This design comes from an exercise in tuning for a short achievable clock period and few clock cycles on the open sky130 flow, not from production work. In this exercise RTL edits were held to simulation tests only and were not proved equivalent to the original.

$ cat flow/config.mk
export PLATFORM = sky130hd
export DESIGN_NAME = mycpu_top
export DESIGN_NICKNAME = mycpu_top
export VERILOG_FILES = /design/flow/design.v
export SDC_FILE = /design/flow/constraint.sdc
export NUM_CORES = 4
export LEC_CHECK = 0
export CAP_MARGIN = 20
export CORE_MARGIN = 2
export CORE_UTILIZATION = 40
export PLACE_DENSITY = 0.6
export SLEW_MARGIN = 20
$ cat flow/constraint.sdc
create_clock -name core_clock -period 10.0 [get_ports {clk}]
set_input_delay 2.0000 -clock core_clock [delete_from_list [all_inputs] [get_ports {clk}]]
set_output_delay 2.0000 -clock core_clock [all_outputs]
set_load 0.01 [all_outputs]
$ cat flow/design.v
module FixedMapping (
    input wire [31:0] VAddr,
    output wire [31:0] PAddr
    );
wire [2:0] head;
assign head = (VAddr[31]&&(!VAddr[30])) ? 3'b000 : VAddr[31:29]; 
assign PAddr = {head,VAddr[28:0]};
endmodule
module addrexc (
    input wire [31:0] address,
    input wire [3:0] addrexc_con,  
    output wire ExceptSet,
    output wire [7:0] ExcCode
    );
wire two,four;
assign two = address[0];
assign four = address[0]||address[1]; 
assign ExceptSet =  (addrexc_con[0]||addrexc_con[2]) ? two :
                    (addrexc_con[1]||addrexc_con[3]) ? four : 1'b0;
assign ExcCode =    (addrexc_con[0]||addrexc_con[1]) ? 8'h04 : 8'h05;
endmodule
module adder
    #(parameter BUS = 4)
    (
    input [BUS-1:0] add_a,add_b,  
    input [3:0] adder_op,  
    output [BUS-1:0] add_res,
    output wire overflow
    );
wire sub_op,slt_op,sltu_op,add_op;
wire cin,cout,top_a,top_b;
wire [BUS-1:0] add_sub_res,data_a,data_b;
wire [BUS-1:0] sltu_res,slt_res; 
assign {add_op,sub_op,slt_op,sltu_op} = adder_op;
assign cin = (sub_op|slt_op|sltu_op) ? 1'b1 : 1'b0;
assign data_a = add_a;
assign data_b = (sub_op|slt_op|sltu_op) ? ~add_b : add_b;
assign top_a = (sltu_op) ? 1'b0 : data_a[BUS-1];
assign top_b = (sltu_op) ? 1'b0 : data_b[BUS-1];
assign {cout,add_sub_res} = {top_a,data_a} + {top_b,data_b} + cin;
assign overflow = (cout ^ add_sub_res[BUS-1]);
assign slt_res[BUS-1:1] = 'b0;
assign sltu_res[BUS-1:1] = 'b0;
assign slt_res[0] = ((add_sub_res[BUS-1]) ? 1'b1:1'b0) ^ overflow;
assign sltu_res[0] = (cout) ? 1'b0:1'b1;
assign add_res = ({BUS{add_op||sub_op}} & add_sub_res)
                 |({BUS{slt_op}} & slt_res)|
                 |({BUS{sltu_op}} & sltu_res);
endmodule
`timescale 1ns / 1ps
module ALU(
    input wire [31:0] scr0,scr1,
    input wire [11:0] aluop,
    output wire overflow,
    output wire [31:0] aluso
    );
wire add_op,sub_op,and_op,or_op,nor_op,xor_op,slt_op,sltu_op,sll_op,srl_op,sra_op,lui_op;
assign {add_op,sub_op,and_op,or_op,nor_op,xor_op,slt_op,sltu_op,sll_op,srl_op,sra_op,lui_op} = aluop;
wire [31:0] and_res,or_res,nor_res,xor_res,sll_res,srl_res,sra_res,lui_res;
assign and_res = scr0 & scr1;
assign or_res = scr0 | scr1;
assign nor_res = ~(scr0 | scr1);
assign xor_res = scr0 ^ scr1;
assign sll_res = scr1 << scr0[4:0] ;
assign srl_res = scr1 >> scr0[4:0] ;
assign sra_res = ($signed(scr1)) >>> scr0[4:0] ;
assign lui_res = {scr1[15:0],16'b0};
wire cin,cout;
wire [31:0] add_a,add_b,add_sub_res;
adder #(.BUS(32)) u_adder (
    .add_a                   ( scr0      ),
    .add_b                   ( scr1      ),
    .adder_op                ( {add_op,sub_op,slt_op,sltu_op}   ),
    .add_res                 ( add_sub_res    ),
    .overflow                ( overflow   )
);
assign aluso  = ({32{add_op||sub_op||slt_op||sltu_op}} & add_sub_res)
                |({32{and_op}} & and_res)
                |({32{or_op}} & or_res)
                |({32{nor_op}} & nor_res)
                |({32{xor_op}} & xor_res)
                |({32{sll_op}} & sll_res)
                |({32{srl_op}} & srl_res)
                |({32{sra_op}} & sra_res)
                |({32{lui_op}} & lui_res) ;     
endmodule
module sbhw (
    input wire [31:0] RD2,
    input wire [2:0] sbhw_con,
    input wire [1:0] adlo,  
    output wire [31:0] sbhw_data,  
    output wire [3:0] sbhw_we  
    );
assign sbhw_data =  sbhw_con[0] ? {4{RD2[7:0]}} :
                    sbhw_con[1] ? {2{RD2[15:0]}} : RD2 ;
assign sbhw_we   =  sbhw_con[0] ? (4'b0001 << adlo) : 
                    sbhw_con[1] ? (4'b0011 << {adlo[1],1'b0}) :
                    sbhw_con[2] ? 4'b1111 : 4'b0;
endmodule
module slr (
    input wire [31:0] RD2,
    input wire [7:0] onehot,
    output wire [31:0] slr_data,
    output wire [3:0] slr_we
    );
assign slr_data =   (onehot[0]||onehot[5]) ? {RD2[23:16],RD2[15:8],RD2[7:0],RD2[31:24]} :
                    (onehot[1]||onehot[6]) ? {RD2[15:0],RD2[31:16]} : 
                    (onehot[2]||onehot[7]) ? {RD2[7:0],RD2[31:24],RD2[23:16],RD2[15:8]} : RD2;
assign slr_we = onehot[0] ? 4'b0001 :
                onehot[1] ? 4'b0011 :
                onehot[2] ? 4'b0111 :
                (onehot[3]||onehot[4]) ? 4'b1111 :
                onehot[5] ? 4'b1110 :
                onehot[6] ? 4'b1100 :
                onehot[7] ? 4'b1000 : 4'b0;  
endmodule
module llr (
    input wire [31:0] word,
    input wire [7:0] onehot,
    output wire [31:0] llr_data,
    output wire [3:0] llr_we
    );
assign llr_data =   (onehot[2]||onehot[7]) ? {word[23:16],word[15:8],word[7:0],word[31:24]} :
                    (onehot[1]||onehot[6]) ? {word[15:0],word[31:16]} : 
                    (onehot[0]||onehot[5]) ? {word[7:0],word[31:24],word[23:16],word[15:8]} : word;
assign llr_we = onehot[7] ? 4'b0001 :
                onehot[6] ? 4'b0011 :
                onehot[5] ? 4'b0111 :
                (onehot[3]||onehot[4]) ? 4'b1111 :
                onehot[2] ? 4'b1110 :
                onehot[1] ? 4'b1100 :
                onehot[0] ? 4'b1000 : 4'b0;  
endmodule
module lubhw (
    input wire [31:0] word,  
    input wire [1:0] adrl_lubhw,  
    input wire [4:0] lubhw_con,  
    output wire [31:0] lubhw_out  
    );
wire [7:0] byte_sel;
wire [15:0] half;
assign byte_sel = (adrl_lubhw==2'b00) ? word[7:0] :
              (adrl_lubhw==2'b01) ? word[15:8] :
              (adrl_lubhw==2'b10) ? word[23:16] : word[31:24];
assign half = (adrl_lubhw==2'b00) ? word[15:0] : word[31:16];
assign lubhw_out = lubhw_con[0] ? {{24{byte_sel[7]}},byte_sel} :
                    lubhw_con[1] ? {24'b0,byte_sel} :
                    lubhw_con[2] ? {{16{half[15]}},half} :
                    lubhw_con[3] ? {16'b0,half} : word;
endmodule
module lr_onehot (
    input wire [1:0] adlr,
    input wire [1:0] lr_con,  
    output wire [7:0] onehot 
    );
assign onehot =    ({lr_con[1],adlr}==3'd0) ? 8'd1 :
                   ({lr_con[1],adlr}==3'd1) ? 8'd2 : 
                   ({lr_con[1],adlr}==3'd2) ? 8'd4 : 
                   ({lr_con[1],adlr}==3'd3) ? 8'd8 : 
                   ({lr_con[1],adlr}==3'd4) ? 8'd16 :
                   ({lr_con[1],adlr}==3'd5) ? 8'd32 :
                   ({lr_con[1],adlr}==3'd6) ? 8'd64 : 8'd128 ;
endmodule
module signext(
    input wire [15:0] imm,
    input wire [2:0] extend_con,
    output wire [31:0] extend_out
    );
wire [31:0] out0,out1,out2;
assign out0 = {{16{imm[15]}},imm};
assign out1 = {16'b0,imm};
assign out2 = {{14{imm[15]}},imm,2'b0};
assign extend_out = extend_con[0] ? out0 :
                    extend_con[1] ? out1 : out2;
endmodule
module brcal(
 	input wire [31:0] RD1, 
	input wire [31:0] RD2, 
	input wire [6:0] brcal_con,  
	output wire brcal_out  
	);
wire beq_res; 
wire bne_res; 
wire bgez_res;
wire bgtz_res;
wire blez_res;
wire bltz_res;
assign beq_res =  (RD1==RD2);
assign bne_res =  !beq_res;
assign bgez_res = !RD1[31];
assign bgtz_res = bgez_res&&(|(RD1[30:0]));
assign bltz_res = RD1[31];
assign blez_res = RD1[31]||(!(|RD1));
assign brcal_out = 	brcal_con[0] ? beq_res:
				    brcal_con[1] ? bne_res:
	 				brcal_con[2] ? bgez_res:			
 					brcal_con[3] ? bgtz_res:
					brcal_con[4] ? blez_res: 
					brcal_con[5] ? bltz_res:
					brcal_con[6] ? 1'b1:1'b0;
endmodule
module bjpc(
 	input wire [31:0] NPC,  
	input wire [31:0] RD1,  
	input wire [31:0] extend_out,  
	input wire [25:0] instr_index,  
	input wire [2:0] bjpc_con,  
	output wire [31:0] bjpc_out  
	);
wire [31:0] jpc;
wire [31:0] jrpc;
wire [31:0] bpc;
assign jpc = {NPC[31:28],instr_index,2'b0};
assign bpc = extend_out+NPC;
assign jrpc = RD1;
assign bjpc_out = bjpc_con[0] ? jpc:
				  bjpc_con[1] ? bpc:jrpc;
endmodule
module idready (
    input wire [2:0] exe_write_type,mem_write_type,wb_write_type,  
    input wire [4:0] exe_wnum,mem_wnum,wb_wnum,
    input wire [2:0] read_type,  
    input wire [4:0] RR1,RR2,
    output wire ready
    );
wire exe_RR1,mem_RR1,wb_RR1;
wire exe_RR2,mem_RR2,wb_RR2;
wire exe_same,mem_same,wb_same;
wire exe_stop,mem_stop,wb_stop;
wire exe_check,mem_check,wb_check;
assign exe_RR1 = (RR1==exe_wnum) ; 
assign mem_RR1 = (RR1==mem_wnum) ; 
assign  wb_RR1 = (RR1==wb_wnum) ;
assign exe_RR2 = (RR2==exe_wnum) ; 
assign mem_RR2 = (RR2==mem_wnum) ; 
assign  wb_RR2 = (RR2==wb_wnum) ;
assign exe_check = (|exe_write_type) ; 
assign mem_check = (|mem_write_type) ; 
assign wb_check = (|wb_write_type) ;
assign exe_same = ((read_type[0]||read_type[2]) && exe_RR1)
                | ((read_type[1]||read_type[2]) && exe_RR2);
assign mem_same = ((read_type[0]||read_type[2]) && mem_RR1)
                | ((read_type[1]||read_type[2]) && mem_RR2);
assign wb_same = ((read_type[0]||read_type[2]) && wb_RR1)
               | ((read_type[1]||read_type[2]) && wb_RR2);
assign exe_stop = exe_same && exe_check;
assign mem_stop = mem_same && mem_check;
assign wb_stop = wb_same && wb_check;
assign ready = !(exe_stop||mem_stop)&&1'b1;
endmodule
module decoder(
 	input wire [31:0] Instruct,  
	output wire [4:0] rs,  
	output wire [4:0] rt,  
	output wire [4:0] rd,  
	output wire [15:0] imm,  
	output wire [25:0] instr_index,  
	output wire [4:0] sa,  
	output wire [2:0] sel_wr_con,  
	output wire [1:0] sel_alud1_con,  
	output wire [1:0] sel_alud2_con,  
	output wire [2:0] extend_con,  
	output wire [2:0] bjpc_con,  
	output wire [6:0] brcal_con,  
	output wire [11:0] aluop,  
	output wire [2:0] sbhw_con,  
	output wire [1:0] sel_dm_con,  
	output wire [3:0] sel_wb_con,  
	output wire [3:0] addrexc_con,  
    output wire [1:0]  lr_con,  
    output wire [4:0] lubhw_con,  
	output wire [2:0] read_type,
	output wire [2:0] write_type
	);
wire [31:0] ins = Instruct; 
wire sel_wb_con0_python;
wire nop;
wire writetype2_python;
wire shift_wt, link_wt;
assign rs = ins[25:21] ;
assign rt = ins[20:16] ;
assign rd = ins[15:11] ;
assign imm = ins[15:0] ;
assign instr_index = ins[25:0] ;
assign sa = ins[10:6] ;
assign sel_wb_con[0] = sel_wb_con0_python && (|ins[20:6]);
assign nop = !(|ins);
assign write_type[2] = (!nop) && (writetype2_python || shift_wt || link_wt);
assign shift_wt = (ins[31:26]==6'b000000) && (ins[5:3]==3'b000);
assign link_wt = (ins[31:26]==6'b000011) || ((ins[31:26]==6'b000001) && ins[20]);
assign write_type[1] = ins[31]&&(!ins[29]) ;
assign write_type[0] = (!ins[31])&&(!ins[29])&&(!ins[28])&&(!ins[27])&&(!ins[26])&&ins[3]&&(!ins[1])&&ins[0] ;
assign writetype2_python = (!ins[31])&&(!ins[29])&&(!ins[28])&&(!ins[27])&&(!ins[26])&&(!ins[20])&&ins[5]&&(!ins[2])&&(!ins[1]) || (!ins[31])&&(!ins[29])&&(!ins[28])&&(!ins[27])&&(!ins[26])&&ins[20]&&ins[5]&&(!ins[2])&&(!ins[1]) || (!ins[31])&&(!ins[29])&&(!ins[28])&&(!ins[27])&&(!ins[26])&&(!ins[20])&&ins[5]&&(!ins[2])&&ins[1]
 || (!ins[31])&&(!ins[29])&&(!ins[28])&&(!ins[27])&&(!ins[26])&&ins[20]&&ins[5]&&(!ins[2])&&ins[1] || (!ins[31])&&ins[29]&&(!ins[28])&&(!ins[27])&&(!ins[26])&&(!ins[20])&&(!ins[5])&&(!ins[2])&&(!ins[1]) || (!ins[31])&&ins[29]&&(!ins[28])&&(!ins[27])&&(!ins[26])&&(!ins[20])&&(!ins[5])&&(!ins[2])&&ins[1]
 || (!ins[31])&&ins[29]&&(!ins[28])&&(!ins[27])&&(!ins[26])&&(!ins[20])&&(!ins[5])&&ins[2]&&(!ins[1]) || (!ins[31])&&ins[29]&&(!ins[28])&&(!ins[27])&&(!ins[26])&&(!ins[20])&&(!ins[5])&&ins[2]&&ins[1] || (!ins[31])&&ins[29]&&(!ins[28])&&(!ins[27])&&(!ins[26])&&(!ins[20])&&ins[5]&&(!ins[2])&&(!ins[1])
 || (!ins[31])&&ins[29]&&(!ins[28])&&(!ins[27])&&(!ins[26])&&(!ins[20])&&ins[5]&&(!ins[2])&&ins[1] || (!ins[31])&&ins[29]&&(!ins[28])&&(!ins[27])&&(!ins[26])&&(!ins[20])&&ins[5]&&ins[2]&&(!ins[1]) || (!ins[31])&&ins[29]&&(!ins[28])&&(!ins[27])&&(!ins[26])&&(!ins[20])&&ins[5]&&ins[2]&&ins[1]
 || (!ins[31])&&ins[29]&&(!ins[28])&&(!ins[27])&&(!ins[26])&&ins[20]&&(!ins[5])&&(!ins[2])&&(!ins[1]) || (!ins[31])&&ins[29]&&(!ins[28])&&(!ins[27])&&(!ins[26])&&ins[20]&&(!ins[5])&&(!ins[2])&&ins[1] || (!ins[31])&&ins[29]&&(!ins[28])&&(!ins[27])&&(!ins[26])&&ins[20]&&(!ins[5])&&ins[2]&&(!ins[1])
 || (!ins[31])&&ins[29]&&(!ins[28])&&(!ins[27])&&(!ins[26])&&ins[20]&&(!ins[5])&&ins[2]&&ins[1] || (!ins[31])&&ins[29]&&(!ins[28])&&(!ins[27])&&(!ins[26])&&ins[20]&&ins[5]&&(!ins[2])&&(!ins[1]) || (!ins[31])&&ins[29]&&(!ins[28])&&(!ins[27])&&(!ins[26])&&ins[20]&&ins[5]&&(!ins[2])&&ins[1]
 || (!ins[31])&&ins[29]&&(!ins[28])&&(!ins[27])&&(!ins[26])&&ins[20]&&ins[5]&&ins[2]&&(!ins[1]) || (!ins[31])&&ins[29]&&(!ins[28])&&(!ins[27])&&(!ins[26])&&ins[20]&&ins[5]&&ins[2]&&ins[1] || (!ins[31])&&ins[29]&&(!ins[28])&&(!ins[27])&&ins[26]&&(!ins[20])&&(!ins[5])&&(!ins[2])&&(!ins[1])
 || (!ins[31])&&ins[29]&&(!ins[28])&&(!ins[27])&&ins[26]&&(!ins[20])&&(!ins[5])&&(!ins[2])&&ins[1] || (!ins[31])&&ins[29]&&(!ins[28])&&(!ins[27])&&ins[26]&&(!ins[20])&&(!ins[5])&&ins[2]&&(!ins[1]) || (!ins[31])&&ins[29]&&(!ins[28])&&(!ins[27])&&ins[26]&&(!ins[20])&&(!ins[5])&&ins[2]&&ins[1]
 || (!ins[31])&&ins[29]&&(!ins[28])&&(!ins[27])&&ins[26]&&(!ins[20])&&ins[5]&&(!ins[2])&&(!ins[1]) || (!ins[31])&&ins[29]&&(!ins[28])&&(!ins[27])&&ins[26]&&(!ins[20])&&ins[5]&&(!ins[2])&&ins[1] || (!ins[31])&&ins[29]&&(!ins[28])&&(!ins[27])&&ins[26]&&(!ins[20])&&ins[5]&&ins[2]&&(!ins[1])
 || (!ins[31])&&ins[29]&&(!ins[28])&&(!ins[27])&&ins[26]&&(!ins[20])&&ins[5]&&ins[2]&&ins[1] || (!ins[31])&&ins[29]&&(!ins[28])&&(!ins[27])&&ins[26]&&ins[20]&&(!ins[5])&&(!ins[2])&&(!ins[1]) || (!ins[31])&&ins[29]&&(!ins[28])&&(!ins[27])&&ins[26]&&ins[20]&&(!ins[5])&&(!ins[2])&&ins[1]
 || (!ins[31])&&ins[29]&&(!ins[28])&&(!ins[27])&&ins[26]&&ins[20]&&(!ins[5])&&ins[2]&&(!ins[1]) || (!ins[31])&&ins[29]&&(!ins[28])&&(!ins[27])&&ins[26]&&ins[20]&&(!ins[5])&&ins[2]&&ins[1] || (!ins[31])&&ins[29]&&(!ins[28])&&(!ins[27])&&ins[26]&&ins[20]&&ins[5]&&(!ins[2])&&(!ins[1])
 || (!ins[31])&&ins[29]&&(!ins[28])&&(!ins[27])&&ins[26]&&ins[20]&&ins[5]&&(!ins[2])&&ins[1] || (!ins[31])&&ins[29]&&(!ins[28])&&(!ins[27])&&ins[26]&&ins[20]&&ins[5]&&ins[2]&&(!ins[1]) || (!ins[31])&&ins[29]&&(!ins[28])&&(!ins[27])&&ins[26]&&ins[20]&&ins[5]&&ins[2]&&ins[1]
 || (!ins[31])&&ins[29]&&(!ins[28])&&ins[27]&&(!ins[26])&&(!ins[20])&&(!ins[5])&&(!ins[2])&&(!ins[1]) || (!ins[31])&&ins[29]&&(!ins[28])&&ins[27]&&(!ins[26])&&(!ins[20])&&(!ins[5])&&(!ins[2])&&ins[1] || (!ins[31])&&ins[29]&&(!ins[28])&&ins[27]&&(!ins[26])&&(!ins[20])&&(!ins[5])&&ins[2]&&(!ins[1])
 || (!ins[31])&&ins[29]&&(!ins[28])&&ins[27]&&(!ins[26])&&(!ins[20])&&(!ins[5])&&ins[2]&&ins[1] || (!ins[31])&&ins[29]&&(!ins[28])&&ins[27]&&(!ins[26])&&(!ins[20])&&ins[5]&&(!ins[2])&&(!ins[1]) || (!ins[31])&&ins[29]&&(!ins[28])&&ins[27]&&(!ins[26])&&(!ins[20])&&ins[5]&&(!ins[2])&&ins[1]
 || (!ins[31])&&ins[29]&&(!ins[28])&&ins[27]&&(!ins[26])&&(!ins[20])&&ins[5]&&ins[2]&&(!ins[1]) || (!ins[31])&&ins[29]&&(!ins[28])&&ins[27]&&(!ins[26])&&(!ins[20])&&ins[5]&&ins[2]&&ins[1] || (!ins[31])&&ins[29]&&(!ins[28])&&ins[27]&&(!ins[26])&&ins[20]&&(!ins[5])&&(!ins[2])&&(!ins[1])
 || (!ins[31])&&ins[29]&&(!ins[28])&&ins[27]&&(!ins[26])&&ins[20]&&(!ins[5])&&(!ins[2])&&ins[1] || (!ins[31])&&ins[29]&&(!ins[28])&&ins[27]&&(!ins[26])&&ins[20]&&(!ins[5])&&ins[2]&&(!ins[1]) || (!ins[31])&&ins[29]&&(!ins[28])&&ins[27]&&(!ins[26])&&ins[20]&&(!ins[5])&&ins[2]&&ins[1]
 || (!ins[31])&&ins[29]&&(!ins[28])&&ins[27]&&(!ins[26])&&ins[20]&&ins[5]&&(!ins[2])&&(!ins[1]) || (!ins[31])&&ins[29]&&(!ins[28])&&ins[27]&&(!ins[26])&&ins[20]&&ins[5]&&(!ins[2])&&ins[1] || (!ins[31])&&ins[29]&&(!ins[28])&&ins[27]&&(!ins[26])&&ins[20]&&ins[5]&&ins[2]&&(!ins[1])
 || (!ins[31])&&ins[29]&&(!ins[28])&&ins[27]&&(!ins[26])&&ins[20]&&ins[5]&&ins[2]&&ins[1] || (!ins[31])&&ins[29]&&(!ins[28])&&ins[27]&&ins[26]&&(!ins[20])&&(!ins[5])&&(!ins[2])&&(!ins[1]) || (!ins[31])&&ins[29]&&(!ins[28])&&ins[27]&&ins[26]&&(!ins[20])&&(!ins[5])&&(!ins[2])&&ins[1]
 || (!ins[31])&&ins[29]&&(!ins[28])&&ins[27]&&ins[26]&&(!ins[20])&&(!ins[5])&&ins[2]&&(!ins[1]) || (!ins[31])&&ins[29]&&(!ins[28])&&ins[27]&&ins[26]&&(!ins[20])&&(!ins[5])&&ins[2]&&ins[1] || (!ins[31])&&ins[29]&&(!ins[28])&&ins[27]&&ins[26]&&(!ins[20])&&ins[5]&&(!ins[2])&&(!ins[1])
 || (!ins[31])&&ins[29]&&(!ins[28])&&ins[27]&&ins[26]&&(!ins[20])&&ins[5]&&(!ins[2])&&ins[1] || (!ins[31])&&ins[29]&&(!ins[28])&&ins[27]&&ins[26]&&(!ins[20])&&ins[5]&&ins[2]&&(!ins[1]) || (!ins[31])&&ins[29]&&(!ins[28])&&ins[27]&&ins[26]&&(!ins[20])&&ins[5]&&ins[2]&&ins[1]
 || (!ins[31])&&ins[29]&&(!ins[28])&&ins[27]&&ins[26]&&ins[20]&&(!ins[5])&&(!ins[2])&&(!ins[1]) || (!ins[31])&&ins[29]&&(!ins[28])&&ins[27]&&ins[26]&&ins[20]&&(!ins[5])&&(!ins[2])&&ins[1] || (!ins[31])&&ins[29]&&(!ins[28])&&ins[27]&&ins[26]&&ins[20]&&(!ins[5])&&ins[2]&&(!ins[1])
 || (!ins[31])&&ins[29]&&(!ins[28])&&ins[27]&&ins[26]&&ins[20]&&(!ins[5])&&ins[2]&&ins[1] || (!ins[31])&&ins[29]&&(!ins[28])&&ins[27]&&ins[26]&&ins[20]&&ins[5]&&(!ins[2])&&(!ins[1]) || (!ins[31])&&ins[29]&&(!ins[28])&&ins[27]&&ins[26]&&ins[20]&&ins[5]&&(!ins[2])&&ins[1]
 || (!ins[31])&&ins[29]&&(!ins[28])&&ins[27]&&ins[26]&&ins[20]&&ins[5]&&ins[2]&&(!ins[1]) || (!ins[31])&&ins[29]&&(!ins[28])&&ins[27]&&ins[26]&&ins[20]&&ins[5]&&ins[2]&&ins[1] || (!ins[31])&&(!ins[29])&&(!ins[28])&&(!ins[27])&&(!ins[26])&&(!ins[20])&&ins[5]&&ins[2]&&(!ins[1])
 || (!ins[31])&&(!ins[29])&&(!ins[28])&&(!ins[27])&&(!ins[26])&&ins[20]&&ins[5]&&ins[2]&&(!ins[1]) || (!ins[31])&&(!ins[29])&&(!ins[28])&&(!ins[27])&&(!ins[26])&&(!ins[20])&&ins[5]&&ins[2]&&ins[1] || (!ins[31])&&(!ins[29])&&(!ins[28])&&(!ins[27])&&(!ins[26])&&ins[20]&&ins[5]&&ins[2]&&ins[1]
 || (!ins[31])&&ins[29]&&ins[28]&&(!ins[27])&&(!ins[26])&&(!ins[20])&&(!ins[5])&&(!ins[2])&&(!ins[1]) || (!ins[31])&&ins[29]&&ins[28]&&(!ins[27])&&(!ins[26])&&(!ins[20])&&(!ins[5])&&(!ins[2])&&ins[1] || (!ins[31])&&ins[29]&&ins[28]&&(!ins[27])&&(!ins[26])&&(!ins[20])&&(!ins[5])&&ins[2]&&(!ins[1])
 || (!ins[31])&&ins[29]&&ins[28]&&(!ins[27])&&(!ins[26])&&(!ins[20])&&(!ins[5])&&ins[2]&&ins[1] || (!ins[31])&&ins[29]&&ins[28]&&(!ins[27])&&(!ins[26])&&(!ins[20])&&ins[5]&&(!ins[2])&&(!ins[1]) || (!ins[31])&&ins[29]&&ins[28]&&(!ins[27])&&(!ins[26])&&(!ins[20])&&ins[5]&&(!ins[2])&&ins[1]
 || (!ins[31])&&ins[29]&&ins[28]&&(!ins[27])&&(!ins[26])&&(!ins[20])&&ins[5]&&ins[2]&&(!ins[1]) || (!ins[31])&&ins[29]&&ins[28]&&(!ins[27])&&(!ins[26])&&(!ins[20])&&ins[5]&&ins[2]&&ins[1] || (!ins[31])&&ins[29]&&ins[28]&&(!ins[27])&&(!ins[26])&&ins[20]&&(!ins[5])&&(!ins[2])&&(!ins[1])
 || (!ins[31])&&ins[29]&&ins[28]&&(!ins[27])&&(!ins[26])&&ins[20]&&(!ins[5])&&(!ins[2])&&ins[1] || (!ins[31])&&ins[29]&&ins[28]&&(!ins[27])&&(!ins[26])&&ins[20]&&(!ins[5])&&ins[2]&&(!ins[1]) || (!ins[31])&&ins[29]&&ins[28]&&(!ins[27])&&(!ins[26])&&ins[20]&&(!ins[5])&&ins[2]&&ins[1]
 || (!ins[31])&&ins[29]&&ins[28]&&(!ins[27])&&(!ins[26])&&ins[20]&&ins[5]&&(!ins[2])&&(!ins[1]) || (!ins[31])&&ins[29]&&ins[28]&&(!ins[27])&&(!ins[26])&&ins[20]&&ins[5]&&(!ins[2])&&ins[1] || (!ins[31])&&ins[29]&&ins[28]&&(!ins[27])&&(!ins[26])&&ins[20]&&ins[5]&&ins[2]&&(!ins[1])
 || (!ins[31])&&ins[29]&&ins[28]&&(!ins[27])&&(!ins[26])&&ins[20]&&ins[5]&&ins[2]&&ins[1] || (!ins[31])&&ins[29]&&ins[28]&&(!ins[27])&&ins[26]&&(!ins[20])&&(!ins[5])&&(!ins[2])&&(!ins[1]) || (!ins[31])&&ins[29]&&ins[28]&&(!ins[27])&&ins[26]&&(!ins[20])&&(!ins[5])&&(!ins[2])&&ins[1]
 || (!ins[31])&&ins[29]&&ins[28]&&(!ins[27])&&ins[26]&&(!ins[20])&&(!ins[5])&&ins[2]&&(!ins[1]) || (!ins[31])&&ins[29]&&ins[28]&&(!ins[27])&&ins[26]&&(!ins[20])&&(!ins[5])&&ins[2]&&ins[1] || (!ins[31])&&ins[29]&&ins[28]&&(!ins[27])&&ins[26]&&(!ins[20])&&ins[5]&&(!ins[2])&&(!ins[1])
 || (!ins[31])&&ins[29]&&ins[28]&&(!ins[27])&&ins[26]&&(!ins[20])&&ins[5]&&(!ins[2])&&ins[1] || (!ins[31])&&ins[29]&&ins[28]&&(!ins[27])&&ins[26]&&(!ins[20])&&ins[5]&&ins[2]&&(!ins[1]) || (!ins[31])&&ins[29]&&ins[28]&&(!ins[27])&&ins[26]&&(!ins[20])&&ins[5]&&ins[2]&&ins[1]
 || (!ins[31])&&ins[29]&&ins[28]&&(!ins[27])&&ins[26]&&ins[20]&&(!ins[5])&&(!ins[2])&&(!ins[1]) || (!ins[31])&&ins[29]&&ins[28]&&(!ins[27])&&ins[26]&&ins[20]&&(!ins[5])&&(!ins[2])&&ins[1] || (!ins[31])&&ins[29]&&ins[28]&&(!ins[27])&&ins[26]&&ins[20]&&(!ins[5])&&ins[2]&&(!ins[1])
 || (!ins[31])&&ins[29]&&ins[28]&&(!ins[27])&&ins[26]&&ins[20]&&(!ins[5])&&ins[2]&&ins[1] || (!ins[31])&&ins[29]&&ins[28]&&(!ins[27])&&ins[26]&&ins[20]&&ins[5]&&(!ins[2])&&(!ins[1]) || (!ins[31])&&ins[29]&&ins[28]&&(!ins[27])&&ins[26]&&ins[20]&&ins[5]&&(!ins[2])&&ins[1]
 || (!ins[31])&&ins[29]&&ins[28]&&(!ins[27])&&ins[26]&&ins[20]&&ins[5]&&ins[2]&&(!ins[1]) || (!ins[31])&&ins[29]&&ins[28]&&(!ins[27])&&ins[26]&&ins[20]&&ins[5]&&ins[2]&&ins[1] || (!ins[31])&&ins[29]&&ins[28]&&ins[27]&&(!ins[26])&&(!ins[20])&&(!ins[5])&&(!ins[2])&&(!ins[1])
 || (!ins[31])&&ins[29]&&ins[28]&&ins[27]&&(!ins[26])&&(!ins[20])&&(!ins[5])&&(!ins[2])&&ins[1] || (!ins[31])&&ins[29]&&ins[28]&&ins[27]&&(!ins[26])&&(!ins[20])&&(!ins[5])&&ins[2]&&(!ins[1]) || (!ins[31])&&ins[29]&&ins[28]&&ins[27]&&(!ins[26])&&(!ins[20])&&(!ins[5])&&ins[2]&&ins[1]
 || (!ins[31])&&ins[29]&&ins[28]&&ins[27]&&(!ins[26])&&(!ins[20])&&ins[5]&&(!ins[2])&&(!ins[1]) || (!ins[31])&&ins[29]&&ins[28]&&ins[27]&&(!ins[26])&&(!ins[20])&&ins[5]&&(!ins[2])&&ins[1] || (!ins[31])&&ins[29]&&ins[28]&&ins[27]&&(!ins[26])&&(!ins[20])&&ins[5]&&ins[2]&&(!ins[1])
 || (!ins[31])&&ins[29]&&ins[28]&&ins[27]&&(!ins[26])&&(!ins[20])&&ins[5]&&ins[2]&&ins[1] || (!ins[31])&&ins[29]&&ins[28]&&ins[27]&&(!ins[26])&&ins[20]&&(!ins[5])&&(!ins[2])&&(!ins[1]) || (!ins[31])&&ins[29]&&ins[28]&&ins[27]&&(!ins[26])&&ins[20]&&(!ins[5])&&(!ins[2])&&ins[1]
 || (!ins[31])&&ins[29]&&ins[28]&&ins[27]&&(!ins[26])&&ins[20]&&(!ins[5])&&ins[2]&&(!ins[1]) || (!ins[31])&&ins[29]&&ins[28]&&ins[27]&&(!ins[26])&&ins[20]&&(!ins[5])&&ins[2]&&ins[1] || (!ins[31])&&ins[29]&&ins[28]&&ins[27]&&(!ins[26])&&ins[20]&&ins[5]&&(!ins[2])&&(!ins[1])
 || (!ins[31])&&ins[29]&&ins[28]&&ins[27]&&(!ins[26])&&ins[20]&&ins[5]&&(!ins[2])&&ins[1] || (!ins[31])&&ins[29]&&ins[28]&&ins[27]&&(!ins[26])&&ins[20]&&ins[5]&&ins[2]&&(!ins[1]) || (!ins[31])&&ins[29]&&ins[28]&&ins[27]&&(!ins[26])&&ins[20]&&ins[5]&&ins[2]&&ins[1]
 || (!ins[31])&&ins[29]&&ins[28]&&ins[27]&&ins[26]&&(!ins[20])&&(!ins[5])&&(!ins[2])&&(!ins[1]) || (!ins[31])&&ins[29]&&ins[28]&&ins[27]&&ins[26]&&(!ins[20])&&(!ins[5])&&(!ins[2])&&ins[1] || (!ins[31])&&ins[29]&&ins[28]&&ins[27]&&ins[26]&&(!ins[20])&&(!ins[5])&&ins[2]&&(!ins[1])
 || (!ins[31])&&ins[29]&&ins[28]&&ins[27]&&ins[26]&&(!ins[20])&&(!ins[5])&&ins[2]&&ins[1] || (!ins[31])&&ins[29]&&ins[28]&&ins[27]&&ins[26]&&(!ins[20])&&ins[5]&&(!ins[2])&&(!ins[1]) || (!ins[31])&&ins[29]&&ins[28]&&ins[27]&&ins[26]&&(!ins[20])&&ins[5]&&(!ins[2])&&ins[1]
 || (!ins[31])&&ins[29]&&ins[28]&&ins[27]&&ins[26]&&(!ins[20])&&ins[5]&&ins[2]&&(!ins[1]) || (!ins[31])&&ins[29]&&ins[28]&&ins[27]&&ins[26]&&(!ins[20])&&ins[5]&&ins[2]&&ins[1] || (!ins[31])&&ins[29]&&ins[28]&&ins[27]&&ins[26]&&ins[20]&&(!ins[5])&&(!ins[2])&&(!ins[1])
 || (!ins[31])&&ins[29]&&ins[28]&&ins[27]&&ins[26]&&ins[20]&&(!ins[5])&&(!ins[2])&&ins[1] || (!ins[31])&&ins[29]&&ins[28]&&ins[27]&&ins[26]&&ins[20]&&(!ins[5])&&ins[2]&&(!ins[1]) || (!ins[31])&&ins[29]&&ins[28]&&ins[27]&&ins[26]&&ins[20]&&(!ins[5])&&ins[2]&&ins[1]
 || (!ins[31])&&ins[29]&&ins[28]&&ins[27]&&ins[26]&&ins[20]&&ins[5]&&(!ins[2])&&(!ins[1]) || (!ins[31])&&ins[29]&&ins[28]&&ins[27]&&ins[26]&&ins[20]&&ins[5]&&(!ins[2])&&ins[1] || (!ins[31])&&ins[29]&&ins[28]&&ins[27]&&ins[26]&&ins[20]&&ins[5]&&ins[2]&&(!ins[1])
 || (!ins[31])&&ins[29]&&ins[28]&&ins[27]&&ins[26]&&ins[20]&&ins[5]&&ins[2]&&ins[1] || (!ins[31])&&(!ins[29])&&(!ins[28])&&(!ins[27])&&(!ins[26])&&(!ins[20])&&(!ins[5])&&(!ins[2])&&ins[1] || (!ins[31])&&(!ins[29])&&(!ins[28])&&(!ins[27])&&(!ins[26])&&ins[20]&&(!ins[5])&&(!ins[2])&&ins[1]
 || (!ins[31])&&(!ins[29])&&(!ins[28])&&(!ins[27])&&(!ins[26])&&(!ins[20])&&(!ins[5])&&ins[2]&&(!ins[1]) || (!ins[31])&&(!ins[29])&&(!ins[28])&&(!ins[27])&&(!ins[26])&&ins[20]&&(!ins[5])&&ins[2]&&(!ins[1]) || (!ins[31])&&(!ins[29])&&(!ins[28])&&(!ins[27])&&(!ins[26])&&(!ins[20])&&(!ins[5])&&ins[2]&&ins[1]
 || (!ins[31])&&(!ins[29])&&(!ins[28])&&(!ins[27])&&(!ins[26])&&ins[20]&&(!ins[5])&&ins[2]&&ins[1] || (!ins[31])&&(!ins[29])&&(!ins[28])&&(!ins[27])&&ins[26]&&ins[20]&&(!ins[5])&&(!ins[2])&&(!ins[1]) || (!ins[31])&&(!ins[29])&&(!ins[28])&&(!ins[27])&&ins[26]&&ins[20]&&(!ins[5])&&(!ins[2])&&ins[1]
 || (!ins[31])&&(!ins[29])&&(!ins[28])&&(!ins[27])&&ins[26]&&ins[20]&&(!ins[5])&&ins[2]&&(!ins[1]) || (!ins[31])&&(!ins[29])&&(!ins[28])&&(!ins[27])&&ins[26]&&ins[20]&&(!ins[5])&&ins[2]&&ins[1] || (!ins[31])&&(!ins[29])&&(!ins[28])&&(!ins[27])&&ins[26]&&ins[20]&&ins[5]&&(!ins[2])&&(!ins[1])
 || (!ins[31])&&(!ins[29])&&(!ins[28])&&(!ins[27])&&ins[26]&&ins[20]&&ins[5]&&(!ins[2])&&ins[1] || (!ins[31])&&(!ins[29])&&(!ins[28])&&(!ins[27])&&ins[26]&&ins[20]&&ins[5]&&ins[2]&&(!ins[1]) || (!ins[31])&&(!ins[29])&&(!ins[28])&&(!ins[27])&&ins[26]&&ins[20]&&ins[5]&&ins[2]&&ins[1]
 || (!ins[31])&&(!ins[29])&&(!ins[28])&&ins[27]&&ins[26]&&(!ins[20])&&(!ins[5])&&(!ins[2])&&(!ins[1]) || (!ins[31])&&(!ins[29])&&(!ins[28])&&ins[27]&&ins[26]&&(!ins[20])&&(!ins[5])&&(!ins[2])&&ins[1] || (!ins[31])&&(!ins[29])&&(!ins[28])&&ins[27]&&ins[26]&&(!ins[20])&&(!ins[5])&&ins[2]&&(!ins[1])
 || (!ins[31])&&(!ins[29])&&(!ins[28])&&ins[27]&&ins[26]&&(!ins[20])&&(!ins[5])&&ins[2]&&ins[1] || (!ins[31])&&(!ins[29])&&(!ins[28])&&ins[27]&&ins[26]&&(!ins[20])&&ins[5]&&(!ins[2])&&(!ins[1]) || (!ins[31])&&(!ins[29])&&(!ins[28])&&ins[27]&&ins[26]&&(!ins[20])&&ins[5]&&(!ins[2])&&ins[1]
 || (!ins[31])&&(!ins[29])&&(!ins[28])&&ins[27]&&ins[26]&&(!ins[20])&&ins[5]&&ins[2]&&(!ins[1]) || (!ins[31])&&(!ins[29])&&(!ins[28])&&ins[27]&&ins[26]&&(!ins[20])&&ins[5]&&ins[2]&&ins[1] || (!ins[31])&&(!ins[29])&&(!ins[28])&&ins[27]&&ins[26]&&ins[20]&&(!ins[5])&&(!ins[2])&&(!ins[1])
 || (!ins[31])&&(!ins[29])&&(!ins[28])&&ins[27]&&ins[26]&&ins[20]&&(!ins[5])&&(!ins[2])&&ins[1] || (!ins[31])&&(!ins[29])&&(!ins[28])&&ins[27]&&ins[26]&&ins[20]&&(!ins[5])&&ins[2]&&(!ins[1]) || (!ins[31])&&(!ins[29])&&(!ins[28])&&ins[27]&&ins[26]&&ins[20]&&(!ins[5])&&ins[2]&&ins[1]
 || (!ins[31])&&(!ins[29])&&(!ins[28])&&ins[27]&&ins[26]&&ins[20]&&ins[5]&&(!ins[2])&&(!ins[1]) || (!ins[31])&&(!ins[29])&&(!ins[28])&&ins[27]&&ins[26]&&ins[20]&&ins[5]&&(!ins[2])&&ins[1] || (!ins[31])&&(!ins[29])&&(!ins[28])&&ins[27]&&ins[26]&&ins[20]&&ins[5]&&ins[2]&&(!ins[1])
 || (!ins[31])&&(!ins[29])&&(!ins[28])&&ins[27]&&ins[26]&&ins[20]&&ins[5]&&ins[2]&&ins[1] ;
assign read_type[1] = (!ins[31])&&(!ins[29])&&(!ins[28])&&(!ins[27])&&(!ins[26])&&(!ins[5])&&(!ins[3])&&(!ins[2]) ;
assign read_type[0] = (!ins[31])&&ins[29]&&(!ins[28])&&(!ins[27])&&(!ins[26])&&(!ins[3])&&(!ins[1]) || (!ins[31])&&ins[29]&&(!ins[28])&&(!ins[27])&&(!ins[26])&&(!ins[3])&&ins[1] || (!ins[31])&&ins[29]&&(!ins[28])&&(!ins[27])&&(!ins[26])&&ins[3]&&(!ins[1])
 || (!ins[31])&&ins[29]&&(!ins[28])&&(!ins[27])&&(!ins[26])&&ins[3]&&ins[1] || (!ins[31])&&ins[29]&&(!ins[28])&&(!ins[27])&&ins[26]&&(!ins[3])&&(!ins[1]) || (!ins[31])&&ins[29]&&(!ins[28])&&(!ins[27])&&ins[26]&&(!ins[3])&&ins[1]
 || (!ins[31])&&ins[29]&&(!ins[28])&&(!ins[27])&&ins[26]&&ins[3]&&(!ins[1]) || (!ins[31])&&ins[29]&&(!ins[28])&&(!ins[27])&&ins[26]&&ins[3]&&ins[1] || (!ins[31])&&ins[29]&&(!ins[28])&&ins[27]&&(!ins[26])&&(!ins[3])&&(!ins[1])
 || (!ins[31])&&ins[29]&&(!ins[28])&&ins[27]&&(!ins[26])&&(!ins[3])&&ins[1] || (!ins[31])&&ins[29]&&(!ins[28])&&ins[27]&&(!ins[26])&&ins[3]&&(!ins[1]) || (!ins[31])&&ins[29]&&(!ins[28])&&ins[27]&&(!ins[26])&&ins[3]&&ins[1]
 || (!ins[31])&&ins[29]&&(!ins[28])&&ins[27]&&ins[26]&&(!ins[3])&&(!ins[1]) || (!ins[31])&&ins[29]&&(!ins[28])&&ins[27]&&ins[26]&&(!ins[3])&&ins[1] || (!ins[31])&&ins[29]&&(!ins[28])&&ins[27]&&ins[26]&&ins[3]&&(!ins[1])
 || (!ins[31])&&ins[29]&&(!ins[28])&&ins[27]&&ins[26]&&ins[3]&&ins[1] || (!ins[31])&&ins[29]&&ins[28]&&(!ins[27])&&(!ins[26])&&(!ins[3])&&(!ins[1]) || (!ins[31])&&ins[29]&&ins[28]&&(!ins[27])&&(!ins[26])&&(!ins[3])&&ins[1]
 || (!ins[31])&&ins[29]&&ins[28]&&(!ins[27])&&(!ins[26])&&ins[3]&&(!ins[1]) || (!ins[31])&&ins[29]&&ins[28]&&(!ins[27])&&(!ins[26])&&ins[3]&&ins[1] || (!ins[31])&&ins[29]&&ins[28]&&(!ins[27])&&ins[26]&&(!ins[3])&&(!ins[1])
 || (!ins[31])&&ins[29]&&ins[28]&&(!ins[27])&&ins[26]&&(!ins[3])&&ins[1] || (!ins[31])&&ins[29]&&ins[28]&&(!ins[27])&&ins[26]&&ins[3]&&(!ins[1]) || (!ins[31])&&ins[29]&&ins[28]&&(!ins[27])&&ins[26]&&ins[3]&&ins[1]
 || (!ins[31])&&ins[29]&&ins[28]&&ins[27]&&(!ins[26])&&(!ins[3])&&(!ins[1]) || (!ins[31])&&ins[29]&&ins[28]&&ins[27]&&(!ins[26])&&(!ins[3])&&ins[1] || (!ins[31])&&ins[29]&&ins[28]&&ins[27]&&(!ins[26])&&ins[3]&&(!ins[1])
 || (!ins[31])&&ins[29]&&ins[28]&&ins[27]&&(!ins[26])&&ins[3]&&ins[1] || (!ins[31])&&ins[29]&&ins[28]&&ins[27]&&ins[26]&&(!ins[3])&&(!ins[1]) || (!ins[31])&&ins[29]&&ins[28]&&ins[27]&&ins[26]&&(!ins[3])&&ins[1]
 || (!ins[31])&&ins[29]&&ins[28]&&ins[27]&&ins[26]&&ins[3]&&(!ins[1]) || (!ins[31])&&ins[29]&&ins[28]&&ins[27]&&ins[26]&&ins[3]&&ins[1] || (!ins[31])&&(!ins[29])&&(!ins[28])&&(!ins[27])&&ins[26]&&(!ins[3])&&(!ins[1])
 || (!ins[31])&&(!ins[29])&&(!ins[28])&&(!ins[27])&&ins[26]&&(!ins[3])&&ins[1] || (!ins[31])&&(!ins[29])&&(!ins[28])&&(!ins[27])&&ins[26]&&ins[3]&&(!ins[1]) || (!ins[31])&&(!ins[29])&&(!ins[28])&&(!ins[27])&&ins[26]&&ins[3]&&ins[1]
 || (!ins[31])&&(!ins[29])&&ins[28]&&ins[27]&&ins[26]&&(!ins[3])&&(!ins[1]) || (!ins[31])&&(!ins[29])&&ins[28]&&ins[27]&&ins[26]&&(!ins[3])&&ins[1] || (!ins[31])&&(!ins[29])&&ins[28]&&ins[27]&&ins[26]&&ins[3]&&(!ins[1])
 || (!ins[31])&&(!ins[29])&&ins[28]&&ins[27]&&ins[26]&&ins[3]&&ins[1] || (!ins[31])&&(!ins[29])&&ins[28]&&ins[27]&&(!ins[26])&&(!ins[3])&&(!ins[1]) || (!ins[31])&&(!ins[29])&&ins[28]&&ins[27]&&(!ins[26])&&(!ins[3])&&ins[1]
 || (!ins[31])&&(!ins[29])&&ins[28]&&ins[27]&&(!ins[26])&&ins[3]&&(!ins[1]) || (!ins[31])&&(!ins[29])&&ins[28]&&ins[27]&&(!ins[26])&&ins[3]&&ins[1] || (!ins[31])&&(!ins[29])&&(!ins[28])&&ins[27]&&(!ins[26])&&(!ins[3])&&(!ins[1])
 || (!ins[31])&&(!ins[29])&&(!ins[28])&&ins[27]&&(!ins[26])&&(!ins[3])&&ins[1] || (!ins[31])&&(!ins[29])&&(!ins[28])&&ins[27]&&(!ins[26])&&ins[3]&&(!ins[1]) || (!ins[31])&&(!ins[29])&&(!ins[28])&&ins[27]&&(!ins[26])&&ins[3]&&ins[1]
 || (!ins[31])&&(!ins[29])&&(!ins[28])&&ins[27]&&ins[26]&&(!ins[3])&&(!ins[1]) || (!ins[31])&&(!ins[29])&&(!ins[28])&&ins[27]&&ins[26]&&(!ins[3])&&ins[1] || (!ins[31])&&(!ins[29])&&(!ins[28])&&ins[27]&&ins[26]&&ins[3]&&(!ins[1])
 || (!ins[31])&&(!ins[29])&&(!ins[28])&&ins[27]&&ins[26]&&ins[3]&&ins[1] || (!ins[31])&&(!ins[29])&&(!ins[28])&&(!ins[27])&&(!ins[26])&&ins[3]&&(!ins[1]) || ins[31]&&(!ins[29])&&(!ins[28])&&(!ins[27])&&(!ins[26])&&(!ins[3])&&(!ins[1])
 || ins[31]&&(!ins[29])&&(!ins[28])&&(!ins[27])&&(!ins[26])&&(!ins[3])&&ins[1] || ins[31]&&(!ins[29])&&(!ins[28])&&(!ins[27])&&(!ins[26])&&ins[3]&&(!ins[1]) || ins[31]&&(!ins[29])&&(!ins[28])&&(!ins[27])&&(!ins[26])&&ins[3]&&ins[1]
 || ins[31]&&(!ins[29])&&ins[28]&&(!ins[27])&&(!ins[26])&&(!ins[3])&&(!ins[1]) || ins[31]&&(!ins[29])&&ins[28]&&(!ins[27])&&(!ins[26])&&(!ins[3])&&ins[1] || ins[31]&&(!ins[29])&&ins[28]&&(!ins[27])&&(!ins[26])&&ins[3]&&(!ins[1])
 || ins[31]&&(!ins[29])&&ins[28]&&(!ins[27])&&(!ins[26])&&ins[3]&&ins[1] || ins[31]&&(!ins[29])&&(!ins[28])&&(!ins[27])&&ins[26]&&(!ins[3])&&(!ins[1]) || ins[31]&&(!ins[29])&&(!ins[28])&&(!ins[27])&&ins[26]&&(!ins[3])&&ins[1]
 || ins[31]&&(!ins[29])&&(!ins[28])&&(!ins[27])&&ins[26]&&ins[3]&&(!ins[1]) || ins[31]&&(!ins[29])&&(!ins[28])&&(!ins[27])&&ins[26]&&ins[3]&&ins[1] || ins[31]&&(!ins[29])&&ins[28]&&(!ins[27])&&ins[26]&&(!ins[3])&&(!ins[1])
 || ins[31]&&(!ins[29])&&ins[28]&&(!ins[27])&&ins[26]&&(!ins[3])&&ins[1] || ins[31]&&(!ins[29])&&ins[28]&&(!ins[27])&&ins[26]&&ins[3]&&(!ins[1]) || ins[31]&&(!ins[29])&&ins[28]&&(!ins[27])&&ins[26]&&ins[3]&&ins[1]
 || ins[31]&&(!ins[29])&&(!ins[28])&&ins[27]&&ins[26]&&(!ins[3])&&(!ins[1]) || ins[31]&&(!ins[29])&&(!ins[28])&&ins[27]&&ins[26]&&(!ins[3])&&ins[1] || ins[31]&&(!ins[29])&&(!ins[28])&&ins[27]&&ins[26]&&ins[3]&&(!ins[1])
 || ins[31]&&(!ins[29])&&(!ins[28])&&ins[27]&&ins[26]&&ins[3]&&ins[1] || ins[31]&&(!ins[29])&&(!ins[28])&&ins[27]&&(!ins[26])&&(!ins[3])&&(!ins[1]) || ins[31]&&(!ins[29])&&(!ins[28])&&ins[27]&&(!ins[26])&&(!ins[3])&&ins[1]
 || ins[31]&&(!ins[29])&&(!ins[28])&&ins[27]&&(!ins[26])&&ins[3]&&(!ins[1]) || ins[31]&&(!ins[29])&&(!ins[28])&&ins[27]&&(!ins[26])&&ins[3]&&ins[1] || ins[31]&&(!ins[29])&&ins[28]&&ins[27]&&(!ins[26])&&(!ins[3])&&(!ins[1])
 || ins[31]&&(!ins[29])&&ins[28]&&ins[27]&&(!ins[26])&&(!ins[3])&&ins[1] || ins[31]&&(!ins[29])&&ins[28]&&ins[27]&&(!ins[26])&&ins[3]&&(!ins[1]) || ins[31]&&(!ins[29])&&ins[28]&&ins[27]&&(!ins[26])&&ins[3]&&ins[1] ;
assign read_type[2] = (!ins[31])&&(!ins[29])&&(!ins[28])&&(!ins[27])&&(!ins[26])&&ins[5]&&(!ins[2]) || (!ins[31])&&(!ins[29])&&(!ins[28])&&(!ins[27])&&(!ins[26])&&ins[5]&&ins[2] || (!ins[31])&&(!ins[29])&&(!ins[28])&&(!ins[27])&&(!ins[26])&&(!ins[5])&&ins[2]
 || (!ins[31])&&(!ins[29])&&ins[28]&&(!ins[27])&&(!ins[26])&&(!ins[5])&&(!ins[2]) || (!ins[31])&&(!ins[29])&&ins[28]&&(!ins[27])&&(!ins[26])&&(!ins[5])&&ins[2] || (!ins[31])&&(!ins[29])&&ins[28]&&(!ins[27])&&(!ins[26])&&ins[5]&&(!ins[2])
 || (!ins[31])&&(!ins[29])&&ins[28]&&(!ins[27])&&(!ins[26])&&ins[5]&&ins[2] || (!ins[31])&&(!ins[29])&&ins[28]&&(!ins[27])&&ins[26]&&(!ins[5])&&(!ins[2]) || (!ins[31])&&(!ins[29])&&ins[28]&&(!ins[27])&&ins[26]&&(!ins[5])&&ins[2]
 || (!ins[31])&&(!ins[29])&&ins[28]&&(!ins[27])&&ins[26]&&ins[5]&&(!ins[2]) || (!ins[31])&&(!ins[29])&&ins[28]&&(!ins[27])&&ins[26]&&ins[5]&&ins[2] || ins[31]&&ins[29]&&(!ins[28])&&(!ins[27])&&(!ins[26])&&(!ins[5])&&(!ins[2])
 || ins[31]&&ins[29]&&(!ins[28])&&(!ins[27])&&(!ins[26])&&(!ins[5])&&ins[2] || ins[31]&&ins[29]&&(!ins[28])&&(!ins[27])&&(!ins[26])&&ins[5]&&(!ins[2]) || ins[31]&&ins[29]&&(!ins[28])&&(!ins[27])&&(!ins[26])&&ins[5]&&ins[2]
 || ins[31]&&ins[29]&&(!ins[28])&&(!ins[27])&&ins[26]&&(!ins[5])&&(!ins[2]) || ins[31]&&ins[29]&&(!ins[28])&&(!ins[27])&&ins[26]&&(!ins[5])&&ins[2] || ins[31]&&ins[29]&&(!ins[28])&&(!ins[27])&&ins[26]&&ins[5]&&(!ins[2])
 || ins[31]&&ins[29]&&(!ins[28])&&(!ins[27])&&ins[26]&&ins[5]&&ins[2] || ins[31]&&ins[29]&&(!ins[28])&&ins[27]&&ins[26]&&(!ins[5])&&(!ins[2]) || ins[31]&&ins[29]&&(!ins[28])&&ins[27]&&ins[26]&&(!ins[5])&&ins[2]
 || ins[31]&&ins[29]&&(!ins[28])&&ins[27]&&ins[26]&&ins[5]&&(!ins[2]) || ins[31]&&ins[29]&&(!ins[28])&&ins[27]&&ins[26]&&ins[5]&&ins[2] || ins[31]&&ins[29]&&(!ins[28])&&ins[27]&&(!ins[26])&&(!ins[5])&&(!ins[2])
 || ins[31]&&ins[29]&&(!ins[28])&&ins[27]&&(!ins[26])&&(!ins[5])&&ins[2] || ins[31]&&ins[29]&&(!ins[28])&&ins[27]&&(!ins[26])&&ins[5]&&(!ins[2]) || ins[31]&&ins[29]&&(!ins[28])&&ins[27]&&(!ins[26])&&ins[5]&&ins[2]
 || ins[31]&&ins[29]&&ins[28]&&ins[27]&&(!ins[26])&&(!ins[5])&&(!ins[2]) || ins[31]&&ins[29]&&ins[28]&&ins[27]&&(!ins[26])&&(!ins[5])&&ins[2] || ins[31]&&ins[29]&&ins[28]&&ins[27]&&(!ins[26])&&ins[5]&&(!ins[2])
 || ins[31]&&ins[29]&&ins[28]&&ins[27]&&(!ins[26])&&ins[5]&&ins[2] ;
assign extend_con[0] = (!ins[31])&&ins[29]&&(!ins[28]) || ins[31]&&(!ins[29])&&(!ins[28]) || ins[31]&&(!ins[29])&&ins[28]
 || ins[31]&&ins[29]&&(!ins[28]) || ins[31]&&ins[29]&&ins[28] ;
assign extend_con[1] = (!ins[31])&&ins[29]&&ins[28] ;
assign extend_con[2] = (!ins[31])&&(!ins[29])&&ins[28]&&(!ins[27])&&(!ins[26]) || (!ins[31])&&(!ins[29])&&ins[28]&&(!ins[27])&&ins[26] || (!ins[31])&&(!ins[29])&&(!ins[28])&&(!ins[27])&&ins[26]
 || (!ins[31])&&(!ins[29])&&ins[28]&&ins[27]&&ins[26] || (!ins[31])&&(!ins[29])&&ins[28]&&ins[27]&&(!ins[26]) ;
assign bjpc_con[0] = (!ins[31])&&(!ins[29])&&(!ins[28])&&ins[27] ;
assign bjpc_con[1] = (!ins[31])&&(!ins[29])&&ins[28]&&(!ins[27])&&(!ins[26]) || (!ins[31])&&(!ins[29])&&ins[28]&&(!ins[27])&&ins[26] || (!ins[31])&&(!ins[29])&&(!ins[28])&&(!ins[27])&&ins[26]
 || (!ins[31])&&(!ins[29])&&ins[28]&&ins[27]&&ins[26] || (!ins[31])&&(!ins[29])&&ins[28]&&ins[27]&&(!ins[26]) ;
assign brcal_con[0] = (!ins[31])&&(!ins[29])&&ins[28]&&(!ins[27])&&(!ins[26]) ;
assign brcal_con[1] = (!ins[31])&&(!ins[29])&&ins[28]&&(!ins[27])&&ins[26] ;
assign brcal_con[3] = (!ins[29])&&ins[28]&&ins[27]&&ins[26] ;
assign brcal_con[4] = (!ins[31])&&(!ins[29])&&ins[28]&&ins[27]&&(!ins[26]) ;
assign sel_wr_con[0] = (!ins[31])&&ins[29] || ins[31]&&(!ins[29]) ;
assign sel_alud2_con[1] = (!ins[31])&&ins[29]&&(!ins[28])&&(!ins[27])&&(!ins[26]) || (!ins[31])&&ins[29]&&(!ins[28])&&(!ins[27])&&ins[26] || (!ins[31])&&ins[29]&&(!ins[28])&&ins[27]&&(!ins[26])
 || (!ins[31])&&ins[29]&&(!ins[28])&&ins[27]&&ins[26] || (!ins[31])&&ins[29]&&ins[28]&&(!ins[27])&&(!ins[26]) || (!ins[31])&&ins[29]&&ins[28]&&(!ins[27])&&ins[26]
 || (!ins[31])&&ins[29]&&ins[28]&&ins[27]&&(!ins[26]) || (!ins[31])&&ins[29]&&ins[28]&&ins[27]&&ins[26] || (!ins[31])&&(!ins[29])&&ins[28]&&(!ins[27])&&(!ins[26])
 || (!ins[31])&&(!ins[29])&&ins[28]&&(!ins[27])&&ins[26] || (!ins[31])&&(!ins[29])&&(!ins[28])&&(!ins[27])&&ins[26] || (!ins[31])&&(!ins[29])&&ins[28]&&ins[27]&&ins[26]
 || (!ins[31])&&(!ins[29])&&ins[28]&&ins[27]&&(!ins[26]) || ins[31]&&(!ins[29])&&(!ins[28])&&(!ins[27])&&(!ins[26]) || ins[31]&&(!ins[29])&&ins[28]&&(!ins[27])&&(!ins[26])
 || ins[31]&&(!ins[29])&&(!ins[28])&&(!ins[27])&&ins[26] || ins[31]&&(!ins[29])&&ins[28]&&(!ins[27])&&ins[26] || ins[31]&&(!ins[29])&&(!ins[28])&&ins[27]&&ins[26]
 || ins[31]&&(!ins[29])&&(!ins[28])&&ins[27]&&(!ins[26]) || ins[31]&&(!ins[29])&&ins[28]&&ins[27]&&(!ins[26]) || ins[31]&&ins[29]&&(!ins[28])&&(!ins[27])&&(!ins[26])
 || ins[31]&&ins[29]&&(!ins[28])&&(!ins[27])&&ins[26] || ins[31]&&ins[29]&&(!ins[28])&&ins[27]&&ins[26] || ins[31]&&ins[29]&&(!ins[28])&&ins[27]&&(!ins[26])
 || ins[31]&&ins[29]&&ins[28]&&ins[27]&&(!ins[26]) ;
assign aluop[0] = ins[29]&&ins[28]&&ins[27]&&ins[26] ;
assign sbhw_con[0] = ins[31]&&ins[29]&&(!ins[27])&&(!ins[26]) ;
assign sbhw_con[1] = ins[31]&&ins[29]&&(!ins[27])&&ins[26] ;
assign sbhw_con[2] = ins[31]&&ins[29]&&ins[27]&&ins[26] ;
assign sel_dm_con[0] = ins[31]&&ins[29]&&(!ins[27])&&(!ins[26]) || ins[31]&&ins[29]&&(!ins[27])&&ins[26] || ins[31]&&ins[29]&&ins[27]&&ins[26] ;
assign sel_dm_con[1] = ins[31]&&ins[29]&&ins[27]&&(!ins[26]) ;
assign sel_wb_con[1] = ins[31]&&(!ins[29])&&(!ins[27])&&(!ins[26]) || ins[31]&&(!ins[29])&&(!ins[27])&&ins[26] || ins[31]&&(!ins[29])&&ins[27]&&ins[26] ;
assign sel_wb_con[2] = ins[31]&&(!ins[29])&&ins[27]&&(!ins[26]) ;
assign addrexc_con[0] = ins[31]&&(!ins[29])&&(!ins[27])&&ins[26] ;
assign addrexc_con[1] = ins[31]&&(!ins[29])&&ins[27]&&ins[26] ;
assign addrexc_con[2] = ins[31]&&ins[29]&&(!ins[27])&&ins[26] ;
assign addrexc_con[3] = ins[31]&&ins[29]&&ins[27]&&ins[26] ;
assign lr_con[0] = ins[31]&&(!ins[28])&&ins[27]&&(!ins[26]) ;
assign lr_con[1] = ins[31]&&ins[28]&&ins[27] ;
assign lubhw_con[0] = ins[31]&&(!ins[29])&&(!ins[28])&&(!ins[27])&&(!ins[26]) ;
assign lubhw_con[1] = ins[31]&&ins[28]&&(!ins[27])&&(!ins[26]) ;
assign lubhw_con[2] = ins[31]&&(!ins[29])&&(!ins[28])&&(!ins[27])&&ins[26] ;
assign lubhw_con[3] = ins[31]&&ins[28]&&ins[26] ;
assign lubhw_con[4] = ins[31]&&(!ins[29])&&ins[27]&&ins[26] ;
assign bjpc_con[2] = (!ins[31])&&(!ins[29])&&(!ins[28])&&(!ins[27])&&(!ins[26])&&ins[3]&&(!ins[1]) ;
assign brcal_con[2] = (!ins[31])&&(!ins[29])&&(!ins[28])&&(!ins[27])&&ins[26]&&ins[16] ;
assign brcal_con[5] = (!ins[31])&&(!ins[29])&&(!ins[28])&&(!ins[27])&&ins[26]&&(!ins[16]) ;
assign sel_alud1_con[1] = (!ins[31])&&(!ins[29])&&(!ins[28])&&(!ins[27])&&(!ins[26])&&(!ins[5])&&(!ins[3])&&(!ins[2]) ;
assign sel_alud2_con[0] = (!ins[31])&&(!ins[29])&&(!ins[28])&&(!ins[27])&&(!ins[26])&&(!ins[3])&&(!ins[1]) || (!ins[31])&&(!ins[29])&&(!ins[28])&&(!ins[27])&&(!ins[26])&&(!ins[3])&&ins[1] || (!ins[31])&&(!ins[29])&&(!ins[28])&&(!ins[27])&&(!ins[26])&&ins[3]&&ins[1] ;
assign aluop[10] = (!ins[31])&&(!ins[29])&&(!ins[28])&&(!ins[27])&&(!ins[26])&&ins[5]&&(!ins[3])&&(!ins[2])&&ins[1] ;
assign aluop[7] = (!ins[31])&&(!ins[29])&&(!ins[28])&&(!ins[27])&&(!ins[26])&&ins[5]&&ins[2]&&ins[1]&&ins[0] ;
assign aluop[3] = (!ins[31])&&(!ins[29])&&(!ins[28])&&(!ins[27])&&(!ins[26])&&(!ins[5])&&(!ins[3])&&(!ins[1]) ;
assign aluop[2] = (!ins[31])&&(!ins[29])&&(!ins[28])&&(!ins[27])&&(!ins[26])&&(!ins[5])&&ins[1]&&(!ins[0]) ;
assign aluop[1] = (!ins[31])&&(!ins[29])&&(!ins[28])&&(!ins[27])&&(!ins[26])&&(!ins[5])&&ins[1]&&ins[0] ;
assign brcal_con[6] = (!ins[31])&&(!ins[29])&&(!ins[28])&&ins[27]&&(!ins[26])&&(!ins[3])&&(!ins[1]) || (!ins[31])&&(!ins[29])&&(!ins[28])&&ins[27]&&(!ins[26])&&(!ins[3])&&ins[1] || (!ins[31])&&(!ins[29])&&(!ins[28])&&ins[27]&&(!ins[26])&&ins[3]&&(!ins[1])
 || (!ins[31])&&(!ins[29])&&(!ins[28])&&ins[27]&&(!ins[26])&&ins[3]&&ins[1] || (!ins[31])&&(!ins[29])&&(!ins[28])&&ins[27]&&ins[26]&&(!ins[3])&&(!ins[1]) || (!ins[31])&&(!ins[29])&&(!ins[28])&&ins[27]&&ins[26]&&(!ins[3])&&ins[1]
 || (!ins[31])&&(!ins[29])&&(!ins[28])&&ins[27]&&ins[26]&&ins[3]&&(!ins[1]) || (!ins[31])&&(!ins[29])&&(!ins[28])&&ins[27]&&ins[26]&&ins[3]&&ins[1] || (!ins[31])&&(!ins[29])&&(!ins[28])&&(!ins[27])&&(!ins[26])&&ins[3]&&(!ins[1]) ;
assign sel_wr_con[1] = (!ins[31])&&(!ins[29])&&(!ins[28])&&(!ins[27])&&(!ins[26])&&(!ins[3])&&(!ins[1]) || (!ins[31])&&(!ins[29])&&(!ins[28])&&(!ins[27])&&(!ins[26])&&(!ins[3])&&ins[1] || (!ins[31])&&(!ins[29])&&(!ins[28])&&(!ins[27])&&(!ins[26])&&ins[3]&&ins[1] ;
assign sel_wr_con[2] = (!ins[31])&&(!ins[29])&&(!ins[28])&&(!ins[27])&&ins[26]&&ins[20]&&(!ins[3])&&(!ins[1])&&(!ins[0]) || (!ins[31])&&(!ins[29])&&(!ins[28])&&(!ins[27])&&ins[26]&&ins[20]&&(!ins[3])&&(!ins[1])&&ins[0] || (!ins[31])&&(!ins[29])&&(!ins[28])&&(!ins[27])&&ins[26]&&ins[20]&&(!ins[3])&&ins[1]&&(!ins[0])
 || (!ins[31])&&(!ins[29])&&(!ins[28])&&(!ins[27])&&ins[26]&&ins[20]&&(!ins[3])&&ins[1]&&ins[0] || (!ins[31])&&(!ins[29])&&(!ins[28])&&(!ins[27])&&ins[26]&&ins[20]&&ins[3]&&(!ins[1])&&(!ins[0]) || (!ins[31])&&(!ins[29])&&(!ins[28])&&(!ins[27])&&ins[26]&&ins[20]&&ins[3]&&(!ins[1])&&ins[0]
 || (!ins[31])&&(!ins[29])&&(!ins[28])&&(!ins[27])&&ins[26]&&ins[20]&&ins[3]&&ins[1]&&(!ins[0]) || (!ins[31])&&(!ins[29])&&(!ins[28])&&(!ins[27])&&ins[26]&&ins[20]&&ins[3]&&ins[1]&&ins[0] || (!ins[31])&&(!ins[29])&&(!ins[28])&&ins[27]&&ins[26]&&(!ins[20])&&(!ins[3])&&(!ins[1])&&(!ins[0])
 || (!ins[31])&&(!ins[29])&&(!ins[28])&&ins[27]&&ins[26]&&(!ins[20])&&(!ins[3])&&(!ins[1])&&ins[0] || (!ins[31])&&(!ins[29])&&(!ins[28])&&ins[27]&&ins[26]&&(!ins[20])&&(!ins[3])&&ins[1]&&(!ins[0]) || (!ins[31])&&(!ins[29])&&(!ins[28])&&ins[27]&&ins[26]&&(!ins[20])&&(!ins[3])&&ins[1]&&ins[0]
 || (!ins[31])&&(!ins[29])&&(!ins[28])&&ins[27]&&ins[26]&&(!ins[20])&&ins[3]&&(!ins[1])&&(!ins[0]) || (!ins[31])&&(!ins[29])&&(!ins[28])&&ins[27]&&ins[26]&&(!ins[20])&&ins[3]&&(!ins[1])&&ins[0] || (!ins[31])&&(!ins[29])&&(!ins[28])&&ins[27]&&ins[26]&&(!ins[20])&&ins[3]&&ins[1]&&(!ins[0])
 || (!ins[31])&&(!ins[29])&&(!ins[28])&&ins[27]&&ins[26]&&(!ins[20])&&ins[3]&&ins[1]&&ins[0] || (!ins[31])&&(!ins[29])&&(!ins[28])&&ins[27]&&ins[26]&&ins[20]&&(!ins[3])&&(!ins[1])&&(!ins[0]) || (!ins[31])&&(!ins[29])&&(!ins[28])&&ins[27]&&ins[26]&&ins[20]&&(!ins[3])&&(!ins[1])&&ins[0]
 || (!ins[31])&&(!ins[29])&&(!ins[28])&&ins[27]&&ins[26]&&ins[20]&&(!ins[3])&&ins[1]&&(!ins[0]) || (!ins[31])&&(!ins[29])&&(!ins[28])&&ins[27]&&ins[26]&&ins[20]&&(!ins[3])&&ins[1]&&ins[0] || (!ins[31])&&(!ins[29])&&(!ins[28])&&ins[27]&&ins[26]&&ins[20]&&ins[3]&&(!ins[1])&&(!ins[0])
 || (!ins[31])&&(!ins[29])&&(!ins[28])&&ins[27]&&ins[26]&&ins[20]&&ins[3]&&(!ins[1])&&ins[0] || (!ins[31])&&(!ins[29])&&(!ins[28])&&ins[27]&&ins[26]&&ins[20]&&ins[3]&&ins[1]&&(!ins[0]) || (!ins[31])&&(!ins[29])&&(!ins[28])&&ins[27]&&ins[26]&&ins[20]&&ins[3]&&ins[1]&&ins[0]
 || (!ins[31])&&(!ins[29])&&(!ins[28])&&(!ins[27])&&(!ins[26])&&(!ins[20])&&ins[3]&&(!ins[1])&&ins[0] ;
assign sel_alud1_con[0] = (!ins[31])&&(!ins[29])&&(!ins[28])&&(!ins[27])&&(!ins[26])&&ins[5]&&(!ins[3])&&(!ins[2]) || (!ins[31])&&(!ins[29])&&(!ins[28])&&(!ins[27])&&(!ins[26])&&ins[5]&&ins[3]&&(!ins[2]) || (!ins[31])&&ins[29]&&(!ins[28])&&(!ins[27])&&(!ins[26])&&(!ins[5])&&(!ins[3])&&(!ins[2])
 || (!ins[31])&&ins[29]&&(!ins[28])&&(!ins[27])&&(!ins[26])&&(!ins[5])&&(!ins[3])&&ins[2] || (!ins[31])&&ins[29]&&(!ins[28])&&(!ins[27])&&(!ins[26])&&(!ins[5])&&ins[3]&&(!ins[2]) || (!ins[31])&&ins[29]&&(!ins[28])&&(!ins[27])&&(!ins[26])&&(!ins[5])&&ins[3]&&ins[2]
 || (!ins[31])&&ins[29]&&(!ins[28])&&(!ins[27])&&(!ins[26])&&ins[5]&&(!ins[3])&&(!ins[2]) || (!ins[31])&&ins[29]&&(!ins[28])&&(!ins[27])&&(!ins[26])&&ins[5]&&(!ins[3])&&ins[2] || (!ins[31])&&ins[29]&&(!ins[28])&&(!ins[27])&&(!ins[26])&&ins[5]&&ins[3]&&(!ins[2])
 || (!ins[31])&&ins[29]&&(!ins[28])&&(!ins[27])&&(!ins[26])&&ins[5]&&ins[3]&&ins[2] || (!ins[31])&&ins[29]&&(!ins[28])&&(!ins[27])&&ins[26]&&(!ins[5])&&(!ins[3])&&(!ins[2]) || (!ins[31])&&ins[29]&&(!ins[28])&&(!ins[27])&&ins[26]&&(!ins[5])&&(!ins[3])&&ins[2]
 || (!ins[31])&&ins[29]&&(!ins[28])&&(!ins[27])&&ins[26]&&(!ins[5])&&ins[3]&&(!ins[2]) || (!ins[31])&&ins[29]&&(!ins[28])&&(!ins[27])&&ins[26]&&(!ins[5])&&ins[3]&&ins[2] || (!ins[31])&&ins[29]&&(!ins[28])&&(!ins[27])&&ins[26]&&ins[5]&&(!ins[3])&&(!ins[2])
 || (!ins[31])&&ins[29]&&(!ins[28])&&(!ins[27])&&ins[26]&&ins[5]&&(!ins[3])&&ins[2] || (!ins[31])&&ins[29]&&(!ins[28])&&(!ins[27])&&ins[26]&&ins[5]&&ins[3]&&(!ins[2]) || (!ins[31])&&ins[29]&&(!ins[28])&&(!ins[27])&&ins[26]&&ins[5]&&ins[3]&&ins[2]
 || (!ins[31])&&ins[29]&&(!ins[28])&&ins[27]&&(!ins[26])&&(!ins[5])&&(!ins[3])&&(!ins[2]) || (!ins[31])&&ins[29]&&(!ins[28])&&ins[27]&&(!ins[26])&&(!ins[5])&&(!ins[3])&&ins[2] || (!ins[31])&&ins[29]&&(!ins[28])&&ins[27]&&(!ins[26])&&(!ins[5])&&ins[3]&&(!ins[2])
 || (!ins[31])&&ins[29]&&(!ins[28])&&ins[27]&&(!ins[26])&&(!ins[5])&&ins[3]&&ins[2] || (!ins[31])&&ins[29]&&(!ins[28])&&ins[27]&&(!ins[26])&&ins[5]&&(!ins[3])&&(!ins[2]) || (!ins[31])&&ins[29]&&(!ins[28])&&ins[27]&&(!ins[26])&&ins[5]&&(!ins[3])&&ins[2]
 || (!ins[31])&&ins[29]&&(!ins[28])&&ins[27]&&(!ins[26])&&ins[5]&&ins[3]&&(!ins[2]) || (!ins[31])&&ins[29]&&(!ins[28])&&ins[27]&&(!ins[26])&&ins[5]&&ins[3]&&ins[2] || (!ins[31])&&ins[29]&&(!ins[28])&&ins[27]&&ins[26]&&(!ins[5])&&(!ins[3])&&(!ins[2])
 || (!ins[31])&&ins[29]&&(!ins[28])&&ins[27]&&ins[26]&&(!ins[5])&&(!ins[3])&&ins[2] || (!ins[31])&&ins[29]&&(!ins[28])&&ins[27]&&ins[26]&&(!ins[5])&&ins[3]&&(!ins[2]) || (!ins[31])&&ins[29]&&(!ins[28])&&ins[27]&&ins[26]&&(!ins[5])&&ins[3]&&ins[2]
 || (!ins[31])&&ins[29]&&(!ins[28])&&ins[27]&&ins[26]&&ins[5]&&(!ins[3])&&(!ins[2]) || (!ins[31])&&ins[29]&&(!ins[28])&&ins[27]&&ins[26]&&ins[5]&&(!ins[3])&&ins[2] || (!ins[31])&&ins[29]&&(!ins[28])&&ins[27]&&ins[26]&&ins[5]&&ins[3]&&(!ins[2])
 || (!ins[31])&&ins[29]&&(!ins[28])&&ins[27]&&ins[26]&&ins[5]&&ins[3]&&ins[2] || (!ins[31])&&(!ins[29])&&(!ins[28])&&(!ins[27])&&(!ins[26])&&ins[5]&&(!ins[3])&&ins[2] || (!ins[31])&&ins[29]&&ins[28]&&(!ins[27])&&(!ins[26])&&(!ins[5])&&(!ins[3])&&(!ins[2])
 || (!ins[31])&&ins[29]&&ins[28]&&(!ins[27])&&(!ins[26])&&(!ins[5])&&(!ins[3])&&ins[2] || (!ins[31])&&ins[29]&&ins[28]&&(!ins[27])&&(!ins[26])&&(!ins[5])&&ins[3]&&(!ins[2]) || (!ins[31])&&ins[29]&&ins[28]&&(!ins[27])&&(!ins[26])&&(!ins[5])&&ins[3]&&ins[2]
 || (!ins[31])&&ins[29]&&ins[28]&&(!ins[27])&&(!ins[26])&&ins[5]&&(!ins[3])&&(!ins[2]) || (!ins[31])&&ins[29]&&ins[28]&&(!ins[27])&&(!ins[26])&&ins[5]&&(!ins[3])&&ins[2] || (!ins[31])&&ins[29]&&ins[28]&&(!ins[27])&&(!ins[26])&&ins[5]&&ins[3]&&(!ins[2])
 || (!ins[31])&&ins[29]&&ins[28]&&(!ins[27])&&(!ins[26])&&ins[5]&&ins[3]&&ins[2] || (!ins[31])&&ins[29]&&ins[28]&&(!ins[27])&&ins[26]&&(!ins[5])&&(!ins[3])&&(!ins[2]) || (!ins[31])&&ins[29]&&ins[28]&&(!ins[27])&&ins[26]&&(!ins[5])&&(!ins[3])&&ins[2]
 || (!ins[31])&&ins[29]&&ins[28]&&(!ins[27])&&ins[26]&&(!ins[5])&&ins[3]&&(!ins[2]) || (!ins[31])&&ins[29]&&ins[28]&&(!ins[27])&&ins[26]&&(!ins[5])&&ins[3]&&ins[2] || (!ins[31])&&ins[29]&&ins[28]&&(!ins[27])&&ins[26]&&ins[5]&&(!ins[3])&&(!ins[2])
 || (!ins[31])&&ins[29]&&ins[28]&&(!ins[27])&&ins[26]&&ins[5]&&(!ins[3])&&ins[2] || (!ins[31])&&ins[29]&&ins[28]&&(!ins[27])&&ins[26]&&ins[5]&&ins[3]&&(!ins[2]) || (!ins[31])&&ins[29]&&ins[28]&&(!ins[27])&&ins[26]&&ins[5]&&ins[3]&&ins[2]
 || (!ins[31])&&ins[29]&&ins[28]&&ins[27]&&(!ins[26])&&(!ins[5])&&(!ins[3])&&(!ins[2]) || (!ins[31])&&ins[29]&&ins[28]&&ins[27]&&(!ins[26])&&(!ins[5])&&(!ins[3])&&ins[2] || (!ins[31])&&ins[29]&&ins[28]&&ins[27]&&(!ins[26])&&(!ins[5])&&ins[3]&&(!ins[2])
 || (!ins[31])&&ins[29]&&ins[28]&&ins[27]&&(!ins[26])&&(!ins[5])&&ins[3]&&ins[2] || (!ins[31])&&ins[29]&&ins[28]&&ins[27]&&(!ins[26])&&ins[5]&&(!ins[3])&&(!ins[2]) || (!ins[31])&&ins[29]&&ins[28]&&ins[27]&&(!ins[26])&&ins[5]&&(!ins[3])&&ins[2]
 || (!ins[31])&&ins[29]&&ins[28]&&ins[27]&&(!ins[26])&&ins[5]&&ins[3]&&(!ins[2]) || (!ins[31])&&ins[29]&&ins[28]&&ins[27]&&(!ins[26])&&ins[5]&&ins[3]&&ins[2] || (!ins[31])&&(!ins[29])&&(!ins[28])&&(!ins[27])&&(!ins[26])&&(!ins[5])&&(!ins[3])&&ins[2]
 || (!ins[31])&&(!ins[29])&&ins[28]&&(!ins[27])&&(!ins[26])&&(!ins[5])&&(!ins[3])&&(!ins[2]) || (!ins[31])&&(!ins[29])&&ins[28]&&(!ins[27])&&(!ins[26])&&(!ins[5])&&(!ins[3])&&ins[2] || (!ins[31])&&(!ins[29])&&ins[28]&&(!ins[27])&&(!ins[26])&&(!ins[5])&&ins[3]&&(!ins[2])
 || (!ins[31])&&(!ins[29])&&ins[28]&&(!ins[27])&&(!ins[26])&&(!ins[5])&&ins[3]&&ins[2] || (!ins[31])&&(!ins[29])&&ins[28]&&(!ins[27])&&(!ins[26])&&ins[5]&&(!ins[3])&&(!ins[2]) || (!ins[31])&&(!ins[29])&&ins[28]&&(!ins[27])&&(!ins[26])&&ins[5]&&(!ins[3])&&ins[2]
 || (!ins[31])&&(!ins[29])&&ins[28]&&(!ins[27])&&(!ins[26])&&ins[5]&&ins[3]&&(!ins[2]) || (!ins[31])&&(!ins[29])&&ins[28]&&(!ins[27])&&(!ins[26])&&ins[5]&&ins[3]&&ins[2] || (!ins[31])&&(!ins[29])&&ins[28]&&(!ins[27])&&ins[26]&&(!ins[5])&&(!ins[3])&&(!ins[2])
 || (!ins[31])&&(!ins[29])&&ins[28]&&(!ins[27])&&ins[26]&&(!ins[5])&&(!ins[3])&&ins[2] || (!ins[31])&&(!ins[29])&&ins[28]&&(!ins[27])&&ins[26]&&(!ins[5])&&ins[3]&&(!ins[2]) || (!ins[31])&&(!ins[29])&&ins[28]&&(!ins[27])&&ins[26]&&(!ins[5])&&ins[3]&&ins[2]
 || (!ins[31])&&(!ins[29])&&ins[28]&&(!ins[27])&&ins[26]&&ins[5]&&(!ins[3])&&(!ins[2]) || (!ins[31])&&(!ins[29])&&ins[28]&&(!ins[27])&&ins[26]&&ins[5]&&(!ins[3])&&ins[2] || (!ins[31])&&(!ins[29])&&ins[28]&&(!ins[27])&&ins[26]&&ins[5]&&ins[3]&&(!ins[2])
 || (!ins[31])&&(!ins[29])&&ins[28]&&(!ins[27])&&ins[26]&&ins[5]&&ins[3]&&ins[2] || (!ins[31])&&(!ins[29])&&(!ins[28])&&(!ins[27])&&ins[26]&&(!ins[5])&&(!ins[3])&&(!ins[2]) || (!ins[31])&&(!ins[29])&&(!ins[28])&&(!ins[27])&&ins[26]&&(!ins[5])&&(!ins[3])&&ins[2]
 || (!ins[31])&&(!ins[29])&&(!ins[28])&&(!ins[27])&&ins[26]&&(!ins[5])&&ins[3]&&(!ins[2]) || (!ins[31])&&(!ins[29])&&(!ins[28])&&(!ins[27])&&ins[26]&&(!ins[5])&&ins[3]&&ins[2] || (!ins[31])&&(!ins[29])&&(!ins[28])&&(!ins[27])&&ins[26]&&ins[5]&&(!ins[3])&&(!ins[2])
 || (!ins[31])&&(!ins[29])&&(!ins[28])&&(!ins[27])&&ins[26]&&ins[5]&&(!ins[3])&&ins[2] || (!ins[31])&&(!ins[29])&&(!ins[28])&&(!ins[27])&&ins[26]&&ins[5]&&ins[3]&&(!ins[2]) || (!ins[31])&&(!ins[29])&&(!ins[28])&&(!ins[27])&&ins[26]&&ins[5]&&ins[3]&&ins[2]
 || (!ins[31])&&(!ins[29])&&ins[28]&&ins[27]&&ins[26]&&(!ins[5])&&(!ins[3])&&(!ins[2]) || (!ins[31])&&(!ins[29])&&ins[28]&&ins[27]&&ins[26]&&(!ins[5])&&(!ins[3])&&ins[2] || (!ins[31])&&(!ins[29])&&ins[28]&&ins[27]&&ins[26]&&(!ins[5])&&ins[3]&&(!ins[2])
 || (!ins[31])&&(!ins[29])&&ins[28]&&ins[27]&&ins[26]&&(!ins[5])&&ins[3]&&ins[2] || (!ins[31])&&(!ins[29])&&ins[28]&&ins[27]&&ins[26]&&ins[5]&&(!ins[3])&&(!ins[2]) || (!ins[31])&&(!ins[29])&&ins[28]&&ins[27]&&ins[26]&&ins[5]&&(!ins[3])&&ins[2]
 || (!ins[31])&&(!ins[29])&&ins[28]&&ins[27]&&ins[26]&&ins[5]&&ins[3]&&(!ins[2]) || (!ins[31])&&(!ins[29])&&ins[28]&&ins[27]&&ins[26]&&ins[5]&&ins[3]&&ins[2] || (!ins[31])&&(!ins[29])&&ins[28]&&ins[27]&&(!ins[26])&&(!ins[5])&&(!ins[3])&&(!ins[2])
 || (!ins[31])&&(!ins[29])&&ins[28]&&ins[27]&&(!ins[26])&&(!ins[5])&&(!ins[3])&&ins[2] || (!ins[31])&&(!ins[29])&&ins[28]&&ins[27]&&(!ins[26])&&(!ins[5])&&ins[3]&&(!ins[2]) || (!ins[31])&&(!ins[29])&&ins[28]&&ins[27]&&(!ins[26])&&(!ins[5])&&ins[3]&&ins[2]
 || (!ins[31])&&(!ins[29])&&ins[28]&&ins[27]&&(!ins[26])&&ins[5]&&(!ins[3])&&(!ins[2]) || (!ins[31])&&(!ins[29])&&ins[28]&&ins[27]&&(!ins[26])&&ins[5]&&(!ins[3])&&ins[2] || (!ins[31])&&(!ins[29])&&ins[28]&&ins[27]&&(!ins[26])&&ins[5]&&ins[3]&&(!ins[2])
 || (!ins[31])&&(!ins[29])&&ins[28]&&ins[27]&&(!ins[26])&&ins[5]&&ins[3]&&ins[2] || (!ins[31])&&(!ins[29])&&(!ins[28])&&(!ins[27])&&(!ins[26])&&(!ins[5])&&ins[3]&&(!ins[2]) || ins[31]&&(!ins[29])&&(!ins[28])&&(!ins[27])&&(!ins[26])&&(!ins[5])&&(!ins[3])&&(!ins[2])
 || ins[31]&&(!ins[29])&&(!ins[28])&&(!ins[27])&&(!ins[26])&&(!ins[5])&&(!ins[3])&&ins[2] || ins[31]&&(!ins[29])&&(!ins[28])&&(!ins[27])&&(!ins[26])&&(!ins[5])&&ins[3]&&(!ins[2]) || ins[31]&&(!ins[29])&&(!ins[28])&&(!ins[27])&&(!ins[26])&&(!ins[5])&&ins[3]&&ins[2]
 || ins[31]&&(!ins[29])&&(!ins[28])&&(!ins[27])&&(!ins[26])&&ins[5]&&(!ins[3])&&(!ins[2]) || ins[31]&&(!ins[29])&&(!ins[28])&&(!ins[27])&&(!ins[26])&&ins[5]&&(!ins[3])&&ins[2] || ins[31]&&(!ins[29])&&(!ins[28])&&(!ins[27])&&(!ins[26])&&ins[5]&&ins[3]&&(!ins[2])
 || ins[31]&&(!ins[29])&&(!ins[28])&&(!ins[27])&&(!ins[26])&&ins[5]&&ins[3]&&ins[2] || ins[31]&&(!ins[29])&&ins[28]&&(!ins[27])&&(!ins[26])&&(!ins[5])&&(!ins[3])&&(!ins[2]) || ins[31]&&(!ins[29])&&ins[28]&&(!ins[27])&&(!ins[26])&&(!ins[5])&&(!ins[3])&&ins[2]
 || ins[31]&&(!ins[29])&&ins[28]&&(!ins[27])&&(!ins[26])&&(!ins[5])&&ins[3]&&(!ins[2]) || ins[31]&&(!ins[29])&&ins[28]&&(!ins[27])&&(!ins[26])&&(!ins[5])&&ins[3]&&ins[2] || ins[31]&&(!ins[29])&&ins[28]&&(!ins[27])&&(!ins[26])&&ins[5]&&(!ins[3])&&(!ins[2])
 || ins[31]&&(!ins[29])&&ins[28]&&(!ins[27])&&(!ins[26])&&ins[5]&&(!ins[3])&&ins[2] || ins[31]&&(!ins[29])&&ins[28]&&(!ins[27])&&(!ins[26])&&ins[5]&&ins[3]&&(!ins[2]) || ins[31]&&(!ins[29])&&ins[28]&&(!ins[27])&&(!ins[26])&&ins[5]&&ins[3]&&ins[2]
 || ins[31]&&(!ins[29])&&(!ins[28])&&(!ins[27])&&ins[26]&&(!ins[5])&&(!ins[3])&&(!ins[2]) || ins[31]&&(!ins[29])&&(!ins[28])&&(!ins[27])&&ins[26]&&(!ins[5])&&(!ins[3])&&ins[2] || ins[31]&&(!ins[29])&&(!ins[28])&&(!ins[27])&&ins[26]&&(!ins[5])&&ins[3]&&(!ins[2])
 || ins[31]&&(!ins[29])&&(!ins[28])&&(!ins[27])&&ins[26]&&(!ins[5])&&ins[3]&&ins[2] || ins[31]&&(!ins[29])&&(!ins[28])&&(!ins[27])&&ins[26]&&ins[5]&&(!ins[3])&&(!ins[2]) || ins[31]&&(!ins[29])&&(!ins[28])&&(!ins[27])&&ins[26]&&ins[5]&&(!ins[3])&&ins[2]
 || ins[31]&&(!ins[29])&&(!ins[28])&&(!ins[27])&&ins[26]&&ins[5]&&ins[3]&&(!ins[2]) || ins[31]&&(!ins[29])&&(!ins[28])&&(!ins[27])&&ins[26]&&ins[5]&&ins[3]&&ins[2] || ins[31]&&(!ins[29])&&ins[28]&&(!ins[27])&&ins[26]&&(!ins[5])&&(!ins[3])&&(!ins[2])
 || ins[31]&&(!ins[29])&&ins[28]&&(!ins[27])&&ins[26]&&(!ins[5])&&(!ins[3])&&ins[2] || ins[31]&&(!ins[29])&&ins[28]&&(!ins[27])&&ins[26]&&(!ins[5])&&ins[3]&&(!ins[2]) || ins[31]&&(!ins[29])&&ins[28]&&(!ins[27])&&ins[26]&&(!ins[5])&&ins[3]&&ins[2]
 || ins[31]&&(!ins[29])&&ins[28]&&(!ins[27])&&ins[26]&&ins[5]&&(!ins[3])&&(!ins[2]) || ins[31]&&(!ins[29])&&ins[28]&&(!ins[27])&&ins[26]&&ins[5]&&(!ins[3])&&ins[2] || ins[31]&&(!ins[29])&&ins[28]&&(!ins[27])&&ins[26]&&ins[5]&&ins[3]&&(!ins[2])
 || ins[31]&&(!ins[29])&&ins[28]&&(!ins[27])&&ins[26]&&ins[5]&&ins[3]&&ins[2] || ins[31]&&(!ins[29])&&(!ins[28])&&ins[27]&&ins[26]&&(!ins[5])&&(!ins[3])&&(!ins[2]) || ins[31]&&(!ins[29])&&(!ins[28])&&ins[27]&&ins[26]&&(!ins[5])&&(!ins[3])&&ins[2]
 || ins[31]&&(!ins[29])&&(!ins[28])&&ins[27]&&ins[26]&&(!ins[5])&&ins[3]&&(!ins[2]) || ins[31]&&(!ins[29])&&(!ins[28])&&ins[27]&&ins[26]&&(!ins[5])&&ins[3]&&ins[2] || ins[31]&&(!ins[29])&&(!ins[28])&&ins[27]&&ins[26]&&ins[5]&&(!ins[3])&&(!ins[2])
 || ins[31]&&(!ins[29])&&(!ins[28])&&ins[27]&&ins[26]&&ins[5]&&(!ins[3])&&ins[2] || ins[31]&&(!ins[29])&&(!ins[28])&&ins[27]&&ins[26]&&ins[5]&&ins[3]&&(!ins[2]) || ins[31]&&(!ins[29])&&(!ins[28])&&ins[27]&&ins[26]&&ins[5]&&ins[3]&&ins[2]
 || ins[31]&&(!ins[29])&&(!ins[28])&&ins[27]&&(!ins[26])&&(!ins[5])&&(!ins[3])&&(!ins[2]) || ins[31]&&(!ins[29])&&(!ins[28])&&ins[27]&&(!ins[26])&&(!ins[5])&&(!ins[3])&&ins[2] || ins[31]&&(!ins[29])&&(!ins[28])&&ins[27]&&(!ins[26])&&(!ins[5])&&ins[3]&&(!ins[2])
 || ins[31]&&(!ins[29])&&(!ins[28])&&ins[27]&&(!ins[26])&&(!ins[5])&&ins[3]&&ins[2] || ins[31]&&(!ins[29])&&(!ins[28])&&ins[27]&&(!ins[26])&&ins[5]&&(!ins[3])&&(!ins[2]) || ins[31]&&(!ins[29])&&(!ins[28])&&ins[27]&&(!ins[26])&&ins[5]&&(!ins[3])&&ins[2]
 || ins[31]&&(!ins[29])&&(!ins[28])&&ins[27]&&(!ins[26])&&ins[5]&&ins[3]&&(!ins[2]) || ins[31]&&(!ins[29])&&(!ins[28])&&ins[27]&&(!ins[26])&&ins[5]&&ins[3]&&ins[2] || ins[31]&&(!ins[29])&&ins[28]&&ins[27]&&(!ins[26])&&(!ins[5])&&(!ins[3])&&(!ins[2])
 || ins[31]&&(!ins[29])&&ins[28]&&ins[27]&&(!ins[26])&&(!ins[5])&&(!ins[3])&&ins[2] || ins[31]&&(!ins[29])&&ins[28]&&ins[27]&&(!ins[26])&&(!ins[5])&&ins[3]&&(!ins[2]) || ins[31]&&(!ins[29])&&ins[28]&&ins[27]&&(!ins[26])&&(!ins[5])&&ins[3]&&ins[2]
 || ins[31]&&(!ins[29])&&ins[28]&&ins[27]&&(!ins[26])&&ins[5]&&(!ins[3])&&(!ins[2]) || ins[31]&&(!ins[29])&&ins[28]&&ins[27]&&(!ins[26])&&ins[5]&&(!ins[3])&&ins[2] || ins[31]&&(!ins[29])&&ins[28]&&ins[27]&&(!ins[26])&&ins[5]&&ins[3]&&(!ins[2])
 || ins[31]&&(!ins[29])&&ins[28]&&ins[27]&&(!ins[26])&&ins[5]&&ins[3]&&ins[2] || ins[31]&&ins[29]&&(!ins[28])&&(!ins[27])&&(!ins[26])&&(!ins[5])&&(!ins[3])&&(!ins[2]) || ins[31]&&ins[29]&&(!ins[28])&&(!ins[27])&&(!ins[26])&&(!ins[5])&&(!ins[3])&&ins[2]
 || ins[31]&&ins[29]&&(!ins[28])&&(!ins[27])&&(!ins[26])&&(!ins[5])&&ins[3]&&(!ins[2]) || ins[31]&&ins[29]&&(!ins[28])&&(!ins[27])&&(!ins[26])&&(!ins[5])&&ins[3]&&ins[2] || ins[31]&&ins[29]&&(!ins[28])&&(!ins[27])&&(!ins[26])&&ins[5]&&(!ins[3])&&(!ins[2])
 || ins[31]&&ins[29]&&(!ins[28])&&(!ins[27])&&(!ins[26])&&ins[5]&&(!ins[3])&&ins[2] || ins[31]&&ins[29]&&(!ins[28])&&(!ins[27])&&(!ins[26])&&ins[5]&&ins[3]&&(!ins[2]) || ins[31]&&ins[29]&&(!ins[28])&&(!ins[27])&&(!ins[26])&&ins[5]&&ins[3]&&ins[2]
 || ins[31]&&ins[29]&&(!ins[28])&&(!ins[27])&&ins[26]&&(!ins[5])&&(!ins[3])&&(!ins[2]) || ins[31]&&ins[29]&&(!ins[28])&&(!ins[27])&&ins[26]&&(!ins[5])&&(!ins[3])&&ins[2] || ins[31]&&ins[29]&&(!ins[28])&&(!ins[27])&&ins[26]&&(!ins[5])&&ins[3]&&(!ins[2])
 || ins[31]&&ins[29]&&(!ins[28])&&(!ins[27])&&ins[26]&&(!ins[5])&&ins[3]&&ins[2] || ins[31]&&ins[29]&&(!ins[28])&&(!ins[27])&&ins[26]&&ins[5]&&(!ins[3])&&(!ins[2]) || ins[31]&&ins[29]&&(!ins[28])&&(!ins[27])&&ins[26]&&ins[5]&&(!ins[3])&&ins[2]
 || ins[31]&&ins[29]&&(!ins[28])&&(!ins[27])&&ins[26]&&ins[5]&&ins[3]&&(!ins[2]) || ins[31]&&ins[29]&&(!ins[28])&&(!ins[27])&&ins[26]&&ins[5]&&ins[3]&&ins[2] || ins[31]&&ins[29]&&(!ins[28])&&ins[27]&&ins[26]&&(!ins[5])&&(!ins[3])&&(!ins[2])
 || ins[31]&&ins[29]&&(!ins[28])&&ins[27]&&ins[26]&&(!ins[5])&&(!ins[3])&&ins[2] || ins[31]&&ins[29]&&(!ins[28])&&ins[27]&&ins[26]&&(!ins[5])&&ins[3]&&(!ins[2]) || ins[31]&&ins[29]&&(!ins[28])&&ins[27]&&ins[26]&&(!ins[5])&&ins[3]&&ins[2]
 || ins[31]&&ins[29]&&(!ins[28])&&ins[27]&&ins[26]&&ins[5]&&(!ins[3])&&(!ins[2]) || ins[31]&&ins[29]&&(!ins[28])&&ins[27]&&ins[26]&&ins[5]&&(!ins[3])&&ins[2] || ins[31]&&ins[29]&&(!ins[28])&&ins[27]&&ins[26]&&ins[5]&&ins[3]&&(!ins[2])
 || ins[31]&&ins[29]&&(!ins[28])&&ins[27]&&ins[26]&&ins[5]&&ins[3]&&ins[2] || ins[31]&&ins[29]&&(!ins[28])&&ins[27]&&(!ins[26])&&(!ins[5])&&(!ins[3])&&(!ins[2]) || ins[31]&&ins[29]&&(!ins[28])&&ins[27]&&(!ins[26])&&(!ins[5])&&(!ins[3])&&ins[2]
 || ins[31]&&ins[29]&&(!ins[28])&&ins[27]&&(!ins[26])&&(!ins[5])&&ins[3]&&(!ins[2]) || ins[31]&&ins[29]&&(!ins[28])&&ins[27]&&(!ins[26])&&(!ins[5])&&ins[3]&&ins[2] || ins[31]&&ins[29]&&(!ins[28])&&ins[27]&&(!ins[26])&&ins[5]&&(!ins[3])&&(!ins[2])
 || ins[31]&&ins[29]&&(!ins[28])&&ins[27]&&(!ins[26])&&ins[5]&&(!ins[3])&&ins[2] || ins[31]&&ins[29]&&(!ins[28])&&ins[27]&&(!ins[26])&&ins[5]&&ins[3]&&(!ins[2]) || ins[31]&&ins[29]&&(!ins[28])&&ins[27]&&(!ins[26])&&ins[5]&&ins[3]&&ins[2]
 || ins[31]&&ins[29]&&ins[28]&&ins[27]&&(!ins[26])&&(!ins[5])&&(!ins[3])&&(!ins[2]) || ins[31]&&ins[29]&&ins[28]&&ins[27]&&(!ins[26])&&(!ins[5])&&(!ins[3])&&ins[2] || ins[31]&&ins[29]&&ins[28]&&ins[27]&&(!ins[26])&&(!ins[5])&&ins[3]&&(!ins[2])
 || ins[31]&&ins[29]&&ins[28]&&ins[27]&&(!ins[26])&&(!ins[5])&&ins[3]&&ins[2] || ins[31]&&ins[29]&&ins[28]&&ins[27]&&(!ins[26])&&ins[5]&&(!ins[3])&&(!ins[2]) || ins[31]&&ins[29]&&ins[28]&&ins[27]&&(!ins[26])&&ins[5]&&(!ins[3])&&ins[2]
 || ins[31]&&ins[29]&&ins[28]&&ins[27]&&(!ins[26])&&ins[5]&&ins[3]&&(!ins[2]) || ins[31]&&ins[29]&&ins[28]&&ins[27]&&(!ins[26])&&ins[5]&&ins[3]&&ins[2] ;
assign aluop[11] = (!ins[31])&&(!ins[29])&&(!ins[28])&&(!ins[27])&&(!ins[26])&&ins[5]&&(!ins[2])&&(!ins[1]) || (!ins[31])&&ins[29]&&(!ins[28])&&(!ins[27])&&(!ins[26])&&(!ins[5])&&(!ins[2])&&(!ins[1]) || (!ins[31])&&ins[29]&&(!ins[28])&&(!ins[27])&&(!ins[26])&&(!ins[5])&&(!ins[2])&&ins[1]
 || (!ins[31])&&ins[29]&&(!ins[28])&&(!ins[27])&&(!ins[26])&&(!ins[5])&&ins[2]&&(!ins[1]) || (!ins[31])&&ins[29]&&(!ins[28])&&(!ins[27])&&(!ins[26])&&(!ins[5])&&ins[2]&&ins[1] || (!ins[31])&&ins[29]&&(!ins[28])&&(!ins[27])&&(!ins[26])&&ins[5]&&(!ins[2])&&(!ins[1])
 || (!ins[31])&&ins[29]&&(!ins[28])&&(!ins[27])&&(!ins[26])&&ins[5]&&(!ins[2])&&ins[1] || (!ins[31])&&ins[29]&&(!ins[28])&&(!ins[27])&&(!ins[26])&&ins[5]&&ins[2]&&(!ins[1]) || (!ins[31])&&ins[29]&&(!ins[28])&&(!ins[27])&&(!ins[26])&&ins[5]&&ins[2]&&ins[1]
 || (!ins[31])&&ins[29]&&(!ins[28])&&(!ins[27])&&ins[26]&&(!ins[5])&&(!ins[2])&&(!ins[1]) || (!ins[31])&&ins[29]&&(!ins[28])&&(!ins[27])&&ins[26]&&(!ins[5])&&(!ins[2])&&ins[1] || (!ins[31])&&ins[29]&&(!ins[28])&&(!ins[27])&&ins[26]&&(!ins[5])&&ins[2]&&(!ins[1])
 || (!ins[31])&&ins[29]&&(!ins[28])&&(!ins[27])&&ins[26]&&(!ins[5])&&ins[2]&&ins[1] || (!ins[31])&&ins[29]&&(!ins[28])&&(!ins[27])&&ins[26]&&ins[5]&&(!ins[2])&&(!ins[1]) || (!ins[31])&&ins[29]&&(!ins[28])&&(!ins[27])&&ins[26]&&ins[5]&&(!ins[2])&&ins[1]
 || (!ins[31])&&ins[29]&&(!ins[28])&&(!ins[27])&&ins[26]&&ins[5]&&ins[2]&&(!ins[1]) || (!ins[31])&&ins[29]&&(!ins[28])&&(!ins[27])&&ins[26]&&ins[5]&&ins[2]&&ins[1] || ins[31]&&(!ins[29])&&(!ins[28])&&(!ins[27])&&(!ins[26])&&(!ins[5])&&(!ins[2])&&(!ins[1])
 || ins[31]&&(!ins[29])&&(!ins[28])&&(!ins[27])&&(!ins[26])&&(!ins[5])&&(!ins[2])&&ins[1] || ins[31]&&(!ins[29])&&(!ins[28])&&(!ins[27])&&(!ins[26])&&(!ins[5])&&ins[2]&&(!ins[1]) || ins[31]&&(!ins[29])&&(!ins[28])&&(!ins[27])&&(!ins[26])&&(!ins[5])&&ins[2]&&ins[1]
 || ins[31]&&(!ins[29])&&(!ins[28])&&(!ins[27])&&(!ins[26])&&ins[5]&&(!ins[2])&&(!ins[1]) || ins[31]&&(!ins[29])&&(!ins[28])&&(!ins[27])&&(!ins[26])&&ins[5]&&(!ins[2])&&ins[1] || ins[31]&&(!ins[29])&&(!ins[28])&&(!ins[27])&&(!ins[26])&&ins[5]&&ins[2]&&(!ins[1])
 || ins[31]&&(!ins[29])&&(!ins[28])&&(!ins[27])&&(!ins[26])&&ins[5]&&ins[2]&&ins[1] || ins[31]&&(!ins[29])&&ins[28]&&(!ins[27])&&(!ins[26])&&(!ins[5])&&(!ins[2])&&(!ins[1]) || ins[31]&&(!ins[29])&&ins[28]&&(!ins[27])&&(!ins[26])&&(!ins[5])&&(!ins[2])&&ins[1]
 || ins[31]&&(!ins[29])&&ins[28]&&(!ins[27])&&(!ins[26])&&(!ins[5])&&ins[2]&&(!ins[1]) || ins[31]&&(!ins[29])&&ins[28]&&(!ins[27])&&(!ins[26])&&(!ins[5])&&ins[2]&&ins[1] || ins[31]&&(!ins[29])&&ins[28]&&(!ins[27])&&(!ins[26])&&ins[5]&&(!ins[2])&&(!ins[1])
 || ins[31]&&(!ins[29])&&ins[28]&&(!ins[27])&&(!ins[26])&&ins[5]&&(!ins[2])&&ins[1] || ins[31]&&(!ins[29])&&ins[28]&&(!ins[27])&&(!ins[26])&&ins[5]&&ins[2]&&(!ins[1]) || ins[31]&&(!ins[29])&&ins[28]&&(!ins[27])&&(!ins[26])&&ins[5]&&ins[2]&&ins[1]
 || ins[31]&&(!ins[29])&&(!ins[28])&&(!ins[27])&&ins[26]&&(!ins[5])&&(!ins[2])&&(!ins[1]) || ins[31]&&(!ins[29])&&(!ins[28])&&(!ins[27])&&ins[26]&&(!ins[5])&&(!ins[2])&&ins[1] || ins[31]&&(!ins[29])&&(!ins[28])&&(!ins[27])&&ins[26]&&(!ins[5])&&ins[2]&&(!ins[1])
 || ins[31]&&(!ins[29])&&(!ins[28])&&(!ins[27])&&ins[26]&&(!ins[5])&&ins[2]&&ins[1] || ins[31]&&(!ins[29])&&(!ins[28])&&(!ins[27])&&ins[26]&&ins[5]&&(!ins[2])&&(!ins[1]) || ins[31]&&(!ins[29])&&(!ins[28])&&(!ins[27])&&ins[26]&&ins[5]&&(!ins[2])&&ins[1]
 || ins[31]&&(!ins[29])&&(!ins[28])&&(!ins[27])&&ins[26]&&ins[5]&&ins[2]&&(!ins[1]) || ins[31]&&(!ins[29])&&(!ins[28])&&(!ins[27])&&ins[26]&&ins[5]&&ins[2]&&ins[1] || ins[31]&&(!ins[29])&&ins[28]&&(!ins[27])&&ins[26]&&(!ins[5])&&(!ins[2])&&(!ins[1])
 || ins[31]&&(!ins[29])&&ins[28]&&(!ins[27])&&ins[26]&&(!ins[5])&&(!ins[2])&&ins[1] || ins[31]&&(!ins[29])&&ins[28]&&(!ins[27])&&ins[26]&&(!ins[5])&&ins[2]&&(!ins[1]) || ins[31]&&(!ins[29])&&ins[28]&&(!ins[27])&&ins[26]&&(!ins[5])&&ins[2]&&ins[1]
 || ins[31]&&(!ins[29])&&ins[28]&&(!ins[27])&&ins[26]&&ins[5]&&(!ins[2])&&(!ins[1]) || ins[31]&&(!ins[29])&&ins[28]&&(!ins[27])&&ins[26]&&ins[5]&&(!ins[2])&&ins[1] || ins[31]&&(!ins[29])&&ins[28]&&(!ins[27])&&ins[26]&&ins[5]&&ins[2]&&(!ins[1])
 || ins[31]&&(!ins[29])&&ins[28]&&(!ins[27])&&ins[26]&&ins[5]&&ins[2]&&ins[1] || ins[31]&&(!ins[29])&&(!ins[28])&&ins[27]&&ins[26]&&(!ins[5])&&(!ins[2])&&(!ins[1]) || ins[31]&&(!ins[29])&&(!ins[28])&&ins[27]&&ins[26]&&(!ins[5])&&(!ins[2])&&ins[1]
 || ins[31]&&(!ins[29])&&(!ins[28])&&ins[27]&&ins[26]&&(!ins[5])&&ins[2]&&(!ins[1]) || ins[31]&&(!ins[29])&&(!ins[28])&&ins[27]&&ins[26]&&(!ins[5])&&ins[2]&&ins[1] || ins[31]&&(!ins[29])&&(!ins[28])&&ins[27]&&ins[26]&&ins[5]&&(!ins[2])&&(!ins[1])
 || ins[31]&&(!ins[29])&&(!ins[28])&&ins[27]&&ins[26]&&ins[5]&&(!ins[2])&&ins[1] || ins[31]&&(!ins[29])&&(!ins[28])&&ins[27]&&ins[26]&&ins[5]&&ins[2]&&(!ins[1]) || ins[31]&&(!ins[29])&&(!ins[28])&&ins[27]&&ins[26]&&ins[5]&&ins[2]&&ins[1]
 || ins[31]&&(!ins[29])&&(!ins[28])&&ins[27]&&(!ins[26])&&(!ins[5])&&(!ins[2])&&(!ins[1]) || ins[31]&&(!ins[29])&&(!ins[28])&&ins[27]&&(!ins[26])&&(!ins[5])&&(!ins[2])&&ins[1] || ins[31]&&(!ins[29])&&(!ins[28])&&ins[27]&&(!ins[26])&&(!ins[5])&&ins[2]&&(!ins[1])
 || ins[31]&&(!ins[29])&&(!ins[28])&&ins[27]&&(!ins[26])&&(!ins[5])&&ins[2]&&ins[1] || ins[31]&&(!ins[29])&&(!ins[28])&&ins[27]&&(!ins[26])&&ins[5]&&(!ins[2])&&(!ins[1]) || ins[31]&&(!ins[29])&&(!ins[28])&&ins[27]&&(!ins[26])&&ins[5]&&(!ins[2])&&ins[1]
 || ins[31]&&(!ins[29])&&(!ins[28])&&ins[27]&&(!ins[26])&&ins[5]&&ins[2]&&(!ins[1]) || ins[31]&&(!ins[29])&&(!ins[28])&&ins[27]&&(!ins[26])&&ins[5]&&ins[2]&&ins[1] || ins[31]&&(!ins[29])&&ins[28]&&ins[27]&&(!ins[26])&&(!ins[5])&&(!ins[2])&&(!ins[1])
 || ins[31]&&(!ins[29])&&ins[28]&&ins[27]&&(!ins[26])&&(!ins[5])&&(!ins[2])&&ins[1] || ins[31]&&(!ins[29])&&ins[28]&&ins[27]&&(!ins[26])&&(!ins[5])&&ins[2]&&(!ins[1]) || ins[31]&&(!ins[29])&&ins[28]&&ins[27]&&(!ins[26])&&(!ins[5])&&ins[2]&&ins[1]
 || ins[31]&&(!ins[29])&&ins[28]&&ins[27]&&(!ins[26])&&ins[5]&&(!ins[2])&&(!ins[1]) || ins[31]&&(!ins[29])&&ins[28]&&ins[27]&&(!ins[26])&&ins[5]&&(!ins[2])&&ins[1] || ins[31]&&(!ins[29])&&ins[28]&&ins[27]&&(!ins[26])&&ins[5]&&ins[2]&&(!ins[1])
 || ins[31]&&(!ins[29])&&ins[28]&&ins[27]&&(!ins[26])&&ins[5]&&ins[2]&&ins[1] || ins[31]&&ins[29]&&(!ins[28])&&(!ins[27])&&(!ins[26])&&(!ins[5])&&(!ins[2])&&(!ins[1]) || ins[31]&&ins[29]&&(!ins[28])&&(!ins[27])&&(!ins[26])&&(!ins[5])&&(!ins[2])&&ins[1]
 || ins[31]&&ins[29]&&(!ins[28])&&(!ins[27])&&(!ins[26])&&(!ins[5])&&ins[2]&&(!ins[1]) || ins[31]&&ins[29]&&(!ins[28])&&(!ins[27])&&(!ins[26])&&(!ins[5])&&ins[2]&&ins[1] || ins[31]&&ins[29]&&(!ins[28])&&(!ins[27])&&(!ins[26])&&ins[5]&&(!ins[2])&&(!ins[1])
 || ins[31]&&ins[29]&&(!ins[28])&&(!ins[27])&&(!ins[26])&&ins[5]&&(!ins[2])&&ins[1] || ins[31]&&ins[29]&&(!ins[28])&&(!ins[27])&&(!ins[26])&&ins[5]&&ins[2]&&(!ins[1]) || ins[31]&&ins[29]&&(!ins[28])&&(!ins[27])&&(!ins[26])&&ins[5]&&ins[2]&&ins[1]
 || ins[31]&&ins[29]&&(!ins[28])&&(!ins[27])&&ins[26]&&(!ins[5])&&(!ins[2])&&(!ins[1]) || ins[31]&&ins[29]&&(!ins[28])&&(!ins[27])&&ins[26]&&(!ins[5])&&(!ins[2])&&ins[1] || ins[31]&&ins[29]&&(!ins[28])&&(!ins[27])&&ins[26]&&(!ins[5])&&ins[2]&&(!ins[1])
 || ins[31]&&ins[29]&&(!ins[28])&&(!ins[27])&&ins[26]&&(!ins[5])&&ins[2]&&ins[1] || ins[31]&&ins[29]&&(!ins[28])&&(!ins[27])&&ins[26]&&ins[5]&&(!ins[2])&&(!ins[1]) || ins[31]&&ins[29]&&(!ins[28])&&(!ins[27])&&ins[26]&&ins[5]&&(!ins[2])&&ins[1]
 || ins[31]&&ins[29]&&(!ins[28])&&(!ins[27])&&ins[26]&&ins[5]&&ins[2]&&(!ins[1]) || ins[31]&&ins[29]&&(!ins[28])&&(!ins[27])&&ins[26]&&ins[5]&&ins[2]&&ins[1] || ins[31]&&ins[29]&&(!ins[28])&&ins[27]&&ins[26]&&(!ins[5])&&(!ins[2])&&(!ins[1])
 || ins[31]&&ins[29]&&(!ins[28])&&ins[27]&&ins[26]&&(!ins[5])&&(!ins[2])&&ins[1] || ins[31]&&ins[29]&&(!ins[28])&&ins[27]&&ins[26]&&(!ins[5])&&ins[2]&&(!ins[1]) || ins[31]&&ins[29]&&(!ins[28])&&ins[27]&&ins[26]&&(!ins[5])&&ins[2]&&ins[1]
 || ins[31]&&ins[29]&&(!ins[28])&&ins[27]&&ins[26]&&ins[5]&&(!ins[2])&&(!ins[1]) || ins[31]&&ins[29]&&(!ins[28])&&ins[27]&&ins[26]&&ins[5]&&(!ins[2])&&ins[1] || ins[31]&&ins[29]&&(!ins[28])&&ins[27]&&ins[26]&&ins[5]&&ins[2]&&(!ins[1])
 || ins[31]&&ins[29]&&(!ins[28])&&ins[27]&&ins[26]&&ins[5]&&ins[2]&&ins[1] || ins[31]&&ins[29]&&(!ins[28])&&ins[27]&&(!ins[26])&&(!ins[5])&&(!ins[2])&&(!ins[1]) || ins[31]&&ins[29]&&(!ins[28])&&ins[27]&&(!ins[26])&&(!ins[5])&&(!ins[2])&&ins[1]
 || ins[31]&&ins[29]&&(!ins[28])&&ins[27]&&(!ins[26])&&(!ins[5])&&ins[2]&&(!ins[1]) || ins[31]&&ins[29]&&(!ins[28])&&ins[27]&&(!ins[26])&&(!ins[5])&&ins[2]&&ins[1] || ins[31]&&ins[29]&&(!ins[28])&&ins[27]&&(!ins[26])&&ins[5]&&(!ins[2])&&(!ins[1])
 || ins[31]&&ins[29]&&(!ins[28])&&ins[27]&&(!ins[26])&&ins[5]&&(!ins[2])&&ins[1] || ins[31]&&ins[29]&&(!ins[28])&&ins[27]&&(!ins[26])&&ins[5]&&ins[2]&&(!ins[1]) || ins[31]&&ins[29]&&(!ins[28])&&ins[27]&&(!ins[26])&&ins[5]&&ins[2]&&ins[1]
 || ins[31]&&ins[29]&&ins[28]&&ins[27]&&(!ins[26])&&(!ins[5])&&(!ins[2])&&(!ins[1]) || ins[31]&&ins[29]&&ins[28]&&ins[27]&&(!ins[26])&&(!ins[5])&&(!ins[2])&&ins[1] || ins[31]&&ins[29]&&ins[28]&&ins[27]&&(!ins[26])&&(!ins[5])&&ins[2]&&(!ins[1])
 || ins[31]&&ins[29]&&ins[28]&&ins[27]&&(!ins[26])&&(!ins[5])&&ins[2]&&ins[1] || ins[31]&&ins[29]&&ins[28]&&ins[27]&&(!ins[26])&&ins[5]&&(!ins[2])&&(!ins[1]) || ins[31]&&ins[29]&&ins[28]&&ins[27]&&(!ins[26])&&ins[5]&&(!ins[2])&&ins[1]
 || ins[31]&&ins[29]&&ins[28]&&ins[27]&&(!ins[26])&&ins[5]&&ins[2]&&(!ins[1]) || ins[31]&&ins[29]&&ins[28]&&ins[27]&&(!ins[26])&&ins[5]&&ins[2]&&ins[1] ;
assign aluop[9] = (!ins[31])&&(!ins[29])&&(!ins[28])&&(!ins[27])&&(!ins[26])&&ins[5]&&ins[2]&&(!ins[1])&&(!ins[0]) || (!ins[31])&&ins[29]&&ins[28]&&(!ins[27])&&(!ins[26])&&(!ins[5])&&(!ins[2])&&(!ins[1])&&(!ins[0]) || (!ins[31])&&ins[29]&&ins[28]&&(!ins[27])&&(!ins[26])&&(!ins[5])&&(!ins[2])&&(!ins[1])&&ins[0]
 || (!ins[31])&&ins[29]&&ins[28]&&(!ins[27])&&(!ins[26])&&(!ins[5])&&(!ins[2])&&ins[1]&&(!ins[0]) || (!ins[31])&&ins[29]&&ins[28]&&(!ins[27])&&(!ins[26])&&(!ins[5])&&(!ins[2])&&ins[1]&&ins[0] || (!ins[31])&&ins[29]&&ins[28]&&(!ins[27])&&(!ins[26])&&(!ins[5])&&ins[2]&&(!ins[1])&&(!ins[0])
 || (!ins[31])&&ins[29]&&ins[28]&&(!ins[27])&&(!ins[26])&&(!ins[5])&&ins[2]&&(!ins[1])&&ins[0] || (!ins[31])&&ins[29]&&ins[28]&&(!ins[27])&&(!ins[26])&&(!ins[5])&&ins[2]&&ins[1]&&(!ins[0]) || (!ins[31])&&ins[29]&&ins[28]&&(!ins[27])&&(!ins[26])&&(!ins[5])&&ins[2]&&ins[1]&&ins[0]
 || (!ins[31])&&ins[29]&&ins[28]&&(!ins[27])&&(!ins[26])&&ins[5]&&(!ins[2])&&(!ins[1])&&(!ins[0]) || (!ins[31])&&ins[29]&&ins[28]&&(!ins[27])&&(!ins[26])&&ins[5]&&(!ins[2])&&(!ins[1])&&ins[0] || (!ins[31])&&ins[29]&&ins[28]&&(!ins[27])&&(!ins[26])&&ins[5]&&(!ins[2])&&ins[1]&&(!ins[0])
 || (!ins[31])&&ins[29]&&ins[28]&&(!ins[27])&&(!ins[26])&&ins[5]&&(!ins[2])&&ins[1]&&ins[0] || (!ins[31])&&ins[29]&&ins[28]&&(!ins[27])&&(!ins[26])&&ins[5]&&ins[2]&&(!ins[1])&&(!ins[0]) || (!ins[31])&&ins[29]&&ins[28]&&(!ins[27])&&(!ins[26])&&ins[5]&&ins[2]&&(!ins[1])&&ins[0]
 || (!ins[31])&&ins[29]&&ins[28]&&(!ins[27])&&(!ins[26])&&ins[5]&&ins[2]&&ins[1]&&(!ins[0]) || (!ins[31])&&ins[29]&&ins[28]&&(!ins[27])&&(!ins[26])&&ins[5]&&ins[2]&&ins[1]&&ins[0] ;
assign aluop[8] = (!ins[31])&&(!ins[29])&&(!ins[28])&&(!ins[27])&&(!ins[26])&&ins[2]&&(!ins[1])&&ins[0] || (!ins[31])&&ins[29]&&ins[28]&&(!ins[27])&&ins[26]&&(!ins[2])&&(!ins[1])&&(!ins[0]) || (!ins[31])&&ins[29]&&ins[28]&&(!ins[27])&&ins[26]&&(!ins[2])&&(!ins[1])&&ins[0]
 || (!ins[31])&&ins[29]&&ins[28]&&(!ins[27])&&ins[26]&&(!ins[2])&&ins[1]&&(!ins[0]) || (!ins[31])&&ins[29]&&ins[28]&&(!ins[27])&&ins[26]&&(!ins[2])&&ins[1]&&ins[0] || (!ins[31])&&ins[29]&&ins[28]&&(!ins[27])&&ins[26]&&ins[2]&&(!ins[1])&&(!ins[0])
 || (!ins[31])&&ins[29]&&ins[28]&&(!ins[27])&&ins[26]&&ins[2]&&(!ins[1])&&ins[0] || (!ins[31])&&ins[29]&&ins[28]&&(!ins[27])&&ins[26]&&ins[2]&&ins[1]&&(!ins[0]) || (!ins[31])&&ins[29]&&ins[28]&&(!ins[27])&&ins[26]&&ins[2]&&ins[1]&&ins[0] ;
assign aluop[6] = (!ins[31])&&(!ins[29])&&(!ins[28])&&(!ins[27])&&(!ins[26])&&ins[5]&&ins[2]&&ins[1]&&(!ins[0]) || (!ins[31])&&ins[29]&&ins[28]&&ins[27]&&(!ins[26])&&(!ins[5])&&(!ins[2])&&(!ins[1])&&(!ins[0]) || (!ins[31])&&ins[29]&&ins[28]&&ins[27]&&(!ins[26])&&(!ins[5])&&(!ins[2])&&(!ins[1])&&ins[0]
 || (!ins[31])&&ins[29]&&ins[28]&&ins[27]&&(!ins[26])&&(!ins[5])&&(!ins[2])&&ins[1]&&(!ins[0]) || (!ins[31])&&ins[29]&&ins[28]&&ins[27]&&(!ins[26])&&(!ins[5])&&(!ins[2])&&ins[1]&&ins[0] || (!ins[31])&&ins[29]&&ins[28]&&ins[27]&&(!ins[26])&&(!ins[5])&&ins[2]&&(!ins[1])&&(!ins[0])
 || (!ins[31])&&ins[29]&&ins[28]&&ins[27]&&(!ins[26])&&(!ins[5])&&ins[2]&&(!ins[1])&&ins[0] || (!ins[31])&&ins[29]&&ins[28]&&ins[27]&&(!ins[26])&&(!ins[5])&&ins[2]&&ins[1]&&(!ins[0]) || (!ins[31])&&ins[29]&&ins[28]&&ins[27]&&(!ins[26])&&(!ins[5])&&ins[2]&&ins[1]&&ins[0]
 || (!ins[31])&&ins[29]&&ins[28]&&ins[27]&&(!ins[26])&&ins[5]&&(!ins[2])&&(!ins[1])&&(!ins[0]) || (!ins[31])&&ins[29]&&ins[28]&&ins[27]&&(!ins[26])&&ins[5]&&(!ins[2])&&(!ins[1])&&ins[0] || (!ins[31])&&ins[29]&&ins[28]&&ins[27]&&(!ins[26])&&ins[5]&&(!ins[2])&&ins[1]&&(!ins[0])
 || (!ins[31])&&ins[29]&&ins[28]&&ins[27]&&(!ins[26])&&ins[5]&&(!ins[2])&&ins[1]&&ins[0] || (!ins[31])&&ins[29]&&ins[28]&&ins[27]&&(!ins[26])&&ins[5]&&ins[2]&&(!ins[1])&&(!ins[0]) || (!ins[31])&&ins[29]&&ins[28]&&ins[27]&&(!ins[26])&&ins[5]&&ins[2]&&(!ins[1])&&ins[0]
 || (!ins[31])&&ins[29]&&ins[28]&&ins[27]&&(!ins[26])&&ins[5]&&ins[2]&&ins[1]&&(!ins[0]) || (!ins[31])&&ins[29]&&ins[28]&&ins[27]&&(!ins[26])&&ins[5]&&ins[2]&&ins[1]&&ins[0] ;
assign aluop[5] = (!ins[31])&&(!ins[29])&&(!ins[28])&&(!ins[27])&&(!ins[26])&&ins[3]&&ins[1]&&(!ins[0]) || (!ins[31])&&ins[29]&&(!ins[28])&&ins[27]&&(!ins[26])&&(!ins[3])&&(!ins[1])&&(!ins[0]) || (!ins[31])&&ins[29]&&(!ins[28])&&ins[27]&&(!ins[26])&&(!ins[3])&&(!ins[1])&&ins[0]
 || (!ins[31])&&ins[29]&&(!ins[28])&&ins[27]&&(!ins[26])&&(!ins[3])&&ins[1]&&(!ins[0]) || (!ins[31])&&ins[29]&&(!ins[28])&&ins[27]&&(!ins[26])&&(!ins[3])&&ins[1]&&ins[0] || (!ins[31])&&ins[29]&&(!ins[28])&&ins[27]&&(!ins[26])&&ins[3]&&(!ins[1])&&(!ins[0])
 || (!ins[31])&&ins[29]&&(!ins[28])&&ins[27]&&(!ins[26])&&ins[3]&&(!ins[1])&&ins[0] || (!ins[31])&&ins[29]&&(!ins[28])&&ins[27]&&(!ins[26])&&ins[3]&&ins[1]&&(!ins[0]) || (!ins[31])&&ins[29]&&(!ins[28])&&ins[27]&&(!ins[26])&&ins[3]&&ins[1]&&ins[0] ;
assign aluop[4] = (!ins[31])&&(!ins[29])&&(!ins[28])&&(!ins[27])&&(!ins[26])&&ins[3]&&ins[1]&&ins[0] || (!ins[31])&&ins[29]&&(!ins[28])&&ins[27]&&ins[26]&&(!ins[3])&&(!ins[1])&&(!ins[0]) || (!ins[31])&&ins[29]&&(!ins[28])&&ins[27]&&ins[26]&&(!ins[3])&&(!ins[1])&&ins[0]
 || (!ins[31])&&ins[29]&&(!ins[28])&&ins[27]&&ins[26]&&(!ins[3])&&ins[1]&&(!ins[0]) || (!ins[31])&&ins[29]&&(!ins[28])&&ins[27]&&ins[26]&&(!ins[3])&&ins[1]&&ins[0] || (!ins[31])&&ins[29]&&(!ins[28])&&ins[27]&&ins[26]&&ins[3]&&(!ins[1])&&(!ins[0])
 || (!ins[31])&&ins[29]&&(!ins[28])&&ins[27]&&ins[26]&&ins[3]&&(!ins[1])&&ins[0] || (!ins[31])&&ins[29]&&(!ins[28])&&ins[27]&&ins[26]&&ins[3]&&ins[1]&&(!ins[0]) || (!ins[31])&&ins[29]&&(!ins[28])&&ins[27]&&ins[26]&&ins[3]&&ins[1]&&ins[0] ;
assign sel_wb_con0_python = (!ins[31])&&(!ins[29])&&(!ins[28])&&(!ins[27])&&(!ins[26])&&(!ins[3])&&(!ins[1]) || (!ins[31])&&(!ins[29])&&(!ins[28])&&(!ins[27])&&(!ins[26])&&(!ins[3])&&ins[1] || (!ins[31])&&(!ins[29])&&(!ins[28])&&(!ins[27])&&(!ins[26])&&ins[3]&&ins[1]
 || (!ins[31])&&ins[29]&&(!ins[28])&&(!ins[27])&&(!ins[26])&&(!ins[3])&&(!ins[1]) || (!ins[31])&&ins[29]&&(!ins[28])&&(!ins[27])&&(!ins[26])&&(!ins[3])&&ins[1] || (!ins[31])&&ins[29]&&(!ins[28])&&(!ins[27])&&(!ins[26])&&ins[3]&&(!ins[1])
 || (!ins[31])&&ins[29]&&(!ins[28])&&(!ins[27])&&(!ins[26])&&ins[3]&&ins[1] || (!ins[31])&&ins[29]&&(!ins[28])&&(!ins[27])&&ins[26]&&(!ins[3])&&(!ins[1]) || (!ins[31])&&ins[29]&&(!ins[28])&&(!ins[27])&&ins[26]&&(!ins[3])&&ins[1]
 || (!ins[31])&&ins[29]&&(!ins[28])&&(!ins[27])&&ins[26]&&ins[3]&&(!ins[1]) || (!ins[31])&&ins[29]&&(!ins[28])&&(!ins[27])&&ins[26]&&ins[3]&&ins[1] || (!ins[31])&&ins[29]&&(!ins[28])&&ins[27]&&(!ins[26])&&(!ins[3])&&(!ins[1])
 || (!ins[31])&&ins[29]&&(!ins[28])&&ins[27]&&(!ins[26])&&(!ins[3])&&ins[1] || (!ins[31])&&ins[29]&&(!ins[28])&&ins[27]&&(!ins[26])&&ins[3]&&(!ins[1]) || (!ins[31])&&ins[29]&&(!ins[28])&&ins[27]&&(!ins[26])&&ins[3]&&ins[1]
 || (!ins[31])&&ins[29]&&(!ins[28])&&ins[27]&&ins[26]&&(!ins[3])&&(!ins[1]) || (!ins[31])&&ins[29]&&(!ins[28])&&ins[27]&&ins[26]&&(!ins[3])&&ins[1] || (!ins[31])&&ins[29]&&(!ins[28])&&ins[27]&&ins[26]&&ins[3]&&(!ins[1])
 || (!ins[31])&&ins[29]&&(!ins[28])&&ins[27]&&ins[26]&&ins[3]&&ins[1] || (!ins[31])&&ins[29]&&ins[28]&&(!ins[27])&&(!ins[26])&&(!ins[3])&&(!ins[1]) || (!ins[31])&&ins[29]&&ins[28]&&(!ins[27])&&(!ins[26])&&(!ins[3])&&ins[1]
 || (!ins[31])&&ins[29]&&ins[28]&&(!ins[27])&&(!ins[26])&&ins[3]&&(!ins[1]) || (!ins[31])&&ins[29]&&ins[28]&&(!ins[27])&&(!ins[26])&&ins[3]&&ins[1] || (!ins[31])&&ins[29]&&ins[28]&&(!ins[27])&&ins[26]&&(!ins[3])&&(!ins[1])
 || (!ins[31])&&ins[29]&&ins[28]&&(!ins[27])&&ins[26]&&(!ins[3])&&ins[1] || (!ins[31])&&ins[29]&&ins[28]&&(!ins[27])&&ins[26]&&ins[3]&&(!ins[1]) || (!ins[31])&&ins[29]&&ins[28]&&(!ins[27])&&ins[26]&&ins[3]&&ins[1]
 || (!ins[31])&&ins[29]&&ins[28]&&ins[27]&&(!ins[26])&&(!ins[3])&&(!ins[1]) || (!ins[31])&&ins[29]&&ins[28]&&ins[27]&&(!ins[26])&&(!ins[3])&&ins[1] || (!ins[31])&&ins[29]&&ins[28]&&ins[27]&&(!ins[26])&&ins[3]&&(!ins[1])
 || (!ins[31])&&ins[29]&&ins[28]&&ins[27]&&(!ins[26])&&ins[3]&&ins[1] || (!ins[31])&&ins[29]&&ins[28]&&ins[27]&&ins[26]&&(!ins[3])&&(!ins[1]) || (!ins[31])&&ins[29]&&ins[28]&&ins[27]&&ins[26]&&(!ins[3])&&ins[1]
 || (!ins[31])&&ins[29]&&ins[28]&&ins[27]&&ins[26]&&ins[3]&&(!ins[1]) || (!ins[31])&&ins[29]&&ins[28]&&ins[27]&&ins[26]&&ins[3]&&ins[1] ;
assign sel_wb_con[3] = (!ins[31])&&(!ins[29])&&(!ins[28])&&(!ins[27])&&ins[26]&&ins[20]&&(!ins[3])&&(!ins[1])&&(!ins[0]) || (!ins[31])&&(!ins[29])&&(!ins[28])&&(!ins[27])&&ins[26]&&ins[20]&&(!ins[3])&&(!ins[1])&&ins[0] || (!ins[31])&&(!ins[29])&&(!ins[28])&&(!ins[27])&&ins[26]&&ins[20]&&(!ins[3])&&ins[1]&&(!ins[0])
 || (!ins[31])&&(!ins[29])&&(!ins[28])&&(!ins[27])&&ins[26]&&ins[20]&&(!ins[3])&&ins[1]&&ins[0] || (!ins[31])&&(!ins[29])&&(!ins[28])&&(!ins[27])&&ins[26]&&ins[20]&&ins[3]&&(!ins[1])&&(!ins[0]) || (!ins[31])&&(!ins[29])&&(!ins[28])&&(!ins[27])&&ins[26]&&ins[20]&&ins[3]&&(!ins[1])&&ins[0]
 || (!ins[31])&&(!ins[29])&&(!ins[28])&&(!ins[27])&&ins[26]&&ins[20]&&ins[3]&&ins[1]&&(!ins[0]) || (!ins[31])&&(!ins[29])&&(!ins[28])&&(!ins[27])&&ins[26]&&ins[20]&&ins[3]&&ins[1]&&ins[0] || (!ins[31])&&(!ins[29])&&(!ins[28])&&ins[27]&&ins[26]&&(!ins[20])&&(!ins[3])&&(!ins[1])&&(!ins[0])
 || (!ins[31])&&(!ins[29])&&(!ins[28])&&ins[27]&&ins[26]&&(!ins[20])&&(!ins[3])&&(!ins[1])&&ins[0] || (!ins[31])&&(!ins[29])&&(!ins[28])&&ins[27]&&ins[26]&&(!ins[20])&&(!ins[3])&&ins[1]&&(!ins[0]) || (!ins[31])&&(!ins[29])&&(!ins[28])&&ins[27]&&ins[26]&&(!ins[20])&&(!ins[3])&&ins[1]&&ins[0]
 || (!ins[31])&&(!ins[29])&&(!ins[28])&&ins[27]&&ins[26]&&(!ins[20])&&ins[3]&&(!ins[1])&&(!ins[0]) || (!ins[31])&&(!ins[29])&&(!ins[28])&&ins[27]&&ins[26]&&(!ins[20])&&ins[3]&&(!ins[1])&&ins[0] || (!ins[31])&&(!ins[29])&&(!ins[28])&&ins[27]&&ins[26]&&(!ins[20])&&ins[3]&&ins[1]&&(!ins[0])
 || (!ins[31])&&(!ins[29])&&(!ins[28])&&ins[27]&&ins[26]&&(!ins[20])&&ins[3]&&ins[1]&&ins[0] || (!ins[31])&&(!ins[29])&&(!ins[28])&&ins[27]&&ins[26]&&ins[20]&&(!ins[3])&&(!ins[1])&&(!ins[0]) || (!ins[31])&&(!ins[29])&&(!ins[28])&&ins[27]&&ins[26]&&ins[20]&&(!ins[3])&&(!ins[1])&&ins[0]
 || (!ins[31])&&(!ins[29])&&(!ins[28])&&ins[27]&&ins[26]&&ins[20]&&(!ins[3])&&ins[1]&&(!ins[0]) || (!ins[31])&&(!ins[29])&&(!ins[28])&&ins[27]&&ins[26]&&ins[20]&&(!ins[3])&&ins[1]&&ins[0] || (!ins[31])&&(!ins[29])&&(!ins[28])&&ins[27]&&ins[26]&&ins[20]&&ins[3]&&(!ins[1])&&(!ins[0])
 || (!ins[31])&&(!ins[29])&&(!ins[28])&&ins[27]&&ins[26]&&ins[20]&&ins[3]&&(!ins[1])&&ins[0] || (!ins[31])&&(!ins[29])&&(!ins[28])&&ins[27]&&ins[26]&&ins[20]&&ins[3]&&ins[1]&&(!ins[0]) || (!ins[31])&&(!ins[29])&&(!ins[28])&&ins[27]&&ins[26]&&ins[20]&&ins[3]&&ins[1]&&ins[0]
 || (!ins[31])&&(!ins[29])&&(!ins[28])&&(!ins[27])&&(!ins[26])&&(!ins[20])&&ins[3]&&(!ins[1])&&ins[0] ;
endmodule
`timescale 1ns / 1ps
module Reg(
    input wire clk,
    input wire rst_n,  
    input wire [3:0] reg_we,
    input wire [4:0] RR1,RR2,WR,
    input wire [31:0] WD,
    output wire [31:0] RD1,RD2
    );
    reg [31:0] rf [31:0];
    always @(posedge clk) begin
        if ((reg_we[0]||reg_we[1]||reg_we[2]||reg_we[3]) && (|WR) &&(rst_n) ) begin
            rf[WR][7:0] <= reg_we[0] ? WD[7:0] : rf[WR][7:0];
            rf[WR][15:8] <= reg_we[1] ? WD[15:8] : rf[WR][15:8];
            rf[WR][23:16] <= reg_we[2] ? WD[23:16] : rf[WR][23:16];
            rf[WR][31:24] <= reg_we[3] ? WD[31:24] : rf[WR][31:24];
        end 
    end
    wire readable1,readable2;
    assign readable1 = (|RR1)&&(rst_n);
    assign readable2 = (|RR2)&&(rst_n);
    assign RD1=readable1 ? rf[RR1]:32'b0;
    assign RD2=readable2 ? rf[RR2]:32'b0;
endmodule
module IF(
	input wire clk,rst_n,
    input wire id_allowin_in,
    output wire if_valid_out,
    input wire id_brcal_res_in,  
 	input wire [31:0] id_bjpc_res_in,  
	output wire [31:0] if_PC_out,if_NPC_out,if_NNPC_out,if_Instruct_out,
    output wire [31:0] inst_sram_wdata,
    output wire [3:0] inst_sram_wen,
    output wire [31:0] inst_sram_addr,
    input  wire [31:0] inst_sram_rdata,
    output wire inst_sram_en
	);
wire  [31:0]  address;   
wire  [3:0]  addrexc_con;
wire  ExceptSet;
wire  [7:0]  ExcCode;
wire  [31:0]  VAddr;  
wire  [31:0]  PAddr;
wire ready ;
wire allowin ;
wire valid_r;
reg  id_to_if_brcal_res_r ;
reg  [31:0] id_to_if_bjpc_res_r;
reg  [31:0] id_to_if_NPC_r;
assign ready = 1'b1;  
assign valid_r = ready;
assign if_valid_out = valid_r;
assign allowin = ready&&id_allowin_in;
always @(posedge clk) begin
    if (!rst_n) begin
        id_to_if_brcal_res_r <= 1'b0;
        id_to_if_bjpc_res_r <= 32'b0;
        id_to_if_NPC_r <= 32'hbfc00000;
    end
    else if (allowin && valid_r) begin
        id_to_if_brcal_res_r <= id_brcal_res_in;
        id_to_if_bjpc_res_r <= id_bjpc_res_in;
        id_to_if_NPC_r <= if_NPC_out;
    end
end
assign if_PC_out = id_to_if_brcal_res_r ? id_to_if_bjpc_res_r : id_to_if_NPC_r;
assign inst_sram_addr = PAddr;
FixedMapping  u_FixedMapping (
    .VAddr                   ( VAddr   ),
    .PAddr                   ( PAddr   ) 
);
assign VAddr = if_PC_out;
assign inst_sram_addr = PAddr;
addrexc  u_addrexc (
    .address                 ( address       ),
    .addrexc_con             ( addrexc_con   ),
    .ExceptSet               ( ExceptSet     ),
    .ExcCode                 ( ExcCode       ) 
);
assign address = if_PC_out;
assign if_NPC_out = if_PC_out + 3'd4;
assign if_NNPC_out = if_PC_out + 4'd8;
assign addrexc_con = 4'b1; 
assign if_Instruct_out = inst_sram_rdata;
assign inst_sram_wen = 4'b0;
assign inst_sram_wdata = 32'b0;
assign inst_sram_en = id_allowin_in&&rst_n;
endmodule
module ID(
	input  wire clk,rst_n,
    input  wire exe_allowin_in,
    output wire id_allowin_out,
    input  wire if_valid_in,
    output wire id_valid_out,
 	input wire [31:0] if_PC_in,if_NPC_in,if_NNPC_in,  
    input wire [31:0] if_Instruct_in,  
	input wire [31:0] wb_wdata_in,  
	input wire [3:0]  wb_wen_in,  
    input wire [4:0]  wb_wnum_in,  
    input wire [2:0] exe_write_type,mem_write_type,wb_write_type,  
    input wire [4:0] exe_wnum,mem_wnum,wb_wnum,
	output wire [3:0]  id_sel_wbdata_out,  
	output wire [1:0]  id_sel_dm_out,  
	output wire [31:0] id_RD2_out,  
	output wire [11:0] id_aluop_out,
	output wire [31:0] id_aludata1_out,  
	output wire [31:0] id_aludata2_out,  
    output wire [2:0]  id_sbhw_con_out,  
    output wire [4:0]  id_regnum_out,
    output wire [31:0] id_NNPC_out, 
    output wire [31:0] id_PC_out,
    output wire [3:0]  id_addrexc_con_out,  
    output wire [1:0]  id_lr_con_out,  
    output wire [4:0]  id_lubhw_con_out,
    output wire id_brcal_res_out,
    output wire [31:0] id_bjpc_res_out,
    output wire [2:0] id_write_type_out
	);
wire [4:0]  RR1;
wire [4:0]  RR2;
wire [3:0] reg_we ;
wire [4:0]  WR;    
wire [31:0]  WD;
wire [31:0] RD1,RD2;
wire   [2:0]  extend_con;  
wire  [31:0]  extend_out;
wire  [31:0]  Instruct;
wire  [4:0]  rs;
wire  [4:0]  rt;
wire  [4:0]  rd;
wire  [15:0]  imm;
wire  [25:0]  instr_index; 
wire  [4:0]  sa;
wire  [2:0]  sel_wr_con;   
wire  [1:0]  sel_alud1_con;
wire  [1:0]  sel_alud2_con;
wire  [2:0]  bjpc_con;     
wire  [6:0]  brcal_con;    
wire  [11:0]  aluop;       
wire  [2:0]  sbhw_con;     
wire  [1:0]  sel_dm_con;   
wire  [3:0]  sel_wb_con;   
wire  [3:0]  addrexc_con;
wire  [1:0]  lr_con;
wire  [4:0]  lubhw_con;
wire  [1:0]  bjaddrexc_con;
wire  [2:0]  read_type;
wire  [2:0]  write_type;
wire  [31:0]  NPC;       
wire  [31:0]  bjpc_out;
wire [31:0] aludata1_wire,aludata2_wire;
wire allowin;
wire ready;
reg valid_r;
wire [31:0] if_to_id_Instruct_r ;
wire [31:0] wb_to_id_wdata_r ;
wire [3:0] wb_to_id_wen_r ;
wire [4:0] wb_to_id_wnum_r ;
wire [31:0] wb_to_id_PC_r ;
reg  [31:0] if_to_id_PC_r ;
reg  [31:0] if_to_id_NPC_r ;
reg  [31:0] if_to_id_NNPC_r ;
wire [31:0] ID_PC;
assign ID_PC = id_PC_out;
wire [4:0] regnum_id_wire;
always @(posedge clk ) begin
    if (!rst_n)begin
       valid_r <= 1'b0; 
    end
    else begin
        valid_r <= if_valid_in ; 
    end
end
assign allowin = !valid_r || (ready&&exe_allowin_in);
assign id_allowin_out = allowin;
assign id_valid_out = valid_r && ready;
assign if_to_id_Instruct_r = if_Instruct_in ;
assign wb_to_id_wdata_r = wb_wdata_in ;
assign wb_to_id_wen_r = wb_wen_in ;
assign wb_to_id_wnum_r = wb_wnum_in ;
always @(posedge clk) begin
    if (!rst_n) begin
        if_to_id_PC_r <= 32'b0;
        if_to_id_NPC_r <= 32'hbfc00000;
        if_to_id_NNPC_r <= 32'b0;
    end
    else if (allowin && if_valid_in) begin
        if_to_id_PC_r <= if_PC_in;
        if_to_id_NPC_r <= if_NPC_in;
        if_to_id_NNPC_r <= if_NNPC_in;
    end
end
Reg  u_Reg (
    .clk                     ( clk      ),
    .rst_n                   ( rst_n    ),
    .reg_we                  ( reg_we   ),
    .RR1                     ( RR1      ),
    .RR2                     ( RR2      ),
    .WR                      ( WR       ),
    .WD                      ( WD       ),
    .RD1                     ( RD1      ),
    .RD2                     ( RD2      )
);
assign id_RD2_out = RD2;
signext  u_signext (
    .imm 		             ( imm		    ),
    .extend_con              ( extend_con   ),
    .extend_out              ( extend_out   ) 
);
decoder  u_decoder (
    .Instruct                ( Instruct        ),
    .rs                      ( rs              ),
    .rt                      ( rt              ),
    .rd                      ( rd              ),
    .imm                     ( imm             ),
    .instr_index             ( instr_index     ),
    .sa                      ( sa              ),
    .sel_wr_con              ( sel_wr_con      ),
    .sel_alud1_con           ( sel_alud1_con   ),
    .sel_alud2_con           ( sel_alud2_con   ),
    .extend_con              ( extend_con      ),
    .bjpc_con                ( bjpc_con        ),
    .brcal_con               ( brcal_con       ),
    .aluop                   ( aluop           ),
    .sbhw_con                ( sbhw_con        ),
    .sel_dm_con              ( sel_dm_con      ),
    .sel_wb_con              ( sel_wb_con      ),
    .addrexc_con             ( addrexc_con     ),
    .lr_con                  ( lr_con          ),
    .lubhw_con               ( lubhw_con       ),
    .read_type               ( read_type       ),
    .write_type              ( write_type      )
);
assign id_sbhw_con_out = sbhw_con;
assign id_lr_con_out = lr_con;
assign id_sel_dm_out = sel_dm_con;
assign id_addrexc_con_out = addrexc_con;
assign id_lubhw_con_out = lubhw_con;
assign id_sel_wbdata_out = sel_wb_con;
assign Instruct = if_to_id_Instruct_r;
assign id_aluop_out = aluop;
brcal  u_brcal (
    .RD1                     ( RD1         ),
    .RD2                     ( RD2         ),
    .brcal_con               ( brcal_con   ),
    .brcal_out               ( brcal_out   )
);
assign id_brcal_res_out = brcal_out && valid_r;
bjpc  u_bjpc (
    .NPC                     ( NPC           ),
    .RD1                     ( RD1           ),
    .extend_out              ( extend_out    ),
    .instr_index             ( instr_index   ),
    .bjpc_con                ( bjpc_con      ),
    .bjpc_out                ( bjpc_out      )
);
assign id_bjpc_res_out = bjpc_out;
assign NPC = if_to_id_NPC_r;
assign regnum_id_wire = sel_wr_con[0] ? rt:
			sel_wr_con[1] ? rd : 32'd31;
assign id_regnum_out = regnum_id_wire;
assign aludata1_wire = sel_alud1_con[0] ? RD1 : {27'b0,sa};  
assign id_aludata1_out = aludata1_wire;
assign aludata2_wire = sel_alud2_con[0] ? RD2 : extend_out;
assign id_aludata2_out = aludata2_wire;	
assign RR1 = rs;
assign RR2 = rt;		
assign WD = wb_to_id_wdata_r;
assign id_PC_out = if_to_id_PC_r;
assign id_NNPC_out = if_to_id_NNPC_r;
assign reg_we = wb_to_id_wen_r;
assign WR = wb_to_id_wnum_r;
assign id_write_type_out = write_type;
idready  u_idready (
    .exe_write_type          ( exe_write_type   ),
    .mem_write_type          ( mem_write_type   ),
    .wb_write_type           ( wb_write_type    ),
    .exe_wnum                ( exe_wnum         ),
    .mem_wnum                ( mem_wnum         ),
    .wb_wnum                 ( wb_wnum          ),
    .read_type               ( read_type        ),
    .RR1                     ( RR1              ),
    .RR2                     ( RR2              ),
    .ready                   ( ready            )
);
endmodule
module EXE(
	input wire  clk,rst_n,
    input wire  mem_allowin_in,
    output wire exe_allowin_out,
    input wire  id_valid_in,
    output wire exe_valid_out,
 	input wire [2:0]  id_sbhw_con_in,  
	input wire [3:0]  id_addrexc_con_in,  
	input wire [3:0]  id_sel_wbdata_in,  
	input wire [11:0] id_aluop_in,  
	input wire [31:0] id_RD2_in,  
	input wire [31:0] id_aludata1_in,  
	input wire [31:0] id_aludata2_in,  
	input wire [1:0]  id_sel_dm_con_in,  
	input wire [1:0]  id_lr_con_in,  
	input wire [4:0]  id_lubhw_con_in,  
    input wire [31:0] id_PC_in,  
    input wire [31:0] id_NNPC_in,  
    input wire [4:0]  id_regnum_in,  
    input wire [2:0]  id_write_type_in,  
	output wire [31:0] exe_alures_out,  
	output wire [3:0]  exe_sel_wbdata_out,  
	output wire [4:0]  exe_lubhw_con_out,  
    output wire [31:0] exe_PC_out,
    output wire [31:0] exe_NNPC_out,
    output wire [4:0]  exe_regnum_out,
	output wire [7:0]  exe_onehot_out,  
	output wire [31:0] exe_dm_data_out,  
	output wire [3:0]  exe_dm_we_out,  
	output wire [31:0] exe_dm_addr_out,  
    output wire [4:0]  exe_wnum_out,
    output wire [2:0]  exe_write_type_out
	);
wire [31:0]  scr0; 
wire [31:0]  scr1; 
wire [11:0]  aluop; 
wire  overflow;
wire  [31:0]  aluso;
wire [2:0]  sbhw_con; 
wire  [31:0]  sbhw_data;
wire  [3:0]  sbhw_we;
wire  [1:0]  adlr;  
wire  [1:0]  lr_con;
wire  [7:0]  onehot;
wire  [31:0]  RD2;
wire  [31:0]  slr_data;
wire  [3:0]  slr_we;
wire  [31:0]  address;  
wire  [3:0]  addrexc_con;
wire  ExceptSet;
wire  [7:0]  ExcCode;
wire allowin;
reg valid_r;
wire ready;
wire [31:0] aluout_exe_wire;
reg  [2:0] id_to_exe_sbhw_con_r ;
reg  [3:0] id_to_exe_addrexc_con_r ;
reg  [3:0] id_to_exe_sel_wbdata_r ;
reg  [11:0] id_to_exe_aluop_r ;
reg  [31:0] id_to_exe_RD2_r ;
reg  [31:0] id_to_exe_aludata1_r ;
reg  [31:0] id_to_exe_aludata2_r ;
reg  [1:0] id_to_exe_sel_dm_con_r ;
reg  [1:0] id_to_exe_lr_con_r ;
reg  [4:0] id_to_exe_lubhw_con_r ;
reg  [31:0] id_to_exe_PC_r ;
reg  [31:0] id_to_exe_NNPC_r ;
reg  [4:0] id_to_exe_regnum_r ;
reg  [2:0] id_to_exe_write_type_r ;
wire [31:0] EXE_PC = exe_PC_out;
always @(posedge clk ) begin
    if (!rst_n) begin
        valid_r <= 1'b0;
    end else begin
        valid_r <= id_valid_in;
    end
end
assign ready = 1'b1; 
assign allowin = !valid_r || (ready && mem_allowin_in);
assign exe_allowin_out = allowin;
assign exe_valid_out = valid_r && ready;
always @(posedge clk) begin
    if (!rst_n) begin
        id_to_exe_sbhw_con_r <= 3'b0;
        id_to_exe_addrexc_con_r <= 4'b0;
        id_to_exe_sel_wbdata_r <= 4'b0;
        id_to_exe_aluop_r <= 12'b0;
        id_to_exe_RD2_r <= 32'b0;
        id_to_exe_aludata1_r <= 32'b0;
        id_to_exe_aludata2_r <= 32'b0;
        id_to_exe_sel_dm_con_r <= 2'b0;
        id_to_exe_lr_con_r <= 2'b0;
        id_to_exe_lubhw_con_r <= 5'b0;
        id_to_exe_PC_r <= 32'b0;
        id_to_exe_NNPC_r <= 32'b0;
        id_to_exe_regnum_r <= 5'b0;
        id_to_exe_write_type_r <= 3'b0;
    end
    else if (allowin && id_valid_in) begin
        id_to_exe_sbhw_con_r <= id_sbhw_con_in;
        id_to_exe_addrexc_con_r <= id_addrexc_con_in;
        id_to_exe_sel_wbdata_r <= id_sel_wbdata_in;
        id_to_exe_aluop_r <= id_aluop_in;
        id_to_exe_RD2_r <= id_RD2_in;
        id_to_exe_aludata1_r <= id_aludata1_in;
        id_to_exe_aludata2_r <= id_aludata2_in;
        id_to_exe_sel_dm_con_r <= id_sel_dm_con_in;
        id_to_exe_lr_con_r <= id_lr_con_in;
        id_to_exe_lubhw_con_r <= id_lubhw_con_in;
        id_to_exe_PC_r <= id_PC_in;
        id_to_exe_NNPC_r <= id_NNPC_in;
        id_to_exe_regnum_r <= id_regnum_in;
        id_to_exe_write_type_r <= id_write_type_in;
    end 
    else if (!id_valid_in)begin
        id_to_exe_sbhw_con_r <= 3'b0;
        id_to_exe_addrexc_con_r <= 4'b0;
        id_to_exe_sel_wbdata_r <= 4'b0;
        id_to_exe_aluop_r <= 12'b0;
        id_to_exe_RD2_r <= 32'b0;
        id_to_exe_aludata1_r <= 32'b0;
        id_to_exe_aludata2_r <= 32'b0;
        id_to_exe_sel_dm_con_r <= 2'b0;
        id_to_exe_lr_con_r <= 2'b0;
        id_to_exe_lubhw_con_r <= 5'b0;
        id_to_exe_NNPC_r <= 32'b0;
        id_to_exe_regnum_r <= 5'b0;
        id_to_exe_write_type_r <= 3'b0;
    end
end
ALU  u_ALU (
    .scr0                    ( scr0       ),
    .scr1                    ( scr1       ),
    .aluop                   ( aluop      ),
    .overflow                ( overflow   ),
    .aluso                   ( aluso      ) 
);
assign scr0 = id_to_exe_aludata1_r;
assign scr1 = id_to_exe_aludata2_r;
assign exe_alures_out = aluso;
sbhw  u_sbhw (
    .RD2                     ( RD2         ),
    .sbhw_con                ( sbhw_con    ),
    .adlo                    ( aluso[1:0]  ),
    .sbhw_data               ( sbhw_data   ),
    .sbhw_we                 ( sbhw_we     ) 
);
assign RD2 = id_to_exe_RD2_r;
assign sbhw_con = id_to_exe_sbhw_con_r;
lr_onehot  u_lr_onehot (
    .adlr                    ( adlr     ),
    .lr_con                  ( lr_con   ),
    .onehot                  ( onehot   ) 
);
assign aluop = id_to_exe_aluop_r;
assign adlr = aluso[1:0];
assign lr_con = id_to_exe_lr_con_r;
slr  u_slr (
    .RD2                     ( RD2        ),
    .onehot                  ( onehot     ),
    .slr_data                ( slr_data   ),
    .slr_we                  ( slr_we     ) 
);
addrexc  u_addrexc (
    .address                 ( address      ),
    .addrexc_con             ( addrexc_con  ),
    .ExceptSet               ( ExceptSet    ),
    .ExcCode                 ( ExcCode      ) 
);
assign address = aluso;
assign addrexc_con = id_to_exe_addrexc_con_r;
assign exe_dm_data_out = id_to_exe_sel_dm_con_r[0] ? sbhw_data : slr_data;
assign exe_dm_we_out = id_to_exe_sel_dm_con_r[0] ? sbhw_we : 
				        id_to_exe_sel_dm_con_r[1] ? slr_we : 4'b0000;
assign exe_dm_addr_out = aluso;
assign exe_PC_out = id_to_exe_PC_r;
assign exe_NNPC_out = id_to_exe_NNPC_r;
assign exe_lubhw_con_out = id_to_exe_lubhw_con_r;
assign exe_regnum_out = id_to_exe_regnum_r;
assign exe_sel_wbdata_out = id_to_exe_sel_wbdata_r;
assign exe_onehot_out = onehot;
assign exe_wnum_out = id_to_exe_regnum_r;
assign exe_write_type_out = id_to_exe_write_type_r;
endmodule
module MEM(
	input  wire clk,rst_n,
    input wire wb_allowin_in,
    output wire mem_allowin_out,
    input  wire exe_valid_in,
    output wire mem_valid_out,
	input  wire [3:0]  exe_sel_wbdata_in,  
	input  wire [31:0] exe_aluout_in,  
	input  wire [7:0]  exe_onehot_in,  
	input  wire [4:0]  exe_lubhw_con_in,  
	input  wire [31:0] exe_dm_data_in,  
	input  wire [3:0]  exe_dm_we_in,  
    input  wire [31:0] exe_VAddr_in,  
    input  wire [31:0] exe_PC_in,  
    input  wire [31:0] exe_NNPC_in,  
    input  wire [4:0]  exe_regnum_in,  
    input  wire [2:0]  exe_write_type_in,
	output wire [31:0] mem_wbdata_out,  
	output wire [3:0]  mem_reg_we_out,  
    output wire [31:0] mem_PC_out,
    output wire [4:0]  mem_wnum_out,
    output wire [2:0]  mem_write_type_out,
    output wire data_sram_en,  
    output wire [3:0]  data_sram_wen,  
    output wire [31:0] data_sram_addr,   
    output wire [31:0] data_sram_wdata,   
    input  wire [31:0] data_sram_rdata   
);
wire  [31:0]  VAddr;
wire  [31:0]  PAddr;
wire  [31:0]  word_llr; 
wire  [7:0]  onehot;
wire  [31:0]  llr_data;
wire  [3:0]  llr_we;   
wire  [31:0]  word_lubhw;     
wire  [1:0]  adrl_lubhw;
wire  [4:0]  lubhw_con;
wire  [31:0]  lubhw_out;
wire allowin,ready;
reg  valid_r;
wire [31:0] DMout;
wire [3:0]  exe_to_mem_dm_we_r ;
wire [31:0] exe_to_mem_VAddr_r ;
wire [31:0] exe_to_mem_dm_data_r;
reg  [3:0] exe_to_mem_sel_wbdata_r ;
reg  [31:0] exe_to_mem_aluout_r ;
reg  [7:0] exe_to_mem_onehot_r ;
reg  [4:0] exe_to_mem_lubhw_con_r ;
reg  [31:0] exe_to_mem_PC_r ;
reg  [31:0] exe_to_mem_NNPC_r ;
reg  [4:0] exe_to_mem_regnum_r ;
reg  [2:0]  exe_to_mem_write_type_r;
wire [31:0] MEM_PC = mem_PC_out;
assign ready = 1'b1; 
assign allowin = (!valid_r) || (ready && wb_allowin_in) ;
assign mem_allowin_out = allowin;
assign mem_valid_out = ready && valid_r;
always @(posedge clk ) begin
    if (!rst_n) begin
        valid_r <= 1'b0;
    end else begin
        valid_r <= exe_valid_in;
    end
end
assign exe_to_mem_dm_data_r = exe_dm_data_in ;
assign exe_to_mem_dm_we_r = exe_dm_we_in ;
assign exe_to_mem_VAddr_r = exe_VAddr_in ;
always @(posedge clk) begin
    if (!rst_n) begin
        exe_to_mem_sel_wbdata_r <= 4'b0;
        exe_to_mem_aluout_r <= 32'b0;
        exe_to_mem_onehot_r <= 8'b0;
        exe_to_mem_lubhw_con_r <= 5'b0;
        exe_to_mem_PC_r <= 32'b0;
        exe_to_mem_NNPC_r <= 32'b0;
        exe_to_mem_regnum_r <= 5'b0;
        exe_to_mem_write_type_r <= 3'b0;
    end
    else if (allowin && exe_valid_in) begin
        exe_to_mem_sel_wbdata_r <= exe_sel_wbdata_in;
        exe_to_mem_aluout_r <= exe_aluout_in;
        exe_to_mem_onehot_r <= exe_onehot_in;
        exe_to_mem_lubhw_con_r <= exe_lubhw_con_in;
        exe_to_mem_PC_r <= exe_PC_in;
        exe_to_mem_NNPC_r <= exe_NNPC_in;
        exe_to_mem_regnum_r <= exe_regnum_in;
        exe_to_mem_write_type_r <= exe_write_type_in;
    end
    else if (!exe_valid_in) begin
        exe_to_mem_sel_wbdata_r <= 4'b0;
        exe_to_mem_aluout_r <= 32'b0;
        exe_to_mem_onehot_r <= 8'b0;
        exe_to_mem_lubhw_con_r <= 5'b0;
        exe_to_mem_NNPC_r <= 32'b0;
        exe_to_mem_regnum_r <= 5'b0;
        exe_to_mem_write_type_r <= 3'b0;
    end
end
FixedMapping  u_FixedMapping (
    .VAddr                   ( VAddr   ),
    .PAddr                   ( PAddr   )
);
assign VAddr = exe_to_mem_VAddr_r;
lubhw  u_lubhw (
    .word                    ( word_lubhw   ),
    .adrl_lubhw              ( adrl_lubhw   ),
    .lubhw_con               ( lubhw_con    ),
    .lubhw_out               ( lubhw_out    )
);
assign word_lubhw = DMout;
assign adrl_lubhw = exe_to_mem_aluout_r[1:0];
assign lubhw_con = exe_to_mem_lubhw_con_r;
llr  u_llr (
    .word                    ( word_llr   ),
    .onehot                  ( onehot     ),
    .llr_data                ( llr_data   ),
    .llr_we                  ( llr_we     )
);
assign onehot = exe_to_mem_onehot_r;
assign word_llr = DMout;
assign mem_wbdata_out = exe_to_mem_sel_wbdata_r[0] ? exe_to_mem_aluout_r : 
				        exe_to_mem_sel_wbdata_r[1] ? lubhw_out :
                        exe_to_mem_sel_wbdata_r[2] ? llr_data:
                        exe_to_mem_sel_wbdata_r[3] ? exe_to_mem_NNPC_r :32'b0; 
assign mem_reg_we_out = (exe_to_mem_sel_wbdata_r[0]||exe_to_mem_sel_wbdata_r[1]||exe_to_mem_sel_wbdata_r[3]) ? 4'b1111 :
					    exe_to_mem_sel_wbdata_r[2] ? llr_we : 4'b0;
assign mem_PC_out = exe_to_mem_PC_r;
assign data_sram_en = rst_n;
assign data_sram_wen = exe_to_mem_dm_we_r;
assign data_sram_addr = PAddr;
assign data_sram_wdata = exe_to_mem_dm_data_r;
assign DMout = data_sram_rdata;
assign mem_wnum_out = exe_to_mem_regnum_r;
assign mem_write_type_out = exe_to_mem_write_type_r;
endmodule
module WB(
	input  wire clk,rst_n,
    output wire wb_allowin_out,
    input  wire mem_valid_in,
    output wire wb_valid_out,
	input wire [31:0] mem_wbdata_in,  
    input wire [3:0]  mem_reg_we_in,  
    input wire [31:0] mem_PC_in,
    input wire [4:0]  mem_wnum_in,
    input wire [2:0]  mem_write_type_in,
	output wire [31:0] wb_wbdata_out,  
	output wire [3:0]  wb_reg_we_out,  
    output wire [4:0]  wb_wnum_out,
    output reg  [4:0]  wb_wnum_reg_out,
    output reg  [2:0]  wb_write_type_out,
    output reg [31:0] debug_wb_pc,    
    output reg [3:0]  debug_wb_rf_wen,    
    output reg [4:0]  debug_wb_rf_wnum,    
    output reg [31:0] debug_wb_rf_wdata    
);
wire [31:0] WB_PC;
assign WB_PC = debug_wb_pc;
wire allowin,ready;
reg  valid_r;
assign ready = 1'b1; 
assign allowin = (!valid_r) || ready ;
assign wb_allowin_out = allowin;
assign wb_valid_out = ready && valid_r;
always @(posedge clk ) begin
    if (!rst_n) begin
        valid_r <= 1'b0;
    end else begin
        valid_r <= mem_valid_in;
    end
end
assign wb_wbdata_out = mem_wbdata_in;
assign wb_reg_we_out = mem_reg_we_in;
assign wb_wnum_out = mem_wnum_in;
always @(posedge clk) begin
    if (!rst_n) begin
        debug_wb_pc <= 32'b0;
        debug_wb_rf_wen <= 4'b0;
        debug_wb_rf_wnum <= 5'b0;
        debug_wb_rf_wdata <= 32'b0;
        wb_write_type_out <= 3'b0;
        wb_wnum_reg_out <= 3'b0;
    end
    else if (allowin && mem_valid_in) begin
        debug_wb_pc <= mem_PC_in;
        debug_wb_rf_wen <= mem_reg_we_in;
        debug_wb_rf_wnum <= mem_wnum_in;
        debug_wb_rf_wdata <= mem_wbdata_in;
        wb_write_type_out <= mem_write_type_in;
        wb_wnum_reg_out <= mem_wnum_in;
    end
    else if (!mem_valid_in) begin
        debug_wb_rf_wen <= 4'b0;
        debug_wb_rf_wnum <= 5'b0;
        debug_wb_rf_wdata <= 32'b0;
        wb_write_type_out <= 3'b0;
        wb_wnum_reg_out <= 3'b0;
    end
end
endmodule
module datapath (
    input wire clk,rst_n,
    output  wire  inst_sram_en,   
    output  wire [3:0] inst_sram_wen,   
    output  wire [31:0] inst_sram_addr,   
    output  wire [31:0] inst_sram_wdata,   
    input  wire [31:0] inst_sram_rdata,  
    output wire data_sram_en,  
    output wire [3 :0] data_sram_wen,  
    output wire [31:0] data_sram_addr,   
    output wire [31:0] data_sram_wdata,   
    input wire [31:0] data_sram_rdata,   
    input wire [5:0] ext_int,
    output wire [31:0] debug_wb_pc,    
    output wire [3:0] debug_wb_rf_wen,    
    output wire [4:0] debug_wb_rf_wnum,    
    output wire [31:0] debug_wb_rf_wdata    
    );
wire  id_allowin_in;
wire  id_brcal_res_in;        
wire  [31:0]  id_bjpc_res_in;    
wire  if_valid_out;
wire  [31:0]  if_PC_out;
wire  [31:0]  if_NPC_out;
wire  [31:0]  if_NNPC_out;
wire  [31:0]  if_Instruct_out;
wire  exe_allowin_in;        
wire  if_valid_in;
wire  [31:0]  if_PC_in;      
wire  [31:0]  if_NPC_in;     
wire  [31:0]  if_NNPC_in;    
wire  [31:0]  if_Instruct_in;
wire  [31:0]  wb_wdata_in;   
wire  [3:0]  wb_wen_in;      
wire  [4:0]  wb_wnum_in;     
wire  [2:0]  exe_write_type; 
wire  [2:0]  mem_write_type; 
wire  [2:0]  wb_write_type;  
wire  [4:0]  exe_wnum;
wire  [4:0]  mem_wnum;
wire  [4:0]  wb_wnum;
wire  id_allowin_out;
wire  id_valid_out;
wire  [3:0]  id_sel_wbdata_out;
wire  [1:0]  id_sel_dm_out;
wire  [31:0]  id_RD2_out;
wire  [11:0]  id_aluop_out;
wire  [31:0]  id_aludata1_out;
wire  [31:0]  id_aludata2_out;
wire  [2:0]  id_sbhw_con_out;
wire  [4:0]  id_regnum_out;
wire  [31:0]  id_NNPC_out;
wire  [31:0]  id_PC_out;
wire  [3:0]  id_addrexc_con_out;
wire  [1:0]  id_lr_con_out;
wire  [4:0]  id_lubhw_con_out;
wire  id_brcal_res_out;
wire  [31:0]  id_bjpc_res_out;
wire  [2:0]  id_write_type_out;
wire  mem_allowin_in;
wire  id_valid_in;
wire  [2:0]  id_sbhw_con_in;
wire  [3:0]  id_addrexc_con_in;
wire  [3:0]  id_sel_wbdata_in;
wire  [11:0]  id_aluop_in;
wire  [31:0]  id_RD2_in;
wire  [31:0]  id_aludata1_in;
wire  [31:0]  id_aludata2_in;
wire  [1:0]  id_sel_dm_con_in;
wire  [1:0]  id_lr_con_in;
wire  [4:0]  id_lubhw_con_in;
wire  [31:0]  id_PC_in;
wire  [31:0]  id_NNPC_in;
wire  [4:0]  id_regnum_in;
wire  [2:0]  id_write_type_in;
wire  exe_allowin_out;
wire  exe_valid_out;
wire  [31:0]  exe_alures_out;
wire  [3:0]  exe_sel_wbdata_out;
wire  [4:0]  exe_lubhw_con_out;
wire  [31:0]  exe_PC_out;
wire  [31:0]  exe_NNPC_out;
wire  [4:0]  exe_regnum_out;
wire  [7:0]  exe_onehot_out;
wire  [31:0]  exe_dm_data_out;
wire  [3:0]  exe_dm_we_out;
wire  [31:0]  exe_dm_addr_out;
wire  [4:0]  exe_wnum_out;
wire  [2:0]  exe_write_type_out;
wire  exe_valid_in;
wire  [3:0]  exe_sel_wbdata_in;
wire  [31:0]  exe_aluout_in;   
wire  [7:0]  exe_onehot_in;    
wire  [4:0]  exe_lubhw_con_in; 
wire  [31:0]  exe_dm_data_in;  
wire  [3:0]  exe_dm_we_in;     
wire  [31:0]  exe_VAddr_in;    
wire  [31:0]  exe_PC_in;       
wire  [31:0]  exe_NNPC_in;     
wire  [4:0]  exe_regnum_in;    
wire  wb_allowin_in;
wire  [2:0]  exe_write_type_in;
wire  mem_allowin_out;
wire  mem_valid_out;
wire  [31:0]  mem_wbdata_out;
wire  [3:0]  mem_reg_we_out;
wire  [31:0]  mem_PC_out;
wire  [4:0]  mem_wnum_out;
wire  [2:0]  mem_write_type_out;
wire  mem_valid_in;
wire  [31:0]  mem_wbdata_in;   
wire  [3:0]  mem_reg_we_in;    
wire  [31:0]  mem_PC_in;       
wire  [4:0]  mem_wnum_in;      
wire  [2:0]  mem_write_type_in;
wire  wb_allowin_out;
wire  wb_valid_out;
wire  [31:0]  wb_wbdata_out;
wire  [3:0]  wb_reg_we_out;
wire  [4:0]  wb_wnum_out;
wire  [2:0]  wb_write_type_out;
wire [3:0] wb_wnum_reg_out;
wire [31:0] PC_IF,PC_ID,PC_EXE,PC_MEM,PC_WB,Instruct;
assign PC_IF = if_PC_out;
assign PC_ID = id_PC_out;
assign PC_EXE = exe_PC_out;
assign PC_MEM = mem_PC_out;
assign PC_WB = debug_wb_pc;
assign Instruct = if_Instruct_out;
IF  u_IF (
    .clk                     ( clk               ),
    .rst_n                   ( rst_n             ),
    .id_allowin_in           ( id_allowin_in     ),
    .id_brcal_res_in         ( id_brcal_res_in   ),
    .id_bjpc_res_in          ( id_bjpc_res_in    ),
    .inst_sram_rdata         ( inst_sram_rdata   ),
    .if_valid_out            ( if_valid_out      ),
    .if_PC_out               ( if_PC_out         ),
    .if_NPC_out              ( if_NPC_out        ),
    .if_NNPC_out             ( if_NNPC_out       ),
    .if_Instruct_out         ( if_Instruct_out   ),
    .inst_sram_wdata         ( inst_sram_wdata   ),
    .inst_sram_wen           ( inst_sram_wen     ),
    .inst_sram_addr          ( inst_sram_addr    ),
    .inst_sram_en            ( inst_sram_en      )
);
assign if_PC_in       = if_PC_out;
assign if_NNPC_in     = if_NNPC_out;
assign if_Instruct_in = if_Instruct_out;
assign if_valid_in    = if_valid_out;
assign if_NPC_in      = if_NPC_out;
ID  u_ID (
    .clk                     ( clk                  ),
    .rst_n                   ( rst_n                ),
    .exe_allowin_in          ( exe_allowin_in       ),
    .if_valid_in             ( if_valid_in          ),
    .if_PC_in                ( if_PC_in             ),
    .if_NPC_in               ( if_NPC_in            ),
    .if_NNPC_in              ( if_NNPC_in           ),
    .if_Instruct_in          ( if_Instruct_in       ),
    .wb_wdata_in             ( wb_wdata_in          ),
    .wb_wen_in               ( wb_wen_in            ),
    .wb_wnum_in              ( wb_wnum_in           ),
    .exe_write_type          ( exe_write_type       ),
    .mem_write_type          ( mem_write_type       ),
    .wb_write_type           ( wb_write_type        ),
    .exe_wnum                ( exe_wnum             ),
    .mem_wnum                ( mem_wnum             ),
    .wb_wnum                 ( wb_wnum              ),
    .id_allowin_out          ( id_allowin_out       ),
    .id_valid_out            ( id_valid_out         ),
    .id_sel_wbdata_out       ( id_sel_wbdata_out    ),
    .id_sel_dm_out           ( id_sel_dm_out        ),
    .id_RD2_out              ( id_RD2_out           ),
    .id_aluop_out            ( id_aluop_out         ),
    .id_aludata1_out         ( id_aludata1_out      ),
    .id_aludata2_out         ( id_aludata2_out      ),
    .id_sbhw_con_out         ( id_sbhw_con_out      ),
    .id_regnum_out           ( id_regnum_out        ),
    .id_NNPC_out             ( id_NNPC_out          ),
    .id_PC_out               ( id_PC_out            ),
    .id_addrexc_con_out      ( id_addrexc_con_out   ),
    .id_lr_con_out           ( id_lr_con_out        ),
    .id_lubhw_con_out        ( id_lubhw_con_out     ),
    .id_brcal_res_out        ( id_brcal_res_out     ),
    .id_bjpc_res_out         ( id_bjpc_res_out      ),
    .id_write_type_out       ( id_write_type_out    )
);
assign exe_wnum          = exe_wnum_out      ;
assign mem_wnum          = mem_wnum_out      ;
assign wb_wnum           = wb_wnum_reg_out   ;
assign mem_write_type    = mem_write_type_out;
assign wb_write_type     = wb_write_type_out ;
assign exe_write_type    = exe_write_type_out;
assign id_allowin_in     = id_allowin_out    ;
assign id_valid_in       = id_valid_out      ;
assign if_NPC_in         = if_NPC_out        ;
assign id_sel_wbdata_in  = id_sel_wbdata_out ;
assign id_sel_dm_con_in  = id_sel_dm_out     ;
assign id_RD2_in         = id_RD2_out        ;
assign id_aluop_in       = id_aluop_out      ;
assign id_aludata1_in    = id_aludata1_out   ;
assign id_aludata2_in    = id_aludata2_out   ;
assign id_sbhw_con_in    = id_sbhw_con_out   ;
assign id_regnum_in      = id_regnum_out     ;
assign id_NNPC_in        = id_NNPC_out       ;
assign id_PC_in          = id_PC_out         ;
assign id_addrexc_con_in = id_addrexc_con_out;
assign id_lr_con_in      = id_lr_con_out     ;
assign id_lubhw_con_in   = id_lubhw_con_out  ;
assign id_brcal_res_in   = id_brcal_res_out  ;
assign id_bjpc_res_in    = id_bjpc_res_out   ;
assign id_write_type_in  = id_write_type_out ;
EXE  u_EXE (
    .clk                     ( clk                  ),
    .rst_n                   ( rst_n                ),
    .mem_allowin_in          ( mem_allowin_in       ),
    .id_valid_in             ( id_valid_in          ),
    .id_sbhw_con_in          ( id_sbhw_con_in       ),
    .id_addrexc_con_in       ( id_addrexc_con_in    ),
    .id_sel_wbdata_in        ( id_sel_wbdata_in     ),
    .id_aluop_in             ( id_aluop_in          ),
    .id_RD2_in               ( id_RD2_in            ),
    .id_aludata1_in          ( id_aludata1_in       ),
    .id_aludata2_in          ( id_aludata2_in       ),
    .id_sel_dm_con_in        ( id_sel_dm_con_in     ),
    .id_lr_con_in            ( id_lr_con_in         ),
    .id_lubhw_con_in         ( id_lubhw_con_in      ),
    .id_PC_in                ( id_PC_in             ),
    .id_NNPC_in              ( id_NNPC_in           ),
    .id_regnum_in            ( id_regnum_in         ),
    .id_write_type_in        ( id_write_type_in     ),
    .exe_allowin_out         ( exe_allowin_out      ),
    .exe_valid_out           ( exe_valid_out        ),
    .exe_alures_out          ( exe_alures_out       ),
    .exe_sel_wbdata_out      ( exe_sel_wbdata_out   ),
    .exe_lubhw_con_out       ( exe_lubhw_con_out    ),
    .exe_PC_out              ( exe_PC_out           ),
    .exe_NNPC_out            ( exe_NNPC_out         ),
    .exe_regnum_out          ( exe_regnum_out       ),
    .exe_onehot_out          ( exe_onehot_out       ),
    .exe_dm_data_out         ( exe_dm_data_out      ),
    .exe_dm_we_out           ( exe_dm_we_out        ),
    .exe_dm_addr_out         ( exe_dm_addr_out      ),
    .exe_wnum_out            ( exe_wnum_out         ),
    .exe_write_type_out      ( exe_write_type_out   )
);
assign mem_allowin_in     = mem_allowin_out    ;
assign exe_allowin_in     = exe_allowin_out    ;
assign exe_valid_in       = exe_valid_out      ;
assign exe_aluout_in      = exe_alures_out     ;
assign exe_sel_wbdata_in  = exe_sel_wbdata_out ;
assign exe_lubhw_con_in   = exe_lubhw_con_out  ;
assign exe_PC_in          = exe_PC_out         ;
assign exe_NNPC_in        = exe_NNPC_out       ;
assign exe_regnum_in      = exe_regnum_out     ;
assign exe_onehot_in      = exe_onehot_out     ;
assign exe_dm_data_in     = exe_dm_data_out    ;
assign exe_dm_we_in       = exe_dm_we_out      ;
assign exe_VAddr_in       = exe_dm_addr_out    ;
assign exe_regnum_in      = exe_wnum_out       ;
assign exe_write_type_in  = exe_write_type_out ;
MEM  u_MEM (
    .clk                     ( clk                  ),
    .rst_n                   ( rst_n                ),
    .wb_allowin_in           ( wb_allowin_in        ),
    .exe_valid_in            ( exe_valid_in         ),
    .exe_sel_wbdata_in       ( exe_sel_wbdata_in    ),
    .exe_aluout_in           ( exe_aluout_in        ),
    .exe_onehot_in           ( exe_onehot_in        ),
    .exe_lubhw_con_in        ( exe_lubhw_con_in     ),
    .exe_dm_data_in          ( exe_dm_data_in       ),
    .exe_dm_we_in            ( exe_dm_we_in         ),
    .exe_VAddr_in            ( exe_VAddr_in         ),
    .exe_PC_in               ( exe_PC_in            ),
    .exe_NNPC_in             ( exe_NNPC_in          ),
    .exe_regnum_in           ( exe_regnum_in        ),
    .exe_write_type_in       ( exe_write_type_in    ),
    .data_sram_rdata         ( data_sram_rdata      ),
    .mem_allowin_out         ( mem_allowin_out      ),
    .mem_valid_out           ( mem_valid_out        ),
    .mem_wbdata_out          ( mem_wbdata_out       ),
    .mem_reg_we_out          ( mem_reg_we_out       ),
    .mem_PC_out              ( mem_PC_out           ),
    .mem_wnum_out            ( mem_wnum_out         ),
    .mem_write_type_out      ( mem_write_type_out   ),
    .data_sram_en            ( data_sram_en         ),
    .data_sram_wen           ( data_sram_wen        ),
    .data_sram_addr          ( data_sram_addr       ),
    .data_sram_wdata         ( data_sram_wdata      )
);
WB  u_WB (
    .clk                     ( clk                 ),
    .rst_n                   ( rst_n               ),
    .mem_valid_in            ( mem_valid_in        ),
    .mem_wbdata_in           ( mem_wbdata_in       ),
    .mem_reg_we_in           ( mem_reg_we_in       ),
    .mem_PC_in               ( mem_PC_in           ),
    .mem_wnum_in             ( mem_wnum_in         ),
    .mem_write_type_in       ( mem_write_type_in   ),
    .wb_allowin_out          ( wb_allowin_out      ),
    .wb_valid_out            ( wb_valid_out        ),
    .wb_wbdata_out           ( wb_wbdata_out       ),
    .wb_reg_we_out           ( wb_reg_we_out       ),
    .wb_wnum_out             ( wb_wnum_out         ),
    .wb_wnum_reg_out         ( wb_wnum_reg_out     ),
    .wb_write_type_out       ( wb_write_type_out   ),
    .debug_wb_pc             ( debug_wb_pc         ),
    .debug_wb_rf_wen         ( debug_wb_rf_wen     ),
    .debug_wb_rf_wnum        ( debug_wb_rf_wnum    ),
    .debug_wb_rf_wdata       ( debug_wb_rf_wdata   )
);
assign mem_valid_in      = mem_valid_out;     
assign mem_wbdata_in     = mem_wbdata_out;    
assign mem_reg_we_in     = mem_reg_we_out;    
assign mem_PC_in         = mem_PC_out;        
assign mem_wnum_in       = mem_wnum_out;      
assign mem_write_type_in = mem_write_type_out;
assign wb_allowin_in     = wb_allowin_out   ;
assign wb_wdata_in       = wb_wbdata_out    ;
assign wb_wen_in         = wb_reg_we_out    ;
assign wb_wnum_in        = wb_wnum_out      ;
assign wb_write_type_in  = wb_write_type_out;
endmodule
module mycpu_top (
    input wire clk,     
    input wire resetn,  
    input wire [5:0] ext_int, 
    output wire inst_sram_en,     
    output wire [3:0] inst_sram_wen,    
    output wire [31:0] inst_sram_addr,   
    output wire [31:0] inst_sram_wdata,  
    input wire [31:0] inst_sram_rdata,  
    output wire data_sram_en,     
    output wire [3:0] data_sram_wen,    
    output wire [31:0] data_sram_addr,   
    output wire [31:0] data_sram_wdata,  
    input wire [31:0] data_sram_rdata,  
    output wire [31:0] debug_wb_pc,      
    output wire [3:0] debug_wb_rf_wen, 
    output wire [4:0] debug_wb_rf_wnum, 
    output wire [31:0] debug_wb_rf_wdata
    );
wire  rst_n;
datapath  u_datapath (
    .clk                     ( clk                 ),
    .rst_n                   ( rst_n               ),
    .inst_sram_rdata         ( inst_sram_rdata     ),
    .data_sram_rdata         ( data_sram_rdata     ),
    .ext_int                 ( ext_int             ),
    .inst_sram_en            ( inst_sram_en        ),
    .inst_sram_wen           ( inst_sram_wen       ),
    .inst_sram_addr          ( inst_sram_addr      ),
    .inst_sram_wdata         ( inst_sram_wdata     ),
    .data_sram_en            ( data_sram_en        ),
    .data_sram_wen           ( data_sram_wen       ),
    .data_sram_addr          ( data_sram_addr      ),
    .data_sram_wdata         ( data_sram_wdata     ),
    .debug_wb_pc             ( debug_wb_pc         ),
    .debug_wb_rf_wen         ( debug_wb_rf_wen     ),
    .debug_wb_rf_wnum        ( debug_wb_rf_wnum    ),
    .debug_wb_rf_wdata       ( debug_wb_rf_wdata   )
);
assign rst_n = resetn;
endmodule
$ cat flow/run.sh
#!/bin/bash
# synth_recipe.tcl (not shown) runs the flow's synth.tcl, then flattens the netlist and writes it again
# the make line also repeats each setting of config.mk as NAME=value (left out here)
make -C /OpenROAD-flow-scripts/flow DESIGN_CONFIG=/design/flow/config.mk WORK_HOME=/design/flow/orfs CLKGATE_MAP_FILE= SYNTH_SCRIPT=/design/flow/synth_recipe.tcl finish
Fig. 1: met2 routing
Bar = 100 microns.
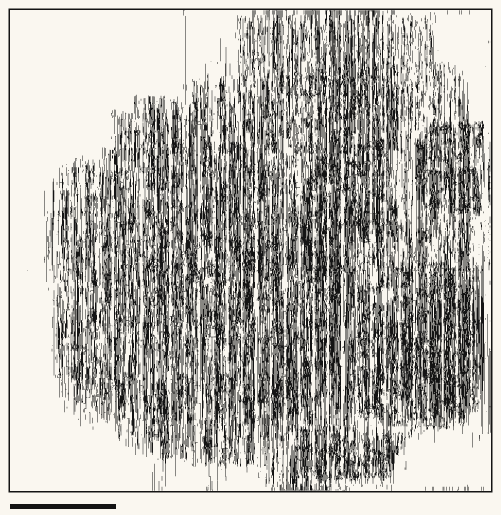
The wires run mostly vertical. The layer carries 142 mm of wire.

Fig. 2: I/O nets highlighted
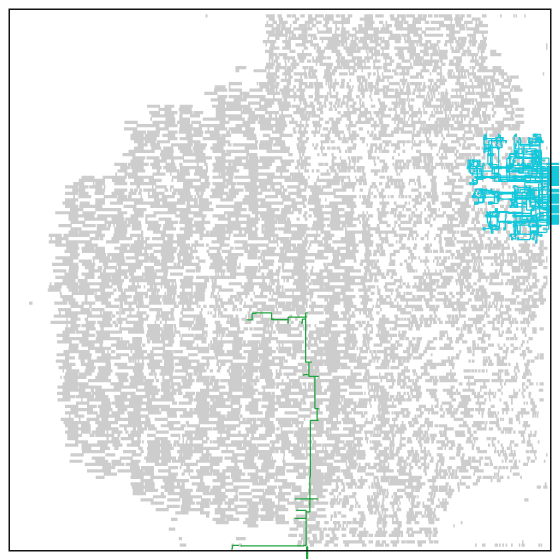
data_sram_en: in green, bits 1, direction output, edge bottom, end cells 0, buffers 2, wire 413 microns. data_sram_rdata: in cyan, bits 32, direction input, edge right, end cells 177, buffers 32, wire 3230 microns.
I/O pins: 283
PortBufs: 240

Fig. 3: placement density heat map
Bar = 100 microns. 23 x 23 tiles, from white (low) to dark blue (high), 0 to 100% covered.
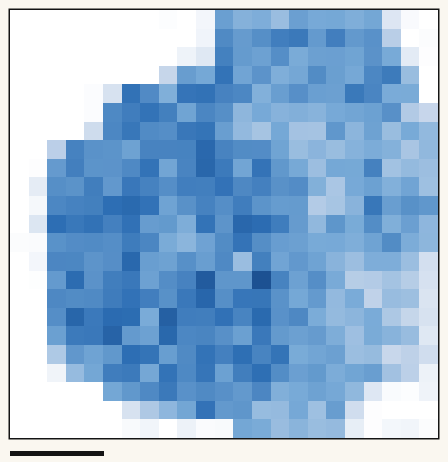
The emptiest ninth of the die: upper left. 20% of the tiles are nearly empty. The fullest tile reaches 87%. The mean over all tiles is 43%. 3.6% of the tiles are over 75% full.
final core utilization: 45.3%
core area: 202000 sq um
Initial Util: 40.2%

==> impl_metrics.json <==
{
  "cts_hold_buf": 0,
  "grt_pass1_wl_microns": 432000,
  "synthFlopType": "edfxtp_1",
  "reg2regPathDepth": 14,
  "fin_hold_ws_ns": 0.447,
  "critical_path_class": "reg2out",
  "fmax_ghz": 0.106,
  "die_h_microns": 455,
  "final_cell_mix": "edfxtp_1, nor2_1, nand2_1",
  "die_w_microns": 455,
  "cpMostUsedCell": "o21ai_0",
  "worst_path_largest_cell_delay_ns": 0.91,
  "slowest_stage": "a2111oi_0",
  "numCtsBuffers": 160,
  "cts_root_buf": "clkbuf_16",
  "yosys.area.top_type": "edfxtp_1",
  "drv_cap": 0,
  "tns_ns": 0,
  "post-place-ws_ns": 1.52,
  "cts_resized": 0,
  "worstPathMaxFanout": 50,
  "synthTopCellsByCount": "edfxtp_1, nor2_1, nand2_1",
  "vdd_drop_max_mv": 0.121,
  "tightest_slew_ns": 1.25,
  "finalCritPeriodShare_pct": 94.3,
  "grt_util_met1_pct": 36.5,
  "drt-initial-drc-count": 8413,
  "track_usage_pct": 29.2,
  "wl_per_cell_microns": 32.4,
  "synth_most_common_cell": "edfxtp_1",
  "powerDensity_nw_per_um2": 154,
  "dp_hpwl_microns": 216000,
  "yosys_warnings": 9,
  "yosys_register_bits": 1538,
  "top_usage_layer": "met2",
  "htreeDepth": 4,
  "post_cts_buffers": 0,
  "clk_latency_ns": 0.87,
  "first_pass_iters": 9,
  "worstReg2RegStart": "u_datapath.u_EXE.id_to_exe_aluop_r[5]",
  "setup_viol": 0,
  "status": "finished clean",
  "ys_seq_area_share_pct": 50.4,
  "clock_path_buffers": 3,
  "grt_antenna_before_repair": 26,
  "tritoncts": "yes",
  "hp-start": "u_datapath.u_ID.if_to_id_NNPC_r[21]",
  "endpoint": "data_sram_wdata[9]",
  "nNetsFinal": 6907,
  "crit_required_ns": 8.00,
  "hold_end": "u_datapath.u_ID.if_to_id_NNPC_r[21]",
  "ys_types": 92,
  "viasPerCell": 6.38,
  "mostFrequentLayoutCell": "edfxtp_1",
  "synth_cells": 6664
}
Testbench counts, summed over its fixed seeds: cycles 20,109.
Fig. 4: path with the least slack
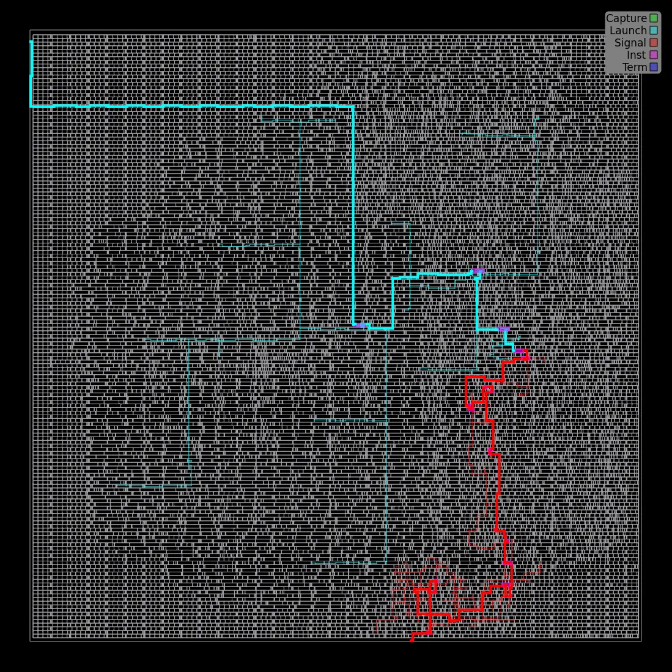
Final Non-Filler Cells: 9521
min Tclk post-route: 9.43 ns

Fig. 5: signal wires on met1
Bar = 100 microns.
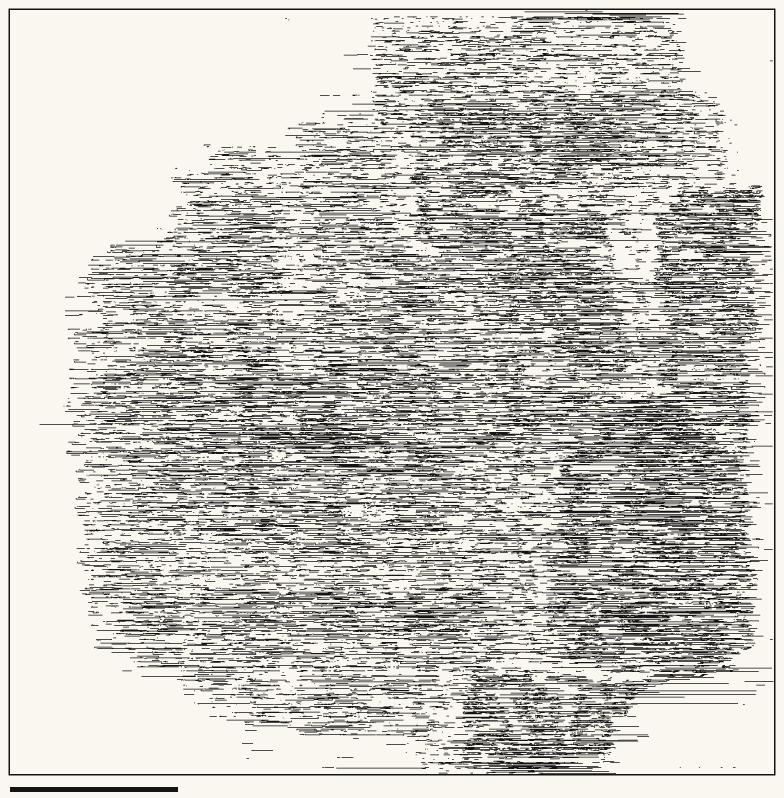
6551 nets have wire on it. The wires run mostly horizontal.

## final cells by class
class / instances / area, sq um / area share (%)
Antenna cell: 14 / 35.0 / 0.0382
Tap cell: 2672 / 3340 / 3.65
Clock buffer: 212 / 4420 / 4.82
Multi-Input combinational cell: 4435 / 37400 / 40.8
Clock inverter: 85 / 900 / 0.982
Timing Repair Buffer: 425 / 3930 / 4.28
Inverter: 140 / 531 / 0.579
Sequential cell: 1538 / 41100 / 44.8
## registers in the layout (all words and copies together), names as in the netlist, 12 cells and up
name                                   cells
u_datapath.u_ID.u_Reg.rf                1024
u_datapath.u_EXE.id_to_exe_NNPC_r         32
u_datapath.u_EXE.id_to_exe_PC_r           32
u_datapath.u_EXE.id_to_exe_RD2_r          32
u_datapath.u_EXE.id_to_exe_aludata1_r     32
u_datapath.u_EXE.id_to_exe_aludata2_r     32
u_datapath.u_ID.if_to_id_PC_r             32
u_datapath.u_IF.id_to_if_bjpc_res_r       32
u_datapath.u_MEM.exe_to_mem_NNPC_r        32
u_datapath.u_MEM.exe_to_mem_PC_r          32
u_datapath.u_MEM.exe_to_mem_aluout_r      32
u_datapath.u_WB.debug_wb_pc               32
u_datapath.u_WB.debug_wb_rf_wdata         32
u_datapath.u_ID.if_to_id_NPC_r            30
u_datapath.u_ID.if_to_id_NNPC_r           29
u_datapath.u_EXE.id_to_exe_aluop_r        12
## worst max-delay path: cells and delay by family, from the launching register on
family	cells	cell delay, ns
compound gates	7	3.01
flops	1	0.36
simple gates	4	0.97
fa+ha+maj	1	0.44
buf+inv	3	1.65
xor+xnor	1	0.13
## kinds of logic (layout without fill, tap and decap cells)
kind of cell	count (synthesis)	in the layout	synth area share, %
AO/OA/AOI/OAI	1308	1308	10.8
XOR/XNOR	164	164	1.77
adder cells (fa/ha/maj)	135	135	2.09
buffers and inverters	758	862	4.36
flip-flops	1538	1538	50.4
multiplexers	935	935	20.4
other	1	82	0.00461
AND/OR/NAND/NOR	1825	1825	10.1
## report_power, final
part / internal [mW] / switching (mW)
combinational: 0.429 / 0.793
clock: 3.47 / 2.61
sequential: 6.75 / 0.0651
total: 10.7 / 3.47
## layer usage
metal | part of all wire (%) | routed length (microns)
met1 | 36 | 113000
met2 | 46 | 142000
met3 | 10 | 31100
met4 | 7.3 | 22600
met5 | 0.020 | 62

==> separate check: timing with driven ports <==
In the flow no input, the clock included, has a driving cell. The finished layout below was timed again as built, in two steps. Step 1 (the two cells are an assumption about what drives the block):
set clk [get_ports {clk}]
set_driving_cell -lib_cell sky130_fd_sc_hd__clkbuf_16 $clk
set_driving_cell -lib_cell sky130_fd_sc_hd__buf_2 [delete_from_list [all_inputs] $clk]
Step 2 also shifts input and output timing later by t, the mid clock arrival at the registers, as if the neighbouring blocks saw the same clock. a / b / c = ideal ports / drivers / drivers and shift; a / b = the first two.
t (ns): 0.924
setup WS [ns]: 0.566 / 0.476 / 1.400
worst setup path after step 2: register to output
worst data-port slew with drivers (ns): 0.23
After both steps this run still meets setup and hold. The setup slack of this run moves by -0.090 ns with the drivers and by +0.834 ns with both steps.
